This design comes from an exercise in tuning for small area and a short achievable clock period on the open sky130 flow, not from production work.
Where RTL was checked, it was by simulation tests only, not by an equivalence proof against the original.
Some runs may be left out. An edit can pass the tests and still lose a function that they never use.
Function not checked in runs 11 to 20: the RTL went through the layout flow alone.

File: flow/design.v
module fadd_core(
  input  wire [31:0] g,
  input  wire        is_add,
  input  wire        cin,      
  input  wire        lsign,
  input  wire [26:0] l27x,
  input  wire        sticky0,
  input  wire        big,
  input  wire        eqm,      
  input  wire        lzero,
  input  wire        lnan,
  input  wire        linf,
  output wire        sign,
  output wire [7:0]  e0,
  output wire [4:0]  esub,
  output wire [25:0] v,        
  output wire [25:0] vsp,      
  output wire        sp,
  output wire        rsh,      
  output wire        sta,
  output wire        stb,
  output wire        inc,
  output wire        rinc,
  output wire        infa
);
function [48:0] skl_carry;
  input [47:0] a;
  input [47:0] b;
  input        ci;
  reg   [48:0] cg, cp;
  integer i, k;
  begin
    cg = {a & b, ci};
    cp = {a ^ b, 1'b0};
    for (k = 0; k < 6; k = k + 1)
      for (i = 0; i < 49; i = i + 1)
        if (((i >> k) & 1) == 1) begin
          cg[i] = cg[i] | (cp[i] & cg[((i >> k) << k) - 1]);
          cp[i] = cp[i] & cp[((i >> k) << k) - 1];
        end
    skl_carry = cg;
  end
endfunction
function [4:0] lzc32;
  input [31:0] x;
  reg [15:0] v0, p0;
  reg [7:0]  v1; reg [15:0] p1;
  reg [3:0]  v2; reg [11:0] p2;
  reg [1:0]  v3; reg [7:0]  p3;
  integer k;
  begin
    for (k = 0; k < 16; k = k + 1) begin
      v0[k] = x[2*k+1] | x[2*k];
      p0[k] = ~x[2*k+1];
    end
    for (k = 0; k < 8; k = k + 1) begin
      v1[k] = v0[2*k+1] | v0[2*k];
      p1[2*k+1 -: 2] = v0[2*k+1] ? {1'b0, p0[2*k+1]} : {1'b1, p0[2*k]};
    end
    for (k = 0; k < 4; k = k + 1) begin
      v2[k] = v1[2*k+1] | v1[2*k];
      p2[3*k+2 -: 3] = v1[2*k+1] ? {1'b0, p1[4*k+3 -: 2]} : {1'b1, p1[4*k+1 -: 2]};
    end
    for (k = 0; k < 2; k = k + 1) begin
      v3[k] = v2[2*k+1] | v2[2*k];
      p3[4*k+3 -: 4] = v2[2*k+1] ? {1'b0, p2[6*k+5 -: 3]} : {1'b1, p2[6*k+2 -: 3]};
    end
    lzc32 = v3[1] ? {1'b0, p3[7:4]} : {1'b1, p3[3:0]};
  end
endfunction
wire [7:0]  eg = g[30:23];
wire [22:0] mg = g[22:0];
wire [26:0] g27 = {2'b01, mg, 2'b00};
wire [48:0] d27_c = skl_carry({21'd0, g27}, {21'd0, l27x}, cin);
wire [26:0] d27 = g27 ^ l27x ^ d27_c[26:0];
wire        sr = d27[26];
wire        eg0 = eg == 8'd0;
wire        egs = eg <= 8'd26;
wire [25:0] capbit = (egs && !eg0) ? (26'd1 << (8'd26 - eg)) : 26'd0;
wire [4:0]  sl = lzc32({d27[25:0] | capbit, 6'b100000});
wire [25:0] himask = ~(capbit - 26'd1);
wire        capped = egs && !eg0 && ((d27[25:0] & himask) == 26'd0);
wire [24:0] wsub = eg0 ? 25'd0 : (d27[24:0] << sl);
wire g_max = eg == 8'd255;
wire g_nan = g_max & (mg != 23'd0);
wire g_inf = g_max & (mg == 23'd0);
wire d_zero = ~is_add & eqm;
reg [31:0] sv;
reg        special;
always @* begin
  special = 1'b1;
  sv = g;
  if (lnan) sv = {lsign, 8'd255, l27x[24:2]};
  else if (g_nan) sv = g;
  else if (g_inf & linf) sv = is_add ? {g[31], 8'd255, 23'd0} : 32'h7fc00000;
  else if (g_inf) sv = {g[31], 8'd255, 23'd0};
  else if (lzero | big) sv = g;
  else if (d_zero) sv = 32'd0;
  else special = 1'b0;
end
assign sign = special ? sv[31] : g[31];
assign e0   = special ? sv[30:23] : (is_add ? eg : (eg0 ? 8'd225 : (capped ? 8'd0 : eg)));
assign esub = (special | is_add | eg0 | capped) ? 5'd0 : sl;
assign v    = is_add ? d27[25:0] : {1'b0, wsub};
assign vsp  = {1'b0, sv[22:0], 2'b00};
assign sp   = special;
assign rsh  = is_add & sr;
assign sta  = sticky0;
assign stb  = sticky0 | d27[0];
assign inc  = ~special & (is_add | ~capped);
assign rinc = ~special & is_add;
assign infa = ~special & is_add;
endmodule
module benc(
  input  wire [22:0] m,
  output wire [11:0] none,
  output wire [11:0] ntwo,
  output wire [10:0] neg
);
wire [24:0] y = {1'b1, m, 1'b0};    
genvar j;
generate for (j = 0; j < 12; j = j + 1) begin : dig
  wire y2 = y[2*j+2], y1 = y[2*j+1], y0 = y[2*j];
  assign none[j] = ~(y1 ^ y0);
  assign ntwo[j] = ~((y2 & ~y1 & ~y0) | (~y2 & y1 & y0));
  if (j < 11) begin : n
    assign neg[j] = y2;
  end
end endgenerate
endmodule
module fmul_core(
  input  wire [31:0] g,
  input  wire        lsign,
  input  wire [22:0] lman,
  input  wire        sgt,
  input  wire        lzero,
  input  wire        lnan,
  input  wire        linf,
  input  wire        st1,
  input  wire        st0,
  input  wire        ovf1,
  input  wire        ovf0,
  input  wire        udf,
  input  wire [7:0]  nexp0,
  input  wire [11:0] none,
  input  wire [11:0] ntwo,
  input  wire [10:0] neg,
  output wire        sign,
  output wire [7:0]  e0,
  output wire [25:0] v,        
  output wire [25:0] vsp,      
  output wire        sp_o,
  output wire        rsh,      
  output wire        sta,
  output wire        stb,
  output wire        ovfm
);
function [48:0] skl_carry;
  input [47:0] a;
  input [47:0] b;
  input        ci;
  reg   [48:0] cg, cp;
  integer i, k;
  begin
    cg = {a & b, ci};
    cp = {a ^ b, 1'b0};
    for (k = 0; k < 6; k = k + 1)
      for (i = 0; i < 49; i = i + 1)
        if (((i >> k) & 1) == 1) begin
          cg[i] = cg[i] | (cp[i] & cg[((i >> k) << k) - 1]);
          cp[i] = cp[i] & cp[((i >> k) << k) - 1];
        end
    skl_carry = cg;
  end
endfunction
function [4:0] lzc32;
  input [31:0] x;
  reg [15:0] v0, p0;
  reg [7:0]  v1; reg [15:0] p1;
  reg [3:0]  v2; reg [11:0] p2;
  reg [1:0]  v3; reg [7:0]  p3;
  integer k;
  begin
    for (k = 0; k < 16; k = k + 1) begin
      v0[k] = x[2*k+1] | x[2*k];
      p0[k] = ~x[2*k+1];
    end
    for (k = 0; k < 8; k = k + 1) begin
      v1[k] = v0[2*k+1] | v0[2*k];
      p1[2*k+1 -: 2] = v0[2*k+1] ? {1'b0, p0[2*k+1]} : {1'b1, p0[2*k]};
    end
    for (k = 0; k < 4; k = k + 1) begin
      v2[k] = v1[2*k+1] | v1[2*k];
      p2[3*k+2 -: 3] = v1[2*k+1] ? {1'b0, p1[4*k+3 -: 2]} : {1'b1, p1[4*k+1 -: 2]};
    end
    for (k = 0; k < 2; k = k + 1) begin
      v3[k] = v2[2*k+1] | v2[2*k];
      p3[4*k+3 -: 4] = v2[2*k+1] ? {1'b0, p2[6*k+5 -: 3]} : {1'b1, p2[6*k+2 -: 3]};
    end
    lzc32 = v3[1] ? {1'b0, p3[7:4]} : {1'b1, p3[3:0]};
  end
endfunction
wire [7:0]  eg = g[30:23];
wire [22:0] mg = g[22:0];
wire [47:0] ra, rb;
mul24 u_m(.x(mg), .none(none), .ntwo(ntwo), .neg(neg), .ra(ra), .rb(rb));
wire [48:0] p_c = skl_carry(ra, rb, 1'b0);
wire [47:0] p = ra ^ rb ^ p_c[47:0];
wire psign = g[31] ^ lsign;
wire g_max = eg == 8'd255;
wire g_nan = g_max & (mg != 23'd0);
wire g_inf = g_max & (mg == 23'd0);
wire nan_l = lnan & ~sgt;
wire [22:0] nan_m = nan_l ? lman : mg;
wire sp_inf  = g_inf | linf;
wire sp_zero = lzero | udf;
wire sp = g_nan | sp_inf | sp_zero | ovf0;
assign sign = g_nan ? (nan_l ? lsign : g[31]) : psign;
assign e0   = (g_nan | sp_inf | (~sp_zero & ovf0)) ? 8'd255 : (sp_zero ? 8'd0 : nexp0);
assign v    = p[46:21];
assign vsp  = g_nan ? {2'b01, nan_m[21:0], 2'b00} : 26'd0;
assign sp_o = sp;
assign rsh  = p[47];
assign sta  = st0;
assign stb  = st1;
assign ovfm = ~sp & ovf1;
endmodule
module mul24(
  input  wire [22:0] x,
  input  wire [11:0] none,
  input  wire [11:0] ntwo,
  input  wire [10:0] neg,
  output wire [47:0] ra,
  output wire [47:0] rb
);
wire nx_0 = ~x[0];
wire nx_1 = ~x[1];
wire nx_2 = ~x[2];
wire nx_3 = ~x[3];
wire nx_4 = ~x[4];
wire nx_5 = ~x[5];
wire nx_6 = ~x[6];
wire nx_7 = ~x[7];
wire nx_8 = ~x[8];
wire nx_9 = ~x[9];
wire nx_10 = ~x[10];
wire nx_11 = ~x[11];
wire nx_12 = ~x[12];
wire nx_13 = ~x[13];
wire nx_14 = ~x[14];
wire nx_15 = ~x[15];
wire nx_16 = ~x[16];
wire nx_17 = ~x[17];
wire nx_18 = ~x[18];
wire nx_19 = ~x[19];
wire nx_20 = ~x[20];
wire nx_21 = ~x[21];
wire nx_22 = ~x[22];
wire pp0_0 = ((x[0] & ~none[0])) ^ neg[0];
wire pp0_1_m, pp0_1;
mbsel u_pp0_1m(.na(nx_1), .nb(nx_0), .none(none[0]), .ntwo(ntwo[0]), .m(pp0_1_m));
mxor u_pp0_1(.a(pp0_1_m), .b(neg[0]), .y(pp0_1));
wire pp0_2_m, pp0_2;
mbsel u_pp0_2m(.na(nx_2), .nb(nx_1), .none(none[0]), .ntwo(ntwo[0]), .m(pp0_2_m));
mxor u_pp0_2(.a(pp0_2_m), .b(neg[0]), .y(pp0_2));
wire pp0_3_m, pp0_3;
mbsel u_pp0_3m(.na(nx_3), .nb(nx_2), .none(none[0]), .ntwo(ntwo[0]), .m(pp0_3_m));
mxor u_pp0_3(.a(pp0_3_m), .b(neg[0]), .y(pp0_3));
wire pp0_4_m, pp0_4;
mbsel u_pp0_4m(.na(nx_4), .nb(nx_3), .none(none[0]), .ntwo(ntwo[0]), .m(pp0_4_m));
mxor u_pp0_4(.a(pp0_4_m), .b(neg[0]), .y(pp0_4));
wire pp0_5_m, pp0_5;
mbsel u_pp0_5m(.na(nx_5), .nb(nx_4), .none(none[0]), .ntwo(ntwo[0]), .m(pp0_5_m));
mxor u_pp0_5(.a(pp0_5_m), .b(neg[0]), .y(pp0_5));
wire pp0_6_m, pp0_6;
mbsel u_pp0_6m(.na(nx_6), .nb(nx_5), .none(none[0]), .ntwo(ntwo[0]), .m(pp0_6_m));
mxor u_pp0_6(.a(pp0_6_m), .b(neg[0]), .y(pp0_6));
wire pp0_7_m, pp0_7;
mbsel u_pp0_7m(.na(nx_7), .nb(nx_6), .none(none[0]), .ntwo(ntwo[0]), .m(pp0_7_m));
mxor u_pp0_7(.a(pp0_7_m), .b(neg[0]), .y(pp0_7));
wire pp0_8_m, pp0_8;
mbsel u_pp0_8m(.na(nx_8), .nb(nx_7), .none(none[0]), .ntwo(ntwo[0]), .m(pp0_8_m));
mxor u_pp0_8(.a(pp0_8_m), .b(neg[0]), .y(pp0_8));
wire pp0_9_m, pp0_9;
mbsel u_pp0_9m(.na(nx_9), .nb(nx_8), .none(none[0]), .ntwo(ntwo[0]), .m(pp0_9_m));
mxor u_pp0_9(.a(pp0_9_m), .b(neg[0]), .y(pp0_9));
wire pp0_10_m, pp0_10;
mbsel u_pp0_10m(.na(nx_10), .nb(nx_9), .none(none[0]), .ntwo(ntwo[0]), .m(pp0_10_m));
mxor u_pp0_10(.a(pp0_10_m), .b(neg[0]), .y(pp0_10));
wire pp0_11_m, pp0_11;
mbsel u_pp0_11m(.na(nx_11), .nb(nx_10), .none(none[0]), .ntwo(ntwo[0]), .m(pp0_11_m));
mxor u_pp0_11(.a(pp0_11_m), .b(neg[0]), .y(pp0_11));
wire pp0_12_m, pp0_12;
mbsel u_pp0_12m(.na(nx_12), .nb(nx_11), .none(none[0]), .ntwo(ntwo[0]), .m(pp0_12_m));
mxor u_pp0_12(.a(pp0_12_m), .b(neg[0]), .y(pp0_12));
wire pp0_13_m, pp0_13;
mbsel u_pp0_13m(.na(nx_13), .nb(nx_12), .none(none[0]), .ntwo(ntwo[0]), .m(pp0_13_m));
mxor u_pp0_13(.a(pp0_13_m), .b(neg[0]), .y(pp0_13));
wire pp0_14_m, pp0_14;
mbsel u_pp0_14m(.na(nx_14), .nb(nx_13), .none(none[0]), .ntwo(ntwo[0]), .m(pp0_14_m));
mxor u_pp0_14(.a(pp0_14_m), .b(neg[0]), .y(pp0_14));
wire pp0_15_m, pp0_15;
mbsel u_pp0_15m(.na(nx_15), .nb(nx_14), .none(none[0]), .ntwo(ntwo[0]), .m(pp0_15_m));
mxor u_pp0_15(.a(pp0_15_m), .b(neg[0]), .y(pp0_15));
wire pp0_16_m, pp0_16;
mbsel u_pp0_16m(.na(nx_16), .nb(nx_15), .none(none[0]), .ntwo(ntwo[0]), .m(pp0_16_m));
mxor u_pp0_16(.a(pp0_16_m), .b(neg[0]), .y(pp0_16));
wire pp0_17_m, pp0_17;
mbsel u_pp0_17m(.na(nx_17), .nb(nx_16), .none(none[0]), .ntwo(ntwo[0]), .m(pp0_17_m));
mxor u_pp0_17(.a(pp0_17_m), .b(neg[0]), .y(pp0_17));
wire pp0_18_m, pp0_18;
mbsel u_pp0_18m(.na(nx_18), .nb(nx_17), .none(none[0]), .ntwo(ntwo[0]), .m(pp0_18_m));
mxor u_pp0_18(.a(pp0_18_m), .b(neg[0]), .y(pp0_18));
wire pp0_19_m, pp0_19;
mbsel u_pp0_19m(.na(nx_19), .nb(nx_18), .none(none[0]), .ntwo(ntwo[0]), .m(pp0_19_m));
mxor u_pp0_19(.a(pp0_19_m), .b(neg[0]), .y(pp0_19));
wire pp0_20_m, pp0_20;
mbsel u_pp0_20m(.na(nx_20), .nb(nx_19), .none(none[0]), .ntwo(ntwo[0]), .m(pp0_20_m));
mxor u_pp0_20(.a(pp0_20_m), .b(neg[0]), .y(pp0_20));
wire pp0_21_m, pp0_21;
mbsel u_pp0_21m(.na(nx_21), .nb(nx_20), .none(none[0]), .ntwo(ntwo[0]), .m(pp0_21_m));
mxor u_pp0_21(.a(pp0_21_m), .b(neg[0]), .y(pp0_21));
wire pp0_22_m, pp0_22;
mbsel u_pp0_22m(.na(nx_22), .nb(nx_21), .none(none[0]), .ntwo(ntwo[0]), .m(pp0_22_m));
mxor u_pp0_22(.a(pp0_22_m), .b(neg[0]), .y(pp0_22));
wire pp0_23 = (~none[0] | (x[22] & ~ntwo[0])) ^ neg[0];
wire pp0_24 = (~ntwo[0]) ^ neg[0];
wire pp1_0 = ((x[0] & ~none[1])) ^ neg[1];
wire pp1_1_m, pp1_1;
mbsel u_pp1_1m(.na(nx_1), .nb(nx_0), .none(none[1]), .ntwo(ntwo[1]), .m(pp1_1_m));
mxor u_pp1_1(.a(pp1_1_m), .b(neg[1]), .y(pp1_1));
wire pp1_2_m, pp1_2;
mbsel u_pp1_2m(.na(nx_2), .nb(nx_1), .none(none[1]), .ntwo(ntwo[1]), .m(pp1_2_m));
mxor u_pp1_2(.a(pp1_2_m), .b(neg[1]), .y(pp1_2));
wire pp1_3_m, pp1_3;
mbsel u_pp1_3m(.na(nx_3), .nb(nx_2), .none(none[1]), .ntwo(ntwo[1]), .m(pp1_3_m));
mxor u_pp1_3(.a(pp1_3_m), .b(neg[1]), .y(pp1_3));
wire pp1_4_m, pp1_4;
mbsel u_pp1_4m(.na(nx_4), .nb(nx_3), .none(none[1]), .ntwo(ntwo[1]), .m(pp1_4_m));
mxor u_pp1_4(.a(pp1_4_m), .b(neg[1]), .y(pp1_4));
wire pp1_5_m, pp1_5;
mbsel u_pp1_5m(.na(nx_5), .nb(nx_4), .none(none[1]), .ntwo(ntwo[1]), .m(pp1_5_m));
mxor u_pp1_5(.a(pp1_5_m), .b(neg[1]), .y(pp1_5));
wire pp1_6_m, pp1_6;
mbsel u_pp1_6m(.na(nx_6), .nb(nx_5), .none(none[1]), .ntwo(ntwo[1]), .m(pp1_6_m));
mxor u_pp1_6(.a(pp1_6_m), .b(neg[1]), .y(pp1_6));
wire pp1_7_m, pp1_7;
mbsel u_pp1_7m(.na(nx_7), .nb(nx_6), .none(none[1]), .ntwo(ntwo[1]), .m(pp1_7_m));
mxor u_pp1_7(.a(pp1_7_m), .b(neg[1]), .y(pp1_7));
wire pp1_8_m, pp1_8;
mbsel u_pp1_8m(.na(nx_8), .nb(nx_7), .none(none[1]), .ntwo(ntwo[1]), .m(pp1_8_m));
mxor u_pp1_8(.a(pp1_8_m), .b(neg[1]), .y(pp1_8));
wire pp1_9_m, pp1_9;
mbsel u_pp1_9m(.na(nx_9), .nb(nx_8), .none(none[1]), .ntwo(ntwo[1]), .m(pp1_9_m));
mxor u_pp1_9(.a(pp1_9_m), .b(neg[1]), .y(pp1_9));
wire pp1_10_m, pp1_10;
mbsel u_pp1_10m(.na(nx_10), .nb(nx_9), .none(none[1]), .ntwo(ntwo[1]), .m(pp1_10_m));
mxor u_pp1_10(.a(pp1_10_m), .b(neg[1]), .y(pp1_10));
wire pp1_11_m, pp1_11;
mbsel u_pp1_11m(.na(nx_11), .nb(nx_10), .none(none[1]), .ntwo(ntwo[1]), .m(pp1_11_m));
mxor u_pp1_11(.a(pp1_11_m), .b(neg[1]), .y(pp1_11));
wire pp1_12_m, pp1_12;
mbsel u_pp1_12m(.na(nx_12), .nb(nx_11), .none(none[1]), .ntwo(ntwo[1]), .m(pp1_12_m));
mxor u_pp1_12(.a(pp1_12_m), .b(neg[1]), .y(pp1_12));
wire pp1_13_m, pp1_13;
mbsel u_pp1_13m(.na(nx_13), .nb(nx_12), .none(none[1]), .ntwo(ntwo[1]), .m(pp1_13_m));
mxor u_pp1_13(.a(pp1_13_m), .b(neg[1]), .y(pp1_13));
wire pp1_14_m, pp1_14;
mbsel u_pp1_14m(.na(nx_14), .nb(nx_13), .none(none[1]), .ntwo(ntwo[1]), .m(pp1_14_m));
mxor u_pp1_14(.a(pp1_14_m), .b(neg[1]), .y(pp1_14));
wire pp1_15_m, pp1_15;
mbsel u_pp1_15m(.na(nx_15), .nb(nx_14), .none(none[1]), .ntwo(ntwo[1]), .m(pp1_15_m));
mxor u_pp1_15(.a(pp1_15_m), .b(neg[1]), .y(pp1_15));
wire pp1_16_m, pp1_16;
mbsel u_pp1_16m(.na(nx_16), .nb(nx_15), .none(none[1]), .ntwo(ntwo[1]), .m(pp1_16_m));
mxor u_pp1_16(.a(pp1_16_m), .b(neg[1]), .y(pp1_16));
wire pp1_17_m, pp1_17;
mbsel u_pp1_17m(.na(nx_17), .nb(nx_16), .none(none[1]), .ntwo(ntwo[1]), .m(pp1_17_m));
mxor u_pp1_17(.a(pp1_17_m), .b(neg[1]), .y(pp1_17));
wire pp1_18_m, pp1_18;
mbsel u_pp1_18m(.na(nx_18), .nb(nx_17), .none(none[1]), .ntwo(ntwo[1]), .m(pp1_18_m));
mxor u_pp1_18(.a(pp1_18_m), .b(neg[1]), .y(pp1_18));
wire pp1_19_m, pp1_19;
mbsel u_pp1_19m(.na(nx_19), .nb(nx_18), .none(none[1]), .ntwo(ntwo[1]), .m(pp1_19_m));
mxor u_pp1_19(.a(pp1_19_m), .b(neg[1]), .y(pp1_19));
wire pp1_20_m, pp1_20;
mbsel u_pp1_20m(.na(nx_20), .nb(nx_19), .none(none[1]), .ntwo(ntwo[1]), .m(pp1_20_m));
mxor u_pp1_20(.a(pp1_20_m), .b(neg[1]), .y(pp1_20));
wire pp1_21_m, pp1_21;
mbsel u_pp1_21m(.na(nx_21), .nb(nx_20), .none(none[1]), .ntwo(ntwo[1]), .m(pp1_21_m));
mxor u_pp1_21(.a(pp1_21_m), .b(neg[1]), .y(pp1_21));
wire pp1_22_m, pp1_22;
mbsel u_pp1_22m(.na(nx_22), .nb(nx_21), .none(none[1]), .ntwo(ntwo[1]), .m(pp1_22_m));
mxor u_pp1_22(.a(pp1_22_m), .b(neg[1]), .y(pp1_22));
wire pp1_23 = (~none[1] | (x[22] & ~ntwo[1])) ^ neg[1];
wire pp1_24 = (~ntwo[1]) ^ neg[1];
wire pp2_0 = ((x[0] & ~none[2])) ^ neg[2];
wire pp2_1_m, pp2_1;
mbsel u_pp2_1m(.na(nx_1), .nb(nx_0), .none(none[2]), .ntwo(ntwo[2]), .m(pp2_1_m));
mxor u_pp2_1(.a(pp2_1_m), .b(neg[2]), .y(pp2_1));
wire pp2_2_m, pp2_2;
mbsel u_pp2_2m(.na(nx_2), .nb(nx_1), .none(none[2]), .ntwo(ntwo[2]), .m(pp2_2_m));
mxor u_pp2_2(.a(pp2_2_m), .b(neg[2]), .y(pp2_2));
wire pp2_3_m, pp2_3;
mbsel u_pp2_3m(.na(nx_3), .nb(nx_2), .none(none[2]), .ntwo(ntwo[2]), .m(pp2_3_m));
mxor u_pp2_3(.a(pp2_3_m), .b(neg[2]), .y(pp2_3));
wire pp2_4_m, pp2_4;
mbsel u_pp2_4m(.na(nx_4), .nb(nx_3), .none(none[2]), .ntwo(ntwo[2]), .m(pp2_4_m));
mxor u_pp2_4(.a(pp2_4_m), .b(neg[2]), .y(pp2_4));
wire pp2_5_m, pp2_5;
mbsel u_pp2_5m(.na(nx_5), .nb(nx_4), .none(none[2]), .ntwo(ntwo[2]), .m(pp2_5_m));
mxor u_pp2_5(.a(pp2_5_m), .b(neg[2]), .y(pp2_5));
wire pp2_6_m, pp2_6;
mbsel u_pp2_6m(.na(nx_6), .nb(nx_5), .none(none[2]), .ntwo(ntwo[2]), .m(pp2_6_m));
mxor u_pp2_6(.a(pp2_6_m), .b(neg[2]), .y(pp2_6));
wire pp2_7_m, pp2_7;
mbsel u_pp2_7m(.na(nx_7), .nb(nx_6), .none(none[2]), .ntwo(ntwo[2]), .m(pp2_7_m));
mxor u_pp2_7(.a(pp2_7_m), .b(neg[2]), .y(pp2_7));
wire pp2_8_m, pp2_8;
mbsel u_pp2_8m(.na(nx_8), .nb(nx_7), .none(none[2]), .ntwo(ntwo[2]), .m(pp2_8_m));
mxor u_pp2_8(.a(pp2_8_m), .b(neg[2]), .y(pp2_8));
wire pp2_9_m, pp2_9;
mbsel u_pp2_9m(.na(nx_9), .nb(nx_8), .none(none[2]), .ntwo(ntwo[2]), .m(pp2_9_m));
mxor u_pp2_9(.a(pp2_9_m), .b(neg[2]), .y(pp2_9));
wire pp2_10_m, pp2_10;
mbsel u_pp2_10m(.na(nx_10), .nb(nx_9), .none(none[2]), .ntwo(ntwo[2]), .m(pp2_10_m));
mxor u_pp2_10(.a(pp2_10_m), .b(neg[2]), .y(pp2_10));
wire pp2_11_m, pp2_11;
mbsel u_pp2_11m(.na(nx_11), .nb(nx_10), .none(none[2]), .ntwo(ntwo[2]), .m(pp2_11_m));
mxor u_pp2_11(.a(pp2_11_m), .b(neg[2]), .y(pp2_11));
wire pp2_12_m, pp2_12;
mbsel u_pp2_12m(.na(nx_12), .nb(nx_11), .none(none[2]), .ntwo(ntwo[2]), .m(pp2_12_m));
mxor u_pp2_12(.a(pp2_12_m), .b(neg[2]), .y(pp2_12));
wire pp2_13_m, pp2_13;
mbsel u_pp2_13m(.na(nx_13), .nb(nx_12), .none(none[2]), .ntwo(ntwo[2]), .m(pp2_13_m));
mxor u_pp2_13(.a(pp2_13_m), .b(neg[2]), .y(pp2_13));
wire pp2_14_m, pp2_14;
mbsel u_pp2_14m(.na(nx_14), .nb(nx_13), .none(none[2]), .ntwo(ntwo[2]), .m(pp2_14_m));
mxor u_pp2_14(.a(pp2_14_m), .b(neg[2]), .y(pp2_14));
wire pp2_15_m, pp2_15;
mbsel u_pp2_15m(.na(nx_15), .nb(nx_14), .none(none[2]), .ntwo(ntwo[2]), .m(pp2_15_m));
mxor u_pp2_15(.a(pp2_15_m), .b(neg[2]), .y(pp2_15));
wire pp2_16_m, pp2_16;
mbsel u_pp2_16m(.na(nx_16), .nb(nx_15), .none(none[2]), .ntwo(ntwo[2]), .m(pp2_16_m));
mxor u_pp2_16(.a(pp2_16_m), .b(neg[2]), .y(pp2_16));
wire pp2_17_m, pp2_17;
mbsel u_pp2_17m(.na(nx_17), .nb(nx_16), .none(none[2]), .ntwo(ntwo[2]), .m(pp2_17_m));
mxor u_pp2_17(.a(pp2_17_m), .b(neg[2]), .y(pp2_17));
wire pp2_18_m, pp2_18;
mbsel u_pp2_18m(.na(nx_18), .nb(nx_17), .none(none[2]), .ntwo(ntwo[2]), .m(pp2_18_m));
mxor u_pp2_18(.a(pp2_18_m), .b(neg[2]), .y(pp2_18));
wire pp2_19_m, pp2_19;
mbsel u_pp2_19m(.na(nx_19), .nb(nx_18), .none(none[2]), .ntwo(ntwo[2]), .m(pp2_19_m));
mxor u_pp2_19(.a(pp2_19_m), .b(neg[2]), .y(pp2_19));
wire pp2_20_m, pp2_20;
mbsel u_pp2_20m(.na(nx_20), .nb(nx_19), .none(none[2]), .ntwo(ntwo[2]), .m(pp2_20_m));
mxor u_pp2_20(.a(pp2_20_m), .b(neg[2]), .y(pp2_20));
wire pp2_21_m, pp2_21;
mbsel u_pp2_21m(.na(nx_21), .nb(nx_20), .none(none[2]), .ntwo(ntwo[2]), .m(pp2_21_m));
mxor u_pp2_21(.a(pp2_21_m), .b(neg[2]), .y(pp2_21));
wire pp2_22_m, pp2_22;
mbsel u_pp2_22m(.na(nx_22), .nb(nx_21), .none(none[2]), .ntwo(ntwo[2]), .m(pp2_22_m));
mxor u_pp2_22(.a(pp2_22_m), .b(neg[2]), .y(pp2_22));
wire pp2_23 = (~none[2] | (x[22] & ~ntwo[2])) ^ neg[2];
wire pp2_24 = (~ntwo[2]) ^ neg[2];
wire pp3_0 = ((x[0] & ~none[3])) ^ neg[3];
wire pp3_1_m, pp3_1;
mbsel u_pp3_1m(.na(nx_1), .nb(nx_0), .none(none[3]), .ntwo(ntwo[3]), .m(pp3_1_m));
mxor u_pp3_1(.a(pp3_1_m), .b(neg[3]), .y(pp3_1));
wire pp3_2_m, pp3_2;
mbsel u_pp3_2m(.na(nx_2), .nb(nx_1), .none(none[3]), .ntwo(ntwo[3]), .m(pp3_2_m));
mxor u_pp3_2(.a(pp3_2_m), .b(neg[3]), .y(pp3_2));
wire pp3_3_m, pp3_3;
mbsel u_pp3_3m(.na(nx_3), .nb(nx_2), .none(none[3]), .ntwo(ntwo[3]), .m(pp3_3_m));
mxor u_pp3_3(.a(pp3_3_m), .b(neg[3]), .y(pp3_3));
wire pp3_4_m, pp3_4;
mbsel u_pp3_4m(.na(nx_4), .nb(nx_3), .none(none[3]), .ntwo(ntwo[3]), .m(pp3_4_m));
mxor u_pp3_4(.a(pp3_4_m), .b(neg[3]), .y(pp3_4));
wire pp3_5_m, pp3_5;
mbsel u_pp3_5m(.na(nx_5), .nb(nx_4), .none(none[3]), .ntwo(ntwo[3]), .m(pp3_5_m));
mxor u_pp3_5(.a(pp3_5_m), .b(neg[3]), .y(pp3_5));
wire pp3_6_m, pp3_6;
mbsel u_pp3_6m(.na(nx_6), .nb(nx_5), .none(none[3]), .ntwo(ntwo[3]), .m(pp3_6_m));
mxor u_pp3_6(.a(pp3_6_m), .b(neg[3]), .y(pp3_6));
wire pp3_7_m, pp3_7;
mbsel u_pp3_7m(.na(nx_7), .nb(nx_6), .none(none[3]), .ntwo(ntwo[3]), .m(pp3_7_m));
mxor u_pp3_7(.a(pp3_7_m), .b(neg[3]), .y(pp3_7));
wire pp3_8_m, pp3_8;
mbsel u_pp3_8m(.na(nx_8), .nb(nx_7), .none(none[3]), .ntwo(ntwo[3]), .m(pp3_8_m));
mxor u_pp3_8(.a(pp3_8_m), .b(neg[3]), .y(pp3_8));
wire pp3_9_m, pp3_9;
mbsel u_pp3_9m(.na(nx_9), .nb(nx_8), .none(none[3]), .ntwo(ntwo[3]), .m(pp3_9_m));
mxor u_pp3_9(.a(pp3_9_m), .b(neg[3]), .y(pp3_9));
wire pp3_10_m, pp3_10;
mbsel u_pp3_10m(.na(nx_10), .nb(nx_9), .none(none[3]), .ntwo(ntwo[3]), .m(pp3_10_m));
mxor u_pp3_10(.a(pp3_10_m), .b(neg[3]), .y(pp3_10));
wire pp3_11_m, pp3_11;
mbsel u_pp3_11m(.na(nx_11), .nb(nx_10), .none(none[3]), .ntwo(ntwo[3]), .m(pp3_11_m));
mxor u_pp3_11(.a(pp3_11_m), .b(neg[3]), .y(pp3_11));
wire pp3_12_m, pp3_12;
mbsel u_pp3_12m(.na(nx_12), .nb(nx_11), .none(none[3]), .ntwo(ntwo[3]), .m(pp3_12_m));
mxor u_pp3_12(.a(pp3_12_m), .b(neg[3]), .y(pp3_12));
wire pp3_13_m, pp3_13;
mbsel u_pp3_13m(.na(nx_13), .nb(nx_12), .none(none[3]), .ntwo(ntwo[3]), .m(pp3_13_m));
mxor u_pp3_13(.a(pp3_13_m), .b(neg[3]), .y(pp3_13));
wire pp3_14_m, pp3_14;
mbsel u_pp3_14m(.na(nx_14), .nb(nx_13), .none(none[3]), .ntwo(ntwo[3]), .m(pp3_14_m));
mxor u_pp3_14(.a(pp3_14_m), .b(neg[3]), .y(pp3_14));
wire pp3_15_m, pp3_15;
mbsel u_pp3_15m(.na(nx_15), .nb(nx_14), .none(none[3]), .ntwo(ntwo[3]), .m(pp3_15_m));
mxor u_pp3_15(.a(pp3_15_m), .b(neg[3]), .y(pp3_15));
wire pp3_16_m, pp3_16;
mbsel u_pp3_16m(.na(nx_16), .nb(nx_15), .none(none[3]), .ntwo(ntwo[3]), .m(pp3_16_m));
mxor u_pp3_16(.a(pp3_16_m), .b(neg[3]), .y(pp3_16));
wire pp3_17_m, pp3_17;
mbsel u_pp3_17m(.na(nx_17), .nb(nx_16), .none(none[3]), .ntwo(ntwo[3]), .m(pp3_17_m));
mxor u_pp3_17(.a(pp3_17_m), .b(neg[3]), .y(pp3_17));
wire pp3_18_m, pp3_18;
mbsel u_pp3_18m(.na(nx_18), .nb(nx_17), .none(none[3]), .ntwo(ntwo[3]), .m(pp3_18_m));
mxor u_pp3_18(.a(pp3_18_m), .b(neg[3]), .y(pp3_18));
wire pp3_19_m, pp3_19;
mbsel u_pp3_19m(.na(nx_19), .nb(nx_18), .none(none[3]), .ntwo(ntwo[3]), .m(pp3_19_m));
mxor u_pp3_19(.a(pp3_19_m), .b(neg[3]), .y(pp3_19));
wire pp3_20_m, pp3_20;
mbsel u_pp3_20m(.na(nx_20), .nb(nx_19), .none(none[3]), .ntwo(ntwo[3]), .m(pp3_20_m));
mxor u_pp3_20(.a(pp3_20_m), .b(neg[3]), .y(pp3_20));
wire pp3_21_m, pp3_21;
mbsel u_pp3_21m(.na(nx_21), .nb(nx_20), .none(none[3]), .ntwo(ntwo[3]), .m(pp3_21_m));
mxor u_pp3_21(.a(pp3_21_m), .b(neg[3]), .y(pp3_21));
wire pp3_22_m, pp3_22;
mbsel u_pp3_22m(.na(nx_22), .nb(nx_21), .none(none[3]), .ntwo(ntwo[3]), .m(pp3_22_m));
mxor u_pp3_22(.a(pp3_22_m), .b(neg[3]), .y(pp3_22));
wire pp3_23 = (~none[3] | (x[22] & ~ntwo[3])) ^ neg[3];
wire pp3_24 = (~ntwo[3]) ^ neg[3];
wire pp4_0 = ((x[0] & ~none[4])) ^ neg[4];
wire pp4_1_m, pp4_1;
mbsel u_pp4_1m(.na(nx_1), .nb(nx_0), .none(none[4]), .ntwo(ntwo[4]), .m(pp4_1_m));
mxor u_pp4_1(.a(pp4_1_m), .b(neg[4]), .y(pp4_1));
wire pp4_2_m, pp4_2;
mbsel u_pp4_2m(.na(nx_2), .nb(nx_1), .none(none[4]), .ntwo(ntwo[4]), .m(pp4_2_m));
mxor u_pp4_2(.a(pp4_2_m), .b(neg[4]), .y(pp4_2));
wire pp4_3_m, pp4_3;
mbsel u_pp4_3m(.na(nx_3), .nb(nx_2), .none(none[4]), .ntwo(ntwo[4]), .m(pp4_3_m));
mxor u_pp4_3(.a(pp4_3_m), .b(neg[4]), .y(pp4_3));
wire pp4_4_m, pp4_4;
mbsel u_pp4_4m(.na(nx_4), .nb(nx_3), .none(none[4]), .ntwo(ntwo[4]), .m(pp4_4_m));
mxor u_pp4_4(.a(pp4_4_m), .b(neg[4]), .y(pp4_4));
wire pp4_5_m, pp4_5;
mbsel u_pp4_5m(.na(nx_5), .nb(nx_4), .none(none[4]), .ntwo(ntwo[4]), .m(pp4_5_m));
mxor u_pp4_5(.a(pp4_5_m), .b(neg[4]), .y(pp4_5));
wire pp4_6_m, pp4_6;
mbsel u_pp4_6m(.na(nx_6), .nb(nx_5), .none(none[4]), .ntwo(ntwo[4]), .m(pp4_6_m));
mxor u_pp4_6(.a(pp4_6_m), .b(neg[4]), .y(pp4_6));
wire pp4_7_m, pp4_7;
mbsel u_pp4_7m(.na(nx_7), .nb(nx_6), .none(none[4]), .ntwo(ntwo[4]), .m(pp4_7_m));
mxor u_pp4_7(.a(pp4_7_m), .b(neg[4]), .y(pp4_7));
wire pp4_8_m, pp4_8;
mbsel u_pp4_8m(.na(nx_8), .nb(nx_7), .none(none[4]), .ntwo(ntwo[4]), .m(pp4_8_m));
mxor u_pp4_8(.a(pp4_8_m), .b(neg[4]), .y(pp4_8));
wire pp4_9_m, pp4_9;
mbsel u_pp4_9m(.na(nx_9), .nb(nx_8), .none(none[4]), .ntwo(ntwo[4]), .m(pp4_9_m));
mxor u_pp4_9(.a(pp4_9_m), .b(neg[4]), .y(pp4_9));
wire pp4_10_m, pp4_10;
mbsel u_pp4_10m(.na(nx_10), .nb(nx_9), .none(none[4]), .ntwo(ntwo[4]), .m(pp4_10_m));
mxor u_pp4_10(.a(pp4_10_m), .b(neg[4]), .y(pp4_10));
wire pp4_11_m, pp4_11;
mbsel u_pp4_11m(.na(nx_11), .nb(nx_10), .none(none[4]), .ntwo(ntwo[4]), .m(pp4_11_m));
mxor u_pp4_11(.a(pp4_11_m), .b(neg[4]), .y(pp4_11));
wire pp4_12_m, pp4_12;
mbsel u_pp4_12m(.na(nx_12), .nb(nx_11), .none(none[4]), .ntwo(ntwo[4]), .m(pp4_12_m));
mxor u_pp4_12(.a(pp4_12_m), .b(neg[4]), .y(pp4_12));
wire pp4_13_m, pp4_13;
mbsel u_pp4_13m(.na(nx_13), .nb(nx_12), .none(none[4]), .ntwo(ntwo[4]), .m(pp4_13_m));
mxor u_pp4_13(.a(pp4_13_m), .b(neg[4]), .y(pp4_13));
wire pp4_14_m, pp4_14;
mbsel u_pp4_14m(.na(nx_14), .nb(nx_13), .none(none[4]), .ntwo(ntwo[4]), .m(pp4_14_m));
mxor u_pp4_14(.a(pp4_14_m), .b(neg[4]), .y(pp4_14));
wire pp4_15_m, pp4_15;
mbsel u_pp4_15m(.na(nx_15), .nb(nx_14), .none(none[4]), .ntwo(ntwo[4]), .m(pp4_15_m));
mxor u_pp4_15(.a(pp4_15_m), .b(neg[4]), .y(pp4_15));
wire pp4_16_m, pp4_16;
mbsel u_pp4_16m(.na(nx_16), .nb(nx_15), .none(none[4]), .ntwo(ntwo[4]), .m(pp4_16_m));
mxor u_pp4_16(.a(pp4_16_m), .b(neg[4]), .y(pp4_16));
wire pp4_17_m, pp4_17;
mbsel u_pp4_17m(.na(nx_17), .nb(nx_16), .none(none[4]), .ntwo(ntwo[4]), .m(pp4_17_m));
mxor u_pp4_17(.a(pp4_17_m), .b(neg[4]), .y(pp4_17));
wire pp4_18_m, pp4_18;
mbsel u_pp4_18m(.na(nx_18), .nb(nx_17), .none(none[4]), .ntwo(ntwo[4]), .m(pp4_18_m));
mxor u_pp4_18(.a(pp4_18_m), .b(neg[4]), .y(pp4_18));
wire pp4_19_m, pp4_19;
mbsel u_pp4_19m(.na(nx_19), .nb(nx_18), .none(none[4]), .ntwo(ntwo[4]), .m(pp4_19_m));
mxor u_pp4_19(.a(pp4_19_m), .b(neg[4]), .y(pp4_19));
wire pp4_20_m, pp4_20;
mbsel u_pp4_20m(.na(nx_20), .nb(nx_19), .none(none[4]), .ntwo(ntwo[4]), .m(pp4_20_m));
mxor u_pp4_20(.a(pp4_20_m), .b(neg[4]), .y(pp4_20));
wire pp4_21_m, pp4_21;
mbsel u_pp4_21m(.na(nx_21), .nb(nx_20), .none(none[4]), .ntwo(ntwo[4]), .m(pp4_21_m));
mxor u_pp4_21(.a(pp4_21_m), .b(neg[4]), .y(pp4_21));
wire pp4_22_m, pp4_22;
mbsel u_pp4_22m(.na(nx_22), .nb(nx_21), .none(none[4]), .ntwo(ntwo[4]), .m(pp4_22_m));
mxor u_pp4_22(.a(pp4_22_m), .b(neg[4]), .y(pp4_22));
wire pp4_23 = (~none[4] | (x[22] & ~ntwo[4])) ^ neg[4];
wire pp4_24 = (~ntwo[4]) ^ neg[4];
wire pp5_0 = ((x[0] & ~none[5])) ^ neg[5];
wire pp5_1_m, pp5_1;
mbsel u_pp5_1m(.na(nx_1), .nb(nx_0), .none(none[5]), .ntwo(ntwo[5]), .m(pp5_1_m));
mxor u_pp5_1(.a(pp5_1_m), .b(neg[5]), .y(pp5_1));
wire pp5_2_m, pp5_2;
mbsel u_pp5_2m(.na(nx_2), .nb(nx_1), .none(none[5]), .ntwo(ntwo[5]), .m(pp5_2_m));
mxor u_pp5_2(.a(pp5_2_m), .b(neg[5]), .y(pp5_2));
wire pp5_3_m, pp5_3;
mbsel u_pp5_3m(.na(nx_3), .nb(nx_2), .none(none[5]), .ntwo(ntwo[5]), .m(pp5_3_m));
mxor u_pp5_3(.a(pp5_3_m), .b(neg[5]), .y(pp5_3));
wire pp5_4_m, pp5_4;
mbsel u_pp5_4m(.na(nx_4), .nb(nx_3), .none(none[5]), .ntwo(ntwo[5]), .m(pp5_4_m));
mxor u_pp5_4(.a(pp5_4_m), .b(neg[5]), .y(pp5_4));
wire pp5_5_m, pp5_5;
mbsel u_pp5_5m(.na(nx_5), .nb(nx_4), .none(none[5]), .ntwo(ntwo[5]), .m(pp5_5_m));
mxor u_pp5_5(.a(pp5_5_m), .b(neg[5]), .y(pp5_5));
wire pp5_6_m, pp5_6;
mbsel u_pp5_6m(.na(nx_6), .nb(nx_5), .none(none[5]), .ntwo(ntwo[5]), .m(pp5_6_m));
mxor u_pp5_6(.a(pp5_6_m), .b(neg[5]), .y(pp5_6));
wire pp5_7_m, pp5_7;
mbsel u_pp5_7m(.na(nx_7), .nb(nx_6), .none(none[5]), .ntwo(ntwo[5]), .m(pp5_7_m));
mxor u_pp5_7(.a(pp5_7_m), .b(neg[5]), .y(pp5_7));
wire pp5_8_m, pp5_8;
mbsel u_pp5_8m(.na(nx_8), .nb(nx_7), .none(none[5]), .ntwo(ntwo[5]), .m(pp5_8_m));
mxor u_pp5_8(.a(pp5_8_m), .b(neg[5]), .y(pp5_8));
wire pp5_9_m, pp5_9;
mbsel u_pp5_9m(.na(nx_9), .nb(nx_8), .none(none[5]), .ntwo(ntwo[5]), .m(pp5_9_m));
mxor u_pp5_9(.a(pp5_9_m), .b(neg[5]), .y(pp5_9));
wire pp5_10_m, pp5_10;
mbsel u_pp5_10m(.na(nx_10), .nb(nx_9), .none(none[5]), .ntwo(ntwo[5]), .m(pp5_10_m));
mxor u_pp5_10(.a(pp5_10_m), .b(neg[5]), .y(pp5_10));
wire pp5_11_m, pp5_11;
mbsel u_pp5_11m(.na(nx_11), .nb(nx_10), .none(none[5]), .ntwo(ntwo[5]), .m(pp5_11_m));
mxor u_pp5_11(.a(pp5_11_m), .b(neg[5]), .y(pp5_11));
wire pp5_12_m, pp5_12;
mbsel u_pp5_12m(.na(nx_12), .nb(nx_11), .none(none[5]), .ntwo(ntwo[5]), .m(pp5_12_m));
mxor u_pp5_12(.a(pp5_12_m), .b(neg[5]), .y(pp5_12));
wire pp5_13_m, pp5_13;
mbsel u_pp5_13m(.na(nx_13), .nb(nx_12), .none(none[5]), .ntwo(ntwo[5]), .m(pp5_13_m));
mxor u_pp5_13(.a(pp5_13_m), .b(neg[5]), .y(pp5_13));
wire pp5_14_m, pp5_14;
mbsel u_pp5_14m(.na(nx_14), .nb(nx_13), .none(none[5]), .ntwo(ntwo[5]), .m(pp5_14_m));
mxor u_pp5_14(.a(pp5_14_m), .b(neg[5]), .y(pp5_14));
wire pp5_15_m, pp5_15;
mbsel u_pp5_15m(.na(nx_15), .nb(nx_14), .none(none[5]), .ntwo(ntwo[5]), .m(pp5_15_m));
mxor u_pp5_15(.a(pp5_15_m), .b(neg[5]), .y(pp5_15));
wire pp5_16_m, pp5_16;
mbsel u_pp5_16m(.na(nx_16), .nb(nx_15), .none(none[5]), .ntwo(ntwo[5]), .m(pp5_16_m));
mxor u_pp5_16(.a(pp5_16_m), .b(neg[5]), .y(pp5_16));
wire pp5_17_m, pp5_17;
mbsel u_pp5_17m(.na(nx_17), .nb(nx_16), .none(none[5]), .ntwo(ntwo[5]), .m(pp5_17_m));
mxor u_pp5_17(.a(pp5_17_m), .b(neg[5]), .y(pp5_17));
wire pp5_18_m, pp5_18;
mbsel u_pp5_18m(.na(nx_18), .nb(nx_17), .none(none[5]), .ntwo(ntwo[5]), .m(pp5_18_m));
mxor u_pp5_18(.a(pp5_18_m), .b(neg[5]), .y(pp5_18));
wire pp5_19_m, pp5_19;
mbsel u_pp5_19m(.na(nx_19), .nb(nx_18), .none(none[5]), .ntwo(ntwo[5]), .m(pp5_19_m));
mxor u_pp5_19(.a(pp5_19_m), .b(neg[5]), .y(pp5_19));
wire pp5_20_m, pp5_20;
mbsel u_pp5_20m(.na(nx_20), .nb(nx_19), .none(none[5]), .ntwo(ntwo[5]), .m(pp5_20_m));
mxor u_pp5_20(.a(pp5_20_m), .b(neg[5]), .y(pp5_20));
wire pp5_21_m, pp5_21;
mbsel u_pp5_21m(.na(nx_21), .nb(nx_20), .none(none[5]), .ntwo(ntwo[5]), .m(pp5_21_m));
mxor u_pp5_21(.a(pp5_21_m), .b(neg[5]), .y(pp5_21));
wire pp5_22_m, pp5_22;
mbsel u_pp5_22m(.na(nx_22), .nb(nx_21), .none(none[5]), .ntwo(ntwo[5]), .m(pp5_22_m));
mxor u_pp5_22(.a(pp5_22_m), .b(neg[5]), .y(pp5_22));
wire pp5_23 = (~none[5] | (x[22] & ~ntwo[5])) ^ neg[5];
wire pp5_24 = (~ntwo[5]) ^ neg[5];
wire pp6_0 = ((x[0] & ~none[6])) ^ neg[6];
wire pp6_1_m, pp6_1;
mbsel u_pp6_1m(.na(nx_1), .nb(nx_0), .none(none[6]), .ntwo(ntwo[6]), .m(pp6_1_m));
mxor u_pp6_1(.a(pp6_1_m), .b(neg[6]), .y(pp6_1));
wire pp6_2_m, pp6_2;
mbsel u_pp6_2m(.na(nx_2), .nb(nx_1), .none(none[6]), .ntwo(ntwo[6]), .m(pp6_2_m));
mxor u_pp6_2(.a(pp6_2_m), .b(neg[6]), .y(pp6_2));
wire pp6_3_m, pp6_3;
mbsel u_pp6_3m(.na(nx_3), .nb(nx_2), .none(none[6]), .ntwo(ntwo[6]), .m(pp6_3_m));
mxor u_pp6_3(.a(pp6_3_m), .b(neg[6]), .y(pp6_3));
wire pp6_4_m, pp6_4;
mbsel u_pp6_4m(.na(nx_4), .nb(nx_3), .none(none[6]), .ntwo(ntwo[6]), .m(pp6_4_m));
mxor u_pp6_4(.a(pp6_4_m), .b(neg[6]), .y(pp6_4));
wire pp6_5_m, pp6_5;
mbsel u_pp6_5m(.na(nx_5), .nb(nx_4), .none(none[6]), .ntwo(ntwo[6]), .m(pp6_5_m));
mxor u_pp6_5(.a(pp6_5_m), .b(neg[6]), .y(pp6_5));
wire pp6_6_m, pp6_6;
mbsel u_pp6_6m(.na(nx_6), .nb(nx_5), .none(none[6]), .ntwo(ntwo[6]), .m(pp6_6_m));
mxor u_pp6_6(.a(pp6_6_m), .b(neg[6]), .y(pp6_6));
wire pp6_7_m, pp6_7;
mbsel u_pp6_7m(.na(nx_7), .nb(nx_6), .none(none[6]), .ntwo(ntwo[6]), .m(pp6_7_m));
mxor u_pp6_7(.a(pp6_7_m), .b(neg[6]), .y(pp6_7));
wire pp6_8_m, pp6_8;
mbsel u_pp6_8m(.na(nx_8), .nb(nx_7), .none(none[6]), .ntwo(ntwo[6]), .m(pp6_8_m));
mxor u_pp6_8(.a(pp6_8_m), .b(neg[6]), .y(pp6_8));
wire pp6_9_m, pp6_9;
mbsel u_pp6_9m(.na(nx_9), .nb(nx_8), .none(none[6]), .ntwo(ntwo[6]), .m(pp6_9_m));
mxor u_pp6_9(.a(pp6_9_m), .b(neg[6]), .y(pp6_9));
wire pp6_10_m, pp6_10;
mbsel u_pp6_10m(.na(nx_10), .nb(nx_9), .none(none[6]), .ntwo(ntwo[6]), .m(pp6_10_m));
mxor u_pp6_10(.a(pp6_10_m), .b(neg[6]), .y(pp6_10));
wire pp6_11_m, pp6_11;
mbsel u_pp6_11m(.na(nx_11), .nb(nx_10), .none(none[6]), .ntwo(ntwo[6]), .m(pp6_11_m));
mxor u_pp6_11(.a(pp6_11_m), .b(neg[6]), .y(pp6_11));
wire pp6_12_m, pp6_12;
mbsel u_pp6_12m(.na(nx_12), .nb(nx_11), .none(none[6]), .ntwo(ntwo[6]), .m(pp6_12_m));
mxor u_pp6_12(.a(pp6_12_m), .b(neg[6]), .y(pp6_12));
wire pp6_13_m, pp6_13;
mbsel u_pp6_13m(.na(nx_13), .nb(nx_12), .none(none[6]), .ntwo(ntwo[6]), .m(pp6_13_m));
mxor u_pp6_13(.a(pp6_13_m), .b(neg[6]), .y(pp6_13));
wire pp6_14_m, pp6_14;
mbsel u_pp6_14m(.na(nx_14), .nb(nx_13), .none(none[6]), .ntwo(ntwo[6]), .m(pp6_14_m));
mxor u_pp6_14(.a(pp6_14_m), .b(neg[6]), .y(pp6_14));
wire pp6_15_m, pp6_15;
mbsel u_pp6_15m(.na(nx_15), .nb(nx_14), .none(none[6]), .ntwo(ntwo[6]), .m(pp6_15_m));
mxor u_pp6_15(.a(pp6_15_m), .b(neg[6]), .y(pp6_15));
wire pp6_16_m, pp6_16;
mbsel u_pp6_16m(.na(nx_16), .nb(nx_15), .none(none[6]), .ntwo(ntwo[6]), .m(pp6_16_m));
mxor u_pp6_16(.a(pp6_16_m), .b(neg[6]), .y(pp6_16));
wire pp6_17_m, pp6_17;
mbsel u_pp6_17m(.na(nx_17), .nb(nx_16), .none(none[6]), .ntwo(ntwo[6]), .m(pp6_17_m));
mxor u_pp6_17(.a(pp6_17_m), .b(neg[6]), .y(pp6_17));
wire pp6_18_m, pp6_18;
mbsel u_pp6_18m(.na(nx_18), .nb(nx_17), .none(none[6]), .ntwo(ntwo[6]), .m(pp6_18_m));
mxor u_pp6_18(.a(pp6_18_m), .b(neg[6]), .y(pp6_18));
wire pp6_19_m, pp6_19;
mbsel u_pp6_19m(.na(nx_19), .nb(nx_18), .none(none[6]), .ntwo(ntwo[6]), .m(pp6_19_m));
mxor u_pp6_19(.a(pp6_19_m), .b(neg[6]), .y(pp6_19));
wire pp6_20_m, pp6_20;
mbsel u_pp6_20m(.na(nx_20), .nb(nx_19), .none(none[6]), .ntwo(ntwo[6]), .m(pp6_20_m));
mxor u_pp6_20(.a(pp6_20_m), .b(neg[6]), .y(pp6_20));
wire pp6_21_m, pp6_21;
mbsel u_pp6_21m(.na(nx_21), .nb(nx_20), .none(none[6]), .ntwo(ntwo[6]), .m(pp6_21_m));
mxor u_pp6_21(.a(pp6_21_m), .b(neg[6]), .y(pp6_21));
wire pp6_22_m, pp6_22;
mbsel u_pp6_22m(.na(nx_22), .nb(nx_21), .none(none[6]), .ntwo(ntwo[6]), .m(pp6_22_m));
mxor u_pp6_22(.a(pp6_22_m), .b(neg[6]), .y(pp6_22));
wire pp6_23 = (~none[6] | (x[22] & ~ntwo[6])) ^ neg[6];
wire pp6_24 = (~ntwo[6]) ^ neg[6];
wire pp7_0 = ((x[0] & ~none[7])) ^ neg[7];
wire pp7_1_m, pp7_1;
mbsel u_pp7_1m(.na(nx_1), .nb(nx_0), .none(none[7]), .ntwo(ntwo[7]), .m(pp7_1_m));
mxor u_pp7_1(.a(pp7_1_m), .b(neg[7]), .y(pp7_1));
wire pp7_2_m, pp7_2;
mbsel u_pp7_2m(.na(nx_2), .nb(nx_1), .none(none[7]), .ntwo(ntwo[7]), .m(pp7_2_m));
mxor u_pp7_2(.a(pp7_2_m), .b(neg[7]), .y(pp7_2));
wire pp7_3_m, pp7_3;
mbsel u_pp7_3m(.na(nx_3), .nb(nx_2), .none(none[7]), .ntwo(ntwo[7]), .m(pp7_3_m));
mxor u_pp7_3(.a(pp7_3_m), .b(neg[7]), .y(pp7_3));
wire pp7_4_m, pp7_4;
mbsel u_pp7_4m(.na(nx_4), .nb(nx_3), .none(none[7]), .ntwo(ntwo[7]), .m(pp7_4_m));
mxor u_pp7_4(.a(pp7_4_m), .b(neg[7]), .y(pp7_4));
wire pp7_5_m, pp7_5;
mbsel u_pp7_5m(.na(nx_5), .nb(nx_4), .none(none[7]), .ntwo(ntwo[7]), .m(pp7_5_m));
mxor u_pp7_5(.a(pp7_5_m), .b(neg[7]), .y(pp7_5));
wire pp7_6_m, pp7_6;
mbsel u_pp7_6m(.na(nx_6), .nb(nx_5), .none(none[7]), .ntwo(ntwo[7]), .m(pp7_6_m));
mxor u_pp7_6(.a(pp7_6_m), .b(neg[7]), .y(pp7_6));
wire pp7_7_m, pp7_7;
mbsel u_pp7_7m(.na(nx_7), .nb(nx_6), .none(none[7]), .ntwo(ntwo[7]), .m(pp7_7_m));
mxor u_pp7_7(.a(pp7_7_m), .b(neg[7]), .y(pp7_7));
wire pp7_8_m, pp7_8;
mbsel u_pp7_8m(.na(nx_8), .nb(nx_7), .none(none[7]), .ntwo(ntwo[7]), .m(pp7_8_m));
mxor u_pp7_8(.a(pp7_8_m), .b(neg[7]), .y(pp7_8));
wire pp7_9_m, pp7_9;
mbsel u_pp7_9m(.na(nx_9), .nb(nx_8), .none(none[7]), .ntwo(ntwo[7]), .m(pp7_9_m));
mxor u_pp7_9(.a(pp7_9_m), .b(neg[7]), .y(pp7_9));
wire pp7_10_m, pp7_10;
mbsel u_pp7_10m(.na(nx_10), .nb(nx_9), .none(none[7]), .ntwo(ntwo[7]), .m(pp7_10_m));
mxor u_pp7_10(.a(pp7_10_m), .b(neg[7]), .y(pp7_10));
wire pp7_11_m, pp7_11;
mbsel u_pp7_11m(.na(nx_11), .nb(nx_10), .none(none[7]), .ntwo(ntwo[7]), .m(pp7_11_m));
mxor u_pp7_11(.a(pp7_11_m), .b(neg[7]), .y(pp7_11));
wire pp7_12_m, pp7_12;
mbsel u_pp7_12m(.na(nx_12), .nb(nx_11), .none(none[7]), .ntwo(ntwo[7]), .m(pp7_12_m));
mxor u_pp7_12(.a(pp7_12_m), .b(neg[7]), .y(pp7_12));
wire pp7_13_m, pp7_13;
mbsel u_pp7_13m(.na(nx_13), .nb(nx_12), .none(none[7]), .ntwo(ntwo[7]), .m(pp7_13_m));
mxor u_pp7_13(.a(pp7_13_m), .b(neg[7]), .y(pp7_13));
wire pp7_14_m, pp7_14;
mbsel u_pp7_14m(.na(nx_14), .nb(nx_13), .none(none[7]), .ntwo(ntwo[7]), .m(pp7_14_m));
mxor u_pp7_14(.a(pp7_14_m), .b(neg[7]), .y(pp7_14));
wire pp7_15_m, pp7_15;
mbsel u_pp7_15m(.na(nx_15), .nb(nx_14), .none(none[7]), .ntwo(ntwo[7]), .m(pp7_15_m));
mxor u_pp7_15(.a(pp7_15_m), .b(neg[7]), .y(pp7_15));
wire pp7_16_m, pp7_16;
mbsel u_pp7_16m(.na(nx_16), .nb(nx_15), .none(none[7]), .ntwo(ntwo[7]), .m(pp7_16_m));
mxor u_pp7_16(.a(pp7_16_m), .b(neg[7]), .y(pp7_16));
wire pp7_17_m, pp7_17;
mbsel u_pp7_17m(.na(nx_17), .nb(nx_16), .none(none[7]), .ntwo(ntwo[7]), .m(pp7_17_m));
mxor u_pp7_17(.a(pp7_17_m), .b(neg[7]), .y(pp7_17));
wire pp7_18_m, pp7_18;
mbsel u_pp7_18m(.na(nx_18), .nb(nx_17), .none(none[7]), .ntwo(ntwo[7]), .m(pp7_18_m));
mxor u_pp7_18(.a(pp7_18_m), .b(neg[7]), .y(pp7_18));
wire pp7_19_m, pp7_19;
mbsel u_pp7_19m(.na(nx_19), .nb(nx_18), .none(none[7]), .ntwo(ntwo[7]), .m(pp7_19_m));
mxor u_pp7_19(.a(pp7_19_m), .b(neg[7]), .y(pp7_19));
wire pp7_20_m, pp7_20;
mbsel u_pp7_20m(.na(nx_20), .nb(nx_19), .none(none[7]), .ntwo(ntwo[7]), .m(pp7_20_m));
mxor u_pp7_20(.a(pp7_20_m), .b(neg[7]), .y(pp7_20));
wire pp7_21_m, pp7_21;
mbsel u_pp7_21m(.na(nx_21), .nb(nx_20), .none(none[7]), .ntwo(ntwo[7]), .m(pp7_21_m));
mxor u_pp7_21(.a(pp7_21_m), .b(neg[7]), .y(pp7_21));
wire pp7_22_m, pp7_22;
mbsel u_pp7_22m(.na(nx_22), .nb(nx_21), .none(none[7]), .ntwo(ntwo[7]), .m(pp7_22_m));
mxor u_pp7_22(.a(pp7_22_m), .b(neg[7]), .y(pp7_22));
wire pp7_23 = (~none[7] | (x[22] & ~ntwo[7])) ^ neg[7];
wire pp7_24 = (~ntwo[7]) ^ neg[7];
wire pp8_0 = ((x[0] & ~none[8])) ^ neg[8];
wire pp8_1_m, pp8_1;
mbsel u_pp8_1m(.na(nx_1), .nb(nx_0), .none(none[8]), .ntwo(ntwo[8]), .m(pp8_1_m));
mxor u_pp8_1(.a(pp8_1_m), .b(neg[8]), .y(pp8_1));
wire pp8_2_m, pp8_2;
mbsel u_pp8_2m(.na(nx_2), .nb(nx_1), .none(none[8]), .ntwo(ntwo[8]), .m(pp8_2_m));
mxor u_pp8_2(.a(pp8_2_m), .b(neg[8]), .y(pp8_2));
wire pp8_3_m, pp8_3;
mbsel u_pp8_3m(.na(nx_3), .nb(nx_2), .none(none[8]), .ntwo(ntwo[8]), .m(pp8_3_m));
mxor u_pp8_3(.a(pp8_3_m), .b(neg[8]), .y(pp8_3));
wire pp8_4_m, pp8_4;
mbsel u_pp8_4m(.na(nx_4), .nb(nx_3), .none(none[8]), .ntwo(ntwo[8]), .m(pp8_4_m));
mxor u_pp8_4(.a(pp8_4_m), .b(neg[8]), .y(pp8_4));
wire pp8_5_m, pp8_5;
mbsel u_pp8_5m(.na(nx_5), .nb(nx_4), .none(none[8]), .ntwo(ntwo[8]), .m(pp8_5_m));
mxor u_pp8_5(.a(pp8_5_m), .b(neg[8]), .y(pp8_5));
wire pp8_6_m, pp8_6;
mbsel u_pp8_6m(.na(nx_6), .nb(nx_5), .none(none[8]), .ntwo(ntwo[8]), .m(pp8_6_m));
mxor u_pp8_6(.a(pp8_6_m), .b(neg[8]), .y(pp8_6));
wire pp8_7_m, pp8_7;
mbsel u_pp8_7m(.na(nx_7), .nb(nx_6), .none(none[8]), .ntwo(ntwo[8]), .m(pp8_7_m));
mxor u_pp8_7(.a(pp8_7_m), .b(neg[8]), .y(pp8_7));
wire pp8_8_m, pp8_8;
mbsel u_pp8_8m(.na(nx_8), .nb(nx_7), .none(none[8]), .ntwo(ntwo[8]), .m(pp8_8_m));
mxor u_pp8_8(.a(pp8_8_m), .b(neg[8]), .y(pp8_8));
wire pp8_9_m, pp8_9;
mbsel u_pp8_9m(.na(nx_9), .nb(nx_8), .none(none[8]), .ntwo(ntwo[8]), .m(pp8_9_m));
mxor u_pp8_9(.a(pp8_9_m), .b(neg[8]), .y(pp8_9));
wire pp8_10_m, pp8_10;
mbsel u_pp8_10m(.na(nx_10), .nb(nx_9), .none(none[8]), .ntwo(ntwo[8]), .m(pp8_10_m));
mxor u_pp8_10(.a(pp8_10_m), .b(neg[8]), .y(pp8_10));
wire pp8_11_m, pp8_11;
mbsel u_pp8_11m(.na(nx_11), .nb(nx_10), .none(none[8]), .ntwo(ntwo[8]), .m(pp8_11_m));
mxor u_pp8_11(.a(pp8_11_m), .b(neg[8]), .y(pp8_11));
wire pp8_12_m, pp8_12;
mbsel u_pp8_12m(.na(nx_12), .nb(nx_11), .none(none[8]), .ntwo(ntwo[8]), .m(pp8_12_m));
mxor u_pp8_12(.a(pp8_12_m), .b(neg[8]), .y(pp8_12));
wire pp8_13_m, pp8_13;
mbsel u_pp8_13m(.na(nx_13), .nb(nx_12), .none(none[8]), .ntwo(ntwo[8]), .m(pp8_13_m));
mxor u_pp8_13(.a(pp8_13_m), .b(neg[8]), .y(pp8_13));
wire pp8_14_m, pp8_14;
mbsel u_pp8_14m(.na(nx_14), .nb(nx_13), .none(none[8]), .ntwo(ntwo[8]), .m(pp8_14_m));
mxor u_pp8_14(.a(pp8_14_m), .b(neg[8]), .y(pp8_14));
wire pp8_15_m, pp8_15;
mbsel u_pp8_15m(.na(nx_15), .nb(nx_14), .none(none[8]), .ntwo(ntwo[8]), .m(pp8_15_m));
mxor u_pp8_15(.a(pp8_15_m), .b(neg[8]), .y(pp8_15));
wire pp8_16_m, pp8_16;
mbsel u_pp8_16m(.na(nx_16), .nb(nx_15), .none(none[8]), .ntwo(ntwo[8]), .m(pp8_16_m));
mxor u_pp8_16(.a(pp8_16_m), .b(neg[8]), .y(pp8_16));
wire pp8_17_m, pp8_17;
mbsel u_pp8_17m(.na(nx_17), .nb(nx_16), .none(none[8]), .ntwo(ntwo[8]), .m(pp8_17_m));
mxor u_pp8_17(.a(pp8_17_m), .b(neg[8]), .y(pp8_17));
wire pp8_18_m, pp8_18;
mbsel u_pp8_18m(.na(nx_18), .nb(nx_17), .none(none[8]), .ntwo(ntwo[8]), .m(pp8_18_m));
mxor u_pp8_18(.a(pp8_18_m), .b(neg[8]), .y(pp8_18));
wire pp8_19_m, pp8_19;
mbsel u_pp8_19m(.na(nx_19), .nb(nx_18), .none(none[8]), .ntwo(ntwo[8]), .m(pp8_19_m));
mxor u_pp8_19(.a(pp8_19_m), .b(neg[8]), .y(pp8_19));
wire pp8_20_m, pp8_20;
mbsel u_pp8_20m(.na(nx_20), .nb(nx_19), .none(none[8]), .ntwo(ntwo[8]), .m(pp8_20_m));
mxor u_pp8_20(.a(pp8_20_m), .b(neg[8]), .y(pp8_20));
wire pp8_21_m, pp8_21;
mbsel u_pp8_21m(.na(nx_21), .nb(nx_20), .none(none[8]), .ntwo(ntwo[8]), .m(pp8_21_m));
mxor u_pp8_21(.a(pp8_21_m), .b(neg[8]), .y(pp8_21));
wire pp8_22_m, pp8_22;
mbsel u_pp8_22m(.na(nx_22), .nb(nx_21), .none(none[8]), .ntwo(ntwo[8]), .m(pp8_22_m));
mxor u_pp8_22(.a(pp8_22_m), .b(neg[8]), .y(pp8_22));
wire pp8_23 = (~none[8] | (x[22] & ~ntwo[8])) ^ neg[8];
wire pp8_24 = (~ntwo[8]) ^ neg[8];
wire pp9_0 = ((x[0] & ~none[9])) ^ neg[9];
wire pp9_1_m, pp9_1;
mbsel u_pp9_1m(.na(nx_1), .nb(nx_0), .none(none[9]), .ntwo(ntwo[9]), .m(pp9_1_m));
mxor u_pp9_1(.a(pp9_1_m), .b(neg[9]), .y(pp9_1));
wire pp9_2_m, pp9_2;
mbsel u_pp9_2m(.na(nx_2), .nb(nx_1), .none(none[9]), .ntwo(ntwo[9]), .m(pp9_2_m));
mxor u_pp9_2(.a(pp9_2_m), .b(neg[9]), .y(pp9_2));
wire pp9_3_m, pp9_3;
mbsel u_pp9_3m(.na(nx_3), .nb(nx_2), .none(none[9]), .ntwo(ntwo[9]), .m(pp9_3_m));
mxor u_pp9_3(.a(pp9_3_m), .b(neg[9]), .y(pp9_3));
wire pp9_4_m, pp9_4;
mbsel u_pp9_4m(.na(nx_4), .nb(nx_3), .none(none[9]), .ntwo(ntwo[9]), .m(pp9_4_m));
mxor u_pp9_4(.a(pp9_4_m), .b(neg[9]), .y(pp9_4));
wire pp9_5_m, pp9_5;
mbsel u_pp9_5m(.na(nx_5), .nb(nx_4), .none(none[9]), .ntwo(ntwo[9]), .m(pp9_5_m));
mxor u_pp9_5(.a(pp9_5_m), .b(neg[9]), .y(pp9_5));
wire pp9_6_m, pp9_6;
mbsel u_pp9_6m(.na(nx_6), .nb(nx_5), .none(none[9]), .ntwo(ntwo[9]), .m(pp9_6_m));
mxor u_pp9_6(.a(pp9_6_m), .b(neg[9]), .y(pp9_6));
wire pp9_7_m, pp9_7;
mbsel u_pp9_7m(.na(nx_7), .nb(nx_6), .none(none[9]), .ntwo(ntwo[9]), .m(pp9_7_m));
mxor u_pp9_7(.a(pp9_7_m), .b(neg[9]), .y(pp9_7));
wire pp9_8_m, pp9_8;
mbsel u_pp9_8m(.na(nx_8), .nb(nx_7), .none(none[9]), .ntwo(ntwo[9]), .m(pp9_8_m));
mxor u_pp9_8(.a(pp9_8_m), .b(neg[9]), .y(pp9_8));
wire pp9_9_m, pp9_9;
mbsel u_pp9_9m(.na(nx_9), .nb(nx_8), .none(none[9]), .ntwo(ntwo[9]), .m(pp9_9_m));
mxor u_pp9_9(.a(pp9_9_m), .b(neg[9]), .y(pp9_9));
wire pp9_10_m, pp9_10;
mbsel u_pp9_10m(.na(nx_10), .nb(nx_9), .none(none[9]), .ntwo(ntwo[9]), .m(pp9_10_m));
mxor u_pp9_10(.a(pp9_10_m), .b(neg[9]), .y(pp9_10));
wire pp9_11_m, pp9_11;
mbsel u_pp9_11m(.na(nx_11), .nb(nx_10), .none(none[9]), .ntwo(ntwo[9]), .m(pp9_11_m));
mxor u_pp9_11(.a(pp9_11_m), .b(neg[9]), .y(pp9_11));
wire pp9_12_m, pp9_12;
mbsel u_pp9_12m(.na(nx_12), .nb(nx_11), .none(none[9]), .ntwo(ntwo[9]), .m(pp9_12_m));
mxor u_pp9_12(.a(pp9_12_m), .b(neg[9]), .y(pp9_12));
wire pp9_13_m, pp9_13;
mbsel u_pp9_13m(.na(nx_13), .nb(nx_12), .none(none[9]), .ntwo(ntwo[9]), .m(pp9_13_m));
mxor u_pp9_13(.a(pp9_13_m), .b(neg[9]), .y(pp9_13));
wire pp9_14_m, pp9_14;
mbsel u_pp9_14m(.na(nx_14), .nb(nx_13), .none(none[9]), .ntwo(ntwo[9]), .m(pp9_14_m));
mxor u_pp9_14(.a(pp9_14_m), .b(neg[9]), .y(pp9_14));
wire pp9_15_m, pp9_15;
mbsel u_pp9_15m(.na(nx_15), .nb(nx_14), .none(none[9]), .ntwo(ntwo[9]), .m(pp9_15_m));
mxor u_pp9_15(.a(pp9_15_m), .b(neg[9]), .y(pp9_15));
wire pp9_16_m, pp9_16;
mbsel u_pp9_16m(.na(nx_16), .nb(nx_15), .none(none[9]), .ntwo(ntwo[9]), .m(pp9_16_m));
mxor u_pp9_16(.a(pp9_16_m), .b(neg[9]), .y(pp9_16));
wire pp9_17_m, pp9_17;
mbsel u_pp9_17m(.na(nx_17), .nb(nx_16), .none(none[9]), .ntwo(ntwo[9]), .m(pp9_17_m));
mxor u_pp9_17(.a(pp9_17_m), .b(neg[9]), .y(pp9_17));
wire pp9_18_m, pp9_18;
mbsel u_pp9_18m(.na(nx_18), .nb(nx_17), .none(none[9]), .ntwo(ntwo[9]), .m(pp9_18_m));
mxor u_pp9_18(.a(pp9_18_m), .b(neg[9]), .y(pp9_18));
wire pp9_19_m, pp9_19;
mbsel u_pp9_19m(.na(nx_19), .nb(nx_18), .none(none[9]), .ntwo(ntwo[9]), .m(pp9_19_m));
mxor u_pp9_19(.a(pp9_19_m), .b(neg[9]), .y(pp9_19));
wire pp9_20_m, pp9_20;
mbsel u_pp9_20m(.na(nx_20), .nb(nx_19), .none(none[9]), .ntwo(ntwo[9]), .m(pp9_20_m));
mxor u_pp9_20(.a(pp9_20_m), .b(neg[9]), .y(pp9_20));
wire pp9_21_m, pp9_21;
mbsel u_pp9_21m(.na(nx_21), .nb(nx_20), .none(none[9]), .ntwo(ntwo[9]), .m(pp9_21_m));
mxor u_pp9_21(.a(pp9_21_m), .b(neg[9]), .y(pp9_21));
wire pp9_22_m, pp9_22;
mbsel u_pp9_22m(.na(nx_22), .nb(nx_21), .none(none[9]), .ntwo(ntwo[9]), .m(pp9_22_m));
mxor u_pp9_22(.a(pp9_22_m), .b(neg[9]), .y(pp9_22));
wire pp9_23 = (~none[9] | (x[22] & ~ntwo[9])) ^ neg[9];
wire pp9_24 = (~ntwo[9]) ^ neg[9];
wire pp10_0 = ((x[0] & ~none[10])) ^ neg[10];
wire pp10_1_m, pp10_1;
mbsel u_pp10_1m(.na(nx_1), .nb(nx_0), .none(none[10]), .ntwo(ntwo[10]), .m(pp10_1_m));
mxor u_pp10_1(.a(pp10_1_m), .b(neg[10]), .y(pp10_1));
wire pp10_2_m, pp10_2;
mbsel u_pp10_2m(.na(nx_2), .nb(nx_1), .none(none[10]), .ntwo(ntwo[10]), .m(pp10_2_m));
mxor u_pp10_2(.a(pp10_2_m), .b(neg[10]), .y(pp10_2));
wire pp10_3_m, pp10_3;
mbsel u_pp10_3m(.na(nx_3), .nb(nx_2), .none(none[10]), .ntwo(ntwo[10]), .m(pp10_3_m));
mxor u_pp10_3(.a(pp10_3_m), .b(neg[10]), .y(pp10_3));
wire pp10_4_m, pp10_4;
mbsel u_pp10_4m(.na(nx_4), .nb(nx_3), .none(none[10]), .ntwo(ntwo[10]), .m(pp10_4_m));
mxor u_pp10_4(.a(pp10_4_m), .b(neg[10]), .y(pp10_4));
wire pp10_5_m, pp10_5;
mbsel u_pp10_5m(.na(nx_5), .nb(nx_4), .none(none[10]), .ntwo(ntwo[10]), .m(pp10_5_m));
mxor u_pp10_5(.a(pp10_5_m), .b(neg[10]), .y(pp10_5));
wire pp10_6_m, pp10_6;
mbsel u_pp10_6m(.na(nx_6), .nb(nx_5), .none(none[10]), .ntwo(ntwo[10]), .m(pp10_6_m));
mxor u_pp10_6(.a(pp10_6_m), .b(neg[10]), .y(pp10_6));
wire pp10_7_m, pp10_7;
mbsel u_pp10_7m(.na(nx_7), .nb(nx_6), .none(none[10]), .ntwo(ntwo[10]), .m(pp10_7_m));
mxor u_pp10_7(.a(pp10_7_m), .b(neg[10]), .y(pp10_7));
wire pp10_8_m, pp10_8;
mbsel u_pp10_8m(.na(nx_8), .nb(nx_7), .none(none[10]), .ntwo(ntwo[10]), .m(pp10_8_m));
mxor u_pp10_8(.a(pp10_8_m), .b(neg[10]), .y(pp10_8));
wire pp10_9_m, pp10_9;
mbsel u_pp10_9m(.na(nx_9), .nb(nx_8), .none(none[10]), .ntwo(ntwo[10]), .m(pp10_9_m));
mxor u_pp10_9(.a(pp10_9_m), .b(neg[10]), .y(pp10_9));
wire pp10_10_m, pp10_10;
mbsel u_pp10_10m(.na(nx_10), .nb(nx_9), .none(none[10]), .ntwo(ntwo[10]), .m(pp10_10_m));
mxor u_pp10_10(.a(pp10_10_m), .b(neg[10]), .y(pp10_10));
wire pp10_11_m, pp10_11;
mbsel u_pp10_11m(.na(nx_11), .nb(nx_10), .none(none[10]), .ntwo(ntwo[10]), .m(pp10_11_m));
mxor u_pp10_11(.a(pp10_11_m), .b(neg[10]), .y(pp10_11));
wire pp10_12_m, pp10_12;
mbsel u_pp10_12m(.na(nx_12), .nb(nx_11), .none(none[10]), .ntwo(ntwo[10]), .m(pp10_12_m));
mxor u_pp10_12(.a(pp10_12_m), .b(neg[10]), .y(pp10_12));
wire pp10_13_m, pp10_13;
mbsel u_pp10_13m(.na(nx_13), .nb(nx_12), .none(none[10]), .ntwo(ntwo[10]), .m(pp10_13_m));
mxor u_pp10_13(.a(pp10_13_m), .b(neg[10]), .y(pp10_13));
wire pp10_14_m, pp10_14;
mbsel u_pp10_14m(.na(nx_14), .nb(nx_13), .none(none[10]), .ntwo(ntwo[10]), .m(pp10_14_m));
mxor u_pp10_14(.a(pp10_14_m), .b(neg[10]), .y(pp10_14));
wire pp10_15_m, pp10_15;
mbsel u_pp10_15m(.na(nx_15), .nb(nx_14), .none(none[10]), .ntwo(ntwo[10]), .m(pp10_15_m));
mxor u_pp10_15(.a(pp10_15_m), .b(neg[10]), .y(pp10_15));
wire pp10_16_m, pp10_16;
mbsel u_pp10_16m(.na(nx_16), .nb(nx_15), .none(none[10]), .ntwo(ntwo[10]), .m(pp10_16_m));
mxor u_pp10_16(.a(pp10_16_m), .b(neg[10]), .y(pp10_16));
wire pp10_17_m, pp10_17;
mbsel u_pp10_17m(.na(nx_17), .nb(nx_16), .none(none[10]), .ntwo(ntwo[10]), .m(pp10_17_m));
mxor u_pp10_17(.a(pp10_17_m), .b(neg[10]), .y(pp10_17));
wire pp10_18_m, pp10_18;
mbsel u_pp10_18m(.na(nx_18), .nb(nx_17), .none(none[10]), .ntwo(ntwo[10]), .m(pp10_18_m));
mxor u_pp10_18(.a(pp10_18_m), .b(neg[10]), .y(pp10_18));
wire pp10_19_m, pp10_19;
mbsel u_pp10_19m(.na(nx_19), .nb(nx_18), .none(none[10]), .ntwo(ntwo[10]), .m(pp10_19_m));
mxor u_pp10_19(.a(pp10_19_m), .b(neg[10]), .y(pp10_19));
wire pp10_20_m, pp10_20;
mbsel u_pp10_20m(.na(nx_20), .nb(nx_19), .none(none[10]), .ntwo(ntwo[10]), .m(pp10_20_m));
mxor u_pp10_20(.a(pp10_20_m), .b(neg[10]), .y(pp10_20));
wire pp10_21_m, pp10_21;
mbsel u_pp10_21m(.na(nx_21), .nb(nx_20), .none(none[10]), .ntwo(ntwo[10]), .m(pp10_21_m));
mxor u_pp10_21(.a(pp10_21_m), .b(neg[10]), .y(pp10_21));
wire pp10_22_m, pp10_22;
mbsel u_pp10_22m(.na(nx_22), .nb(nx_21), .none(none[10]), .ntwo(ntwo[10]), .m(pp10_22_m));
mxor u_pp10_22(.a(pp10_22_m), .b(neg[10]), .y(pp10_22));
wire pp10_23 = (~none[10] | (x[22] & ~ntwo[10])) ^ neg[10];
wire pp10_24 = (~ntwo[10]) ^ neg[10];
wire pp11_0 = ~((x[0] & ~none[11]));
wire pp11_1;
mbseln u_pp11_1(.na(nx_1), .nb(nx_0), .none(none[11]), .ntwo(ntwo[11]), .pp(pp11_1));
wire pp11_2;
mbseln u_pp11_2(.na(nx_2), .nb(nx_1), .none(none[11]), .ntwo(ntwo[11]), .pp(pp11_2));
wire pp11_3;
mbseln u_pp11_3(.na(nx_3), .nb(nx_2), .none(none[11]), .ntwo(ntwo[11]), .pp(pp11_3));
wire pp11_4;
mbseln u_pp11_4(.na(nx_4), .nb(nx_3), .none(none[11]), .ntwo(ntwo[11]), .pp(pp11_4));
wire pp11_5;
mbseln u_pp11_5(.na(nx_5), .nb(nx_4), .none(none[11]), .ntwo(ntwo[11]), .pp(pp11_5));
wire pp11_6;
mbseln u_pp11_6(.na(nx_6), .nb(nx_5), .none(none[11]), .ntwo(ntwo[11]), .pp(pp11_6));
wire pp11_7;
mbseln u_pp11_7(.na(nx_7), .nb(nx_6), .none(none[11]), .ntwo(ntwo[11]), .pp(pp11_7));
wire pp11_8;
mbseln u_pp11_8(.na(nx_8), .nb(nx_7), .none(none[11]), .ntwo(ntwo[11]), .pp(pp11_8));
wire pp11_9;
mbseln u_pp11_9(.na(nx_9), .nb(nx_8), .none(none[11]), .ntwo(ntwo[11]), .pp(pp11_9));
wire pp11_10;
mbseln u_pp11_10(.na(nx_10), .nb(nx_9), .none(none[11]), .ntwo(ntwo[11]), .pp(pp11_10));
wire pp11_11;
mbseln u_pp11_11(.na(nx_11), .nb(nx_10), .none(none[11]), .ntwo(ntwo[11]), .pp(pp11_11));
wire pp11_12;
mbseln u_pp11_12(.na(nx_12), .nb(nx_11), .none(none[11]), .ntwo(ntwo[11]), .pp(pp11_12));
wire pp11_13;
mbseln u_pp11_13(.na(nx_13), .nb(nx_12), .none(none[11]), .ntwo(ntwo[11]), .pp(pp11_13));
wire pp11_14;
mbseln u_pp11_14(.na(nx_14), .nb(nx_13), .none(none[11]), .ntwo(ntwo[11]), .pp(pp11_14));
wire pp11_15;
mbseln u_pp11_15(.na(nx_15), .nb(nx_14), .none(none[11]), .ntwo(ntwo[11]), .pp(pp11_15));
wire pp11_16;
mbseln u_pp11_16(.na(nx_16), .nb(nx_15), .none(none[11]), .ntwo(ntwo[11]), .pp(pp11_16));
wire pp11_17;
mbseln u_pp11_17(.na(nx_17), .nb(nx_16), .none(none[11]), .ntwo(ntwo[11]), .pp(pp11_17));
wire pp11_18;
mbseln u_pp11_18(.na(nx_18), .nb(nx_17), .none(none[11]), .ntwo(ntwo[11]), .pp(pp11_18));
wire pp11_19;
mbseln u_pp11_19(.na(nx_19), .nb(nx_18), .none(none[11]), .ntwo(ntwo[11]), .pp(pp11_19));
wire pp11_20;
mbseln u_pp11_20(.na(nx_20), .nb(nx_19), .none(none[11]), .ntwo(ntwo[11]), .pp(pp11_20));
wire pp11_21;
mbseln u_pp11_21(.na(nx_21), .nb(nx_20), .none(none[11]), .ntwo(ntwo[11]), .pp(pp11_21));
wire pp11_22;
mbseln u_pp11_22(.na(nx_22), .nb(nx_21), .none(none[11]), .ntwo(ntwo[11]), .pp(pp11_22));
wire pp11_23 = ~(~none[11] | (x[22] & ~ntwo[11]));
wire pp11_24 = ~(~ntwo[11]);
wire s1, c2;
mha u_s1(.a(neg[8]), .b(pp0_16), .s(s1), .co(c2));
wire s3, c4;
mha u_s3(.a(pp0_17), .b(pp1_15), .s(s3), .co(c4));
wire s5, c6;
mfa u_s5(.a(neg[9]), .b(pp0_18), .c(pp1_16), .s(s5), .co(c6));
wire s7, c8;
mha u_s7(.a(pp2_14), .b(pp3_12), .s(s7), .co(c8));
wire s9, c10;
mfa u_s9(.a(pp0_19), .b(pp1_17), .c(pp2_15), .s(s9), .co(c10));
wire s11, c12;
mha u_s11(.a(pp3_13), .b(pp4_11), .s(s11), .co(c12));
wire s13, c14;
mfa u_s13(.a(neg[10]), .b(pp0_20), .c(pp1_18), .s(s13), .co(c14));
wire s15, c16;
mfa u_s15(.a(pp2_16), .b(pp3_14), .c(pp4_12), .s(s15), .co(c16));
wire s17, c18;
mha u_s17(.a(pp5_10), .b(pp6_8), .s(s17), .co(c18));
wire s19, c20;
mfa u_s19(.a(pp0_21), .b(pp1_19), .c(pp2_17), .s(s19), .co(c20));
wire s21, c22;
mfa u_s21(.a(pp3_15), .b(pp4_13), .c(pp5_11), .s(s21), .co(c22));
wire s23, c24;
mha u_s23(.a(pp6_9), .b(pp7_7), .s(s23), .co(c24));
wire s25 = ~(pp0_22 ^ pp1_20);
wire c26 = pp0_22 | pp1_20;
wire s27, c28;
mfa u_s27(.a(pp2_18), .b(pp3_16), .c(pp4_14), .s(s27), .co(c28));
wire s29, c30;
mfa u_s29(.a(pp5_12), .b(pp6_10), .c(pp7_8), .s(s29), .co(c30));
wire s31, c32;
mha u_s31(.a(pp8_6), .b(pp9_4), .s(s31), .co(c32));
wire s33, c34;
mfa u_s33(.a(pp0_23), .b(pp1_21), .c(pp2_19), .s(s33), .co(c34));
wire s35, c36;
mfa u_s35(.a(pp3_17), .b(pp4_15), .c(pp5_13), .s(s35), .co(c36));
wire s37, c38;
mfa u_s37(.a(pp6_11), .b(pp7_9), .c(pp8_7), .s(s37), .co(c38));
wire s39, c40;
mha u_s39(.a(pp9_5), .b(pp10_3), .s(s39), .co(c40));
wire s41, c42;
mfa u_s41(.a(x[0]), .b(pp0_24), .c(pp1_22), .s(s41), .co(c42));
wire s43, c44;
mfa u_s43(.a(pp2_20), .b(pp3_18), .c(pp4_16), .s(s43), .co(c44));
wire s45, c46;
mfa u_s45(.a(pp5_14), .b(pp6_12), .c(pp7_10), .s(s45), .co(c46));
wire s47, c48;
mfa u_s47(.a(pp8_8), .b(pp9_6), .c(pp10_4), .s(s47), .co(c48));
wire s49, c50;
mfa u_s49(.a(x[1]), .b(neg[0]), .c(pp1_23), .s(s49), .co(c50));
wire s51, c52;
mfa u_s51(.a(pp2_21), .b(pp3_19), .c(pp4_17), .s(s51), .co(c52));
wire s53, c54;
mfa u_s53(.a(pp5_15), .b(pp6_13), .c(pp7_11), .s(s53), .co(c54));
wire s55, c56;
mfa u_s55(.a(pp8_9), .b(pp9_7), .c(pp10_5), .s(s55), .co(c56));
wire s57, c58;
mfa u_s57(.a(x[2]), .b(neg[0]), .c(pp1_24), .s(s57), .co(c58));
wire s59, c60;
mfa u_s59(.a(pp2_22), .b(pp3_20), .c(pp4_18), .s(s59), .co(c60));
wire s61, c62;
mfa u_s61(.a(pp5_16), .b(pp6_14), .c(pp7_12), .s(s61), .co(c62));
wire s63, c64;
mfa u_s63(.a(pp8_10), .b(pp9_8), .c(pp10_6), .s(s63), .co(c64));
wire s65, c66;
mfa u_s65(.a(x[3]), .b(~neg[0]), .c(~neg[1]), .s(s65), .co(c66));
wire s67, c68;
mfa u_s67(.a(pp2_23), .b(pp3_21), .c(pp4_19), .s(s67), .co(c68));
wire s69, c70;
mfa u_s69(.a(pp5_17), .b(pp6_15), .c(pp7_13), .s(s69), .co(c70));
wire s71, c72;
mfa u_s71(.a(pp8_11), .b(pp9_9), .c(pp10_7), .s(s71), .co(c72));
wire s73 = ~(x[4] ^ pp2_24);
wire c74 = x[4] | pp2_24;
wire s75, c76;
mfa u_s75(.a(pp3_22), .b(pp4_20), .c(pp5_18), .s(s75), .co(c76));
wire s77, c78;
mfa u_s77(.a(pp6_16), .b(pp7_14), .c(pp8_12), .s(s77), .co(c78));
wire s79, c80;
mha u_s79(.a(pp9_10), .b(pp10_8), .s(s79), .co(c80));
wire s81, c82;
mfa u_s81(.a(x[5]), .b(~neg[2]), .c(pp3_23), .s(s81), .co(c82));
wire s83, c84;
mfa u_s83(.a(pp4_21), .b(pp5_19), .c(pp6_17), .s(s83), .co(c84));
wire s85, c86;
mfa u_s85(.a(pp7_15), .b(pp8_13), .c(pp9_11), .s(s85), .co(c86));
wire s87 = ~(x[6] ^ pp3_24);
wire c88 = x[6] | pp3_24;
wire s89, c90;
mfa u_s89(.a(pp4_22), .b(pp5_20), .c(pp6_18), .s(s89), .co(c90));
wire s91, c92;
mha u_s91(.a(pp7_16), .b(pp8_14), .s(s91), .co(c92));
wire s93, c94;
mfa u_s93(.a(x[7]), .b(~neg[3]), .c(pp4_23), .s(s93), .co(c94));
wire s95, c96;
mfa u_s95(.a(pp5_21), .b(pp6_19), .c(pp7_17), .s(s95), .co(c96));
wire s97 = ~(x[8] ^ pp4_24);
wire c98 = x[8] | pp4_24;
wire s99, c100;
mha u_s99(.a(pp5_22), .b(pp6_20), .s(s99), .co(c100));
wire s101, c102;
mfa u_s101(.a(x[9]), .b(~neg[4]), .c(pp5_23), .s(s101), .co(c102));
wire s103 = ~x[10];
wire c104 = x[10];
wire s105, c106;
mha u_s105(.a(neg[5]), .b(pp0_10), .s(s105), .co(c106));
wire s107, c108;
mha u_s107(.a(pp0_11), .b(pp1_9), .s(s107), .co(c108));
wire s109, c110;
mfa u_s109(.a(neg[6]), .b(pp0_12), .c(pp1_10), .s(s109), .co(c110));
wire s111, c112;
mha u_s111(.a(pp2_8), .b(pp3_6), .s(s111), .co(c112));
wire s113, c114;
mfa u_s113(.a(pp0_13), .b(pp1_11), .c(pp2_9), .s(s113), .co(c114));
wire s115, c116;
mha u_s115(.a(pp3_7), .b(pp4_5), .s(s115), .co(c116));
wire s117, c118;
mfa u_s117(.a(neg[7]), .b(pp0_14), .c(pp1_12), .s(s117), .co(c118));
wire s119, c120;
mfa u_s119(.a(pp2_10), .b(pp3_8), .c(pp4_6), .s(s119), .co(c120));
wire s121, c122;
mha u_s121(.a(pp5_4), .b(pp6_2), .s(s121), .co(c122));
wire s123, c124;
mfa u_s123(.a(pp0_15), .b(pp1_13), .c(pp2_11), .s(s123), .co(c124));
wire s125, c126;
mfa u_s125(.a(pp3_9), .b(pp4_7), .c(pp5_5), .s(s125), .co(c126));
wire s127, c128;
mha u_s127(.a(pp6_3), .b(pp7_1), .s(s127), .co(c128));
wire s129, c130;
mfa u_s129(.a(pp1_14), .b(pp2_12), .c(pp3_10), .s(s129), .co(c130));
wire s131, c132;
mfa u_s131(.a(pp4_8), .b(pp5_6), .c(pp6_4), .s(s131), .co(c132));
wire s133, c134;
mfa u_s133(.a(pp7_2), .b(pp8_0), .c(s1), .s(s133), .co(c134));
wire s135, c136;
mfa u_s135(.a(pp2_13), .b(pp3_11), .c(pp4_9), .s(s135), .co(c136));
wire s137, c138;
mfa u_s137(.a(pp5_7), .b(pp6_5), .c(pp7_3), .s(s137), .co(c138));
wire s139, c140;
mfa u_s139(.a(pp8_1), .b(c2), .c(s3), .s(s139), .co(c140));
wire s141, c142;
mfa u_s141(.a(pp4_10), .b(pp5_8), .c(pp6_6), .s(s141), .co(c142));
wire s143, c144;
mfa u_s143(.a(pp7_4), .b(pp8_2), .c(pp9_0), .s(s143), .co(c144));
wire s145, c146;
mfa u_s145(.a(c4), .b(s7), .c(s5), .s(s145), .co(c146));
wire s147, c148;
mfa u_s147(.a(pp5_9), .b(pp6_7), .c(pp7_5), .s(s147), .co(c148));
wire s149, c150;
mfa u_s149(.a(pp8_3), .b(pp9_1), .c(c8), .s(s149), .co(c150));
wire s151, c152;
mfa u_s151(.a(s11), .b(c6), .c(s9), .s(s151), .co(c152));
wire s153, c154;
mfa u_s153(.a(pp7_6), .b(pp8_4), .c(pp9_2), .s(s153), .co(c154));
wire s155, c156;
mfa u_s155(.a(pp10_0), .b(c12), .c(s17), .s(s155), .co(c156));
wire s157, c158;
mfa u_s157(.a(c10), .b(s13), .c(s15), .s(s157), .co(c158));
wire s159, c160;
mfa u_s159(.a(pp8_5), .b(pp9_3), .c(pp10_1), .s(s159), .co(c160));
wire s161, c162;
mfa u_s161(.a(c18), .b(s23), .c(c14), .s(s161), .co(c162));
wire s163, c164;
mfa u_s163(.a(c16), .b(s19), .c(s21), .s(s163), .co(c164));
wire s165, c166;
mfa u_s165(.a(pp10_2), .b(pp11_0), .c(c24), .s(s165), .co(c166));
wire s167, c168;
mfa u_s167(.a(s25), .b(s31), .c(c20), .s(s167), .co(c168));
wire s169, c170;
mfa u_s169(.a(c22), .b(s27), .c(s29), .s(s169), .co(c170));
wire s171, c172;
mfa u_s171(.a(pp11_1), .b(c26), .c(c32), .s(s171), .co(c172));
wire s173, c174;
mfa u_s173(.a(s39), .b(c28), .c(c30), .s(s173), .co(c174));
wire s175, c176;
mfa u_s175(.a(s33), .b(s35), .c(s37), .s(s175), .co(c176));
wire s177, c178;
mfa u_s177(.a(pp11_2), .b(c40), .c(c34), .s(s177), .co(c178));
wire s179, c180;
mfa u_s179(.a(c36), .b(c38), .c(s41), .s(s179), .co(c180));
wire s181, c182;
mfa u_s181(.a(s43), .b(s45), .c(s47), .s(s181), .co(c182));
wire s183, c184;
mfa u_s183(.a(pp11_3), .b(s49), .c(c42), .s(s183), .co(c184));
wire s185, c186;
mfa u_s185(.a(c44), .b(c46), .c(c48), .s(s185), .co(c186));
wire s187, c188;
mfa u_s187(.a(s51), .b(s53), .c(s55), .s(s187), .co(c188));
wire s189, c190;
mfa u_s189(.a(pp11_4), .b(c50), .c(s57), .s(s189), .co(c190));
wire s191, c192;
mfa u_s191(.a(c52), .b(c54), .c(c56), .s(s191), .co(c192));
wire s193, c194;
mfa u_s193(.a(s59), .b(s61), .c(s63), .s(s193), .co(c194));
wire s195, c196;
mfa u_s195(.a(s65), .b(pp11_5), .c(c58), .s(s195), .co(c196));
wire s197, c198;
mfa u_s197(.a(c60), .b(c62), .c(c64), .s(s197), .co(c198));
wire s199, c200;
mfa u_s199(.a(s67), .b(s69), .c(s71), .s(s199), .co(c200));
wire s201, c202;
mfa u_s201(.a(c66), .b(pp11_6), .c(s73), .s(s201), .co(c202));
wire s203, c204;
mfa u_s203(.a(s79), .b(c68), .c(c70), .s(s203), .co(c204));
wire s205, c206;
mfa u_s205(.a(c72), .b(s75), .c(s77), .s(s205), .co(c206));
wire s207, c208;
mfa u_s207(.a(pp10_9), .b(pp11_7), .c(c74), .s(s207), .co(c208));
wire s209, c210;
mfa u_s209(.a(c80), .b(s81), .c(c76), .s(s209), .co(c210));
wire s211, c212;
mfa u_s211(.a(c78), .b(s83), .c(s85), .s(s211), .co(c212));
wire s213, c214;
mfa u_s213(.a(pp9_12), .b(pp10_10), .c(pp11_8), .s(s213), .co(c214));
wire s215, c216;
mfa u_s215(.a(s87), .b(c82), .c(s91), .s(s215), .co(c216));
wire s217, c218;
mfa u_s217(.a(c84), .b(c86), .c(s89), .s(s217), .co(c218));
wire s219, c220;
mfa u_s219(.a(pp8_15), .b(pp9_13), .c(pp10_11), .s(s219), .co(c220));
wire s221, c222;
mfa u_s221(.a(pp11_9), .b(c88), .c(c92), .s(s221), .co(c222));
wire s223, c224;
mfa u_s223(.a(s93), .b(c90), .c(s95), .s(s223), .co(c224));
wire s225, c226;
mfa u_s225(.a(pp7_18), .b(pp8_16), .c(pp9_14), .s(s225), .co(c226));
wire s227, c228;
mfa u_s227(.a(pp10_12), .b(pp11_10), .c(s97), .s(s227), .co(c228));
wire s229, c230;
mfa u_s229(.a(c94), .b(s99), .c(c96), .s(s229), .co(c230));
wire s231, c232;
mfa u_s231(.a(pp6_21), .b(pp7_19), .c(pp8_17), .s(s231), .co(c232));
wire s233, c234;
mfa u_s233(.a(pp9_15), .b(pp10_13), .c(pp11_11), .s(s233), .co(c234));
wire s235, c236;
mfa u_s235(.a(c98), .b(c100), .c(s101), .s(s235), .co(c236));
wire s237, c238;
mfa u_s237(.a(s103), .b(pp5_24), .c(pp6_22), .s(s237), .co(c238));
wire s239, c240;
mfa u_s239(.a(pp7_20), .b(pp8_18), .c(pp9_16), .s(s239), .co(c240));
wire s241, c242;
mfa u_s241(.a(pp10_14), .b(pp11_12), .c(c102), .s(s241), .co(c242));
wire s243, c244;
mfa u_s243(.a(c104), .b(x[11]), .c(~neg[5]), .s(s243), .co(c244));
wire s245, c246;
mfa u_s245(.a(pp6_23), .b(pp7_21), .c(pp8_19), .s(s245), .co(c246));
wire s247, c248;
mfa u_s247(.a(pp9_17), .b(pp10_15), .c(pp11_13), .s(s247), .co(c248));
wire s249 = ~(x[12] ^ pp6_24);
wire c250 = x[12] | pp6_24;
wire s251, c252;
mfa u_s251(.a(pp7_22), .b(pp8_20), .c(pp9_18), .s(s251), .co(c252));
wire s253, c254;
mha u_s253(.a(pp10_16), .b(pp11_14), .s(s253), .co(c254));
wire s255, c256;
mfa u_s255(.a(x[13]), .b(~neg[6]), .c(pp7_23), .s(s255), .co(c256));
wire s257, c258;
mfa u_s257(.a(pp8_21), .b(pp9_19), .c(pp10_17), .s(s257), .co(c258));
wire s259 = ~(x[14] ^ pp7_24);
wire c260 = x[14] | pp7_24;
wire s261, c262;
mha u_s261(.a(pp8_22), .b(pp9_20), .s(s261), .co(c262));
wire s263, c264;
mfa u_s263(.a(x[15]), .b(~neg[7]), .c(pp8_23), .s(s263), .co(c264));
wire s265 = ~x[16];
wire c266 = x[16];
wire s267, c268;
mha u_s267(.a(neg[3]), .b(pp0_6), .s(s267), .co(c268));
wire s269, c270;
mha u_s269(.a(pp0_7), .b(pp1_5), .s(s269), .co(c270));
wire s271, c272;
mfa u_s271(.a(neg[4]), .b(pp0_8), .c(pp1_6), .s(s271), .co(c272));
wire s273, c274;
mha u_s273(.a(pp2_4), .b(pp3_2), .s(s273), .co(c274));
wire s275, c276;
mfa u_s275(.a(pp0_9), .b(pp1_7), .c(pp2_5), .s(s275), .co(c276));
wire s277, c278;
mha u_s277(.a(pp3_3), .b(pp4_1), .s(s277), .co(c278));
wire s279, c280;
mfa u_s279(.a(pp1_8), .b(pp2_6), .c(pp3_4), .s(s279), .co(c280));
wire s281, c282;
mfa u_s281(.a(pp4_2), .b(pp5_0), .c(s105), .s(s281), .co(c282));
wire s283, c284;
mfa u_s283(.a(pp2_7), .b(pp3_5), .c(pp4_3), .s(s283), .co(c284));
wire s285, c286;
mfa u_s285(.a(pp5_1), .b(c106), .c(s107), .s(s285), .co(c286));
wire s287, c288;
mfa u_s287(.a(pp4_4), .b(pp5_2), .c(pp6_0), .s(s287), .co(c288));
wire s289, c290;
mfa u_s289(.a(c108), .b(s111), .c(s109), .s(s289), .co(c290));
wire s291, c292;
mfa u_s291(.a(pp5_3), .b(pp6_1), .c(c112), .s(s291), .co(c292));
wire s293, c294;
mfa u_s293(.a(s115), .b(c110), .c(s113), .s(s293), .co(c294));
wire s295, c296;
mfa u_s295(.a(pp7_0), .b(c116), .c(s121), .s(s295), .co(c296));
wire s297, c298;
mfa u_s297(.a(c114), .b(s117), .c(s119), .s(s297), .co(c298));
wire s299, c300;
mfa u_s299(.a(c122), .b(s127), .c(c118), .s(s299), .co(c300));
wire s301, c302;
mfa u_s301(.a(c120), .b(s123), .c(s125), .s(s301), .co(c302));
wire s303, c304;
mfa u_s303(.a(c128), .b(c124), .c(c126), .s(s303), .co(c304));
wire s305, c306;
mfa u_s305(.a(s129), .b(s131), .c(s133), .s(s305), .co(c306));
wire s307, c308;
mfa u_s307(.a(c130), .b(c132), .c(s135), .s(s307), .co(c308));
wire s309, c310;
mfa u_s309(.a(s137), .b(c134), .c(s139), .s(s309), .co(c310));
wire s311, c312;
mfa u_s311(.a(c136), .b(c138), .c(s141), .s(s311), .co(c312));
wire s313, c314;
mfa u_s313(.a(s143), .b(c140), .c(s145), .s(s313), .co(c314));
wire s315, c316;
mfa u_s315(.a(c142), .b(c144), .c(s147), .s(s315), .co(c316));
wire s317, c318;
mfa u_s317(.a(s149), .b(c146), .c(s151), .s(s317), .co(c318));
wire s319, c320;
mfa u_s319(.a(c148), .b(s153), .c(c150), .s(s319), .co(c320));
wire s321, c322;
mfa u_s321(.a(s155), .b(c152), .c(s157), .s(s321), .co(c322));
wire s323, c324;
mfa u_s323(.a(c154), .b(s159), .c(c156), .s(s323), .co(c324));
wire s325, c326;
mfa u_s325(.a(s161), .b(c158), .c(s163), .s(s325), .co(c326));
wire s327, c328;
mfa u_s327(.a(c160), .b(s165), .c(c162), .s(s327), .co(c328));
wire s329, c330;
mfa u_s329(.a(s167), .b(c164), .c(s169), .s(s329), .co(c330));
wire s331, c332;
mfa u_s331(.a(c166), .b(s171), .c(c168), .s(s331), .co(c332));
wire s333, c334;
mfa u_s333(.a(c170), .b(s173), .c(s175), .s(s333), .co(c334));
wire s335, c336;
mfa u_s335(.a(c172), .b(s177), .c(c174), .s(s335), .co(c336));
wire s337, c338;
mfa u_s337(.a(c176), .b(s179), .c(s181), .s(s337), .co(c338));
wire s339, c340;
mfa u_s339(.a(c178), .b(s183), .c(c180), .s(s339), .co(c340));
wire s341, c342;
mfa u_s341(.a(c182), .b(s185), .c(s187), .s(s341), .co(c342));
wire s343, c344;
mfa u_s343(.a(c184), .b(s189), .c(c186), .s(s343), .co(c344));
wire s345, c346;
mfa u_s345(.a(c188), .b(s191), .c(s193), .s(s345), .co(c346));
wire s347, c348;
mfa u_s347(.a(s195), .b(c190), .c(c192), .s(s347), .co(c348));
wire s349, c350;
mfa u_s349(.a(c194), .b(s197), .c(s199), .s(s349), .co(c350));
wire s351, c352;
mfa u_s351(.a(c196), .b(s201), .c(c198), .s(s351), .co(c352));
wire s353, c354;
mfa u_s353(.a(c200), .b(s203), .c(s205), .s(s353), .co(c354));
wire s355, c356;
mfa u_s355(.a(s207), .b(c202), .c(s209), .s(s355), .co(c356));
wire s357, c358;
mfa u_s357(.a(c204), .b(c206), .c(s211), .s(s357), .co(c358));
wire s359, c360;
mfa u_s359(.a(c208), .b(s213), .c(c210), .s(s359), .co(c360));
wire s361, c362;
mfa u_s361(.a(s215), .b(c212), .c(s217), .s(s361), .co(c362));
wire s363, c364;
mfa u_s363(.a(c214), .b(s219), .c(s221), .s(s363), .co(c364));
wire s365, c366;
mfa u_s365(.a(c216), .b(c218), .c(s223), .s(s365), .co(c366));
wire s367, c368;
mfa u_s367(.a(c220), .b(s225), .c(s227), .s(s367), .co(c368));
wire s369, c370;
mfa u_s369(.a(c222), .b(s229), .c(c224), .s(s369), .co(c370));
wire s371, c372;
mfa u_s371(.a(c226), .b(s231), .c(s233), .s(s371), .co(c372));
wire s373, c374;
mfa u_s373(.a(c228), .b(c230), .c(s235), .s(s373), .co(c374));
wire s375, c376;
mfa u_s375(.a(c232), .b(c234), .c(s237), .s(s375), .co(c376));
wire s377, c378;
mfa u_s377(.a(s239), .b(s241), .c(c236), .s(s377), .co(c378));
wire s379, c380;
mfa u_s379(.a(s243), .b(c238), .c(c240), .s(s379), .co(c380));
wire s381, c382;
mfa u_s381(.a(s245), .b(s247), .c(c242), .s(s381), .co(c382));
wire s383, c384;
mfa u_s383(.a(c244), .b(s249), .c(s253), .s(s383), .co(c384));
wire s385, c386;
mfa u_s385(.a(c246), .b(c248), .c(s251), .s(s385), .co(c386));
wire s387, c388;
mfa u_s387(.a(pp11_15), .b(c250), .c(c254), .s(s387), .co(c388));
wire s389, c390;
mfa u_s389(.a(s255), .b(c252), .c(s257), .s(s389), .co(c390));
wire s391, c392;
mfa u_s391(.a(pp10_18), .b(pp11_16), .c(s259), .s(s391), .co(c392));
wire s393, c394;
mfa u_s393(.a(c256), .b(s261), .c(c258), .s(s393), .co(c394));
wire s395, c396;
mfa u_s395(.a(pp9_21), .b(pp10_19), .c(pp11_17), .s(s395), .co(c396));
wire s397, c398;
mfa u_s397(.a(c260), .b(c262), .c(s263), .s(s397), .co(c398));
wire s399, c400;
mfa u_s399(.a(s265), .b(pp8_24), .c(pp9_22), .s(s399), .co(c400));
wire s401, c402;
mfa u_s401(.a(pp10_20), .b(pp11_18), .c(c264), .s(s401), .co(c402));
wire s403, c404;
mfa u_s403(.a(c266), .b(x[17]), .c(~neg[8]), .s(s403), .co(c404));
wire s405, c406;
mfa u_s405(.a(pp9_23), .b(pp10_21), .c(pp11_19), .s(s405), .co(c406));
wire s407 = ~(x[18] ^ pp9_24);
wire c408 = x[18] | pp9_24;
wire s409, c410;
mha u_s409(.a(pp10_22), .b(pp11_20), .s(s409), .co(c410));
wire s411, c412;
mfa u_s411(.a(x[19]), .b(~neg[9]), .c(pp10_23), .s(s411), .co(c412));
wire s413 = ~x[20];
wire c414 = x[20];
wire s415, c416;
mha u_s415(.a(neg[2]), .b(pp0_4), .s(s415), .co(c416));
wire s417, c418;
mha u_s417(.a(pp0_5), .b(pp1_3), .s(s417), .co(c418));
wire s419, c420;
mfa u_s419(.a(pp1_4), .b(pp2_2), .c(pp3_0), .s(s419), .co(c420));
wire s421, c422;
mfa u_s421(.a(pp2_3), .b(pp3_1), .c(c268), .s(s421), .co(c422));
wire s423, c424;
mfa u_s423(.a(pp4_0), .b(c270), .c(s273), .s(s423), .co(c424));
wire s425, c426;
mfa u_s425(.a(c274), .b(s277), .c(c272), .s(s425), .co(c426));
wire s427, c428;
mfa u_s427(.a(c278), .b(c276), .c(s279), .s(s427), .co(c428));
wire s429, c430;
mfa u_s429(.a(c280), .b(s283), .c(c282), .s(s429), .co(c430));
wire s431, c432;
mfa u_s431(.a(c284), .b(s287), .c(c286), .s(s431), .co(c432));
wire s433, c434;
mfa u_s433(.a(c288), .b(s291), .c(c290), .s(s433), .co(c434));
wire s435, c436;
mfa u_s435(.a(c292), .b(s295), .c(c294), .s(s435), .co(c436));
wire s437, c438;
mfa u_s437(.a(c296), .b(s299), .c(c298), .s(s437), .co(c438));
wire s439, c440;
mfa u_s439(.a(c300), .b(c302), .c(s303), .s(s439), .co(c440));
wire s441, c442;
mfa u_s441(.a(c304), .b(c306), .c(s307), .s(s441), .co(c442));
wire s443, c444;
mfa u_s443(.a(c308), .b(s311), .c(c310), .s(s443), .co(c444));
wire s445, c446;
mfa u_s445(.a(c312), .b(s315), .c(c314), .s(s445), .co(c446));
wire s447, c448;
mfa u_s447(.a(c316), .b(s319), .c(c318), .s(s447), .co(c448));
wire s449, c450;
mfa u_s449(.a(c320), .b(s323), .c(c322), .s(s449), .co(c450));
wire s451, c452;
mfa u_s451(.a(c324), .b(s327), .c(c326), .s(s451), .co(c452));
wire s453, c454;
mfa u_s453(.a(c328), .b(s331), .c(c330), .s(s453), .co(c454));
wire s455, c456;
mfa u_s455(.a(c332), .b(s335), .c(c334), .s(s455), .co(c456));
wire s457, c458;
mfa u_s457(.a(c336), .b(s339), .c(c338), .s(s457), .co(c458));
wire s459, c460;
mfa u_s459(.a(s343), .b(c340), .c(c342), .s(s459), .co(c460));
wire s461, c462;
mfa u_s461(.a(c344), .b(s347), .c(c346), .s(s461), .co(c462));
wire s463, c464;
mfa u_s463(.a(c348), .b(s351), .c(c350), .s(s463), .co(c464));
wire s465, c466;
mfa u_s465(.a(c352), .b(s355), .c(c354), .s(s465), .co(c466));
wire s467, c468;
mfa u_s467(.a(c356), .b(s359), .c(c358), .s(s467), .co(c468));
wire s469, c470;
mfa u_s469(.a(s363), .b(c360), .c(c362), .s(s469), .co(c470));
wire s471, c472;
mfa u_s471(.a(c364), .b(s367), .c(s369), .s(s471), .co(c472));
wire s473, c474;
mfa u_s473(.a(c368), .b(s371), .c(c370), .s(s473), .co(c474));
wire s475, c476;
mfa u_s475(.a(c372), .b(s375), .c(s377), .s(s475), .co(c476));
wire s477, c478;
mfa u_s477(.a(c376), .b(s379), .c(s381), .s(s477), .co(c478));
wire s479, c480;
mfa u_s479(.a(s383), .b(c380), .c(c382), .s(s479), .co(c480));
wire s481, c482;
mfa u_s481(.a(c384), .b(s387), .c(c386), .s(s481), .co(c482));
wire s483, c484;
mfa u_s483(.a(s391), .b(c388), .c(s393), .s(s483), .co(c484));
wire s485, c486;
mfa u_s485(.a(s395), .b(c392), .c(c394), .s(s485), .co(c486));
wire s487, c488;
mfa u_s487(.a(c396), .b(s399), .c(s401), .s(s487), .co(c488));
wire s489, c490;
mfa u_s489(.a(s403), .b(c400), .c(s405), .s(s489), .co(c490));
wire s491, c492;
mfa u_s491(.a(c404), .b(s407), .c(s409), .s(s491), .co(c492));
wire s493, c494;
mfa u_s493(.a(pp11_21), .b(c408), .c(c410), .s(s493), .co(c494));
wire s495, c496;
mfa u_s495(.a(s413), .b(pp10_24), .c(pp11_22), .s(s495), .co(c496));
wire s497, c498;
mfa u_s497(.a(c414), .b(x[21]), .c(~neg[10]), .s(s497), .co(c498));
wire s499 = ~x[22];
wire c500 = x[22];
wire s501, c502;
mha u_s501(.a(neg[1]), .b(pp0_2), .s(s501), .co(c502));
wire s503, c504;
mha u_s503(.a(pp0_3), .b(pp1_1), .s(s503), .co(c504));
wire s505, c506;
mfa u_s505(.a(pp1_2), .b(pp2_0), .c(s415), .s(s505), .co(c506));
wire s507, c508;
mfa u_s507(.a(pp2_1), .b(c416), .c(s417), .s(s507), .co(c508));
wire s509, c510;
mfa u_s509(.a(c418), .b(s267), .c(s419), .s(s509), .co(c510));
wire s511, c512;
mfa u_s511(.a(s269), .b(c420), .c(s421), .s(s511), .co(c512));
wire s513, c514;
mfa u_s513(.a(s271), .b(c422), .c(s423), .s(s513), .co(c514));
wire s515, c516;
mfa u_s515(.a(s275), .b(c424), .c(s425), .s(s515), .co(c516));
wire s517, c518;
mfa u_s517(.a(s281), .b(c426), .c(s427), .s(s517), .co(c518));
wire s519, c520;
mfa u_s519(.a(s285), .b(c428), .c(s429), .s(s519), .co(c520));
wire s521, c522;
mfa u_s521(.a(s289), .b(c430), .c(s431), .s(s521), .co(c522));
wire s523, c524;
mfa u_s523(.a(s293), .b(c432), .c(s433), .s(s523), .co(c524));
wire s525, c526;
mfa u_s525(.a(s297), .b(c434), .c(s435), .s(s525), .co(c526));
wire s527, c528;
mfa u_s527(.a(s301), .b(c436), .c(s437), .s(s527), .co(c528));
wire s529, c530;
mfa u_s529(.a(s305), .b(c438), .c(s439), .s(s529), .co(c530));
wire s531, c532;
mfa u_s531(.a(s309), .b(c440), .c(s441), .s(s531), .co(c532));
wire s533, c534;
mfa u_s533(.a(s313), .b(c442), .c(s443), .s(s533), .co(c534));
wire s535, c536;
mfa u_s535(.a(s317), .b(c444), .c(s445), .s(s535), .co(c536));
wire s537, c538;
mfa u_s537(.a(s321), .b(c446), .c(s447), .s(s537), .co(c538));
wire s539, c540;
mfa u_s539(.a(s325), .b(c448), .c(s449), .s(s539), .co(c540));
wire s541, c542;
mfa u_s541(.a(s329), .b(c450), .c(s451), .s(s541), .co(c542));
wire s543, c544;
mfa u_s543(.a(s333), .b(c452), .c(s453), .s(s543), .co(c544));
wire s545, c546;
mfa u_s545(.a(s337), .b(c454), .c(s455), .s(s545), .co(c546));
wire s547, c548;
mfa u_s547(.a(s341), .b(c456), .c(s457), .s(s547), .co(c548));
wire s549, c550;
mfa u_s549(.a(s345), .b(c458), .c(s459), .s(s549), .co(c550));
wire s551, c552;
mfa u_s551(.a(s349), .b(s461), .c(c460), .s(s551), .co(c552));
wire s553, c554;
mfa u_s553(.a(s353), .b(c462), .c(s463), .s(s553), .co(c554));
wire s555, c556;
mfa u_s555(.a(s357), .b(c464), .c(s465), .s(s555), .co(c556));
wire s557, c558;
mfa u_s557(.a(s361), .b(c466), .c(s467), .s(s557), .co(c558));
wire s559, c560;
mfa u_s559(.a(s365), .b(c468), .c(s469), .s(s559), .co(c560));
wire s561, c562;
mfa u_s561(.a(c366), .b(s471), .c(c470), .s(s561), .co(c562));
wire s563, c564;
mfa u_s563(.a(s373), .b(c472), .c(s473), .s(s563), .co(c564));
wire s565, c566;
mfa u_s565(.a(c374), .b(s475), .c(c474), .s(s565), .co(c566));
wire s567, c568;
mfa u_s567(.a(c378), .b(c476), .c(s477), .s(s567), .co(c568));
wire s569, c570;
mfa u_s569(.a(s385), .b(c478), .c(s479), .s(s569), .co(c570));
wire s571, c572;
mfa u_s571(.a(s389), .b(s481), .c(c480), .s(s571), .co(c572));
wire s573, c574;
mfa u_s573(.a(c390), .b(s483), .c(c482), .s(s573), .co(c574));
wire s575, c576;
mfa u_s575(.a(s397), .b(c484), .c(s485), .s(s575), .co(c576));
wire s577, c578;
mfa u_s577(.a(c398), .b(s487), .c(c486), .s(s577), .co(c578));
wire s579, c580;
mfa u_s579(.a(c402), .b(c488), .c(s489), .s(s579), .co(c580));
wire s581, c582;
mfa u_s581(.a(c406), .b(s491), .c(c490), .s(s581), .co(c582));
wire s583, c584;
mfa u_s583(.a(s411), .b(c492), .c(s493), .s(s583), .co(c584));
wire s585, c586;
mfa u_s585(.a(c412), .b(s495), .c(c494), .s(s585), .co(c586));
wire s587, c588;
mfa u_s587(.a(s497), .b(pp11_23), .c(c496), .s(s587), .co(c588));
wire s589, c590;
mfa u_s589(.a(s499), .b(c498), .c(pp11_24), .s(s589), .co(c590));
wire s591 = ~c500;
wire c592 = c500;
assign ra = {c590, c588, c586, c584, c582, c580, c578, c576, c574, c572, c570, c568, c566, c564, c562, c560, c558, c556, c554, c552, c550, c548, c546, c544, c542, c540, c538, c536, c534, c532, c530, c528, c526, c524, c522, c520, c518, c516, c514, c512, c510, c508, c506, c504, c502, s501, pp0_1, neg[0]};
assign rb = {s591, s589, s587, s585, s583, s581, s579, s577, s575, s573, s571, s569, s567, s565, s563, s561, s559, s557, s555, s553, s551, s549, s547, s545, s543, s541, s539, s537, s535, s533, s531, s529, s527, s525, s523, s521, s519, s517, s515, s513, s511, s509, s507, s505, s503, pp1_0, 1'b0, pp0_0};
endmodule
module mfa(input wire a, input wire b, input wire c, output wire s, output wire co);
assign {co, s} = a + b + c;
endmodule
module mha(input wire a, input wire b, output wire s, output wire co);
assign {co, s} = a + b;
endmodule
module mbsel(input wire na, input wire nb, input wire none, input wire ntwo, output wire m);
assign m = ~((na | none) & (nb | ntwo));
endmodule
module mbseln(input wire na, input wire nb, input wire none, input wire ntwo, output wire pp);
assign pp = (na | none) & (nb | ntwo);
endmodule
module mxor(input wire a, input wire b, output wire y);
assign y = a ^ b;
endmodule
module fpu_addmul(
  input  wire        clk,
  input  wire        op,      
  input  wire [31:0] s,
  input  wire [31:0] t,
  output wire [31:0] d
);
function [48:0] skl_carry;
  input [47:0] a;
  input [47:0] b;
  input        ci;
  reg   [48:0] cg, cp;
  integer i, k;
  begin
    cg = {a & b, ci};
    cp = {a ^ b, 1'b0};
    for (k = 0; k < 6; k = k + 1)
      for (i = 0; i < 49; i = i + 1)
        if (((i >> k) & 1) == 1) begin
          cg[i] = cg[i] | (cp[i] & cg[((i >> k) << k) - 1]);
          cp[i] = cp[i] & cp[((i >> k) << k) - 1];
        end
    skl_carry = cg;
  end
endfunction
function [4:0] lzc32;
  input [31:0] x;
  reg [15:0] v0, p0;
  reg [7:0]  v1; reg [15:0] p1;
  reg [3:0]  v2; reg [11:0] p2;
  reg [1:0]  v3; reg [7:0]  p3;
  integer k;
  begin
    for (k = 0; k < 16; k = k + 1) begin
      v0[k] = x[2*k+1] | x[2*k];
      p0[k] = ~x[2*k+1];
    end
    for (k = 0; k < 8; k = k + 1) begin
      v1[k] = v0[2*k+1] | v0[2*k];
      p1[2*k+1 -: 2] = v0[2*k+1] ? {1'b0, p0[2*k+1]} : {1'b1, p0[2*k]};
    end
    for (k = 0; k < 4; k = k + 1) begin
      v2[k] = v1[2*k+1] | v1[2*k];
      p2[3*k+2 -: 3] = v1[2*k+1] ? {1'b0, p1[4*k+3 -: 2]} : {1'b1, p1[4*k+1 -: 2]};
    end
    for (k = 0; k < 2; k = k + 1) begin
      v3[k] = v2[2*k+1] | v2[2*k];
      p3[4*k+3 -: 4] = v2[2*k+1] ? {1'b0, p2[6*k+5 -: 3]} : {1'b1, p2[6*k+2 -: 3]};
    end
    lzc32 = v3[1] ? {1'b0, p3[7:4]} : {1'b1, p3[3:0]};
  end
endfunction
wire [7:0]  es = s[30:23], et = t[30:23];
wire [22:0] ms = s[22:0],  mt = t[22:0];
wire [48:0] cmp_c = skl_carry({17'd0, t[30:0]}, {17'd0, ~s[30:0]}, 1'b1);
wire        sgt = ~cmp_c[31];             
wire        eqm = s[30:0] == t[30:0];
wire [31:0] g_a = sgt ? s : t;
wire [31:0] l_a = sgt ? t : s;
wire        is_add = s[31] == t[31];
wire [48:0] dst_c = skl_carry({40'd0, es}, {40'd0, ~et}, 1'b1);
wire [48:0] dts_c = skl_carry({40'd0, et}, {40'd0, ~es}, 1'b1);
wire [7:0]  dst = es ^ ~et ^ dst_c[7:0];
wire [7:0]  dts = et ^ ~es ^ dts_c[7:0];
wire        ege = dst_c[8];               
wire [26:0] l27_st = {2'b01, mt, 2'b00} >> dst[4:0];    
wire [26:0] l27_ts = {2'b01, ms, 2'b00} >> dts[4:0];    
wire [26:0] l27_a  = sgt ? l27_st : l27_ts;
reg [31:0] pos, pot;
integer j;
always @* begin
  pos[0] = ms[0];
  pot[0] = mt[0];
  for (j = 1; j < 32; j = j + 1) begin
    pos[j] = (j >= 23) | pos[j-1] | ms[j < 23 ? j : 0];
    pot[j] = (j >= 23) | pot[j-1] | mt[j < 23 ? j : 0];
  end
end
wire [31:0] qs = {pos[28:0], 3'b000}, qt = {pot[28:0], 3'b000};
wire       sticky_a = ege ? qt[dst[4:0]] : qs[dts[4:0]];
reg mst1_a, mst0_a;
always @* begin
  mst1_a = 1'b0;
  mst0_a = 1'b0;
  for (j = 0; j <= 21; j = j + 1) mst1_a = mst1_a | (pos[j] & pot[21-j]);
  for (j = 0; j <= 20; j = j + 1) mst0_a = mst0_a | (pos[j] & pot[20-j]);
end
wire [8:0] esum = {1'b0, es} + {1'b0, et};
wire [11:0] none_s, ntwo_s, none_t, ntwo_t;
wire [10:0] neg_s, neg_t;
benc u_es(.m(ms), .none(none_s), .ntwo(ntwo_s), .neg(neg_s));
benc u_et(.m(mt), .none(none_t), .ntwo(ntwo_t), .neg(neg_t));
wire s_zero = s[30:0] == 31'd0, t_zero = t[30:0] == 31'd0;
wire s_nan = (es == 8'd255) & (ms != 23'd0), t_nan = (et == 8'd255) & (mt != 23'd0);
wire s_inf = (es == 8'd255) & (ms == 23'd0), t_inf = (et == 8'd255) & (mt == 23'd0);
wire lnan_a = s_nan & t_nan;
reg         op1, sgt1, big1, lsign1, sticky1, eqm1, add1, cin1;
reg         lzero1, lnan1, linf1, mst1_1, mst0_1, ovf1_1, ovf0_1, udf1;
reg  [31:0] g1;
reg  [26:0] l27x1;
reg  [7:0]  nexp0_1;
reg  [11:0] none1, ntwo1;
reg  [10:0] neg1;
always @(posedge clk) begin
  op1     <= op;
  sgt1    <= sgt;
  eqm1    <= eqm;
  add1    <= is_add;
  cin1    <= ~is_add;           
  g1      <= g_a;
  lsign1  <= l_a[31];
  l27x1   <= (is_add | lnan_a) ? l27_a : ~l27_a;    
  sticky1 <= sticky_a;
  big1    <= ege ? dst > 8'd24 : dts > 8'd24;
  lzero1  <= s_zero | t_zero;
  lnan1   <= lnan_a;
  linf1   <= (s_inf & (t_inf | t_nan)) | (t_inf & (s_inf | s_nan));
  mst1_1  <= mst1_a;
  mst0_1  <= mst0_a;
  ovf1_1  <= esum >= 9'd381;
  ovf0_1  <= esum >= 9'd382;
  udf1    <= esum < 9'd127;
  nexp0_1 <= esum[7:0] - 8'd127;
  none1   <= sgt ? none_t : none_s;
  ntwo1   <= sgt ? ntwo_t : ntwo_s;
  neg1    <= sgt ? neg_t  : neg_s;
end
wire        a_sign, a_rsh, a_sta, a_stb, a_inc, a_rinc, a_infa;
wire [7:0]  a_e0;
wire [4:0]  a_esub;
wire [25:0] a_v, a_vsp;
wire        a_sp;
wire        m_sign, m_rsh, m_sta, m_stb, m_ovf;
wire [7:0]  m_e0;
wire [25:0] m_v, m_vsp;
wire        m_sp;
fadd_core u_add(.g(g1), .is_add(add1), .cin(cin1), .lsign(lsign1), .l27x(l27x1), .sticky0(sticky1),
  .big(big1), .eqm(eqm1), .lzero(lzero1), .lnan(lnan1), .linf(linf1),
  .sign(a_sign), .e0(a_e0), .esub(a_esub), .v(a_v), .vsp(a_vsp), .sp(a_sp), .rsh(a_rsh), .sta(a_sta), .stb(a_stb),
  .inc(a_inc), .rinc(a_rinc), .infa(a_infa));
fmul_core u_mul(.g(g1), .lsign(lsign1), .lman(l27x1[24:2]), .sgt(sgt1),
  .lzero(lzero1), .lnan(lnan1), .linf(linf1),
  .st1(mst1_1), .st0(mst0_1), .ovf1(ovf1_1), .ovf0(ovf0_1), .udf(udf1), .nexp0(nexp0_1),
  .none(none1), .ntwo(ntwo1), .neg(neg1),
  .sign(m_sign), .e0(m_e0), .v(m_v), .vsp(m_vsp), .sp_o(m_sp), .rsh(m_rsh), .sta(m_sta), .stb(m_stb), .ovfm(m_ovf));
wire        sel_m = op1 & ~m_sp, sel_a = ~op1 & ~a_sp;
reg         sign2, rsh2, sta2, stb2, sub2, inc2, rinc2, infa2, ovfm2, e253_2, e254_2;
reg  [7:0]  e02;
reg  [4:0]  esub2;
reg  [25:0] v2;
always @(posedge clk) begin
  sign2 <= op1 ? m_sign : a_sign;
  e02   <= op1 ? m_e0   : a_e0;
  esub2 <= op1 ? 5'd0   : a_esub;
  v2    <= ({26{sel_m}} & m_v) | ({26{sel_a}} & a_v) | (op1 ? m_vsp : (a_sp ? a_vsp : 26'd0));
  rsh2  <= (sel_m & m_rsh) | (sel_a & a_rsh);
  sta2  <= op1 ? m_sta  : a_sta;
  stb2  <= op1 ? m_stb  : a_stb;
  sub2  <= ~op1 & ~add1;
  inc2  <= ~op1 & a_inc;
  rinc2 <= op1 | a_rinc;
  infa2 <= ~op1 & a_infa;
  ovfm2 <= op1 & m_ovf;
  e253_2 <= a_e0 == 8'd253;
  e254_2 <= a_e0 == 8'd254;
end
wire [24:0] w  = rsh2 ? v2[25:1] : v2[24:0];
wire        st = rsh2 ? stb2 : sta2;
wire        flag  = w[1] & (w[0] | (sub2 ? w[2] & ~st : w[2] | st));
wire [23:0] man_r = {1'b0, w[24:2]} + {23'd0, flag};
wire        cri   = inc2 & flag & (&w[24:2]);    
wire [7:0]  e0p1  = e02 + 8'd1;
wire [7:0]  e0p2  = e02 + 8'd2;
wire [7:0]  e0ms  = e02 - {3'd0, esub2};
wire [7:0]  e0ms1 = e0ms + 8'd1;
wire        rr    = rsh2 & rinc2;
wire [7:0]  exp_r = sub2 ? (cri ? e0ms1 : e0ms) :
                    (rr ? (cri ? e0p2 : e0p1) : (cri ? e0p1 : e02));
wire        inf_r = rsh2 & ((infa2 & (cri ? e253_2 : e254_2)) | ovfm2);
assign d = {sign2, inf_r ? 8'd255 : exp_r, inf_r ? 23'd0 : man_r[22:0]};
endmodule
File: flow/flow/run.sh
#!/bin/bash
set -euo pipefail
export SETUP_SLACK_MARGIN=7
export BUFFER_PORTS_ARGS="-buffer_cell sky130_fd_sc_hd__buf_2"
bash standard.sh > standard.log 2>&1
File: flow/standard.sh
#!/bin/bash
# synth_recipe.tcl (not shown) runs the flow's synth.tcl, then flattens the netlist and writes it again
# the make line also repeats each setting of config.mk as NAME=value (left out here)
make -C /OpenROAD-flow-scripts/flow DESIGN_CONFIG=/design/flow/config.mk WORK_HOME=/design/flow/orfs CLKGATE_MAP_FILE= SYNTH_SCRIPT=/design/flow/synth_recipe.tcl "${@:-finish}"
File: flow/config.mk
export PLATFORM = sky130hd
export DESIGN_NAME = fpu_addmul
export DESIGN_NICKNAME = fpu_addmul
export VERILOG_FILES = /design/flow/design.v
export SDC_FILE = /design/flow/constraint.sdc
export NUM_CORES = 4
export LEC_CHECK = 0
export CAP_MARGIN = 20
export CORE_MARGIN = 2
export CORE_UTILIZATION = 40
export SLEW_MARGIN = 20
export SYNTH_HIERARCHICAL = 1
export TNS_END_PERCENT = 5
File: flow/constraint.sdc
create_clock -name core_clock -period 13.0 [get_ports {clk}]
set_input_delay 2.6000 -clock core_clock [delete_from_list [all_inputs] [get_ports {clk}]]
set_output_delay 2.6000 -clock core_clock [all_outputs]
set_load 0.01 [all_outputs]
**Run 1: port wiring**

Scale: 2 px per µm.
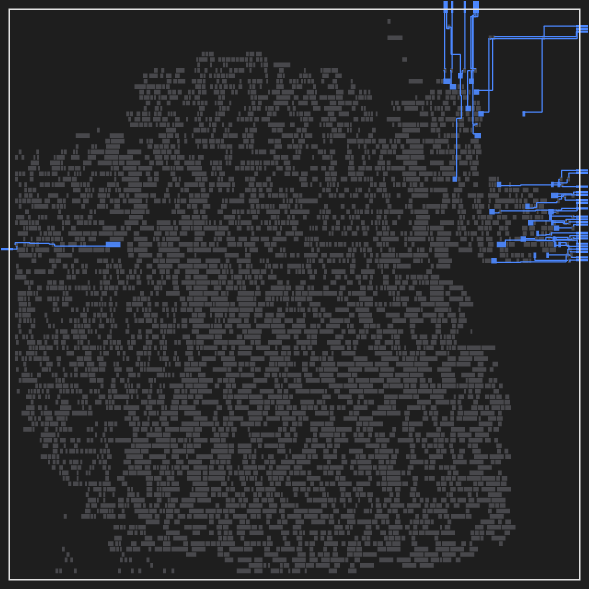
| color | port | bits | direction | end cells | buffers | wire |
|---|---|---|---|---|---|---|
| blue | d | 32 | output | 32 | 32 | 1,100 µm |

**Run 1: sequential cells grouped by signal name**

Scale: 1.5 px per µm.
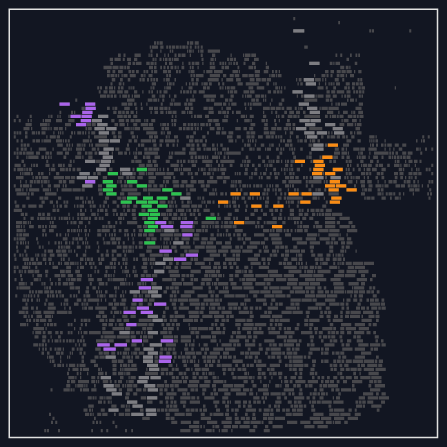
| color | name in the netlist | placed flops |
|---|---|---|
| orange | v2 | 26 |
| green | l27x1 | 27 |
| purple | g1 | 32 |
not colored: 83

**Run 1: clock routing**

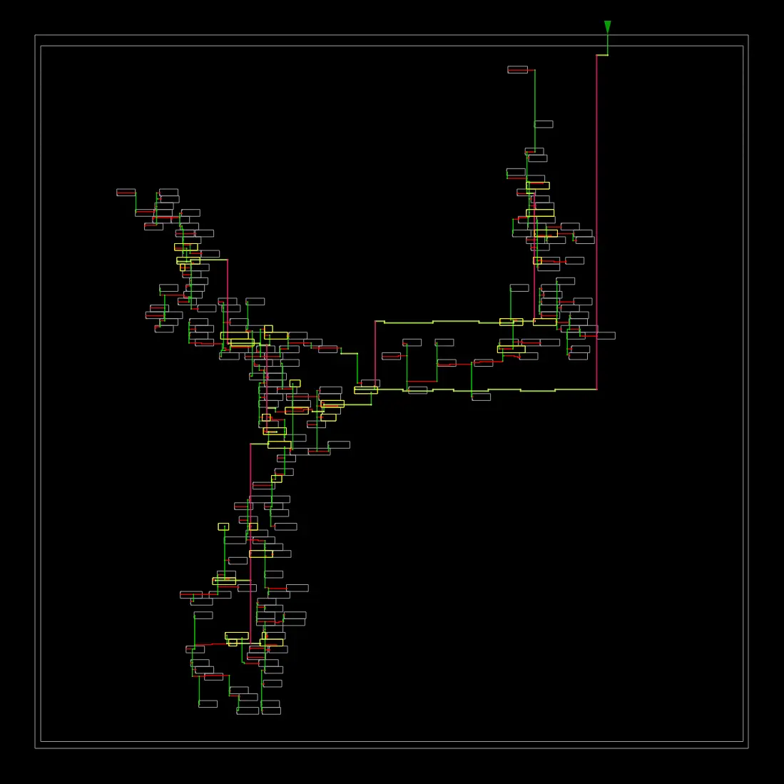
# clock sinks: 168
TritonCTS Buffers: 17

**Run 1: routed metal per tile**

Scale: 1.5 px per µm. The die is cut into 28 by 28 equal tiles; dark purple is low, yellow is high, scaled to the fullest tile. Values are wire area over tile area, all layers added.
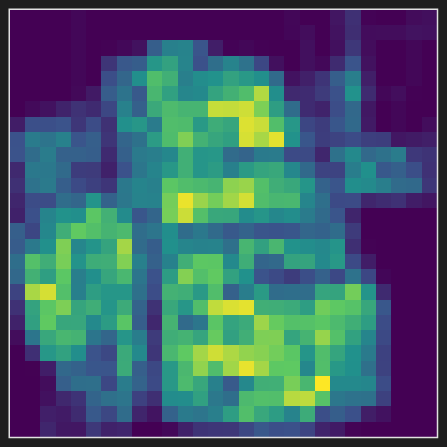
fullest tile: 0.73
mean over tiles: 0.25
nearly empty tiles: 21%
emptiest ninth of the die: upper right
tiles over half the peak: 30%

==> flow_summary.toml, run 1 <==
[setup_path]
path_depth = 9
cp.required_ns = 10.40
critPathTopFamily = "simple AND/OR/NAND/NOR gates"
path_max_fanout = 54
crit_buf_inv = 3
startpoint_type = "flop"
reg2reg_from = "neg1[3]"
path_cells = "buf_12, nand2_1, a2111oi_4, nand3_1, or4_1, a221o_1, buf_4, nor4_2, buf_2"
cp-startpoint = "rsh2"
crit_type = "reg -> out"
endpoint_kind = "primary output"
cp.arrival_ns = 3.50
max_stage_delay_ns = 0.57

[layout]
seq_cells = 168
stdcell_area_mm2 = 0.0337
fin_util = 0.433
most-common-layout-cells = "xor2_1 (313), fa_1 (263), nand2_1 (262), o22ai_1 (256), a21oi_1 (212)"
seq_share = 0.103
diodes = 1
clkCellAreaFrac = 0.0183
n_all_buffers = 208
multi_input_area_share = 0.775
n_fill_cell = 7772
area_growth_pct = 7.05
largest-register = "g1"
largest_reg_flops = 32
seq_area_mm2 = 0.00345
nonClkBufAreaFrac = 0.0454
top_regs = "g1 (32), l27x1 (27), v2 (26)"
inv_count = 168
multi_input_area_mm2 = 0.0261
drive_gt1_frac = 0.135
stdcell_count = 4721

[floorplanning]
placementRows = 102
nWellTaps = 1040
core_area_mm2 = 0.0777
die_x_um = 284
die_h_um = 284
boundaryPins = 98

[global_routing]
grt_antenna_before_repair = 6
grt_max_degree = 83
grt-busiest-layer = "met2"
grt_pass1_wl_mm = 176
use_met1 = 0.379
globalRouteOverflowTotal = 0
grt_pass1_vias = 28712

[placement]
gp_congestion = 0.961
hpwl_mm = 82.7
post-place-ws_ns = 6.32
portBuffers = 97
dpl.cell_count = 4660
dpl-instance-area_mm2 = 0.0322

[sta]
hold_viol_final = 0
fin_hold_ws_ns = 0.659
maxSlewViolCount = 0
min_period_ns = 6.10
fmaxAchievable_ghz = 0.164
setup_viol = 0
slew_headroom = 0.245
skew_ns = 0.0185

[yosys]
synth_edf_count = 0
synth_top_flop_cell = "dfxtp_1"
yosysUniqueCellTypes = 124
syn_area_mm2 = 0.0315
yosysSeqAreaShare = 0.107
synthArstFlopShare = 0
yosys.area.top_type = "fa_1"
syn_area_per_cell_um2 = 8.47
synth_top_area_frac = 0.170
synth.area.top_cells = "fa_1 (17%), dfxtp_1 (11%), xor2_1 (8.7%)"
yosys-top-cells-count = "xor2_1 (313), fa_1 (267), nand2_1 (262)"
synth-seq-cells = 168
syn_inst = 3716

[route]
wl_met3_mm = 12.3
detail-route-antenna-nets = 0
drc = 0
wl_per_cell_um = 24.8
drtPass1Iterations = 6
wl_mm = 117
via_per_inst = 6.30
top_layer_used = "met5"
vias = 29721
routedLengthMet1_mm = 48.9

[clocking]
cts_setup_buffers = 10
post_cts_resized = 95
insertion_delay_ns = 0.45
cts_buffer_depth = 2
clk_pin_slew_ns = 0.08
htree_levels = 4
hold_buffers = 0

[run]
max_cap_viol_count = 0

[outcome]
status = "complete, no violations"
[run 1: tightest hold or removal path, cell delays in order (launching register included)]
cell	delay (ns)
dfxtp_1	0.35
nand2_1	0.06
o21ai_0	0.06
mux2_2	0.16
[run 1: cell families (layout without fill, tap and decap cells)]
logic type | after synthesis | count (layout) | synth area share
AO/OA/AOI/OAI | 1051 | 1052 | 0.223
AND/OR/NAND/NOR | 946 | 946 | 0.156
buffers and inverters | 448 | 407 | 0.0752
adder cells (fa/ha/maj) | 441 | 441 | 0.239
XOR/XNOR | 431 | 431 | 0.120
multiplexers | 228 | 228 | 0.0801
flip-flops | 168 | 168 | 0.107
other | 3 | 8 | 0.000358
[run 1: final timing paths]
kind / to / slack (ns)
hold / removal: sign2 / 0.66
setup / recovery: d[7] / 6.90
setup reg to reg: v2[16] / 6.93
hold reg to reg: sign2 / 0.66
--- run 2 (diff from run 1) ---
==> flow/flow/run.sh (replaced) <==
#!/bin/bash
set -euo pipefail
export SETUP_SLACK_MARGIN=7.5
export BUFFER_PORTS_ARGS="-buffer_cell sky130_fd_sc_hd__buf_2"
bash standard.sh > standard.log 2>&1
--- a/flow/config.mk
+++ b/flow/config.mk
@@ -10,2 +10,3 @@
 export CORE_UTILIZATION = 40
+export CTS_BUF_LIST = sky130_fd_sc_hd__clkbuf_4 sky130_fd_sc_hd__clkbuf_8
 export SLEW_MARGIN = 20
**Run 2: port wiring**

Scale: 2 px per µm.
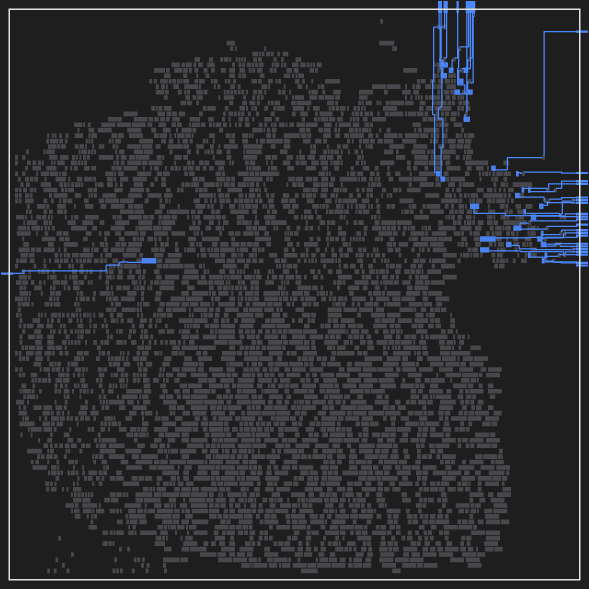
| color | port | bits | direction | end cells | buffers | wire |
|---|---|---|---|---|---|---|
| blue | d | 32 | output | 32 | 32 | 1,250 µm |

==> flow_summary.toml, run 2 <==
[sta]
skew_ns = 0.0239
maxSlewViolCount = 0
fmaxAchievable_ghz = 0.170
min_period_ns = 5.87

[setup_path]
cp.arrival_ns = 6.28
ff2ff_setup_slack_ns = 7.13
crit_type = "in -> reg"
endpoint_kind = "flop"
max_stage_delay_ns = 0.58
cp-startpoint = "s[28]"
path_cells = "buf_2, inv_1, ha_1, nand3_1, or3_1, or4_1, a21oi_1, nor3_2, buf_4, buf_6, o41ai_2, xnor2_1"
reg2reg_from = "g1[13]"
critPathTopFamily = "simple AND/OR/NAND/NOR gates"
path_max_fanout = 77

[route]
wl_met3_mm = 14.7
detail-route-antenna-nets = 0
routedLengthMet1_mm = 50.0

[clocking]
clk_pin_slew_ns = 0.09
htree_levels = 4
insertion_delay_ns = 0.51
cts_sinks = 168
cts_buffers = 17

[yosys]
yosys-top-cells-count = "xor2_1 (313), fa_1 (267), nand2_1 (262)"
yosysUniqueCellTypes = 124
synth-seq-cells = 168
synthArstFlopShare = 0
syn_inst = 3716
synth_top_area_frac = 0.170
synth_edf_count = 0
synth_fa_ha_area_frac = 0.239
synth_top_flop_cell = "dfxtp_1"
synthSimpleGateAreaFrac = 0.156
muxShareOfSynthArea = 0.0801

[layout]
seq_cells = 168
multi_input_area_mm2 = 0.0270
n_all_buffers = 333
inv_count = 183
n_fill_cell = 7544
most-common-layout-cells = "xor2_1 (305), nand2_1 (260), fa_1 (237), nor2_1 (207), o22ai_1 (205)"
top_regs = "g1 (32), l27x1 (27), v2 (26)"
multi_input_area_share = 0.751
drive_gt1_frac = 0.216
clkCellAreaFrac = 0.0102
nonClkBufAreaFrac = 0.0789
diodes = 2

[global_routing]
grt-busiest-layer = "met2"
grt_antenna_before_repair = 4

[run]
max_cap_viol_count = 0

[outcome]
status = "complete, no violations"

[placement]
gp_congestion = 0.994

[floorplanning]
nWellTaps = 1040
die_x_um = 284
**Run 2: routed metal per tile**

Scale: 1.5 px per µm. The die is cut into 28 by 28 equal tiles; dark purple is low, yellow is high, scaled to the fullest tile. Values are wire area over tile area, all layers added.
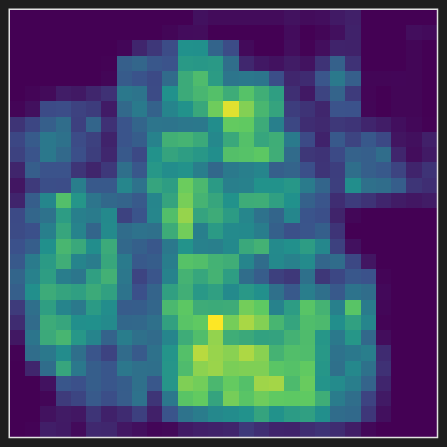
Total GRT Usage: 0.297
wire per inst: 25.5 µm
DR vias: 30,766
Total Wirelength: 124 mm

## run 2: cell counts after synthesis
No cell type changed its count.
## run 2: per-module statistics from Yosys (local to each module, per instance), excerpt
module | flops+latches | times used
mbseln | 0 | 22
mul24 | 0 | 1
fmul_core | 0 | 1
mbsel | 0 | 242
mfa | 0 | 256
fadd_core | 0 | 1
mha | 0 | 28
## run 2: repair_timing
item	CTS	global route
buffers inserted	143	40
pin swaps	48	47
gates cloned	23	1
gates resized for setup	174	96
endpoints found under the setup margin	141	146
hold buffers	0	0
## run 2: per-stage QoR
| stage | instances | hold WS, ns | utilization | area [µm²] |
|---|---|---|---|---|
| 6_report | 4864 | 0.655 | 0.462 | 35900 |
| 5_1_grt | 4863 | 0.689 | 0.462 | 35900 |
| 4_1_cts | 4821 | 0.644 | 0.451 | 35100 |
| 3_5_place_dp | 4623 | 0.611 | 0.418 | 32500 |
| 3_3_place_gp | 4623 | 0.625 | 0.418 | 32500 |
| 2_1_floorplan | 3720 | 0.384 | - | 32000 |
--- run 3 (diff from run 2) ---
==> flow/flow/run.sh (replaced) <==
#!/bin/bash
set -euo pipefail
export SETUP_SLACK_MARGIN=6.5
export BUFFER_PORTS_ARGS="-buffer_cell sky130_fd_sc_hd__buf_2"
bash standard.sh > standard.log 2>&1
**Run 3: port wiring**

Scale: 2 px per µm.
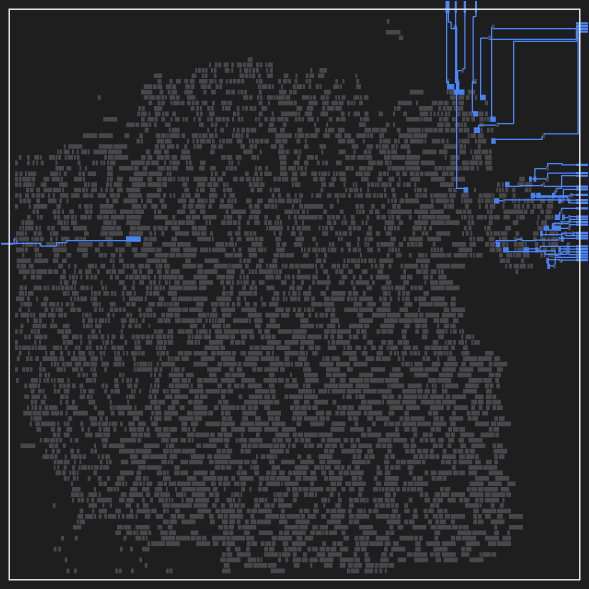
| color | port | bits | direction | end cells | buffers | wire |
|---|---|---|---|---|---|---|
| blue | d | 32 | output | 32 | 32 | 1,190 µm |

==> flow_summary.toml, run 3 <==
[sta]
skew_ns = 0.0193
setup_viol = 0
maxSlewViolCount = 0
min_period_ns = 6.67
fin_hold_ws_ns = 0.642
hold_viol_final = 0
slew_headroom = 0.212

[route]
drc = 0
wl_per_cell_um = 24.7
via_per_inst = 6.29
drtPass1Iterations = 7
wl_mm = 116
detail-route-antenna-nets = 0
vias = 29620

[layout]
seq_share = 0.103
inv_count = 168
largest-register = "g1"
stdcell_area_mm2 = 0.0328
multi_input_area_share = 0.787
n_all_buffers = 198
clkCellAreaFrac = 0.0117
top_regs = "g1 (32), l27x1 (27), v2 (26)"
area_growth_pct = 4.26
nMultiInputCombCells = 3104
largest_reg_flops = 32
n_fill_cell = 7836
mostFrequentLayoutCell = "xor2_1"
stdcell_count = 4710
seq_area_mm2 = 0.00339
seq_cells = 168
fin_util = 0.422
most-common-layout-cells = "xor2_1 (313), fa_1 (267), nand2_1 (262), o22ai_1 (257), a21oi_1 (216)"
drive_gt1_frac = 0.117
diodes = 2
multi_input_area_mm2 = 0.0258
nonClkBufAreaFrac = 0.0380

[setup_path]
path_depth = 22
cp.required_ns = 13.35
cp.arrival_ns = 7.02
cp-startpoint = "g1[1]"
reg2regPathDepth = 22
ff2ff_setup_slack_ns = 6.33
reg2reg_from = "g1[1]"
max_stage_delay_ns = 0.79
path_max_fanout = 44
endpoint_kind = "flop"
crit_end = "v2[13]"
crit_buf_inv = 2
startpoint_type = "flop"
r2r_end = "v2[13]"
crit_type = "reg -> reg"
critPathTopFamily = "compound AO/OA/AOI/OAI gates"
path_cells = "ha_1, o21a_1, o221ai_2, nand4_4, nand2_1, inv_1, fa_1, xor2_1, buf_4, a31o_2, o21bai_1, or3_1, nor2_2, nand2b_4, o31a_2, mux2i_1, o22ai_1, a22oi_1, nand2_1, nor2b_1, a211oi_1, a21oi_1"

[yosys]
yosys-top-cells-count = "xor2_1 (313), fa_1 (267), nand2_1 (262)"
synthArstFlopShare = 0
syn_inst = 3716
synth_edf_count = 0
syn_area_per_cell_um2 = 8.47
synth.area.top_cells = "fa_1 (17%), dfxtp_1 (11%), xor2_1 (8.7%)"
yosysSeqAreaShare = 0.107
synth_top_flop_cell = "dfxtp_1"
syn_area_mm2 = 0.0315
synth-seq-cells = 168
yosys.area.top_type = "fa_1"
synth_top_area_frac = 0.170

[run]
max_cap_viol_count = 0

[floorplanning]
placementRows = 102
die_h_um = 284
die_x_um = 284
nWellTaps = 1040
boundaryPins = 98
core_area_mm2 = 0.0777

[clocking]
hold_buffers = 0
insertion_delay_ns = 0.49
htree_levels = 4
cts_buffer_depth = 2
clk_pin_slew_ns = 0.10
cts_sinks = 168
cts_setup_buffers = 0
post_cts_resized = 2
cts_buffers = 17

[global_routing]
track_usage = 0.276
grt_pass1_wl_mm = 174
grt_max_degree = 90
globalRouteOverflowTotal = 0
grt_antenna_before_repair = 9
grt_pass1_vias = 28250

[placement]
dpl.cell_count = 4662
hpwl_mm = 82.8
portBuffers = 97
post-place-ws_ns = 6.44
gp_congestion = 0.973

[worst_hold_path]
hold_end = "sign2"

[outcome]
status = "complete, no violations"
**Run 3: routed metal per tile**

Scale: 1.5 px per µm. The die is cut into 28 by 28 equal tiles; dark purple is low, yellow is high, scaled to the fullest tile. Values are wire area over tile area, all layers added.
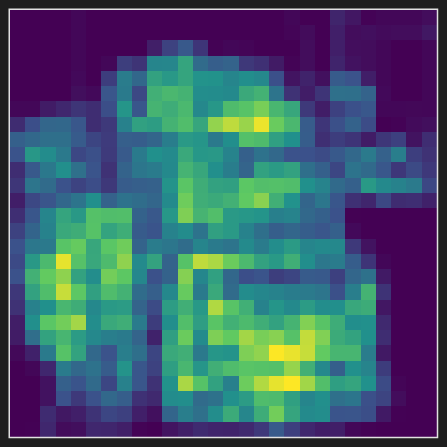
emptiest ninth of the die: upper right
fullest tile: 0.76
tiles over half the peak: 27%

-- run 3: cell counts after synthesis --
No cell type changed its count.
-- run 3: per-module statistics from Yosys, one instance, submodules excluded --
module / cells / times used / flops+latches
mul24: 213 / 1 / 0
fpu_addmul: 1531 / 1 / 168
mha: 1 / 28 / 0
mbsel: 1 / 242 / 0
mxor: 1 / 242 / 0
fadd_core: 805 / 1 / 0
fmul_core: 261 / 1 / 0
benc: 58 / 2 / 0
mfa: 1 / 256 / 0
mbseln: 1 / 22 / 0
-- run 3: cells by family after synthesis --
logic type               after synthesis  synth area share
AO/OA/AOI/OAI                       1051             0.223
XOR/XNOR                             431             0.120
adder cells (fa/ha/maj)              441             0.239
buffers and inverters                448            0.0752
flip-flops                           168             0.107
multiplexers                         228            0.0801
other                                  3          0.000358
AND/OR/NAND/NOR                      946             0.156
-- run 3: per-layer routing --
metal | routed length [µm] | GRT usage
met5 | 27 | 0
met2 | 49700 | 0.419
met4 | 4700 | 0.108
met3 | 13300 | 0.0621
met1 | 48500 | 0.380
--- run 4 (diff from run 3) ---
==> flow/flow/run.sh (replaced) <==
#!/bin/bash
set -euo pipefail
export SETUP_SLACK_MARGIN=7
export BUFFER_PORTS_ARGS="-buffer_cell sky130_fd_sc_hd__buf_2"
bash standard.sh > standard.log 2>&1
--- a/flow/config.mk
+++ b/flow/config.mk
@@ -13,2 +13 @@
 export SYNTH_HIERARCHICAL = 1
-export TNS_END_PERCENT = 5
**Run 4: port wiring**

Scale: 2 px per µm.
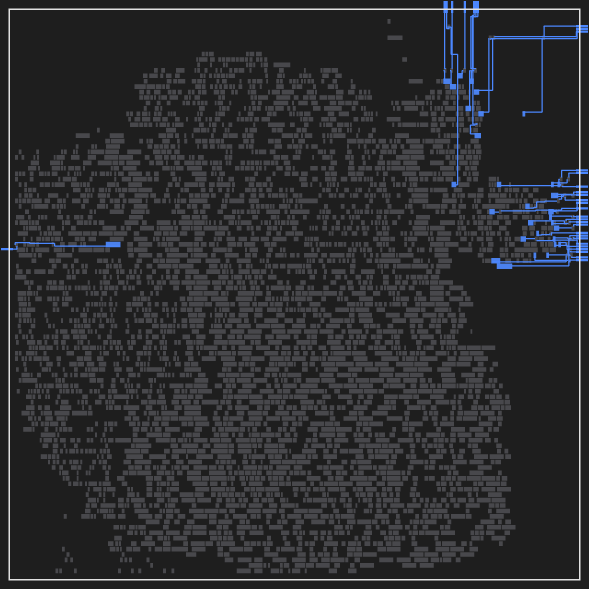
| color | port | bits | direction | end cells | buffers | wire |
|---|---|---|---|---|---|---|
| blue | d | 32 | output | 32 | 32 | 1,110 µm |

==> flow_summary.toml, run 4 <==
[outcome]
status = "complete, no violations"

[sta]
fin_hold_ws_ns = 0.655
fmaxAchievable_ghz = 0.169
setup_viol = 0
hold_viol_final = 0
slew_headroom = 0.230
skew_ns = 0.0235

[clocking]
insertion_delay_ns = 0.51
htree_levels = 4
hold_buffers = 0
cts_sinks = 168
clk_pin_slew_ns = 0.09
cts_buffers = 17

[layout]
stdcell_count = 4774
most-common-layout-cells = "xor2_1 (309), nand2_1 (262), fa_1 (255), o22ai_1 (242), nor2_1 (208)"
area_growth_pct = 9.88
n_fill_cell = 7685
fin_util = 0.445
stdcell_area_mm2 = 0.0346
top_regs = "g1 (32), l27x1 (27), v2 (26)"
largest-register = "g1"

[setup_path]
startpoint_type = "flop"
crit_type = "reg -> reg"
r2r_end = "v2[10]"
crit_end = "v2[10]"
path_depth = 19
max_stage_delay_ns = 0.51
cp.arrival_ns = 6.24
cp.required_ns = 13.32
path_max_fanout = 13
ff2ff_setup_slack_ns = 7.08
cp-startpoint = "g1[16]"
reg2regPathDepth = 19
crit_buf_inv = 3
path_cells = "clkinvlp_4, buf_12, o22ai_1, xor2_1, fa_1, fa_1, fa_2, fa_1, fa_1, ha_4, and4_1, nand2_1, or3_4, a31o_4, nand2_8, buf_4, fa_1, a21oi_1, a21oi_1"
critPathTopFamily = "adder cells"
endpoint_kind = "flop"

[route]
vias = 30034
wl_per_cell_um = 24.8
detail-route-antenna-nets = 0
drc = 0

[global_routing]
grt_max_degree = 83
globalRouteOverflowTotal = 0
grt_antenna_before_repair = 8
grt_pass1_vias = 28842

[placement]
gp_congestion = 0.961
dpl-instance-area_mm2 = 0.0322
dpl.cell_count = 4660
hpwl_mm = 82.7
portBuffers = 97

[yosys]
synthArstFlopShare = 0
syn_area_mm2 = 0.0315
yosysSeqAreaShare = 0.107
syn_area_per_cell_um2 = 8.47
synth_top_area_frac = 0.170
syn_inst = 3716
synth_top_flop_cell = "dfxtp_1"
yosysUniqueCellTypes = 124
yosys-top-cells-count = "xor2_1 (313), fa_1 (267), nand2_1 (262)"
yosys.area.top_type = "fa_1"
synth_edf_count = 0

[floorplanning]
core_area_mm2 = 0.0777
boundaryPins = 98
placementRows = 102
die_h_um = 284
die_x_um = 284

[worst_hold_path]
hold_end = "sta2"
**Run 4: sequential cells grouped by signal name**

Scale: 1.5 px per µm.
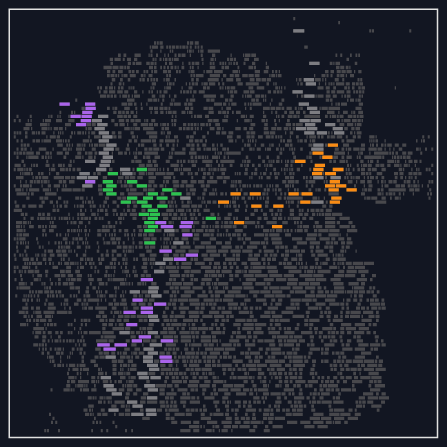
| color | name in the netlist | placed flops |
|---|---|---|
| green | l27x1 | 27 |
| purple | g1 | 32 |
| orange | v2 | 26 |

[run 4: cell counts after synthesis]
No cell type changed its count.
[run 4: cell type report]
cell class                 instances  area (µm²)  area share
multi-input combinational       3105       26400       0.764
inverter                         165         681      0.0197
tap                             1040        1300      0.0376
timing repair inverter             4        25.0    0.000724
sequential                       168        3470       0.100
antenna                            2        5.00    0.000145
clock buffer                      18         241     0.00698
timing repair buffer             259        2260      0.0654
clock inverter                    13         189     0.00546
[run 4: routing by layer]
layer / GRT usage / routed length, µm / up-vias
met1: 0.379 / 49200 / 14444
met3: 0.0657 / 12700 / 320
met4: 0.119 / 4910 / 6
met5: 0 / 28 / -
met2: 0.429 / 51500 / 1871
li1: - / - / 13393
[run 4: cells by family after synthesis]
logic type / share of synthesized area
AO/OA/AOI/OAI: 0.223
AND/OR/NAND/NOR: 0.156
buffers and inverters: 0.0752
adder cells (fa/ha/maj): 0.239
XOR/XNOR: 0.120
multiplexers: 0.0801
flip-flops: 0.107
other: 0.000358
[run 4: timing repair]
| action | 4_1_cts | 5_1_grt |
|---|---|---|
| buffers inserted | 14 | 56 |
| gates cloned | 5 | 6 |
| pin swaps | 10 | 43 |
| resized for setup | 111 | 172 |
| setup endpoints to repair | 64 | 50 |
--- run 5 (diff from run 4) ---
--- a/flow/config.mk
+++ b/flow/config.mk
@@ -13 +13,2 @@
 export SYNTH_HIERARCHICAL = 1
+export TNS_END_PERCENT = 5
**Run 5: clock routing**

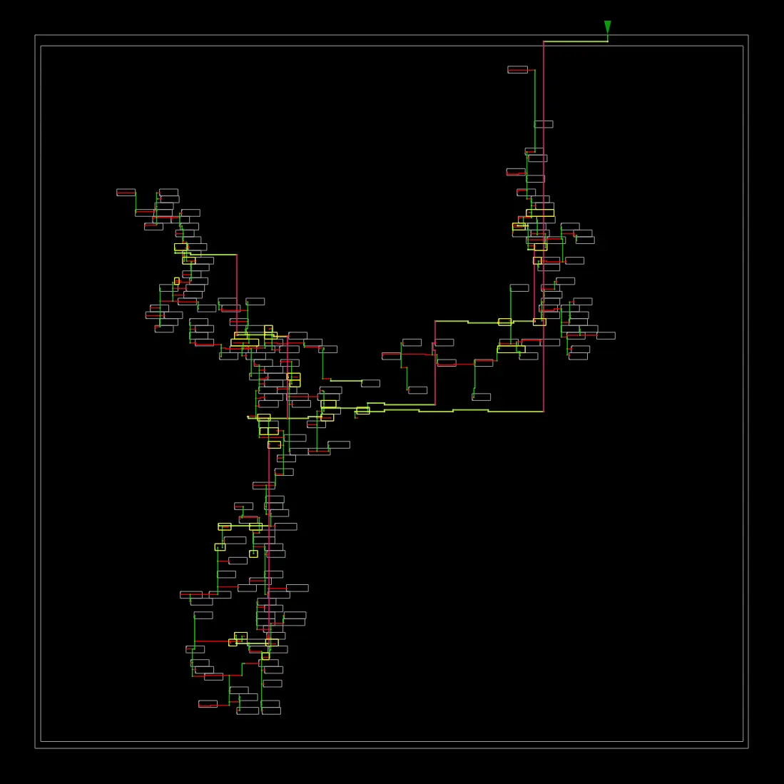
Seq cells: 168
worst skew pair latency: 0.51 ns
skew final: 0.0239 ns

==> flow_summary.toml, run 5 <==
[outcome]
status = "complete, no violations"

[setup_path]
crit_type = "reg -> reg"
cp.required_ns = 13.37
critPathTopFamily = "adder cells"
path_max_fanout = 24
cp.arrival_ns = 6.37
max_stage_delay_ns = 0.52
endpoint_kind = "flop"
crit_buf_inv = 3
startpoint_type = "flop"

[yosys]
muxShareOfSynthArea = 0.0801
synth_top_area_frac = 0.170
synth.most_common_cell = "xor2_1"
synth_top_flop_cell = "dfxtp_1"
yosysSeqAreaShare = 0.107
yosys.area.top_type = "fa_1"
syn_inst = 3716
synth_compound_area_frac = 0.223
synthSimpleGateAreaFrac = 0.156
synth_edf_count = 0
yosysWarnings = 9
yosys-top-cells-count = "xor2_1 (313), fa_1 (267), nand2_1 (262)"
synth.area.top_cells = "fa_1 (17%), dfxtp_1 (11%), xor2_1 (8.7%)"
syn_area_mm2 = 0.0315
yosysUniqueCellTypes = 124
synth-seq-cells = 168
synth_top_family_by_area = "adder cells"
synthArstFlopShare = 0
synth-xor-area-share = 0.120
syn_area_per_cell_um2 = 8.47

[layout]
stdcell_count = 4737
multi_input_area_mm2 = 0.0262
largest_reg_flops = 32
area_growth_pct = 7.21
fin_util = 0.434
seq_area_mm2 = 0.00345
most-common-layout-cells = "xor2_1 (311), fa_1 (263), nand2_1 (262), o22ai_1 (253), a21oi_1 (210)"
drive_gt1_frac = 0.142
stdcell_area_mm2 = 0.0337
top_regs = "g1 (32), l27x1 (27), v2 (26)"
largest-register = "g1"
n_fill_cell = 7779
mostFrequentLayoutCell = "xor2_1"

[clocking]
cts_setup_buffers = 11
cts_buffer_depth = 2
cts_buffers = 17
cts_sinks = 168
hold_buffers = 0
post_cts_resized = 90
clk_pin_slew_ns = 0.11

[global_routing]
grt_pass1_wl_mm = 176
grt_antenna_before_repair = 7
use_met3 = 0.0658
grt-busiest-layer = "met2"
grt_max_degree = 83
track_usage = 0.280
grt_pass1_vias = 28769

[floorplanning]
die_h_um = 284
boundaryPins = 98
placementRows = 102
die_x_um = 284
core_area_mm2 = 0.0777

[run]
max_cap_viol_count = 0

[sta]
fin_hold_ws_ns = 0.659
hold_viol_final = 0
min_period_ns = 6.00
fmaxAchievable_ghz = 0.167
setup_viol = 0
maxSlewViolCount = 0

[route]
met2_length_mm = 50.5
wl_met3_mm = 13.1
wl_mm = 117
wl_per_cell_um = 24.8
drtPass1Iterations = 6
detail-route-antenna-nets = 0
routedLengthMet1_mm = 48.4
vias = 29854
top_layer_used = "met5"
via_per_inst = 6.30

[placement]
post-place-ws_ns = 6.32
dpl.cell_count = 4660
dpl-instance-area_mm2 = 0.0322
portBuffers = 97
hpwl_mm = 82.7
**Run 5: signal wires by layer**

Scale: 1.5 px per µm. Two of the layers only.
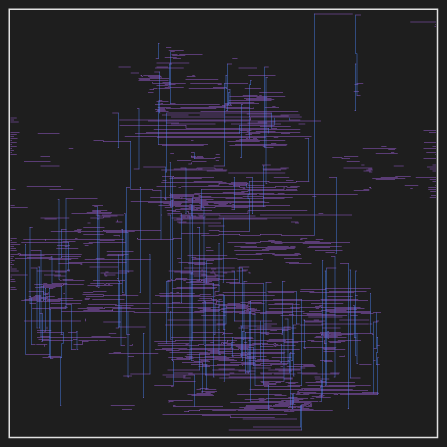
| color | layer | wire length |
|---|---|---|
| purple | met3 | 13,100 µm |
| blue | met4 | 5,330 µm |

-- run 5: cell counts after synthesis --
Identical to the previous run, type by type.
-- run 5: worst paths after layout --
check	start	end	cells after the start
min	lsign1	sign2	3
max	g1[5]	v2[16]	21
max reg2reg	g1[5]	v2[16]	21
min reg2reg	lsign1	sign2	3
-- run 5: final cells by class --
cell class                 count  share of cell area
clock inverter                13             0.00560
inverter                     165              0.0194
sequential                   168               0.102
timing repair inverter         4            0.000742
multi-input combinational   3105               0.776
tap                         1040              0.0386
antenna                        2            0.000148
clock buffer                  18             0.00716
timing repair buffer         222              0.0496
-- run 5: logic make-up (layout without fill, tap and decap cells) --
logic type,after synthesis,after routing
buffers and inverters,448,422
AOI/OAI and AO/OA,1051,1052
DFF,168,168
xor gates and xnor gates,431,431
and+or+nand+nor,946,946
muxes,228,228
adders and majority gates,441,441
other,3,9
-- run 5: per-module statistics from Yosys (local to each module, per instance) --
module      flops+latches  copies in the design  cells
mbsel                   0                   242      1
mxor                    0                   242      1
benc                    0                     2     58
mfa                     0                   256      1
fpu_addmul            168                     1   1531
fmul_core               0                     1    261
mha                     0                    28      1
mbseln                  0                    22      1
fadd_core               0                     1    805
mul24                   0                     1    213
--- run 6 (diff from run 5) ---
==> flow/flow/run.sh (replaced) <==
#!/bin/bash
set -euo pipefail
export SETUP_SLACK_MARGIN=7.25
export BUFFER_PORTS_ARGS="-buffer_cell sky130_fd_sc_hd__buf_2"
bash standard.sh > standard.log 2>&1
**Run 6: port wiring**

Scale: 2 px per µm.
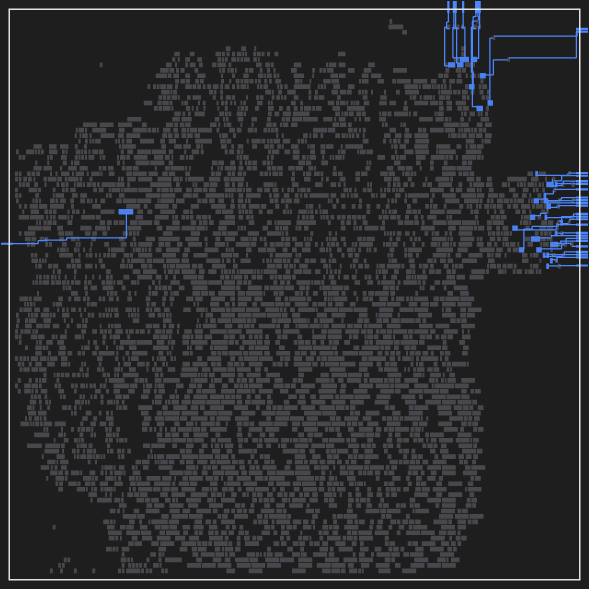
| color | port | bits | direction | end cells | buffers | wire |
|---|---|---|---|---|---|---|
| blue | d | 32 | output | 32 | 32 | 856 µm |

==> flow_summary.toml, run 6 <==
[setup_path]
crit_type = "reg -> reg"
critPathTopFamily = "adder cells"
cp.required_ns = 13.37
startpoint_type = "flop"
cp-startpoint = "g1[21]"
path_cells = "inv_1, buf_12, o22ai_1, xor2_1, fa_1, fa_1, fa_2, fa_1, fa_1, ha_4, a21o_1, a21o_1, a221o_1, a21oi_4, nand2_8, fa_1, xor2_1, a21oi_1, a21oi_1"
crit_buf_inv = 2
reg2reg_from = "g1[21]"
ff2ff_setup_slack_ns = 6.96

[layout]
inv_count = 169
area_growth_pct = 10.9
largest-register = "g1"
mostFrequentLayoutCell = "xor2_1"
seq_area_mm2 = 0.00349
drive_gt1_frac = 0.176
largestClassByArea = "multi-input combinational cells"
most-common-layout-cells = "xor2_1 (308), nand2_1 (259), fa_1 (249), o22ai_1 (232), nor2_1 (208)"
n_fill_cell = 7647
largest_reg_flops = 32
multi_input_area_share = 0.759
stdcell_count = 4793

[yosys]
syn_inst = 3716
yosys.area.top_type = "fa_1"
synthArstFlopShare = 0
yosys-top-cells-count = "xor2_1 (313), fa_1 (267), nand2_1 (262)"
synth-seq-cells = 168
synth_edf_count = 0
synth_top_family_by_area = "adder cells"
syn_area_per_cell_um2 = 8.47
synth.most_common_cell = "xor2_1"
synth_top_flop_cell = "dfxtp_1"

[outcome]
status = "complete, no violations"

[sta]
fmaxAchievable_ghz = 0.166
fin_hold_ws_ns = 0.642
skew_ns = 0.0297
maxSlewViolCount = 0
setup_viol = 0

[route]
detail-route-antenna-nets = 0
wl_mm = 122
drtPass1Iterations = 8
wl_per_cell_um = 25.5
via_per_inst = 6.32

[floorplanning]
die_h_um = 284
nWellTaps = 1040
die_x_um = 284
core_area_mm2 = 0.0777
boundaryPins = 98

[clocking]
post_cts_resized = 164
htree_levels = 4
cts_sinks = 168
cts_buffer_depth = 2
insertion_delay_ns = 0.51

[global_routing]
grt_max_degree = 86

[placement]
dpl.cell_count = 4655
hpwl_mm = 83.9
portBuffers = 97
dpl-instance-area_mm2 = 0.0322
gp_congestion = 0.970

[worst_hold_path]
hp-start = "lsign1"
**Run 6: signal wires by layer**

Scale: 1.5 px per µm. Two of the layers only.
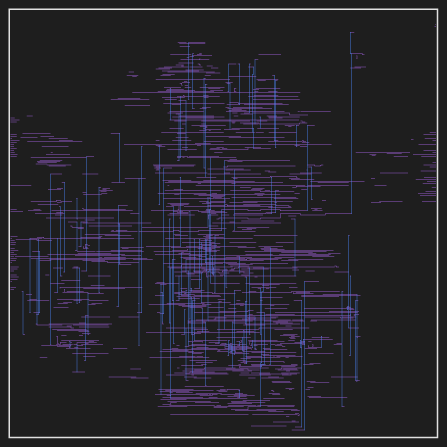
| color | layer | wire length |
|---|---|---|
| purple | met3 | 12,200 µm |
| blue | met4 | 4,590 µm |

-- run 6: changes by cell type in the layout (fill, tap and decap cells not counted), sizes merged --
| cell | change |
|---|---|
| buf | +53 |
| clkinvlp | +7 |
| clkbuf | +4 |
| clkinv | -4 |
| inv | -3 |
| a221o | +1 |
| diode | -1 |
| o31a | -1 |
-- run 6: cell families after synthesis --
| kind of cell | count (synthesis) |
|---|---|
| multiplexers | 228 |
| AO/OA/AOI/OAI | 1051 |
| adder cells (fa/ha/maj) | 441 |
| buffers and inverters | 448 |
| flip-flops | 168 |
| AND/OR/NAND/NOR | 946 |
| other | 3 |
| XOR/XNOR | 431 |
-- run 6: path summary, 6_finish.rpt --
| kind | to | cells after the start |
|---|---|---|
| max reg2reg | v2[11] | 19 |
| max | v2[11] | 19 |
| min reg2reg | sign2 | 3 |
| min | sign2 | 3 |
-- run 6: layer usage --
layer  up-vias  share of wire  track usage
met2      1893           0.43        0.434
li1      13435              -            -
met1     14689           0.43        0.400
met5         -        0.00011            0
met3       273           0.10       0.0553
met4         2          0.038        0.110
--- run 7 (diff from run 6) ---
==> flow/flow/run.sh (replaced) <==
#!/bin/bash
set -euo pipefail
export SETUP_SLACK_MARGIN=7
export BUFFER_PORTS_ARGS="-buffer_cell sky130_fd_sc_hd__buf_2"
bash standard.sh > standard.log 2>&1
--- a/flow/config.mk
+++ b/flow/config.mk
@@ -13,2 +13,2 @@
 export SYNTH_HIERARCHICAL = 1
-export TNS_END_PERCENT = 5
+export TNS_END_PERCENT = 1
**Run 7: port wiring**

Scale: 2 px per µm.
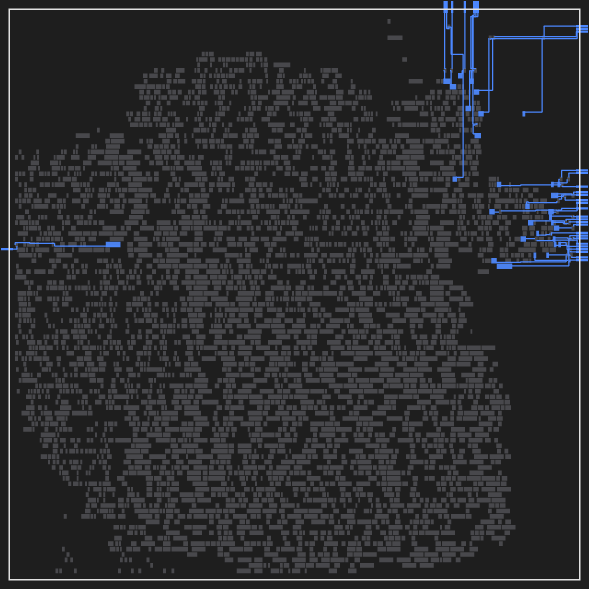
| color | port | bits | direction | end cells | buffers | wire |
|---|---|---|---|---|---|---|
| blue | d | 32 | output | 32 | 32 | 1,110 µm |

==> flow_summary.toml, run 7 <==
[outcome]
status = "complete, no violations"

[setup_path]
cp.arrival_ns = 6.40
cp.required_ns = 13.37
path_cells = "buf_4, o22ai_1, xor2_1, fa_1, fa_1, fa_2, fa_1, fa_1, ha_4, and4_1, nand2_1, or3_4, a31o_2, nand2_4, a21bo_4, a21oi_4, a311o_1, a21oi_1, a21oi_1"
crit_buf_inv = 1
reg2regPathDepth = 19
path_max_fanout = 24
crit_type = "reg -> reg"
endpoint_kind = "flop"
startpoint_type = "flop"
max_stage_delay_ns = 0.63
critPathTopFamily = "adder cells"

[global_routing]
met2_usage = 0.429
grt_max_degree = 83
grt_pass1_wl_mm = 176
grt_pass1_vias = 28657
globalRouteOverflowTotal = 0
grt_antenna_before_repair = 7
use_met1 = 0.376
grt-busiest-layer = "met2"
use_met3 = 0.0658

[sta]
setup_viol = 0
fmaxAchievable_ghz = 0.166
maxSlewViolCount = 0
slew_headroom = 0.233
min_period_ns = 6.03
hold_viol_final = 0

[run]
max_cap_viol_count = 0

[yosys]
yosysUniqueCellTypes = 124
synth-seq-cells = 168
synth_top_family_by_area = "adder cells"
syn_inst = 3716
synth.area.top_cells = "fa_1 (17%), dfxtp_1 (11%), xor2_1 (8.7%)"
synth_top_area_frac = 0.170
muxShareOfSynthArea = 0.0801
synth_compound_area_frac = 0.223
synth_top_flop_cell = "dfxtp_1"
syn_area_mm2 = 0.0315
yosysWarnings = 9
synthArstFlopShare = 0
synthSimpleGateAreaFrac = 0.156
synth_fa_ha_area_frac = 0.239
synth-xor-area-share = 0.120
synth_edf_count = 0
yosys-top-cells-count = "xor2_1 (313), fa_1 (267), nand2_1 (262)"
synth.most_common_cell = "xor2_1"
yosysSeqAreaShare = 0.107
yosys.area.top_type = "fa_1"

[clocking]
clk_pin_slew_ns = 0.11
insertion_delay_ns = 0.51
cts_setup_buffers = 7
htree_levels = 4
cts_buffer_depth = 2
cts_sinks = 168
post_cts_resized = 49
hold_buffers = 0
cts_buffers = 17

[floorplanning]
die_x_um = 284
boundaryPins = 98
die_h_um = 284
placementRows = 102
core_area_mm2 = 0.0777

[layout]
largest-register = "g1"
largest_reg_flops = 32
mostFrequentLayoutCell = "xor2_1"
area_growth_pct = 6.83
top_regs = "g1 (32), l27x1 (27), v2 (26)"
most-common-layout-cells = "xor2_1 (313), nand2_1 (262), fa_1 (260), o22ai_1 (255), a21oi_1 (211)"
drive_gt1_frac = 0.136

[route]
drc = 0
routedLengthMet1_mm = 49.1
top_layer_used = "met5"
via_per_inst = 6.30
vias = 29800
detail-route-antenna-nets = 0
drtPass1Iterations = 6
wl_met3_mm = 12.1
met2_length_mm = 50.8
wl_mm = 117

[placement]
portBuffers = 97
gp_congestion = 0.961

[worst_hold_path]
hold_depth = 1
**Run 7: clock routing**

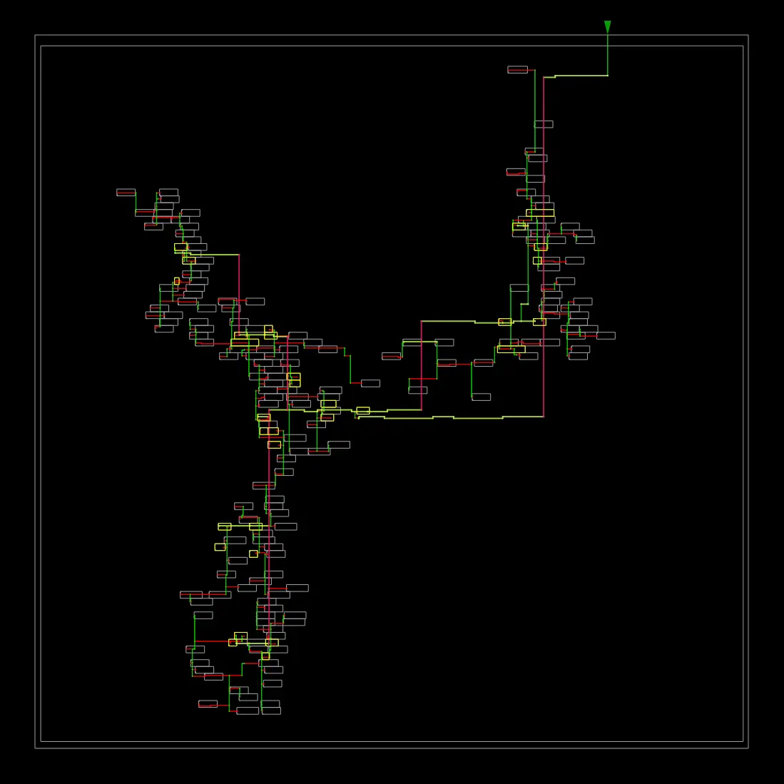
clock buf count: 18
skew final: 0.0262 ns

[run 7: cell counts after synthesis]
No cell type changed its count.
[run 7: final timing paths]
| kind | start | end | slack, ns |
|---|---|---|---|
| max reg2reg | none1[6] | v2[16] | 6.97 |
| max | none1[6] | v2[16] | 6.97 |
| min reg2reg | sticky1 | sta2 | 0.67 |
| min | sticky1 | sta2 | 0.67 |
[run 7: area by class of cell]
cell class | count | area (µm²) | area share
Antenna cell | 4 | 10.0 | 0.000298
Clock buffer | 18 | 241 | 0.00718
Clock inverter | 13 | 189 | 0.00562
Inverter | 165 | 659 | 0.0196
Multi-Input combinational cell | 3104 | 26100 | 0.777
Sequential cell | 168 | 3450 | 0.103
Tap cell | 1040 | 1300 | 0.0387
Timing Repair Buffer | 215 | 1630 | 0.0485
Timing Repair inverter | 4 | 25.0 | 0.000744
[run 7: through the flow]
step           std cells  hold slack [ns]  setup WS, ns  instance area, µm²   util
3_3_place_gp        4660            0.620          6.31               32200  0.414
2_1_floorplan       3720            0.384          7.07               31500      -
4_1_cts             4700            0.632          6.81               32900  0.423
6_report            4731            0.672          6.97               33600  0.433
3_5_place_dp        4660            0.611          6.32               32200  0.414
5_1_grt             4729            0.670          6.80               33600  0.432
--- run 8 (diff from run 7) ---
--- a/flow/config.mk
+++ b/flow/config.mk
@@ -13,2 +13,2 @@
 export SYNTH_HIERARCHICAL = 1
-export TNS_END_PERCENT = 1
+export TNS_END_PERCENT = 20
**Run 8: sequential cells grouped by signal name**

Scale: 1.5 px per µm.
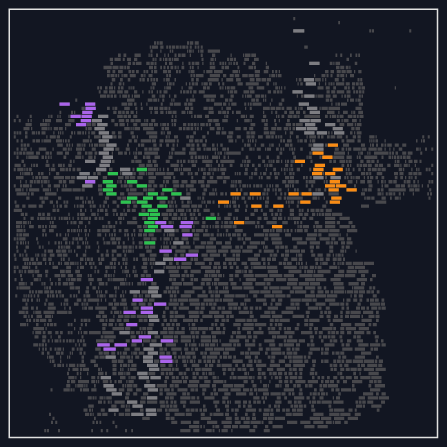
| color | name in the netlist | placed flops |
|---|---|---|
| green | l27x1 | 27 |
| orange | v2 | 26 |
| purple | g1 | 32 |

==> flow_summary.toml, run 8 <==
[route]
detail-route-antenna-nets = 0
routedLengthMet1_mm = 48.9
drc = 0
wl_mm = 118
wl_per_cell_um = 24.8
via_per_inst = 6.32
drtPass1Iterations = 7
vias = 30092
met2_length_mm = 51.5
wl_met3_mm = 12.5
top_layer_used = "met5"

[yosys]
yosysWarnings = 9
synth_edf_count = 0
synth_fa_ha_area_frac = 0.239
synthArstFlopShare = 0
syn_area_per_cell_um2 = 8.47
syn_inst = 3716
synth.most_common_cell = "xor2_1"
synth_compound_area_frac = 0.223
muxShareOfSynthArea = 0.0801
synth_top_area_frac = 0.170
yosys-top-cells-count = "xor2_1 (313), fa_1 (267), nand2_1 (262)"
synth-seq-cells = 168
yosysSeqAreaShare = 0.107
syn_area_mm2 = 0.0315
synthSimpleGateAreaFrac = 0.156
synth.area.top_cells = "fa_1 (17%), dfxtp_1 (11%), xor2_1 (8.7%)"
synth-xor-area-share = 0.120
synth_top_flop_cell = "dfxtp_1"
synth_top_family_by_area = "adder cells"
yosysUniqueCellTypes = 124
yosys.area.top_type = "fa_1"

[global_routing]
use_met1 = 0.378
grt_max_degree = 83
grt-busiest-layer = "met2"
globalRouteOverflowTotal = 0
met2_usage = 0.429
use_met3 = 0.0658
track_usage = 0.281
grt_pass1_vias = 28829
grt_pass1_wl_mm = 177
grt_antenna_before_repair = 7

[run]
max_cap_viol_count = 0

[layout]
mostFrequentLayoutCell = "xor2_1"
area_growth_pct = 8.87
largest_reg_flops = 32
drive_gt1_frac = 0.156
nets = 4215
largest-register = "g1"
top_regs = "g1 (32), l27x1 (27), v2 (26)"
stdcell_area_mm2 = 0.0343
most-common-layout-cells = "xor2_1 (311), nand2_1 (261), fa_1 (257), o22ai_1 (247)"

[clocking]
clk_pin_slew_ns = 0.11
cts_tree = "yes"
cts_buffers = 17
cts_buffer_depth = 2
htree_levels = 4
cts_sinks = 168
insertion_delay_ns = 0.51
hold_buffers = 0

[setup_path]
crit_buf_inv = 2
crit_path_top_delay_cell = "or4_4"
startpoint_type = "flop"
crit_type = "reg -> out"
max_stage_delay_ns = 0.49
path_cells = "buf_12, nand2b_1, a2111oi_4, nand3_1, or4_4, mux2i_1, nand4_1, mux2_1, a211o_1, buf_2"
cp.required_ns = 10.40
path_max_fanout = 14
cp.arrival_ns = 3.37
critPathTopFamily = "simple AND/OR/NAND/NOR gates"
endpoint_kind = "primary output"

[outcome]
status = "complete, no violations"

[placement]
hpwl_mm = 82.7
gp_congestion = 0.961
post-place-ws_ns = 6.32
dpl-instance-area_mm2 = 0.0322

[sta]
final.setup.worst_slack_ns = 7.03
tns_ns = 0
slew_headroom = 0.246
setup_viol = 0
worstMarginPinSlew_ns = 1.12
grt_setup_unrepaired = "yes"
hold_viol_final = 0
skew_ns = 0.0225
fmaxAchievable_ghz = 0.168
fin_hold_ws_ns = 0.661
maxSlewViolCount = 0
min_period_ns = 5.97
fin_crit_sh = 0.459

[worst_hold_path]
hold_path.class = "reg -> reg"

[floorplanning]
die_x_um = 284
core_area_mm2 = 0.0777
placementRows = 102
die_h_um = 284
**Run 8: port wiring**

Scale: 2 px per µm.
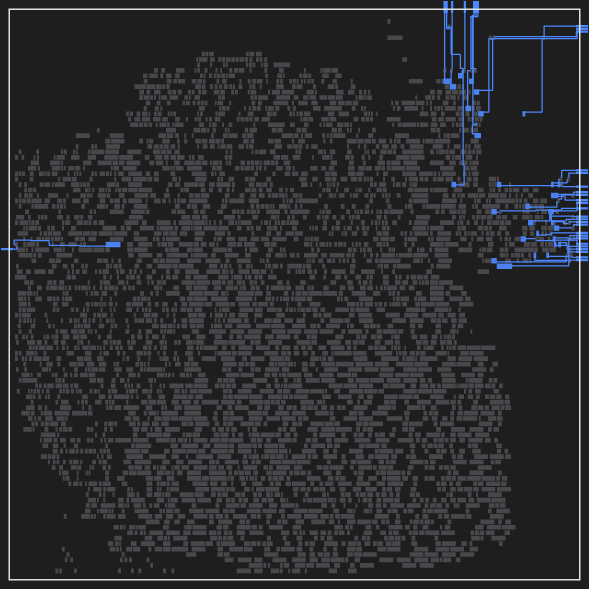
io pins: 98
PortBufs: 97

-- run 8: through the flow --
stage | instances | util
floorplan | 3720 | -
global placement | 4660 | 0.414
detailed placement | 4660 | 0.414
CTS | 4707 | 0.427
global route | 4764 | 0.441
finish | 4764 | 0.441
-- run 8: what timing repair did --
item / in CTS / in global routing
setup endpoints to repair: 64 / 111
pin swaps: 6 / 31
gates cloned: 4 / 5
resized for setup: 98 / 139
setup buffers: 12 / 50
-- run 8: path summary, 6_finish.rpt --
check / startpoint / to / slack, ns / cells past startpoint
max: rsh2 / d[29] / 7.03 / 10
min: lsign1 / sign2 / 0.66 / 3
max reg2reg: g1[8] / v2[12] / 7.05 / 20
min reg2reg: lsign1 / sign2 / 0.66 / 3
-- run 8: final cells by class --
| type | count | area [µm²] |
|---|---|---|
| flip-flops and latches | 168 | 3460 |
| clock buffers | 18 | 241 |
| repair inverters | 4 | 25.0 |
| diodes | 2 | 5.00 |
| fillers | 7741 | 43500 |
| well taps | 1040 | 1300 |
| repair buffers | 249 | 2080 |
| clock inverters | 13 | 189 |
| multi-input cells | 3105 | 26300 |
| inverters | 165 | 673 |
--- run 9 (diff from run 8) ---
--- a/flow/config.mk
+++ b/flow/config.mk
@@ -7,3 +7,3 @@
 export LEC_CHECK = 0
-export CAP_MARGIN = 20
+export CAP_MARGIN = 5
 export CORE_MARGIN = 2
@@ -11,4 +11,4 @@
 export CTS_BUF_LIST = sky130_fd_sc_hd__clkbuf_4 sky130_fd_sc_hd__clkbuf_8
-export SLEW_MARGIN = 20
+export SLEW_MARGIN = 5
 export SYNTH_HIERARCHICAL = 1
-export TNS_END_PERCENT = 20
+export TNS_END_PERCENT = 5
**Run 9: signal wires by layer**

Scale: 1.5 px per µm. Two of the layers only.
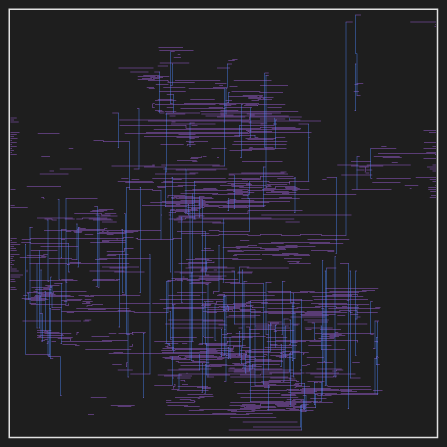
| color | layer | wire length |
|---|---|---|
| blue | met4 | 5,390 µm |
| purple | met3 | 12,900 µm |

==> flow_summary.toml, run 9 <==
[outcome]
status = "complete, no violations"

[route]
wl_mm = 117
wl_met3_mm = 12.9
drtPass1Iterations = 8
top_layer_used = "met5"
wl_per_cell_um = 24.8

[yosys]
yosysUniqueCellTypes = 124
yosysSeqAreaShare = 0.107
synth_top_area_frac = 0.170
synth_compound_area_frac = 0.223
yosysWarnings = 9
muxShareOfSynthArea = 0.0801
yosys-top-cells-count = "xor2_1 (313), fa_1 (267), nand2_1 (262)"
syn_inst = 3716
yosys.area.top_type = "fa_1"
synth.area.top_cells = "fa_1 (17%), dfxtp_1 (11%), xor2_1 (8.7%)"
synth-xor-area-share = 0.120
synth-seq-cells = 168
synth.most_common_cell = "xor2_1"
synth_edf_count = 0
synth_top_flop_cell = "dfxtp_1"
syn_area_mm2 = 0.0315

[sta]
setup_viol = 0
grt_setup_unrepaired = "yes"
fin_hold_ws_ns = 0.636

[layout]
top_regs = "g1 (32), l27x1 (27), v2 (26)"
largest_reg_flops = 32
nets = 4188
drive_gt1_frac = 0.140
fin_util = 0.433
mostFrequentLayoutCell = "xor2_1"

[placement]
hpwl_mm = 82.7
portBuffers = 97
dpl-instance-area_mm2 = 0.0322

[floorplanning]
boundaryPins = 98
core_area_mm2 = 0.0777
placementRows = 102

[global_routing]
use_met1 = 0.377
met2_usage = 0.428
globalRouteOverflowTotal = 0
grt_antenna_before_repair = 7
grt_pass1_vias = 28769
use_met3 = 0.0658
track_usage = 0.280

[setup_path]
crit_end = "v2[16]"
reg2regPathDepth = 21
endpoint_kind = "flop"
ff2ff_setup_slack_ns = 6.99
cp.required_ns = 13.37
crit_type = "reg -> reg"
path_depth = 21
startpoint_type = "flop"
cp-startpoint = "g1[5]"
cp.arrival_ns = 6.38

[worst_hold_path]
hold_path.class = "reg -> reg"

[clocking]
cts_buffers = 17
cts_buffer_depth = 2
cts_sinks = 168

[run]
max_cap_viol_count = 0
**Run 9: clock routing**

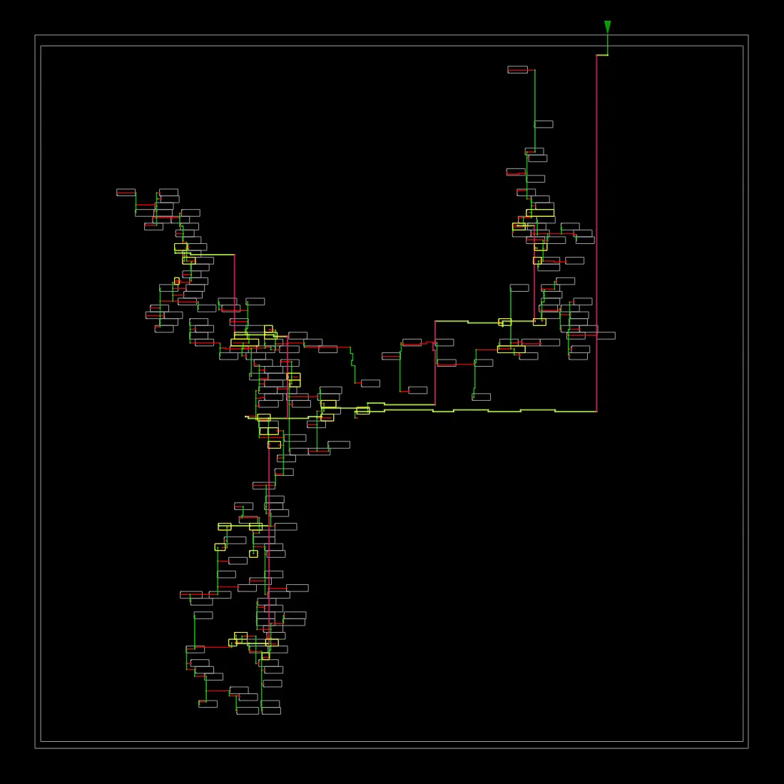
skew final: 0.0235 ns

run 9: cell counts after synthesis:
Identical to the previous run, type by type.
run 9: metrics by stage:
step | setup WS [ns] | instances
final | 6.99 | 4738
after CTS | 6.81 | 4705
after global placement | 6.31 | 4660
after global routing | 6.83 | 4737
after floorplan | 7.07 | 3720
after detailed placement | 6.32 | 4660
run 9: cell type report:
class | count | area [µm²]
well taps | 1040 | 1300
multi-input cells | 3105 | 26100
fillers | 7786 | 44000
clock inverters | 13 | 189
inverters | 165 | 656
clock buffers | 18 | 241
repair inverters | 4 | 25.0
diodes | 3 | 7.51
flip-flops and latches | 168 | 3450
repair buffers | 222 | 1670
run 9: worst min path at each step:
stage	slack, ns	from	endpoint	cells past startpoint
after global routing	0.67	sticky1	sta2	1
after CTS	0.63	sticky1	sta2	1
after detailed placement	0.61	sticky1	sta2	1
final	0.64	sticky1	sta2	1
after global placement	0.62	lsign1	sign2	3
after floorplan	0.38	add1	sub2	1
run 9: timing repair:
action | 4_1_cts | 5_1_grt
setup endpoints to repair | 64 | 123
pin swaps | 6 | 19
cloned | 3 | 5
gates resized for setup | 90 | 75
setup buffers | 11 | 25
hold endpoints to repair | 0 | 0
--- run 10 (diff from run 9) ---
--- a/flow/config.mk
+++ b/flow/config.mk
@@ -7,3 +7,3 @@
 export LEC_CHECK = 0
-export CAP_MARGIN = 5
+export CAP_MARGIN = 10
 export CORE_MARGIN = 2
@@ -11,3 +11,3 @@
 export CTS_BUF_LIST = sky130_fd_sc_hd__clkbuf_4 sky130_fd_sc_hd__clkbuf_8
-export SLEW_MARGIN = 5
+export SLEW_MARGIN = 10
 export SYNTH_HIERARCHICAL = 1
**Run 10: sequential cells grouped by signal name**

Scale: 1.5 px per µm.
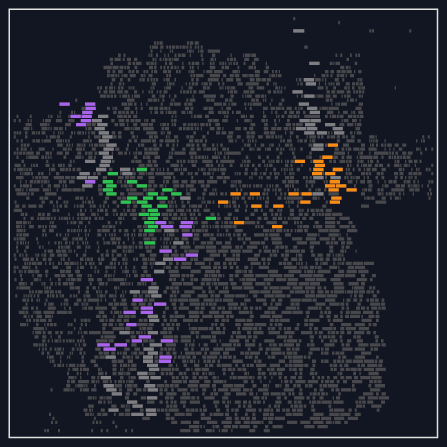
| color | name in the netlist | placed flops |
|---|---|---|
| green | l27x1 | 27 |
| purple | g1 | 32 |
| orange | v2 | 26 |
not colored: 83

==> flow_summary.toml, run 10 <==
[layout]
nets = 4188
most-common-layout-cells = "xor2_1 (312), fa_1 (263), nand2_1 (261), o22ai_1 (253), a21oi_1 (211)"
nonClkBufAreaFrac = 0.0497
seq_cells = 168
n_fill_cell = 7786
drive_gt1_frac = 0.140
area_growth_pct = 7.05
fin_util = 0.433
multi_input_area_share = 0.776
clkCellAreaFrac = 0.0128
multi_input_area_mm2 = 0.0261
seq_share = 0.103
seq_area_mm2 = 0.00345
nMultiInputCombCells = 3105
inv_count = 169
largest-register = "g1"
diodes = 3
stdcell_count = 4738
largestClassByArea = "multi-input combinational cells"

[global_routing]
grt_antenna_before_repair = 7
use_met1 = 0.377
grt_pass1_vias = 28769
use_met3 = 0.0658
grt_max_degree = 83
globalRouteOverflowTotal = 0
grt_pass1_wl_mm = 176
met2_usage = 0.428

[setup_path]
path_cells = "buf_6, inv_1, buf_6, o22ai_1, xor2_1, fa_1, fa_1, fa_1, fa_1, fa_1, ha_4, and4_1, nand2_1, or3_4, a31o_2, nand2_4, a21bo_4, a21oi_4, a311o_1, a21oi_1, a21oi_1"
crit_path_top_delay_cell = "fa_1"
crit_buf_inv = 3
path_depth = 21
startpoint_type = "flop"
cp-startpoint = "g1[5]"
reg2regPathDepth = 21
cp.required_ns = 13.37
cp.arrival_ns = 6.38
crit_end = "v2[16]"
max_stage_delay_ns = 0.52
r2r_end = "v2[16]"
path_max_fanout = 24
reg2reg_from = "g1[5]"

[yosys]
yosysSeqAreaShare = 0.107
synth_compound_area_frac = 0.223
synth-xor-area-share = 0.120
yosys.area.top_type = "fa_1"
synth_edf_count = 0
synthSimpleGateAreaFrac = 0.156
synth_top_flop_cell = "dfxtp_1"
synth_top_area_frac = 0.170
synth_fa_ha_area_frac = 0.239
synthArstFlopShare = 0
syn_inst = 3716
yosysUniqueCellTypes = 124
syn_area_per_cell_um2 = 8.47

[sta]
skew_ns = 0.0235
tns_ns = 0
setup_viol = 0
maxSlewViolCount = 0
worstMarginPinSlew_ns = 1.28
fin_hold_ws_ns = 0.636
hold_viol_final = 0
fin_crit_sh = 0.462
final.setup.worst_slack_ns = 6.99
min_period_ns = 6.01

[placement]
portBuffers = 97
post-place-ws_ns = 6.32
dpl.cell_count = 4660
gp_congestion = 0.961

[route]
via_per_inst = 6.29
met2_length_mm = 50.5
wl_mm = 117
drtPass1Iterations = 8
top_layer_used = "met5"
drc = 0

[worst_hold_path]
hp-start = "sticky1"
hold_depth = 1
hold_path.class = "reg -> reg"

[outcome]
status = "complete, no violations"

[floorplanning]
die_x_um = 284
nWellTaps = 1040
placementRows = 102

[clocking]
cts_buffer_depth = 2
cts_sinks = 168

[run]
max_cap_viol_count = 0
**Run 10: routed metal per tile**

Scale: 1.5 px per µm. The die is cut into 28 by 28 equal tiles; dark purple is low, yellow is high, scaled to the fullest tile. Values are wire area over tile area, all layers added.
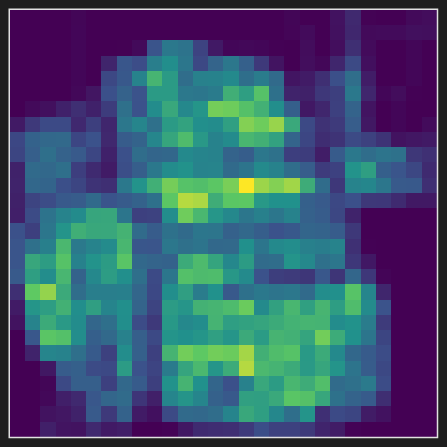
tiles over half the peak: 21%
emptiest ninth of the die: upper right
fullest tile: 0.86
nearly empty tiles: 22%

-- run 10: cell counts after synthesis --
Identical to the previous run, type by type.
-- run 10: repair_timing --
item                                   in CTS  in global routing
resized for setup                          90                 75
endpoints found under the hold margin       0                  0
setup endpoints to repair                  64                123
pin swaps                                   6                 19
buffers inserted                           11                 25
cloned                                      3                  5
-- run 10: Yosys stat by module, one instance, submodules excluded --
module      times used  flops+latches  cells inside
benc                 2              0            58
fadd_core            1              0           805
fmul_core            1              0           261
fpu_addmul           1            168          1531
mbsel              242              0             1
mbseln              22              0             1
mfa                256              0             1
mha                 28              0             1
mul24                1              0           213
mxor               242              0             1
--- run 11 (diff from run 10) ---
--- a/flow/design.v
+++ b/flow/design.v
@@ -1739,5 +1739,7 @@
 wire        ege = dst_c[8];               
-wire [26:0] l27_st = {2'b01, mt, 2'b00} >> dst[4:0];    
-wire [26:0] l27_ts = {2'b01, ms, 2'b00} >> dts[4:0];    
-wire [26:0] l27_a  = sgt ? l27_st : l27_ts;
+wire        eeq = es == et;
+wire [4:0]  rs5 = ege ? dst[4:0] : dts[4:0];
+wire [22:0] ml_e = ege ? mt : ms;
+wire [26:0] l27_e = {2'b01, ml_e, 2'b00} >> rs5;
+wire [26:0] l27_a = eeq ? {2'b01, sgt ? mt : ms, 2'b00} : l27_e;
 reg [31:0] pos, pot;
--- a/flow/config.mk
+++ b/flow/config.mk
@@ -7,3 +7,3 @@
 export LEC_CHECK = 0
-export CAP_MARGIN = 10
+export CAP_MARGIN = 20
 export CORE_MARGIN = 2
@@ -11,3 +11,3 @@
 export CTS_BUF_LIST = sky130_fd_sc_hd__clkbuf_4 sky130_fd_sc_hd__clkbuf_8
-export SLEW_MARGIN = 10
+export SLEW_MARGIN = 20
 export SYNTH_HIERARCHICAL = 1
**Run 11: sequential cells grouped by signal name**

Scale: 1.5 px per µm.
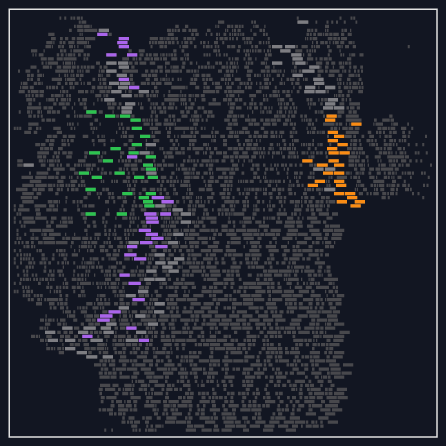
| color | name in the netlist | placed flops |
|---|---|---|
| green | l27x1 | 27 |
| purple | g1 | 32 |
| orange | v2 | 26 |
not colored: 83

==> flow_summary.toml, run 11 <==
[yosys]
synth_top_area_frac = 0.170
yosysSeqAreaShare = 0.107
yosys-top-cells-count = "xor2_1 (298), fa_1 (267), o22ai_1 (257)"
yosysUniqueCellTypes = 121
synth.most_common_cell = "xor2_1"
synth_top_flop_cell = "dfxtp_1"
synth-seq-cells = 168
synth_edf_count = 0

[layout]
n_fill_cell = 7801
nMultiInputCombCells = 3057
nonClkBufAreaFrac = 0.0575
inv_count = 175
clkCellAreaFrac = 0.0121
nClkBuffers = 17
stdcell_area_mm2 = 0.0343
drive_gt1_frac = 0.169
n_all_buffers = 262
most-common-layout-cells = "xor2_1 (293), fa_1 (260), o22ai_1 (254), nand2_1 (206), a21oi_1 (194)"
top_regs = "g1 (32), l27x1 (27), v2 (26)"
seq_area_mm2 = 0.00345
largest_reg_flops = 32

[outcome]
status = "complete, no violations"

[setup_path]
cp-startpoint = "g1[15]"
r2r_end = "v2[16]"
path_depth = 22
cp.arrival_ns = 6.42
path_max_fanout = 24
reg2regPathDepth = 22
path_cells = "buf_6, inv_1, buf_12, o22ai_1, xor2_1, fa_1, fa_1, fa_1, fa_1, fa_1, ha_4, a21oi_2, o21ai_1, a221o_1, a21oi_4, nand2_8, a21bo_4, a21oi_4, nor3_1, a311o_1, a21oi_2, a21oi_2"
startpoint_type = "flop"

[global_routing]
use_met3 = 0.0551
grt_max_degree = 77
met2_usage = 0.439
grt_pass1_vias = 28614
grt_pass1_wl_mm = 180

[route]
via_per_inst = 6.33
drtPass1Iterations = 7
vias = 29962
wl_per_cell_um = 25.2
wl_met3_mm = 11.6
top_layer_used = "met4"
routedLengthMet1_mm = 50.2

[worst_hold_path]
hold_path.class = "reg -> reg"
hold_end = "sta2"
hp-start = "mst0_1"

[sta]
fin_crit_sh = 0.464
skew_ns = 0.0265
setup_viol = 0
fmaxAchievable_ghz = 0.166
hold_viol_final = 0
grt_setup_unrepaired = "yes"

[floorplanning]
nWellTaps = 1040
boundaryPins = 98
placementRows = 102
die_h_um = 284

[placement]
portBuffers = 97
dpl-instance-area_mm2 = 0.0323

[clocking]
cts_tree = "yes"
htree_levels = 4
cts_buffer_depth = 2
cts_setup_buffers = 43
hold_buffers = 0
cts_buffers = 17
clk_pin_slew_ns = 0.09

[run]
max_cap_viol_count = 0
**Run 11: signal wires by layer**

Scale: 1.5 px per µm. Two of the layers only.
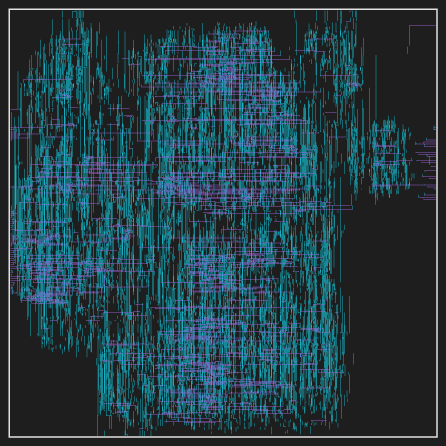
| color | layer | wire length |
|---|---|---|
| purple | met3 | 11,600 µm |
| cyan | met2 | 52.0 mm |

[run 11: cell types whose count changed in the layout (fill, tap and decap cells not counted), sizes merged, moves of 15 or more]
cell | before | now
nor2 | 211 | 182
buf | 219 | 261
nor3 | 57 | 90
xor2 | 314 | 299
nand2 | 263 | 208
[run 11: through the flow]
step | cells | worst slack, ns
after floorplan | 3674 | 6.91
after global placement | 4628 | 5.14
after detailed placement | 4628 | 5.03
after CTS | 4705 | 6.85
after global routing | 4734 | 6.79
final | 4734 | 6.97
[run 11: kinds of logic (layout without fill, tap and decap cells)]
logic type / count (synthesis) / count (layout) / share of synthesized area
buffers and inverters: 450 / 468 / 0.0734
flip-flops: 168 / 168 / 0.107
AND/OR/NAND/NOR: 920 / 920 / 0.156
multiplexers: 228 / 229 / 0.0855
adder cells (fa/ha/maj): 440 / 440 / 0.239
XOR/XNOR: 422 / 422 / 0.118
AO/OA/AOI/OAI: 1039 / 1039 / 0.221
other: 3 / 8 / 0.000358
--- run 12 (diff from run 11) ---
--- a/flow/design.v
+++ b/flow/design.v
@@ -6,2 +6,3 @@
   input  wire [26:0] l27x,
+  input  wire [22:0] lman,     
   input  wire        sticky0,
@@ -92,3 +93,3 @@
   sv = g;
-  if (lnan) sv = {lsign, 8'd255, l27x[24:2]};
+  if (lnan) sv = {lsign, 8'd255, lman};
   else if (g_nan) sv = g;
@@ -1739,7 +1740,5 @@
 wire        ege = dst_c[8];               
-wire        eeq = es == et;
-wire [4:0]  rs5 = ege ? dst[4:0] : dts[4:0];
-wire [22:0] ml_e = ege ? mt : ms;
-wire [26:0] l27_e = {2'b01, ml_e, 2'b00} >> rs5;
-wire [26:0] l27_a = eeq ? {2'b01, sgt ? mt : ms, 2'b00} : l27_e;
+wire [26:0] l27_st = {2'b01, mt, 2'b00} >> dst[4:0];    
+wire [26:0] l27_ts = {2'b01, ms, 2'b00} >> dts[4:0];    
+wire [26:0] l27_a  = sgt ? l27_st : l27_ts;
 reg [31:0] pos, pot;
@@ -1772,6 +1771,6 @@
 wire lnan_a = s_nan & t_nan;
-reg         op1, sgt1, big1, lsign1, sticky1, eqm1, add1, cin1;
+reg         op1, sgt1, big1, lsign1, sticky1, eqm1, add1, cin1, inv1;
 reg         lzero1, lnan1, linf1, mst1_1, mst0_1, ovf1_1, ovf0_1, udf1;
 reg  [31:0] g1;
-reg  [26:0] l27x1;
+reg  [26:0] l27_1;
 reg  [7:0]  nexp0_1;
@@ -1787,3 +1786,4 @@
   lsign1  <= l_a[31];
-  l27x1   <= (is_add | lnan_a) ? l27_a : ~l27_a;    
+  l27_1   <= l27_a;
+  inv1    <= ~is_add & ~lnan_a;    
   sticky1 <= sticky_a;
@@ -1812,3 +1812,3 @@
 wire        m_sp;
-fadd_core u_add(.g(g1), .is_add(add1), .cin(cin1), .lsign(lsign1), .l27x(l27x1), .sticky0(sticky1),
+fadd_core u_add(.g(g1), .is_add(add1), .cin(cin1), .lsign(lsign1), .l27x(l27_1 ^ {27{inv1}}), .lman(l27_1[24:2]), .sticky0(sticky1),
   .big(big1), .eqm(eqm1), .lzero(lzero1), .lnan(lnan1), .linf(linf1),
@@ -1816,3 +1816,3 @@
   .inc(a_inc), .rinc(a_rinc), .infa(a_infa));
-fmul_core u_mul(.g(g1), .lsign(lsign1), .lman(l27x1[24:2]), .sgt(sgt1),
+fmul_core u_mul(.g(g1), .lsign(lsign1), .lman(l27_1[24:2]), .sgt(sgt1),
   .lzero(lzero1), .lnan(lnan1), .linf(linf1),
**Run 12: clock routing**

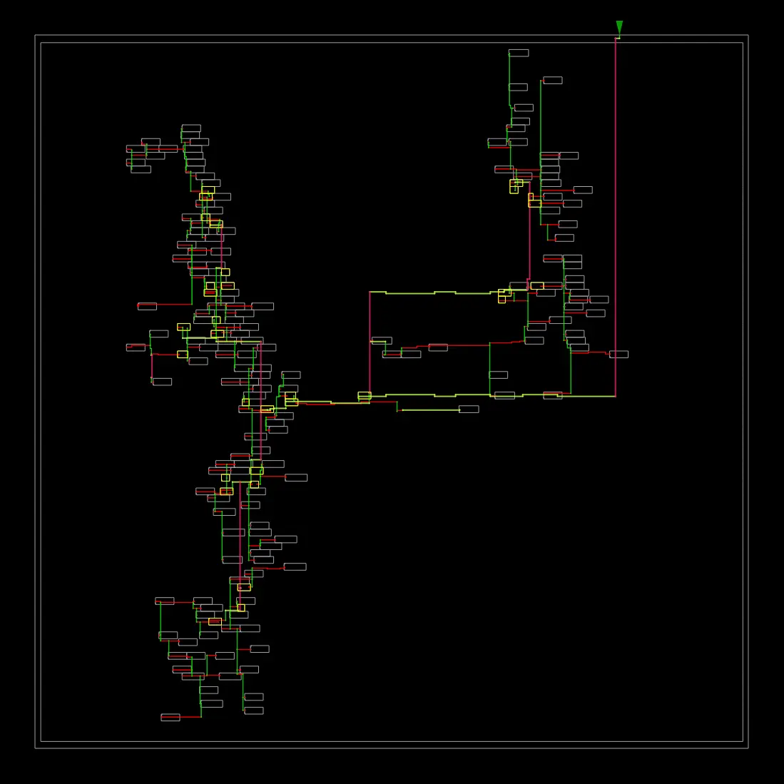
skew final: 0.0264 ns
worst skew pair latency: 0.50 ns

==> flow_summary.toml, run 12 <==
[yosys]
synth_edf_count = 0
yosys.area.top_type = "fa_1"
yosys-top-cells-count = "xor2_1 (329), nand2_1 (290), fa_1 (267), o22ai_1 (267), a21oi_1 (216)"
syn_area_per_cell_um2 = 8.28
synthArstFlopShare = 0
synth-seq-cells = 168
yosysUniqueCellTypes = 118
synth_compound_area_frac = 0.243
yosysSeqAreaShare = 0.108
synth_top_area_frac = 0.171
syn_inst = 3765
synth_top_flop_cell = "dfxtp_1"
synth.most_common_cell = "xor2_1"
synth.area.top_cells = "fa_1 (17%), dfxtp_1 (11%), xor2_1 (9.2%)"
synth-xor-area-share = 0.124
synthSimpleGateAreaFrac = 0.147

[placement]
dpl.cell_count = 4707
dpl-instance-area_mm2 = 0.0321
portBuffers = 97

[floorplanning]
core_area_mm2 = 0.0773
placementRows = 102
die_x_um = 283
boundaryPins = 98

[layout]
most-common-layout-cells = "xor2_1 (324), nand2_1 (286), fa_1 (257), o22ai_1 (255), a21oi_1 (206)"
fin_util = 0.442
stdcell_area_mm2 = 0.0342
largest_reg_flops = 32
stdcell_count = 4829
drive_gt1_frac = 0.154

[sta]
setup_viol = 0
final.setup.worst_slack_ns = 6.98
slew_headroom = 0.274
grt_setup_unrepaired = "yes"
fin_crit_sh = 0.463
fin_hold_ws_ns = 0.633

[setup_path]
critPathTopFamily = "compound AO/OA/AOI/OAI gates"
crit_buf_inv = 4
crit_type = "reg -> out"
cp.required_ns = 10.40
crit_path_top_delay_cell = "a2111o_1"
max_stage_delay_ns = 0.51
endpoint_kind = "primary output"
cp.arrival_ns = 3.42
path_cells = "buf_12, o21ba_4, o32ai_2, a21o_2, inv_2, ha_4, nand3_4, a2111o_1, buf_6, nor2_4, and3_4, nand2_2, a21oi_2, a211oi_2, nor3_1, buf_2"
path_max_fanout = 11
reg2reg_from = "inv1"

[route]
met2_length_mm = 51.5
detail-route-antenna-nets = 0
wl_per_cell_um = 24.6
wl_met3_mm = 12.9
top_layer_used = "met5"
vias = 30248

[global_routing]
use_met3 = 0.0654
globalRouteOverflowTotal = 0
grt_antenna_before_repair = 4
met2_usage = 0.437
grt_pass1_wl_mm = 180

[clocking]
cts_sinks = 168
htree_levels = 4
cts_tree = "yes"
hold_buffers = 0

[outcome]
status = "complete, no violations"

[run]
max_cap_viol_count = 0
**Run 12: signal wires by layer**

Scale: 1.5 px per µm. Two of the layers only.
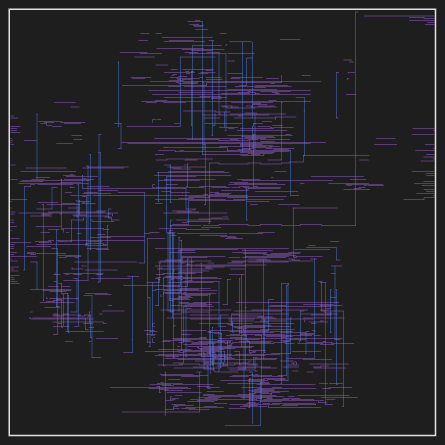
| color | layer | wire length |
|---|---|---|
| purple | met3 | 12,900 µm |
| blue | met4 | 4,760 µm |

run 12: cell types whose count changed in the layout (fill, tap and decap cells not counted), moves of 11 or more:
cell / delta
nand3_1: -17
xor2_1: +31
mux2_2: -64
buf_4: +18
a21oi_1: +12
mux2i_1: -11
a211oi_1: +16
mux2_1: +37
o21ai_1: +59
nor3_1: -35
mux4_2: -13
o31ai_1: +13
nand2_1: +80
run 12: area by class of cell:
cell class / instances / area, µm² / share of cell area
clock inverters: 13 / 111 / 0.00326
flip-flops and latches: 168 / 3460 / 0.101
inverters: 169 / 682 / 0.0199
repair buffers: 278 / 2110 / 0.0616
repair inverters: 6 / 42.5 / 0.00124
multi-input cells: 3136 / 26200 / 0.767
well taps: 1040 / 1300 / 0.0380
clock buffers: 18 / 248 / 0.00724
diodes: 1 / 2.50 / 0.0000732
run 12: timing repair:
item                                    in CTS  in global routing
cloned                                       7                  2
setup buffers                               21                 60
endpoints found under the setup margin     104                109
resized for setup                           68                177
pin swaps                                    7                 47
--- run 13 (diff from run 12) ---
==> flow/flow/run.sh (replaced) <==
#!/bin/bash
set -euo pipefail
export SETUP_SLACK_MARGIN=7.5
export BUFFER_PORTS_ARGS="-buffer_cell sky130_fd_sc_hd__buf_2"
bash standard.sh > standard.log 2>&1
**Run 13: sequential cells grouped by signal name**

Scale: 1.5 px per µm.
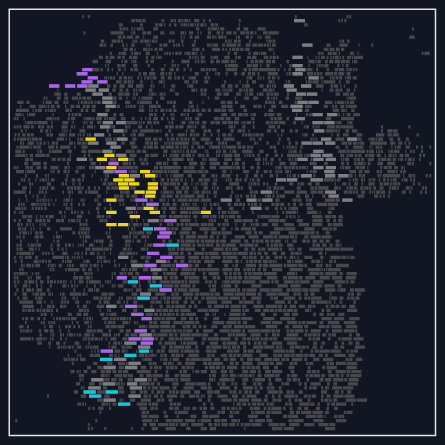
| color | name in the netlist | placed flops |
|---|---|---|
| cyan | ntwo1 | 12 |
| purple | g1 | 32 |
| yellow | l27_1 | 26 |

==> flow_summary.toml, run 13 <==
[sta]
fin_hold_ws_ns = 0.647
maxSlewViolCount = 0
tns_ns = 0
fin_crit_sh = 0.454
slew_headroom = 0.189
skew_ns = 0.0240
final.setup.worst_slack_ns = 7.10
min_period_ns = 5.90
grt_setup_unrepaired = "yes"
setup_viol = 0

[yosys]
synth_top_area_frac = 0.171
synth.area.top_cells = "fa_1 (17%), dfxtp_1 (11%), xor2_1 (9.2%)"
yosys.area.top_type = "fa_1"
synth_top_family_by_area = "compound AO/OA/AOI/OAI gates"
yosysWarnings = 9
yosysSeqAreaShare = 0.108
synth-seq-cells = 168
synthArstFlopShare = 0
synth.most_common_cell = "xor2_1"
synthSimpleGateAreaFrac = 0.147
yosysUniqueCellTypes = 118
synth_compound_area_frac = 0.243
syn_area_per_cell_um2 = 8.28
yosys-top-cells-count = "xor2_1 (329), nand2_1 (290), fa_1 (267), o22ai_1 (267), a21oi_1 (216)"

[layout]
most-common-layout-cells = "xor2_1 (318), nand2_1 (287), fa_1 (239), o22ai_1 (220), a21oi_1 (196)"
largest_reg_flops = 32
drive_gt1_frac = 0.204
top_regs = "g1 (32), l27_1 (26), v2 (26)"
n_fill_cell = 7498
area_growth_pct = 15.7
nets = 4353
largest-register = "g1"
stdcell_area_mm2 = 0.0361
mostFrequentLayoutCell = "xor2_1"

[setup_path]
r2r_end = "v2[14]"
path_cells = "clkinvlp_4, buf_12, o22ai_4, xor2_2, fa_2, fa_1, fa_2, fa_1, fa_1, ha_4, a21oi_4, o21ai_2, a221o_1, a21oi_4, nand2_8, a21bo_4, a21oi_4, xnor2_1, a21oi_1, a21oi_1"
crit_type = "reg -> reg"
ff2ff_setup_slack_ns = 7.10
path_depth = 20
reg2reg_from = "g1[19]"
reg2regPathDepth = 20
startpoint_type = "flop"
crit_end = "v2[14]"
max_stage_delay_ns = 0.53
crit_path_top_delay_cell = "fa_1"
path_max_fanout = 6

[route]
drc = 0
detail-route-antenna-nets = 0

[floorplanning]
die_h_um = 283
die_x_um = 283
core_area_mm2 = 0.0773
placementRows = 102

[worst_hold_path]
hold_depth = 3
hold_path.class = "reg -> reg"

[placement]
hpwl_mm = 84.7
dpl.cell_count = 4666
dpl-instance-area_mm2 = 0.0323
post-place-ws_ns = 6.14

[global_routing]
grt_max_degree = 91
globalRouteOverflowTotal = 0

[clocking]
htree_levels = 4
cts_buffer_depth = 2
clk_pin_slew_ns = 0.10
cts_sinks = 168
insertion_delay_ns = 0.50

[run]
max_cap_viol_count = 0

[outcome]
status = "complete, no violations"
**Run 13: routed metal per tile**

Scale: 1.5 px per µm. The die is cut into 28 by 28 equal tiles; dark purple is low, yellow is high, scaled to the fullest tile. Values are wire area over tile area, all layers added.
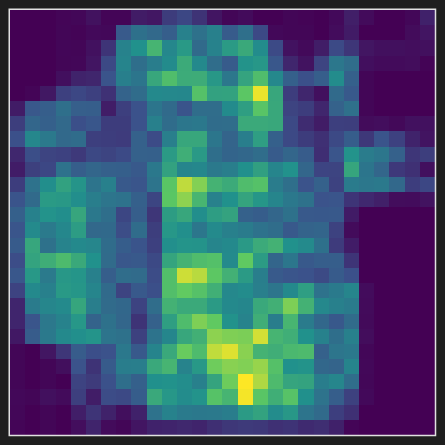
Total GRT Usage: 0.299
wire per inst: 25.5 µm
Total Wirelength: 125 mm
DR vias: 31,084

run 13: cell types whose count changed in the layout (fill, tap and decap cells not counted), moves of 18 or more:
| cell | before | now |
|---|---|---|
| buf_4 | 149 | 175 |
| o22ai_2 | 12 | 42 |
| fa_2 | 10 | 28 |
| fa_1 | 257 | 239 |
| dfxtp_4 | 21 | 47 |
| dfxtp_1 | 133 | 108 |
| o22ai_1 | 255 | 220 |
| buf_12 | 8 | 32 |
run 13: repair_timing:
item,4_1_cts,5_1_grt
setup endpoints to repair,133,144
cloned,23,1
setup buffers,143,36
hold buffers,0,0
gates resized for setup,200,105
pin swaps,44,53
run 13: routing by layer:
layer	track usage	wire, µm	vias up
met5	0	40	-
li1	-	-	13767
met4	0.127	6180	6
met2	0.456	54000	2006
met1	0.409	51200	14899
met3	0.0607	13500	406
run 13: cell type report:
cell class / count / area (µm²) / area share
inverters: 169 / 721 / 0.0200
diodes: 2 / 5.00 / 0.000139
flip-flops and latches: 168 / 3560 / 0.0986
repair buffers: 337 / 2970 / 0.0822
multi-input cells: 3138 / 27000 / 0.748
well taps: 1040 / 1300 / 0.0361
repair inverters: 17 / 125 / 0.00347
clock inverters: 13 / 156 / 0.00434
clock buffers: 19 / 262 / 0.00725
--- run 14 (diff from run 13) ---
==> flow/flow/run.sh (replaced) <==
#!/bin/bash
set -euo pipefail
export SETUP_SLACK_MARGIN=7.25
export BUFFER_PORTS_ARGS="-buffer_cell sky130_fd_sc_hd__buf_2"
bash standard.sh > standard.log 2>&1
**Run 14: clock routing**

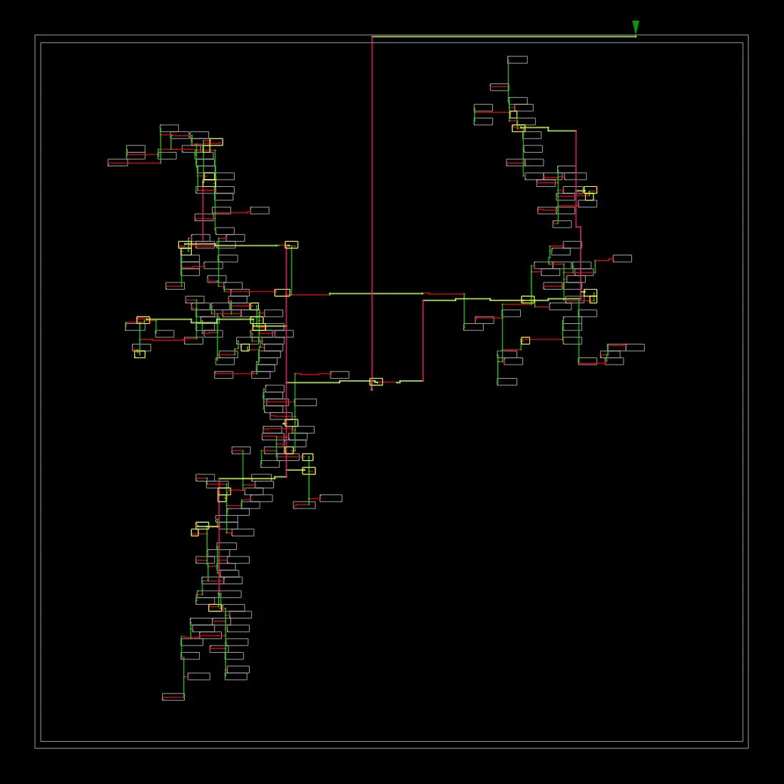
worst skew pair latency: 0.55 ns

==> flow_summary.toml, run 14 <==
[route]
met2_length_mm = 52.5
detail-route-antenna-nets = 0
wl_met3_mm = 12.7
routedLengthMet1_mm = 51.8
vias = 30842
drtPass1Iterations = 6

[yosys]
synthSimpleGateAreaFrac = 0.147
syn_inst = 3765
synth_fa_ha_area_frac = 0.240
synth_compound_area_frac = 0.243
yosys.area.top_type = "fa_1"
synth.area.top_cells = "fa_1 (17%), dfxtp_1 (11%), xor2_1 (9.2%)"
yosysWarnings = 9
syn_area_per_cell_um2 = 8.28
yosys-top-cells-count = "xor2_1 (329), nand2_1 (290), fa_1 (267), o22ai_1 (267), a21oi_1 (216)"
synth_top_area_frac = 0.171
yosysUniqueCellTypes = 118
syn_area_mm2 = 0.0312
synth_edf_count = 0
synth_top_flop_cell = "dfxtp_1"

[placement]
dpl-instance-area_mm2 = 0.0322
dpl.cell_count = 4688
post-place-ws_ns = 6.19

[sta]
worstMarginPinSlew_ns = 1.06
setup_viol = 0
fin_hold_ws_ns = 0.604
fmaxAchievable_ghz = 0.167
grt_setup_unrepaired = "yes"
slew_headroom = 0.296
skew_ns = 0.0246
min_period_ns = 5.97
final.setup.worst_slack_ns = 7.03

[global_routing]
grt_antenna_before_repair = 3
grt_pass1_vias = 29379
use_met1 = 0.405
met2_usage = 0.438

[setup_path]
endpoint_kind = "flop"
reg2reg_from = "g1[21]"
startpoint_type = "flop"
crit_end = "v2[21]"
cp-startpoint = "g1[21]"

[layout]
nClkBuffers = 18
n_all_buffers = 328
largest_reg_flops = 32
drive_gt1_frac = 0.194
diodes = 1
fin_util = 0.460
largest-register = "g1"
nMultiInputCombCells = 3136
nets = 4336
top_regs = "g1 (32), l27_1 (26), v2 (26)"
nonClkBufAreaFrac = 0.0771

[floorplanning]
boundaryPins = 98
die_x_um = 283
core_area_mm2 = 0.0773

[worst_hold_path]
hold_path.class = "reg -> reg"

[outcome]
status = "complete, no violations"

[clocking]
cts_tree = "yes"
htree_levels = 4
hold_buffers = 0
**Run 14: sequential cells grouped by signal name**

Scale: 1.5 px per µm.
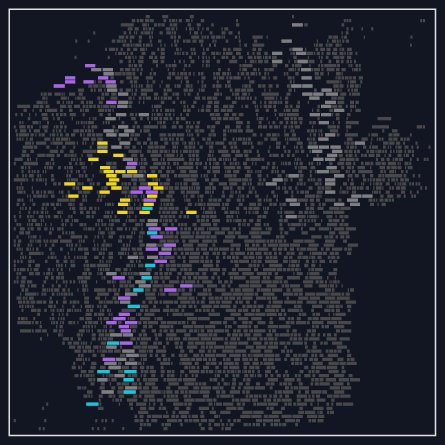
Reg area: 0.00352 mm²
sequential share of cell area: 0.0989

==> run 14: cell counts after synthesis <==
No cell type changed its count.
==> run 14: worst min-delay path by stage <==
stage                        from  slack (ns)  depth (start not counted)    to
after floorplan              add1        0.38                          1  sub2
after global placement    sticky1        0.59                          1  sta2
after detailed placement  sticky1        0.58                          1  sta2
after CTS                 sticky1        0.59                          1  sta2
after global routing      sticky1        0.61                          1  sta2
final                     sticky1        0.60                          1  sta2
==> run 14: critical path, stage by stage, from the launching register on <==
cell and delay, ns:
dfxtp_4 0.39, clkinvlp_4 0.08, buf_4 0.20, buf_4 0.16, o22ai_1 0.20, xor2_1 0.27
fa_1 0.47, fa_1 0.43, fa_1 0.52, fa_1 0.43, fa_1 0.60, ha_4 0.24
a21o_1 0.18, a21oi_2 0.19, o211ai_1 0.14, a21oi_2 0.19, nor2b_1 0.10, a211oi_4 0.28
o21bai_1 0.13, a21oi_1 0.20, xnor2_1 0.15, a21oi_1 0.10, a21oi_1 0.24
--- run 15 (diff from run 14) ---
--- a/flow/design.v
+++ b/flow/design.v
@@ -1732,3 +1732,4 @@
 wire        eqm = s[30:0] == t[30:0];
-wire [31:0] g_a = sgt ? s : t;
+wire [48:0] cmp_d = skl_carry({17'd0, s[30:0]}, {17'd0, ~t[30:0]}, 1'b1);
+wire        sge = cmp_d[31];
 wire [31:0] l_a = sgt ? t : s;
@@ -1740,2 +1741,3 @@
 wire        ege = dst_c[8];               
+wire [31:0] g_a = {sgt ? s[31] : t[31], ege ? es : et, sge ? ms : mt};
 wire [26:0] l27_st = {2'b01, mt, 2'b00} >> dst[4:0];    
@@ -1799,5 +1801,5 @@
   nexp0_1 <= esum[7:0] - 8'd127;
-  none1   <= sgt ? none_t : none_s;
-  ntwo1   <= sgt ? ntwo_t : ntwo_s;
-  neg1    <= sgt ? neg_t  : neg_s;
+  none1   <= sge ? none_t : none_s;
+  ntwo1   <= sge ? ntwo_t : ntwo_s;
+  neg1    <= sge ? neg_t  : neg_s;
 end
==> flow/flow/run.sh (replaced) <==
#!/bin/bash
set -euo pipefail
export SETUP_SLACK_MARGIN=7
export BUFFER_PORTS_ARGS="-buffer_cell sky130_fd_sc_hd__buf_2"
bash standard.sh > standard.log 2>&1
**Run 15: sequential cells grouped by signal name**

Scale: 1.5 px per µm.
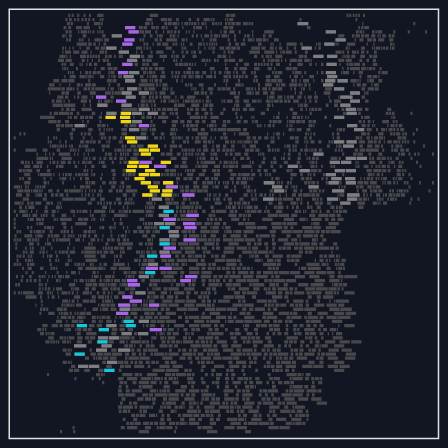
fin util: 0.442
Reg area: 0.00346 mm²

==> flow_summary.toml, run 15 <==
[outcome]
status = "complete, no violations"

[sta]
maxSlewViolCount = 0
final.setup.worst_slack_ns = 7.00
fin_crit_sh = 0.461
fin_hold_ws_ns = 0.590
tns_ns = 0
hold_viol_final = 0
skew_ns = 0.0238
setup_viol = 0
grt_setup_unrepaired = "yes"
min_period_ns = 6.00

[yosys]
yosysSeqAreaShare = 0.106
yosysUniqueCellTypes = 125
yosys-top-cells-count = "xor2_1 (325), nand2_1 (288), fa_1 (267)"
yosysWarnings = 9
synth.most_common_cell = "xor2_1"
syn_area_per_cell_um2 = 8.39
synth_top_area_frac = 0.169
synthArstFlopShare = 0
synth-seq-cells = 168
syn_inst = 3769
syn_area_mm2 = 0.0316
synth_edf_count = 0
synth_top_flop_cell = "dfxtp_1"

[placement]
dpl-instance-area_mm2 = 0.0326
hpwl_mm = 86.5
gp_congestion = 1.01
dpl.cell_count = 4733
portBuffers = 97
post-place-ws_ns = 6.16

[setup_path]
startpoint_type = "input pin"
endpoint_kind = "flop"
cp.arrival_ns = 6.32
path_max_fanout = 58
crit_buf_inv = 3
max_stage_delay_ns = 0.69
ff2ff_setup_slack_ns = 7.01
r2r_end = "v2[25]"
crit_type = "in -> reg"
critPathTopFamily = "compound AO/OA/AOI/OAI gates"
crit_path_top_delay_cell = "buf_4"
path_cells = "buf_2, inv_1, ha_1, nor2b_1, o21a_1, o21ai_1, a21oi_1, a2111oi_0, o221ai_1, a211oi_4, buf_4, mux2i_1"
reg2regPathDepth = 21
cp-startpoint = "s[1]"
cp.required_ns = 13.32

[route]
drc = 0
detail-route-antenna-nets = 0
via_per_inst = 6.28
routedLengthMet1_mm = 50.8
met2_length_mm = 52.2
top_layer_used = "met4"
drtPass1Iterations = 7
wl_met3_mm = 13.1

[clocking]
hold_buffers = 0
cts_tree = "yes"
clk_pin_slew_ns = 0.09
cts_sinks = 168
post_cts_resized = 56
cts_setup_buffers = 11
htree_levels = 4
cts_buffer_depth = 2
insertion_delay_ns = 0.50

[global_routing]
use_met1 = 0.403
globalRouteOverflowTotal = 0
grt_pass1_wl_mm = 180
use_met3 = 0.0546
grt_max_degree = 78
grt_pass1_vias = 28574
grt-busiest-layer = "met2"
grt_antenna_before_repair = 6
met2_usage = 0.431

[floorplanning]
die_x_um = 285
core_area_mm2 = 0.0786
die_h_um = 285
placementRows = 103
boundaryPins = 98

[layout]
area_growth_pct = 9.76
multi_input_area_mm2 = 0.0267
mostFrequentLayoutCell = "xor2_1"
most-common-layout-cells = "xor2_1 (314), nand2_1 (287), fa_1 (254), o22ai_1 (242), a21oi_1 (231)"
n_fill_cell = 7938
stdcell_count = 4828
stdcell_area_mm2 = 0.0347
nets = 4293
drive_gt1_frac = 0.159
largest_reg_flops = 32
largest-register = "g1"

[run]
max_cap_viol_count = 0

[worst_hold_path]
hp-start = "mst0_1"
hold_depth = 1
hold_path.class = "reg -> reg"
hold_end = "sta2"
**Run 15: signal wires by layer**

Scale: 1.5 px per µm. Two of the layers only.
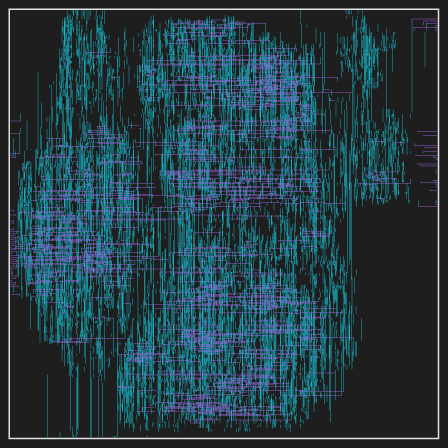
Total Wirelength: 120 mm
DR vias: 30,336
wire per inst: 24.9 µm
Total GRT Usage: 0.284

run 15: cell count changes after synthesis, sizes merged, moves of 8 or more:
cell / previous run / this run
a311oi: 13 / 4
ha: 172 / 198
o21bai: 8 / 17
or2: 18 / 7
a21oi: 222 / 248
nand3: 93 / 82
a21o: 44 / 52
buf: 168 / 180
mux4: 10 / 21
o31ai: 26 / 11
inv: 166 / 179
clkbuf: 128 / 101
o21ai: 234 / 210
a211oi: 68 / 54
run 15: area by class of cell:
cell class | instances | share of cell area
Inverter | 182 | 0.0208
Antenna cell | 4 | 0.000288
Sequential cell | 168 | 0.0997
Timing Repair inverter | 1 | 0.000252
Clock buffer | 18 | 0.00714
Clock inverter | 13 | 0.00584
Timing Repair Buffer | 248 | 0.0582
Multi-Input combinational cell | 3144 | 0.770
Tap cell | 1050 | 0.0379
run 15: cells by family (layout without fill, tap and decap cells):
family	Yosys count	count (layout)	synth area share
other	3	11	0.000356
XOR/XNOR	443	443	0.123
AO/OA/AOI/OAI	1133	1133	0.237
multiplexers	178	178	0.0674
adder cells (fa/ha/maj)	467	467	0.248
buffers and inverters	463	462	0.0732
AND/OR/NAND/NOR	914	916	0.145
flip-flops	168	168	0.106
--- run 16 (diff from run 15) ---
--- a/flow/design.v
+++ b/flow/design.v
@@ -1765,6 +1765,5 @@
 wire [8:0] esum = {1'b0, es} + {1'b0, et};
-wire [11:0] none_s, ntwo_s, none_t, ntwo_t;
-wire [10:0] neg_s, neg_t;
-benc u_es(.m(ms), .none(none_s), .ntwo(ntwo_s), .neg(neg_s));
-benc u_et(.m(mt), .none(none_t), .ntwo(ntwo_t), .neg(neg_t));
+wire [11:0] none_a, ntwo_a;
+wire [10:0] neg_a;
+benc u_enc(.m(sge ? mt : ms), .none(none_a), .ntwo(ntwo_a), .neg(neg_a));
 wire s_zero = s[30:0] == 31'd0, t_zero = t[30:0] == 31'd0;
@@ -1801,5 +1800,5 @@
   nexp0_1 <= esum[7:0] - 8'd127;
-  none1   <= sge ? none_t : none_s;
-  ntwo1   <= sge ? ntwo_t : ntwo_s;
-  neg1    <= sge ? neg_t  : neg_s;
+  none1   <= none_a;
+  ntwo1   <= ntwo_a;
+  neg1    <= neg_a;
 end
**Run 16: signal wires by layer**

Scale: 1.5 px per µm. Two of the layers only.
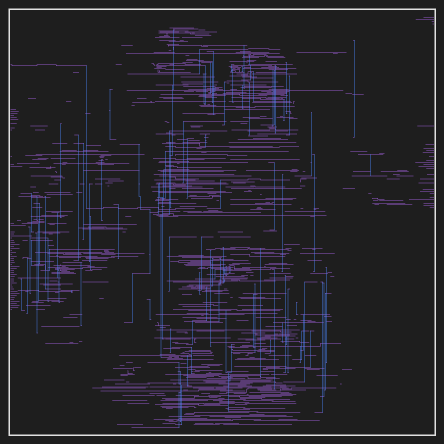
Total Wirelength: 119 mm
wire per inst: 24.6 µm
DR vias: 30,020
Total GRT Usage: 0.285

==> flow_summary.toml, run 16 <==
[yosys]
yosysWarnings = 9
synth_top_family_by_area = "adder cells"
yosysUniqueCellTypes = 121
yosysSeqAreaShare = 0.108
synth_top_area_frac = 0.172
synth.area.top_cells = "fa_1 (17%), dfxtp_1 (11%), xor2_1 (9.2%)"
synthSimpleGateAreaFrac = 0.144
synth_compound_area_frac = 0.232
syn_inst = 3732
muxShareOfSynthArea = 0.0727

[sta]
hold_viol_final = 0
fmaxAchievable_ghz = 0.168
worstMarginPinSlew_ns = 1.14
min_period_ns = 5.97

[setup_path]
reg2reg_from = "g1[3]"
path_depth = 19
max_stage_delay_ns = 0.53
ff2ff_setup_slack_ns = 7.03
path_max_fanout = 14
crit_end = "v2[5]"
startpoint_type = "flop"
cp-startpoint = "g1[3]"

[global_routing]
grt_max_degree = 77
grt_antenna_before_repair = 4
globalRouteOverflowTotal = 0
grt_pass1_wl_mm = 179

[floorplanning]
core_area_mm2 = 0.0772
boundaryPins = 98

[route]
detail-route-antenna-nets = 0
via_per_inst = 6.23

[clocking]
clk_pin_slew_ns = 0.10
cts_buffer_depth = 2
htree_levels = 4
hold_buffers = 0

[layout]
largest-register = "g1"
area_growth_pct = 11.1
drive_gt1_frac = 0.166
most-common-layout-cells = "xor2_1 (320), nand2_1 (307), fa_1 (253), o22ai_1 (236), a21oi_1 (231)"

[placement]
gp_congestion = 0.999
portBuffers = 97

[worst_hold_path]
hold_path.class = "reg -> reg"
hold_end = "stb2"
hp-start = "mst1_1"

[run]
max_cap_viol_count = 0

[outcome]
status = "complete, no violations"
**Run 16: port wiring**

Scale: 2 px per µm.
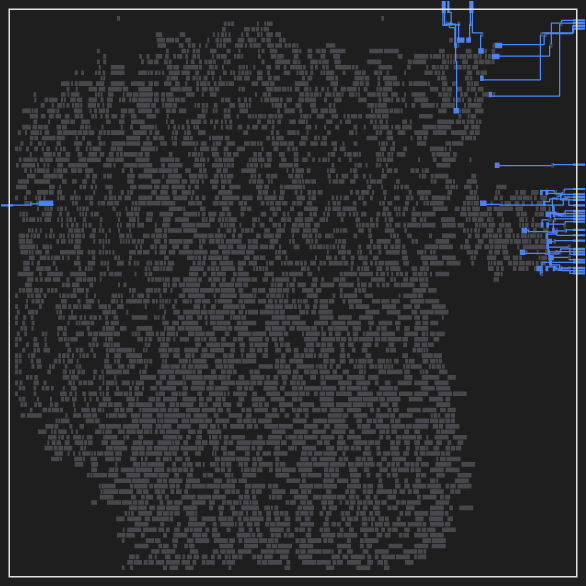

## run 16: timing repair
item	CTS	global route
setup endpoints to repair	146	71
endpoints found under the hold margin	0	0
buffers inserted	21	76
gates resized for setup	83	206
gates cloned	7	5
pin swaps	7	34
## run 16: routing by layer
metal / share of wire / GRT usage
met1: 0.43 / 0.409
met2: 0.43 / 0.423
met3: 0.10 / 0.0494
met4: 0.033 / 0.108
met5: 0.00011 / 0
## run 16: cell type report
cell class	instances	area (µm²)	share of cell area
repair inverters	5	33.8	0.000976
well taps	1040	1300	0.0376
flip-flops and latches	168	3460	0.100
inverters	178	739	0.0214
multi-input cells	3116	26400	0.764
repair buffers	282	2240	0.0648
diodes	1	2.50	0.0000723
clock inverters	14	143	0.00412
clock buffers	18	241	0.00698
## run 16: metrics by stage
step           hold slack, ns  cell area [µm²]  setup slack, ns
2_1_floorplan           0.457            31200             6.97
3_3_place_gp            0.534            32100             5.76
3_5_place_dp            0.533            32100             5.63
4_1_cts                 0.543            33000             6.84
5_1_grt                 0.555            34600             6.93
6_report                0.562            34600             7.03
--- run 17 (diff from run 16) ---
--- a/flow/design.v
+++ b/flow/design.v
@@ -145,5 +145,2 @@
   input  wire [7:0]  nexp0,
-  input  wire [11:0] none,
-  input  wire [11:0] ntwo,
-  input  wire [10:0] neg,
   output wire        sign,
@@ -206,2 +203,5 @@
 wire [47:0] ra, rb;
+wire [11:0] none, ntwo;
+wire [10:0] neg;
+benc u_enc(.m(lman), .none(none), .ntwo(ntwo), .neg(neg));
 mul24 u_m(.x(mg), .none(none), .ntwo(ntwo), .neg(neg), .ra(ra), .rb(rb));
@@ -1765,5 +1765,2 @@
 wire [8:0] esum = {1'b0, es} + {1'b0, et};
-wire [11:0] none_a, ntwo_a;
-wire [10:0] neg_a;
-benc u_enc(.m(sge ? mt : ms), .none(none_a), .ntwo(ntwo_a), .neg(neg_a));
 wire s_zero = s[30:0] == 31'd0, t_zero = t[30:0] == 31'd0;
@@ -1777,4 +1774,3 @@
 reg  [7:0]  nexp0_1;
-reg  [11:0] none1, ntwo1;
-reg  [10:0] neg1;
+reg  [22:0] lm1;
 always @(posedge clk) begin
@@ -1800,5 +1796,3 @@
   nexp0_1 <= esum[7:0] - 8'd127;
-  none1   <= none_a;
-  ntwo1   <= ntwo_a;
-  neg1    <= neg_a;
+  lm1     <= sge ? mt : ms;
 end
@@ -1813,3 +1807,3 @@
 wire        m_sp;
-fadd_core u_add(.g(g1), .is_add(add1), .cin(cin1), .lsign(lsign1), .l27x(l27_1 ^ {27{inv1}}), .lman(l27_1[24:2]), .sticky0(sticky1),
+fadd_core u_add(.g(g1), .is_add(add1), .cin(cin1), .lsign(lsign1), .l27x(l27_1 ^ {27{inv1}}), .lman(lm1), .sticky0(sticky1),
   .big(big1), .eqm(eqm1), .lzero(lzero1), .lnan(lnan1), .linf(linf1),
@@ -1817,6 +1811,5 @@
   .inc(a_inc), .rinc(a_rinc), .infa(a_infa));
-fmul_core u_mul(.g(g1), .lsign(lsign1), .lman(l27_1[24:2]), .sgt(sgt1),
+fmul_core u_mul(.g(g1), .lsign(lsign1), .lman(lm1), .sgt(sgt1),
   .lzero(lzero1), .lnan(lnan1), .linf(linf1),
   .st1(mst1_1), .st0(mst0_1), .ovf1(ovf1_1), .ovf0(ovf0_1), .udf(udf1), .nexp0(nexp0_1),
-  .none(none1), .ntwo(ntwo1), .neg(neg1),
   .sign(m_sign), .e0(m_e0), .v(m_v), .vsp(m_vsp), .sp_o(m_sp), .rsh(m_rsh), .sta(m_sta), .stb(m_stb), .ovfm(m_ovf));
**Run 17: clock routing**

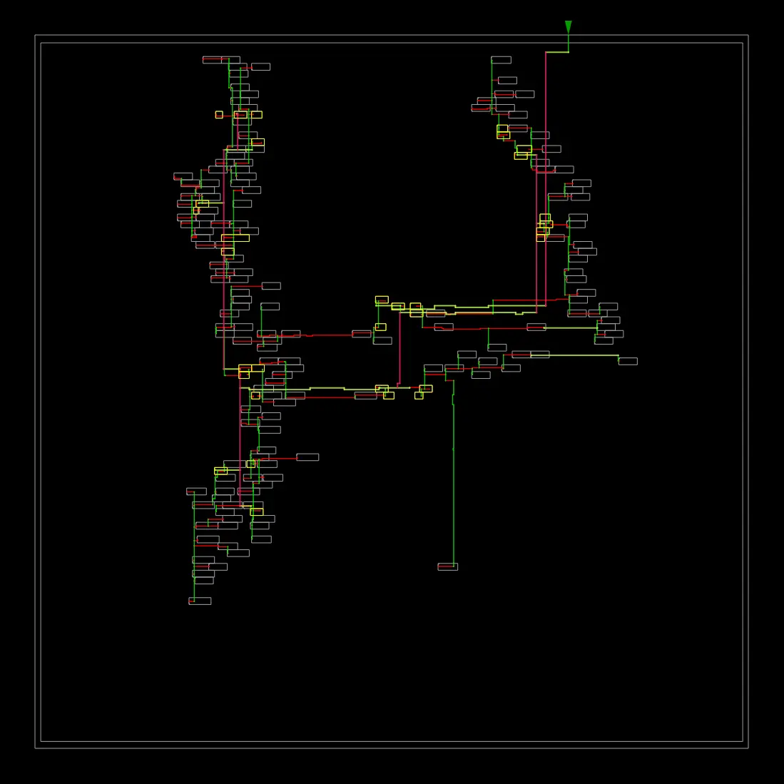
# clock sinks: 156
worst skew pair latency: 0.52 ns
skew final: 0.0323 ns

==> flow_summary.toml, run 17 <==
[sta]
grt_setup_unrepaired = "yes"
hold_viol_final = 0
min_period_ns = 6.25
final.setup.worst_slack_ns = 6.75
fmaxAchievable_ghz = 0.160
tns_ns = 0
slew_headroom = 0.211
setup_viol = 0
maxSlewViolCount = 0
worstMarginPinSlew_ns = 1.18
fin_crit_sh = 0.481

[clocking]
cts_buffer_depth = 2
clk_pin_slew_ns = 0.11
cts_buffers = 17
cts_setup_buffers = 105
hold_buffers = 0
cts_tree = "yes"
htree_levels = 4

[setup_path]
reg2regPathDepth = 23
endpoint_kind = "flop"
path_depth = 23
crit_type = "reg -> reg"
r2r_end = "v2[11]"
startpoint_type = "flop"
max_stage_delay_ns = 0.59
ff2ff_setup_slack_ns = 6.75
crit_end = "v2[11]"
crit_path_top_delay_cell = "fa_1"
cp-startpoint = "lm1[15]"
path_cells = "buf_12, and3b_2, a21oi_4, buf_12, buf_4, o22ai_1, xor2_1, fa_1, fa_2, fa_1, fa_1, fa_1, ha_4, a21oi_2, o21ai_2, a221o_1, a21oi_4, nand2_8, buf_12, fa_1, xor2_1, a21oi_1, a21oi_1"
crit_buf_inv = 4
path_max_fanout = 7
cp.arrival_ns = 6.62
reg2reg_from = "lm1[15]"
crit_top_cell = "fa_1"

[yosys]
synth-seq-cells = 156
synth_top_flop_cell = "dfxtp_1"
yosysSeqAreaShare = 0.100
syn_inst = 3710
yosysUniqueCellTypes = 118
synth_edf_count = 0
synth.area.top_cells = "fa_1 (17%), dfxtp_1 (10%), xor2_1 (9.0%)"
syn_area_mm2 = 0.0312
yosys.area.top_type = "fa_1"
synthArstFlopShare = 0
syn_area_per_cell_um2 = 8.41
synth_top_area_frac = 0.171

[placement]
post-place-ws_ns = 5.71
hpwl_mm = 85.9
gp_congestion = 0.987
portBuffers = 97

[layout]
mostFrequentLayoutCell = "xor2_1"
nets = 4331
top_regs = "g1 (32), l27_1 (26), v2 (26)"
area_growth_pct = 14.4
drive_gt1_frac = 0.181
most-common-layout-cells = "xor2_1 (314), nand2_1 (298), o22ai_1 (257), fa_1 (248), a21oi_1 (212)"
largest-register = "g1"
largest_reg_flops = 32

[global_routing]
globalRouteOverflowTotal = 0
grt_antenna_before_repair = 3
use_met1 = 0.409
grt_max_degree = 77
grt_pass1_vias = 30147
use_met3 = 0.0650
grt_pass1_wl_mm = 188
grt-busiest-layer = "met2"
track_usage = 0.300
met2_usage = 0.457

[worst_hold_path]
hold_depth = 1
hold_end = "sta2"
hold_path.class = "reg -> reg"

[route]
met2_length_mm = 53.6
top_layer_used = "met4"
vias = 31098
via_per_inst = 6.41
wl_met3_mm = 14.3
wl_mm = 125
routedLengthMet1_mm = 51.0
wl_per_cell_um = 25.8

[outcome]
status = "complete, no violations"

[run]
max_cap_viol_count = 0

[floorplanning]
boundaryPins = 98
placementRows = 102
die_x_um = 283
core_area_mm2 = 0.0773
**Run 17: sequential cells grouped by signal name**

Scale: 1.5 px per µm.
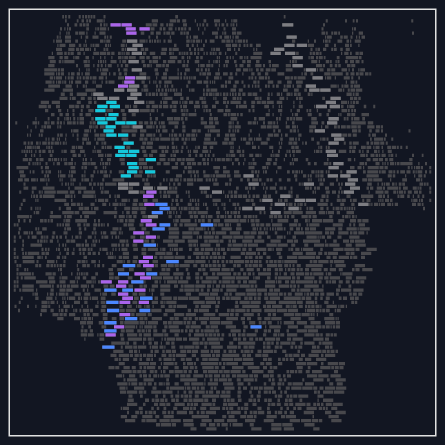
| color | name in the netlist | placed flops |
|---|---|---|
| blue | lm1 | 23 |
| purple | g1 | 32 |
| cyan | l27_1 | 26 |

[run 17: cell types whose count changed after synthesis, moves of 13 or more]
| cell | before | now |
|---|---|---|
| mux2i_1 | 152 | 133 |
| o22ai_1 | 260 | 277 |
| mux4_2 | 12 | 25 |
| nor2_1 | 201 | 184 |
[run 17: through the flow]
stage	hold WS, ns	instances	area [µm²]	utilization
5_1_grt	0.615	4854	35700	0.462
3_5_place_dp	0.567	4673	32600	0.421
3_3_place_gp	0.577	4673	32600	0.421
6_report	0.591	4855	35700	0.462
2_1_floorplan	0.457	3714	31600	-
4_1_cts	0.580	4832	35300	0.456
[run 17: logic make-up after synthesis]
family | count (synthesis) | synth area share
xor+xnor | 426 | 0.120
buf+inv | 446 | 0.0706
flops | 156 | 0.100
simple gates | 908 | 0.145
compound gates | 1103 | 0.237
fa+ha+maj | 465 | 0.251
other cells | 3 | 0.000361
mux | 203 | 0.0774
[run 17: area by class of cell]
class	count	area [µm²]
timing repair buffer	327	3000
clock inverter	15	173
timing repair inverter	2	12.5
inverter	180	702
fill	7580	41600
antenna	1	2.50
multi-input combinational	3117	27100
tap	1040	1300
sequential	156	3210
clock buffer	17	234
--- run 18 (diff from run 17) ---
--- a/flow/design.v
+++ b/flow/design.v
@@ -1732,4 +1732,3 @@
 wire        eqm = s[30:0] == t[30:0];
-wire [48:0] cmp_d = skl_carry({17'd0, s[30:0]}, {17'd0, ~t[30:0]}, 1'b1);
-wire        sge = cmp_d[31];
+wire [31:0] g_a = sgt ? s : t;
 wire [31:0] l_a = sgt ? t : s;
@@ -1741,3 +1740,2 @@
 wire        ege = dst_c[8];               
-wire [31:0] g_a = {sgt ? s[31] : t[31], ege ? es : et, sge ? ms : mt};
 wire [26:0] l27_st = {2'b01, mt, 2'b00} >> dst[4:0];    
@@ -1796,3 +1794,3 @@
   nexp0_1 <= esum[7:0] - 8'd127;
-  lm1     <= sge ? mt : ms;
+  lm1     <= l_a[22:0];
 end
**Run 18: sequential cells grouped by signal name**

Scale: 1.5 px per µm.
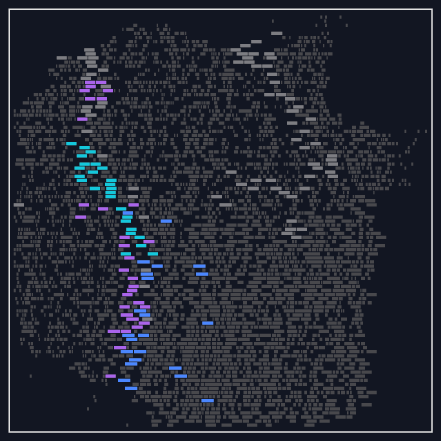
| color | name in the netlist | placed flops |
|---|---|---|
| purple | g1 | 32 |
| blue | lm1 | 23 |
| cyan | l27_1 | 26 |

==> flow_summary.toml, run 18 <==
[outcome]
status = "complete, no violations"

[yosys]
syn_inst = 3654
synth_top_flop_cell = "dfxtp_1"
synth_top_area_frac = 0.174
synthArstFlopShare = 0

[floorplanning]
boundaryPins = 98
die_x_um = 281
core_area_mm2 = 0.0759

[sta]
maxSlewViolCount = 0
skew_ns = 0.0287
grt_setup_unrepaired = "yes"
fmaxAchievable_ghz = 0.162
worstMarginPinSlew_ns = 1.08
slew_headroom = 0.277
hold_viol_final = 0

[layout]
diodes = 0
mostFrequentLayoutCell = "xor2_1"
largestClassByArea = "multi-input combinational cells"
area_growth_pct = 15.2
top_regs = "g1 (32), l27_1 (26), v2 (26)"
seq_cells = 156
nMultiInputCombCells = 3054
seq_area_mm2 = 0.00325
drive_gt1_frac = 0.214
multi_input_area_share = 0.756
n_fill_cell = 7387
largest_reg_flops = 32
seq_share = 0.0919

[setup_path]
cp.arrival_ns = 6.53
max_stage_delay_ns = 0.57
startpoint_type = "flop"
critPathTopFamily = "adder cells"
path_max_fanout = 6
crit_path_top_delay_cell = "fa_2"
crit_type = "reg -> reg"

[global_routing]
grt-busiest-layer = "met2"
met2_usage = 0.470
globalRouteOverflowTotal = 0
grt_antenna_before_repair = 4
use_met3 = 0.0758
grt_pass1_wl_mm = 183

[route]
met2_length_mm = 53.8
top_layer_used = "met5"
wl_met3_mm = 12.9

[placement]
dpl.cell_count = 4581

[clocking]
hold_buffers = 0
cts_buffers = 17
cts_buffer_depth = 2
cts_tree = "yes"
post_cts_resized = 196
cts_sinks = 156

[worst_hold_path]
hold_path.class = "reg -> reg"

[run]
max_cap_viol_count = 0
**Run 18: signal wires by layer**

Scale: 1.5 px per µm. Two of the layers only.
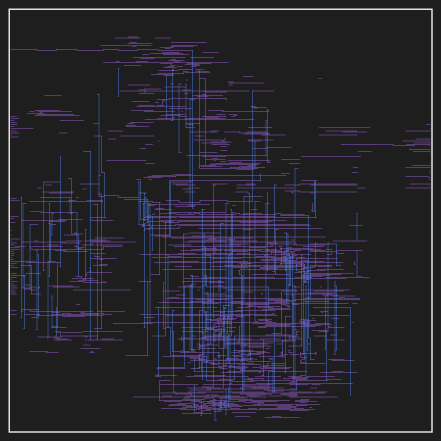
wire per inst: 25.9 µm
Total Wirelength: 123 mm
DR vias: 30,343
Total GRT Usage: 0.305

[run 18: worst paths after layout]
| check | from | endpoint | slack [ns] | cells past startpoint |
|---|---|---|---|---|
| max | lm1[1] | v2[16] | 6.83 | 23 |
| min | ovf1_1 | ovfm2 | 0.65 | 3 |
| max reg2reg | lm1[1] | v2[16] | 6.83 | 23 |
| min reg2reg | ovf1_1 | ovfm2 | 0.65 | 3 |
[run 18: kinds of logic after synthesis]
| group | Yosys count | synth area share |
|---|---|---|
| buffers and inverters | 453 | 0.0731 |
| adder cells (fa/ha/maj) | 439 | 0.244 |
| other | 3 | 0.000367 |
| multiplexers | 217 | 0.0807 |
| flip-flops | 156 | 0.102 |
| AND/OR/NAND/NOR | 883 | 0.145 |
| AO/OA/AOI/OAI | 1077 | 0.233 |
| XOR/XNOR | 426 | 0.122 |
[run 18: metrics by stage]
step	hold WS, ns	instance area, µm²	setup WS, ns	utilization
after CTS	0.642	34400	6.90	0.453
after floorplan	0.384	31000	7.00	-
after global placement	0.644	31900	5.86	0.420
after detailed placement	0.631	31900	5.88	0.420
after global routing	0.650	35300	6.68	0.465
final	0.654	35300	6.83	0.465
--- run 19 (diff from run 18) ---
--- a/flow/design.v
+++ b/flow/design.v
@@ -145,2 +145,5 @@
   input  wire [7:0]  nexp0,
+  input  wire [11:0] none,
+  input  wire [11:0] ntwo,
+  input  wire [10:0] neg,
   output wire        sign,
@@ -203,5 +206,2 @@
 wire [47:0] ra, rb;
-wire [11:0] none, ntwo;
-wire [10:0] neg;
-benc u_enc(.m(lman), .none(none), .ntwo(ntwo), .neg(neg));
 mul24 u_m(.x(mg), .none(none), .ntwo(ntwo), .neg(neg), .ra(ra), .rb(rb));
@@ -1700,2 +1700,33 @@
 endfunction
+function gt32;
+  input [31:0] a;
+  input [31:0] b;
+  reg [31:0] g0, e0;
+  reg [15:0] g1, e1;
+  reg [7:0]  g2, e2;
+  reg [3:0]  g3, e3;
+  reg [1:0]  g4, e4;
+  integer i;
+  begin
+    g0 = a & ~b;
+    e0 = ~(a ^ b);
+    for (i = 0; i < 16; i = i + 1) begin
+      g1[i] = g0[2*i+1] | (e0[2*i+1] & g0[2*i]);
+      e1[i] = e0[2*i+1] & e0[2*i];
+    end
+    for (i = 0; i < 8; i = i + 1) begin
+      g2[i] = g1[2*i+1] | (e1[2*i+1] & g1[2*i]);
+      e2[i] = e1[2*i+1] & e1[2*i];
+    end
+    for (i = 0; i < 4; i = i + 1) begin
+      g3[i] = g2[2*i+1] | (e2[2*i+1] & g2[2*i]);
+      e3[i] = e2[2*i+1] & e2[2*i];
+    end
+    for (i = 0; i < 2; i = i + 1) begin
+      g4[i] = g3[2*i+1] | (e3[2*i+1] & g3[2*i]);
+      e4[i] = e3[2*i+1] & e3[2*i];
+    end
+    gt32 = g4[1] | (e4[1] & g4[0]);
+  end
+endfunction
 function [4:0] lzc32;
@@ -1729,7 +1760,2 @@
 wire [22:0] ms = s[22:0],  mt = t[22:0];
-wire [48:0] cmp_c = skl_carry({17'd0, t[30:0]}, {17'd0, ~s[30:0]}, 1'b1);
-wire        sgt = ~cmp_c[31];             
-wire        eqm = s[30:0] == t[30:0];
-wire [31:0] g_a = sgt ? s : t;
-wire [31:0] l_a = sgt ? t : s;
 wire        is_add = s[31] == t[31];
@@ -1740,2 +1766,7 @@
 wire        ege = dst_c[8];               
+wire        eeq = es == et;
+wire        sgt = eeq ? gt32({9'd0, ms}, {9'd0, mt}) : ege;
+wire        eqm = eeq & (ms == mt);
+wire [31:0] g_a = {sgt ? s[31] : t[31], ege ? es : et, sgt ? ms : mt};
+wire [31:0] l_a = sgt ? t : s;
 wire [26:0] l27_st = {2'b01, mt, 2'b00} >> dst[4:0];    
@@ -1763,2 +1794,6 @@
 wire [8:0] esum = {1'b0, es} + {1'b0, et};
+wire [11:0] none_s, ntwo_s, none_t, ntwo_t;
+wire [10:0] neg_s, neg_t;
+benc u_es(.m(ms), .none(none_s), .ntwo(ntwo_s), .neg(neg_s));
+benc u_et(.m(mt), .none(none_t), .ntwo(ntwo_t), .neg(neg_t));
 wire s_zero = s[30:0] == 31'd0, t_zero = t[30:0] == 31'd0;
@@ -1772,3 +1807,4 @@
 reg  [7:0]  nexp0_1;
-reg  [22:0] lm1;
+reg  [11:0] none1, ntwo1;
+reg  [10:0] neg1;
 always @(posedge clk) begin
@@ -1794,3 +1830,5 @@
   nexp0_1 <= esum[7:0] - 8'd127;
-  lm1     <= l_a[22:0];
+  none1   <= sgt ? none_t : none_s;
+  ntwo1   <= sgt ? ntwo_t : ntwo_s;
+  neg1    <= sgt ? neg_t  : neg_s;
 end
@@ -1805,3 +1843,3 @@
 wire        m_sp;
-fadd_core u_add(.g(g1), .is_add(add1), .cin(cin1), .lsign(lsign1), .l27x(l27_1 ^ {27{inv1}}), .lman(lm1), .sticky0(sticky1),
+fadd_core u_add(.g(g1), .is_add(add1), .cin(cin1), .lsign(lsign1), .l27x(l27_1 ^ {27{inv1}}), .lman(l27_1[24:2]), .sticky0(sticky1),
   .big(big1), .eqm(eqm1), .lzero(lzero1), .lnan(lnan1), .linf(linf1),
@@ -1809,5 +1847,6 @@
   .inc(a_inc), .rinc(a_rinc), .infa(a_infa));
-fmul_core u_mul(.g(g1), .lsign(lsign1), .lman(lm1), .sgt(sgt1),
+fmul_core u_mul(.g(g1), .lsign(lsign1), .lman(l27_1[24:2]), .sgt(sgt1),
   .lzero(lzero1), .lnan(lnan1), .linf(linf1),
   .st1(mst1_1), .st0(mst0_1), .ovf1(ovf1_1), .ovf0(ovf0_1), .udf(udf1), .nexp0(nexp0_1),
+  .none(none1), .ntwo(ntwo1), .neg(neg1),
   .sign(m_sign), .e0(m_e0), .v(m_v), .vsp(m_vsp), .sp_o(m_sp), .rsh(m_rsh), .sta(m_sta), .stb(m_stb), .ovfm(m_ovf));
**Run 19: routed metal per tile**

Scale: 1.5 px per µm. The die is cut into 28 by 28 equal tiles; dark purple is low, yellow is high, scaled to the fullest tile. Values are wire area over tile area, all layers added.
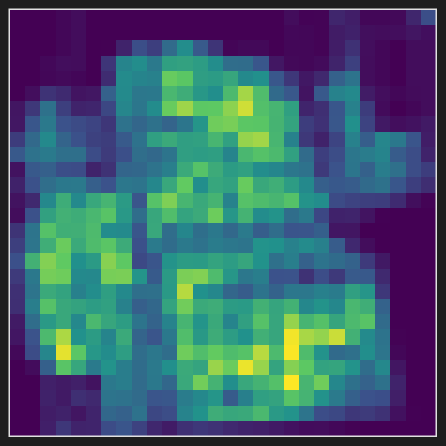
tiles over half the peak: 30%
fullest tile: 0.75
nearly empty tiles: 16%
emptiest ninth of the die: upper right
mean over tiles: 0.25

==> flow_summary.toml, run 19 <==
[layout]
largest_reg_flops = 32
n_fill_cell = 7739
most-common-layout-cells = "xor2_1 (321), nand2_1 (253), o22ai_1 (252), fa_1 (250), a21oi_1 (205)"
stdcell_area_mm2 = 0.0346
mostFrequentLayoutCell = "xor2_1"
top_regs = "g1 (32), l27_1 (26), v2 (26)"
nets = 4241

[global_routing]
track_usage = 0.288
grt_antenna_before_repair = 4
grt_pass1_wl_mm = 180
grt_max_degree = 83

[yosys]
syn_area_per_cell_um2 = 8.43
synth.most_common_cell = "xor2_1"
yosysSeqAreaShare = 0.107
muxShareOfSynthArea = 0.0765
syn_inst = 3710
synth_top_flop_cell = "dfxtp_1"
synth-seq-cells = 168
synth.area.top_cells = "fa_1 (17%), dfxtp_1 (11%), xor2_1 (9.1%)"
synthArstFlopShare = 0
yosysWarnings = 9
synthSimpleGateAreaFrac = 0.145
syn_area_mm2 = 0.0313
synth_fa_ha_area_frac = 0.241
synth-xor-area-share = 0.121

[setup_path]
cp.arrival_ns = 6.52
ff2ff_setup_slack_ns = 6.95
critPathTopFamily = "adder cells"
crit_top_cell = "fa_1"
r2r_end = "v2[8]"
path_depth = 19
crit_path_top_delay_cell = "fa_1"
cp-startpoint = "g1[1]"
startpoint_type = "flop"
max_stage_delay_ns = 0.55
path_max_fanout = 16

[placement]
post-place-ws_ns = 5.74
dpl.cell_count = 4650
gp_congestion = 0.975
dpl-instance-area_mm2 = 0.0322

[sta]
fin_hold_ws_ns = 0.628
setup_viol = 0
maxSlewViolCount = 0
fmaxAchievable_ghz = 0.165
min_period_ns = 6.05

[worst_hold_path]
hold_end = "sta2"
hp-start = "sticky1"
hold_path.class = "reg -> reg"

[route]
drtPass1Iterations = 6
drc = 0
top_layer_used = "met5"
via_per_inst = 6.31

[clocking]
clk_pin_slew_ns = 0.12
post_cts_resized = 97
htree_levels = 4

[floorplanning]
placementRows = 102
boundaryPins = 98
die_x_um = 284

[outcome]
status = "complete, no violations"
**Run 19: clock routing**

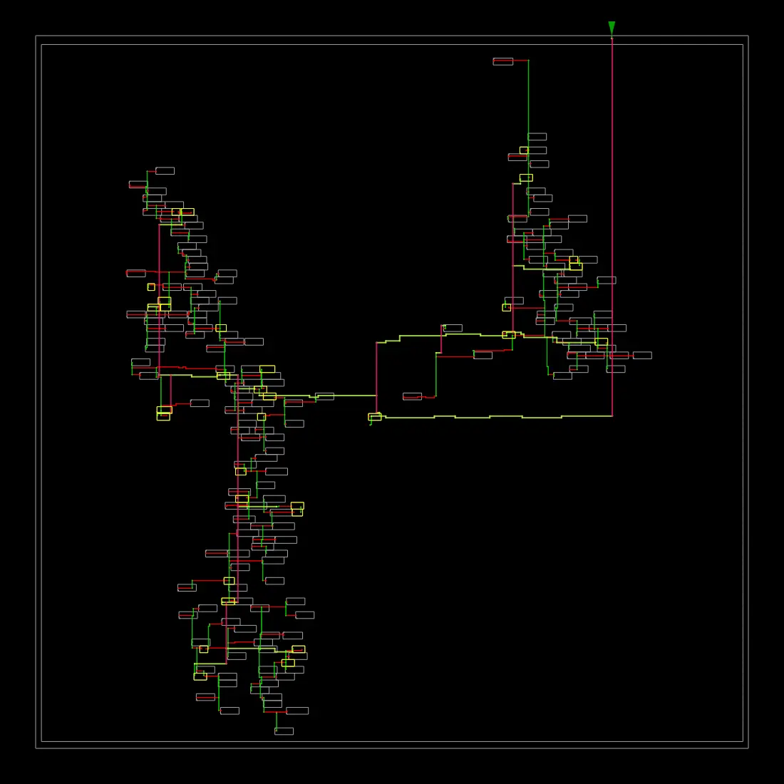
# clock sinks: 168
worst skew pair latency: 0.56 ns
skew final: 0.0295 ns

-- run 19: cell count changes in the layout (fill, tap and decap cells not counted), moves of 18 or more --
cell	before	now
nor2_1	170	189
xnor2_1	79	105
a21oi_1	184	205
buf_4	176	147
mux2i_1	110	82
dfxtp_1	104	136
dfxtp_2	29	7
mux2_1	2	20
-- run 19: metal layers --
metal,track usage,vias to the layer above
li1,-,13499
met1,0.395,14603
met2,0.442,1833
met3,0.0585,291
met4,0.115,2
met5,0,-
-- run 19: area by class of cell --
type,instances,area [µm²],area share
multi-input cells,3092,26500,0.765
flip-flops and latches,168,3470,0.100
repair buffers,287,2270,0.0656
well taps,1040,1300,0.0376
inverters,166,678,0.0196
clock buffers,18,248,0.00716
clock inverters,14,149,0.00430
repair inverters,4,30.0,0.000867
diodes,1,2.50,0.0000723
--- run 20 (diff from run 19) ---
--- a/flow/design.v
+++ b/flow/design.v
@@ -6,3 +6,2 @@
   input  wire [26:0] l27x,
-  input  wire [22:0] lman,     
   input  wire        sticky0,
@@ -93,3 +92,3 @@
   sv = g;
-  if (lnan) sv = {lsign, 8'd255, lman};
+  if (lnan) sv = {lsign, 8'd255, l27x[24:2]};
   else if (g_nan) sv = g;
@@ -1768,3 +1767,3 @@
 wire        sgt = eeq ? gt32({9'd0, ms}, {9'd0, mt}) : ege;
-wire        eqm = eeq & (ms == mt);
+wire        eqm = s[30:0] == t[30:0];
 wire [31:0] g_a = {sgt ? s[31] : t[31], ege ? es : et, sgt ? ms : mt};
@@ -1802,6 +1801,6 @@
 wire lnan_a = s_nan & t_nan;
-reg         op1, sgt1, big1, lsign1, sticky1, eqm1, add1, cin1, inv1;
+reg         op1, sgt1, big1, lsign1, sticky1, eqm1, add1, cin1;
 reg         lzero1, lnan1, linf1, mst1_1, mst0_1, ovf1_1, ovf0_1, udf1;
 reg  [31:0] g1;
-reg  [26:0] l27_1;
+reg  [26:0] l27x1;
 reg  [7:0]  nexp0_1;
@@ -1817,4 +1816,3 @@
   lsign1  <= l_a[31];
-  l27_1   <= l27_a;
-  inv1    <= ~is_add & ~lnan_a;    
+  l27x1   <= (is_add | lnan_a) ? l27_a : ~l27_a;    
   sticky1 <= sticky_a;
@@ -1843,3 +1841,3 @@
 wire        m_sp;
-fadd_core u_add(.g(g1), .is_add(add1), .cin(cin1), .lsign(lsign1), .l27x(l27_1 ^ {27{inv1}}), .lman(l27_1[24:2]), .sticky0(sticky1),
+fadd_core u_add(.g(g1), .is_add(add1), .cin(cin1), .lsign(lsign1), .l27x(l27x1), .sticky0(sticky1),
   .big(big1), .eqm(eqm1), .lzero(lzero1), .lnan(lnan1), .linf(linf1),
@@ -1847,3 +1845,3 @@
   .inc(a_inc), .rinc(a_rinc), .infa(a_infa));
-fmul_core u_mul(.g(g1), .lsign(lsign1), .lman(l27_1[24:2]), .sgt(sgt1),
+fmul_core u_mul(.g(g1), .lsign(lsign1), .lman(l27x1[24:2]), .sgt(sgt1),
   .lzero(lzero1), .lnan(lnan1), .linf(linf1),
--- a/flow/config.mk
+++ b/flow/config.mk
@@ -10,3 +10,2 @@
 export CORE_UTILIZATION = 40
-export CTS_BUF_LIST = sky130_fd_sc_hd__clkbuf_4 sky130_fd_sc_hd__clkbuf_8
 export SLEW_MARGIN = 20
**Run 20: port wiring**

Scale: 2 px per µm.
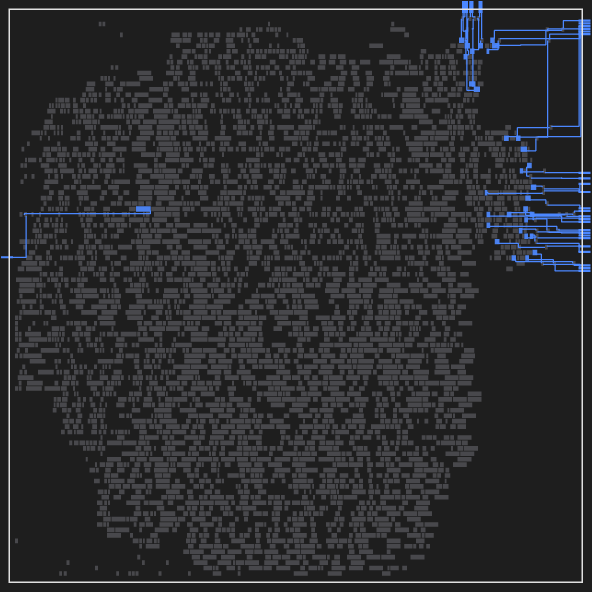
| color | port | bits | direction | end cells | buffers | wire |
|---|---|---|---|---|---|---|
| blue | d | 32 | output | 32 | 32 | 1,320 µm |

==> flow_summary.toml, run 20 <==
[setup_path]
r2r_end = "v2[16]"
crit_end = "v2[16]"
crit_path_top_delay_cell = "fa_1"
cp.arrival_ns = 6.35
startpoint_type = "flop"
path_cells = "clkinvlp_4, buf_6, o22ai_1, xor2_1, fa_1, fa_1, fa_2, fa_1, fa_1, ha_4, and4_1, a221o_1, a21oi_4, nand2_8, a21bo_4, a21oi_4, nor3_1, a311o_1, a21oi_2, a21oi_2"
endpoint_kind = "flop"

[layout]
diodes = 0
drive_gt1_frac = 0.165
most-common-layout-cells = "xor2_1 (300), nand2_1 (271), o22ai_1 (254), fa_1 (253), nor2_1 (200)"
mostFrequentLayoutCell = "xor2_1"
n_fill_cell = 7751

[sta]
worstMarginPinSlew_ns = 1.19
hold_viol_final = 0
fmaxAchievable_ghz = 0.165
final.setup.worst_slack_ns = 6.95
grt_setup_unrepaired = "yes"
setup_viol = 0

[yosys]
yosysSeqAreaShare = 0.106
synth_edf_count = 0
synth_compound_area_frac = 0.222
yosysWarnings = 9
yosys.area.top_type = "fa_1"
syn_inst = 3737
synth-xor-area-share = 0.121
muxShareOfSynthArea = 0.0867
synth_fa_ha_area_frac = 0.236

[route]
drtPass1Iterations = 6
via_per_inst = 6.30

[clocking]
clk_pin_slew_ns = 0.07
cts_sinks = 168
cts_buffers = 17
insertion_delay_ns = 0.45
cts_tree = "yes"

[global_routing]
grt_pass1_wl_mm = 180
grt_pass1_vias = 28762

[outcome]
status = "complete, no violations"

[placement]
dpl.cell_count = 4688

[run]
max_cap_viol_count = 0

[worst_hold_path]
hold_end = "sta2"
**Run 20: signal wires by layer**

Scale: 1.5 px per µm. Two of the layers only.
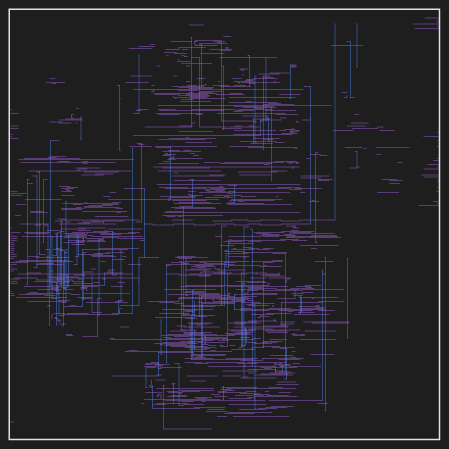
Total Wirelength: 118 mm
wire per inst: 24.7 µm
Total GRT Usage: 0.282
DR vias: 30,130

## run 20: cell count changes after synthesis, moves of 14 or more
cell	delta
xor2_1	-17
mux2_1	-15
mux4_2	+14
nand3_1	+36
o21ai_1	-14
xnor2_1	+21
nand2_1	+19
a21oi_1	-23
mux2i_1	+18
## run 20: cell type report
cell class	instances	share of cell area
flip-flops and latches	168	0.0998
well taps	1050	0.0378
clock buffers	17	0.0123
inverters	166	0.0195
clock inverters	14	0.00624
multi-input cells	3117	0.771
repair inverters	2	0.000396
repair buffers	245	0.0531
## run 20: what timing repair did
item	in CTS	in global routing
pin swaps	9	49
endpoints found under the setup margin	143	133
gates cloned	0	2
setup buffers	17	41
gates resized for setup	73	167
## run 20: per-layer routing
metal / vias up / part of all wire / global-route usage / routed length [µm]
met4: 2 / 0.033 / 0.0991 / 3950
met1: 14491 / 0.42 / 0.393 / 49100
met2: 1895 / 0.45 / 0.435 / 52700
met3: 249 / 0.10 / 0.0511 / 12300
li1: 13493 / - / - / -
met5: - / 0.00011 / 0 / 13

==> re-timing with driven ports <==
How much do the figures lean on ideal ports? The routed layouts below were timed once more, with nothing changed but the port constraints. Step 1 sets driving cells, clkbuf_16 on the clock port and buf_2 on the other inputs (assumed; they add their load-dependent delay and slew). Step 2 also shifts input and output timing later by t, the mid clock arrival at the registers, as if the neighbouring blocks saw the same clock. Slacks: ideal ports / drivers / drivers and shift; pairs: ideal ports / drivers.
| run | t (ns) | setup slack, ns | worst slew at a driven data input, ns | cell pins on the clock port's net |
|---|---|---|---|---|
| run 1 | 0.512 | 6.899 / 6.831 / 6.761 | 0.08 | 1 |
| run 2 | 0.560 | 7.126 / 7.086 / 6.606 | 0.08 | 1 |
| run 3 | 0.536 | 6.328 / 6.328 / 6.328 | 0.10 | 1 |
| run 4 | 0.558 | 7.081 / 7.068 / 6.738 | 0.08 | 1 |
| run 5 | 0.555 | 6.995 / 6.948 / 6.674 | 0.08 | 1 |
| run 6 | 0.559 | 6.962 / 6.962 / 6.644 | 0.04 | 1 |
| run 7 | 0.554 | 6.975 / 6.937 / 6.568 | 0.08 | 1 |
| run 8 | 0.557 | 7.033 / 6.972 / 6.756 | 0.08 | 1 |
| run 9 | 0.566 | 6.990 / 6.936 / 6.678 | 0.08 | 1 |
| run 10 | 0.566 | 6.990 / 6.936 / 6.678 | 0.08 | 1 |
| run 11 | 0.604 | 6.965 / 6.965 / 6.423 | 0.07 | 1 |
| run 12 | 0.555 | 6.978 / 6.914 / 6.807 | 0.06 | 1 |
| run 13 | 0.556 | 7.098 / 7.069 / 6.693 | 0.05 | 1 |
| run 14 | 0.597 | 7.030 / 7.030 / 6.734 | 0.06 | 1 |
| run 15 | 0.546 | 7.002 / 6.983 / 6.492 | 0.08 | 1 |
| run 16 | 0.544 | 7.031 / 7.031 / 6.775 | 0.09 | 1 |
| run 17 | 0.555 | 6.746 / 6.746 / 6.368 | 0.06 | 1 |
| run 18 | 0.560 | 6.833 / 6.833 / 6.627 | 0.06 | 1 |
| run 19 | 0.606 | 6.952 / 6.952 / 6.626 | 0.05 | 1 |
| run 20 | 0.504 | 6.945 / 6.945 / 6.684 | 0.06 | 1 |
After both steps setup and hold are still met in every run listed. For run 11, which loses most, drivers alone change the setup slack by 0.000 ns; drivers and shift together by -0.542 ns.
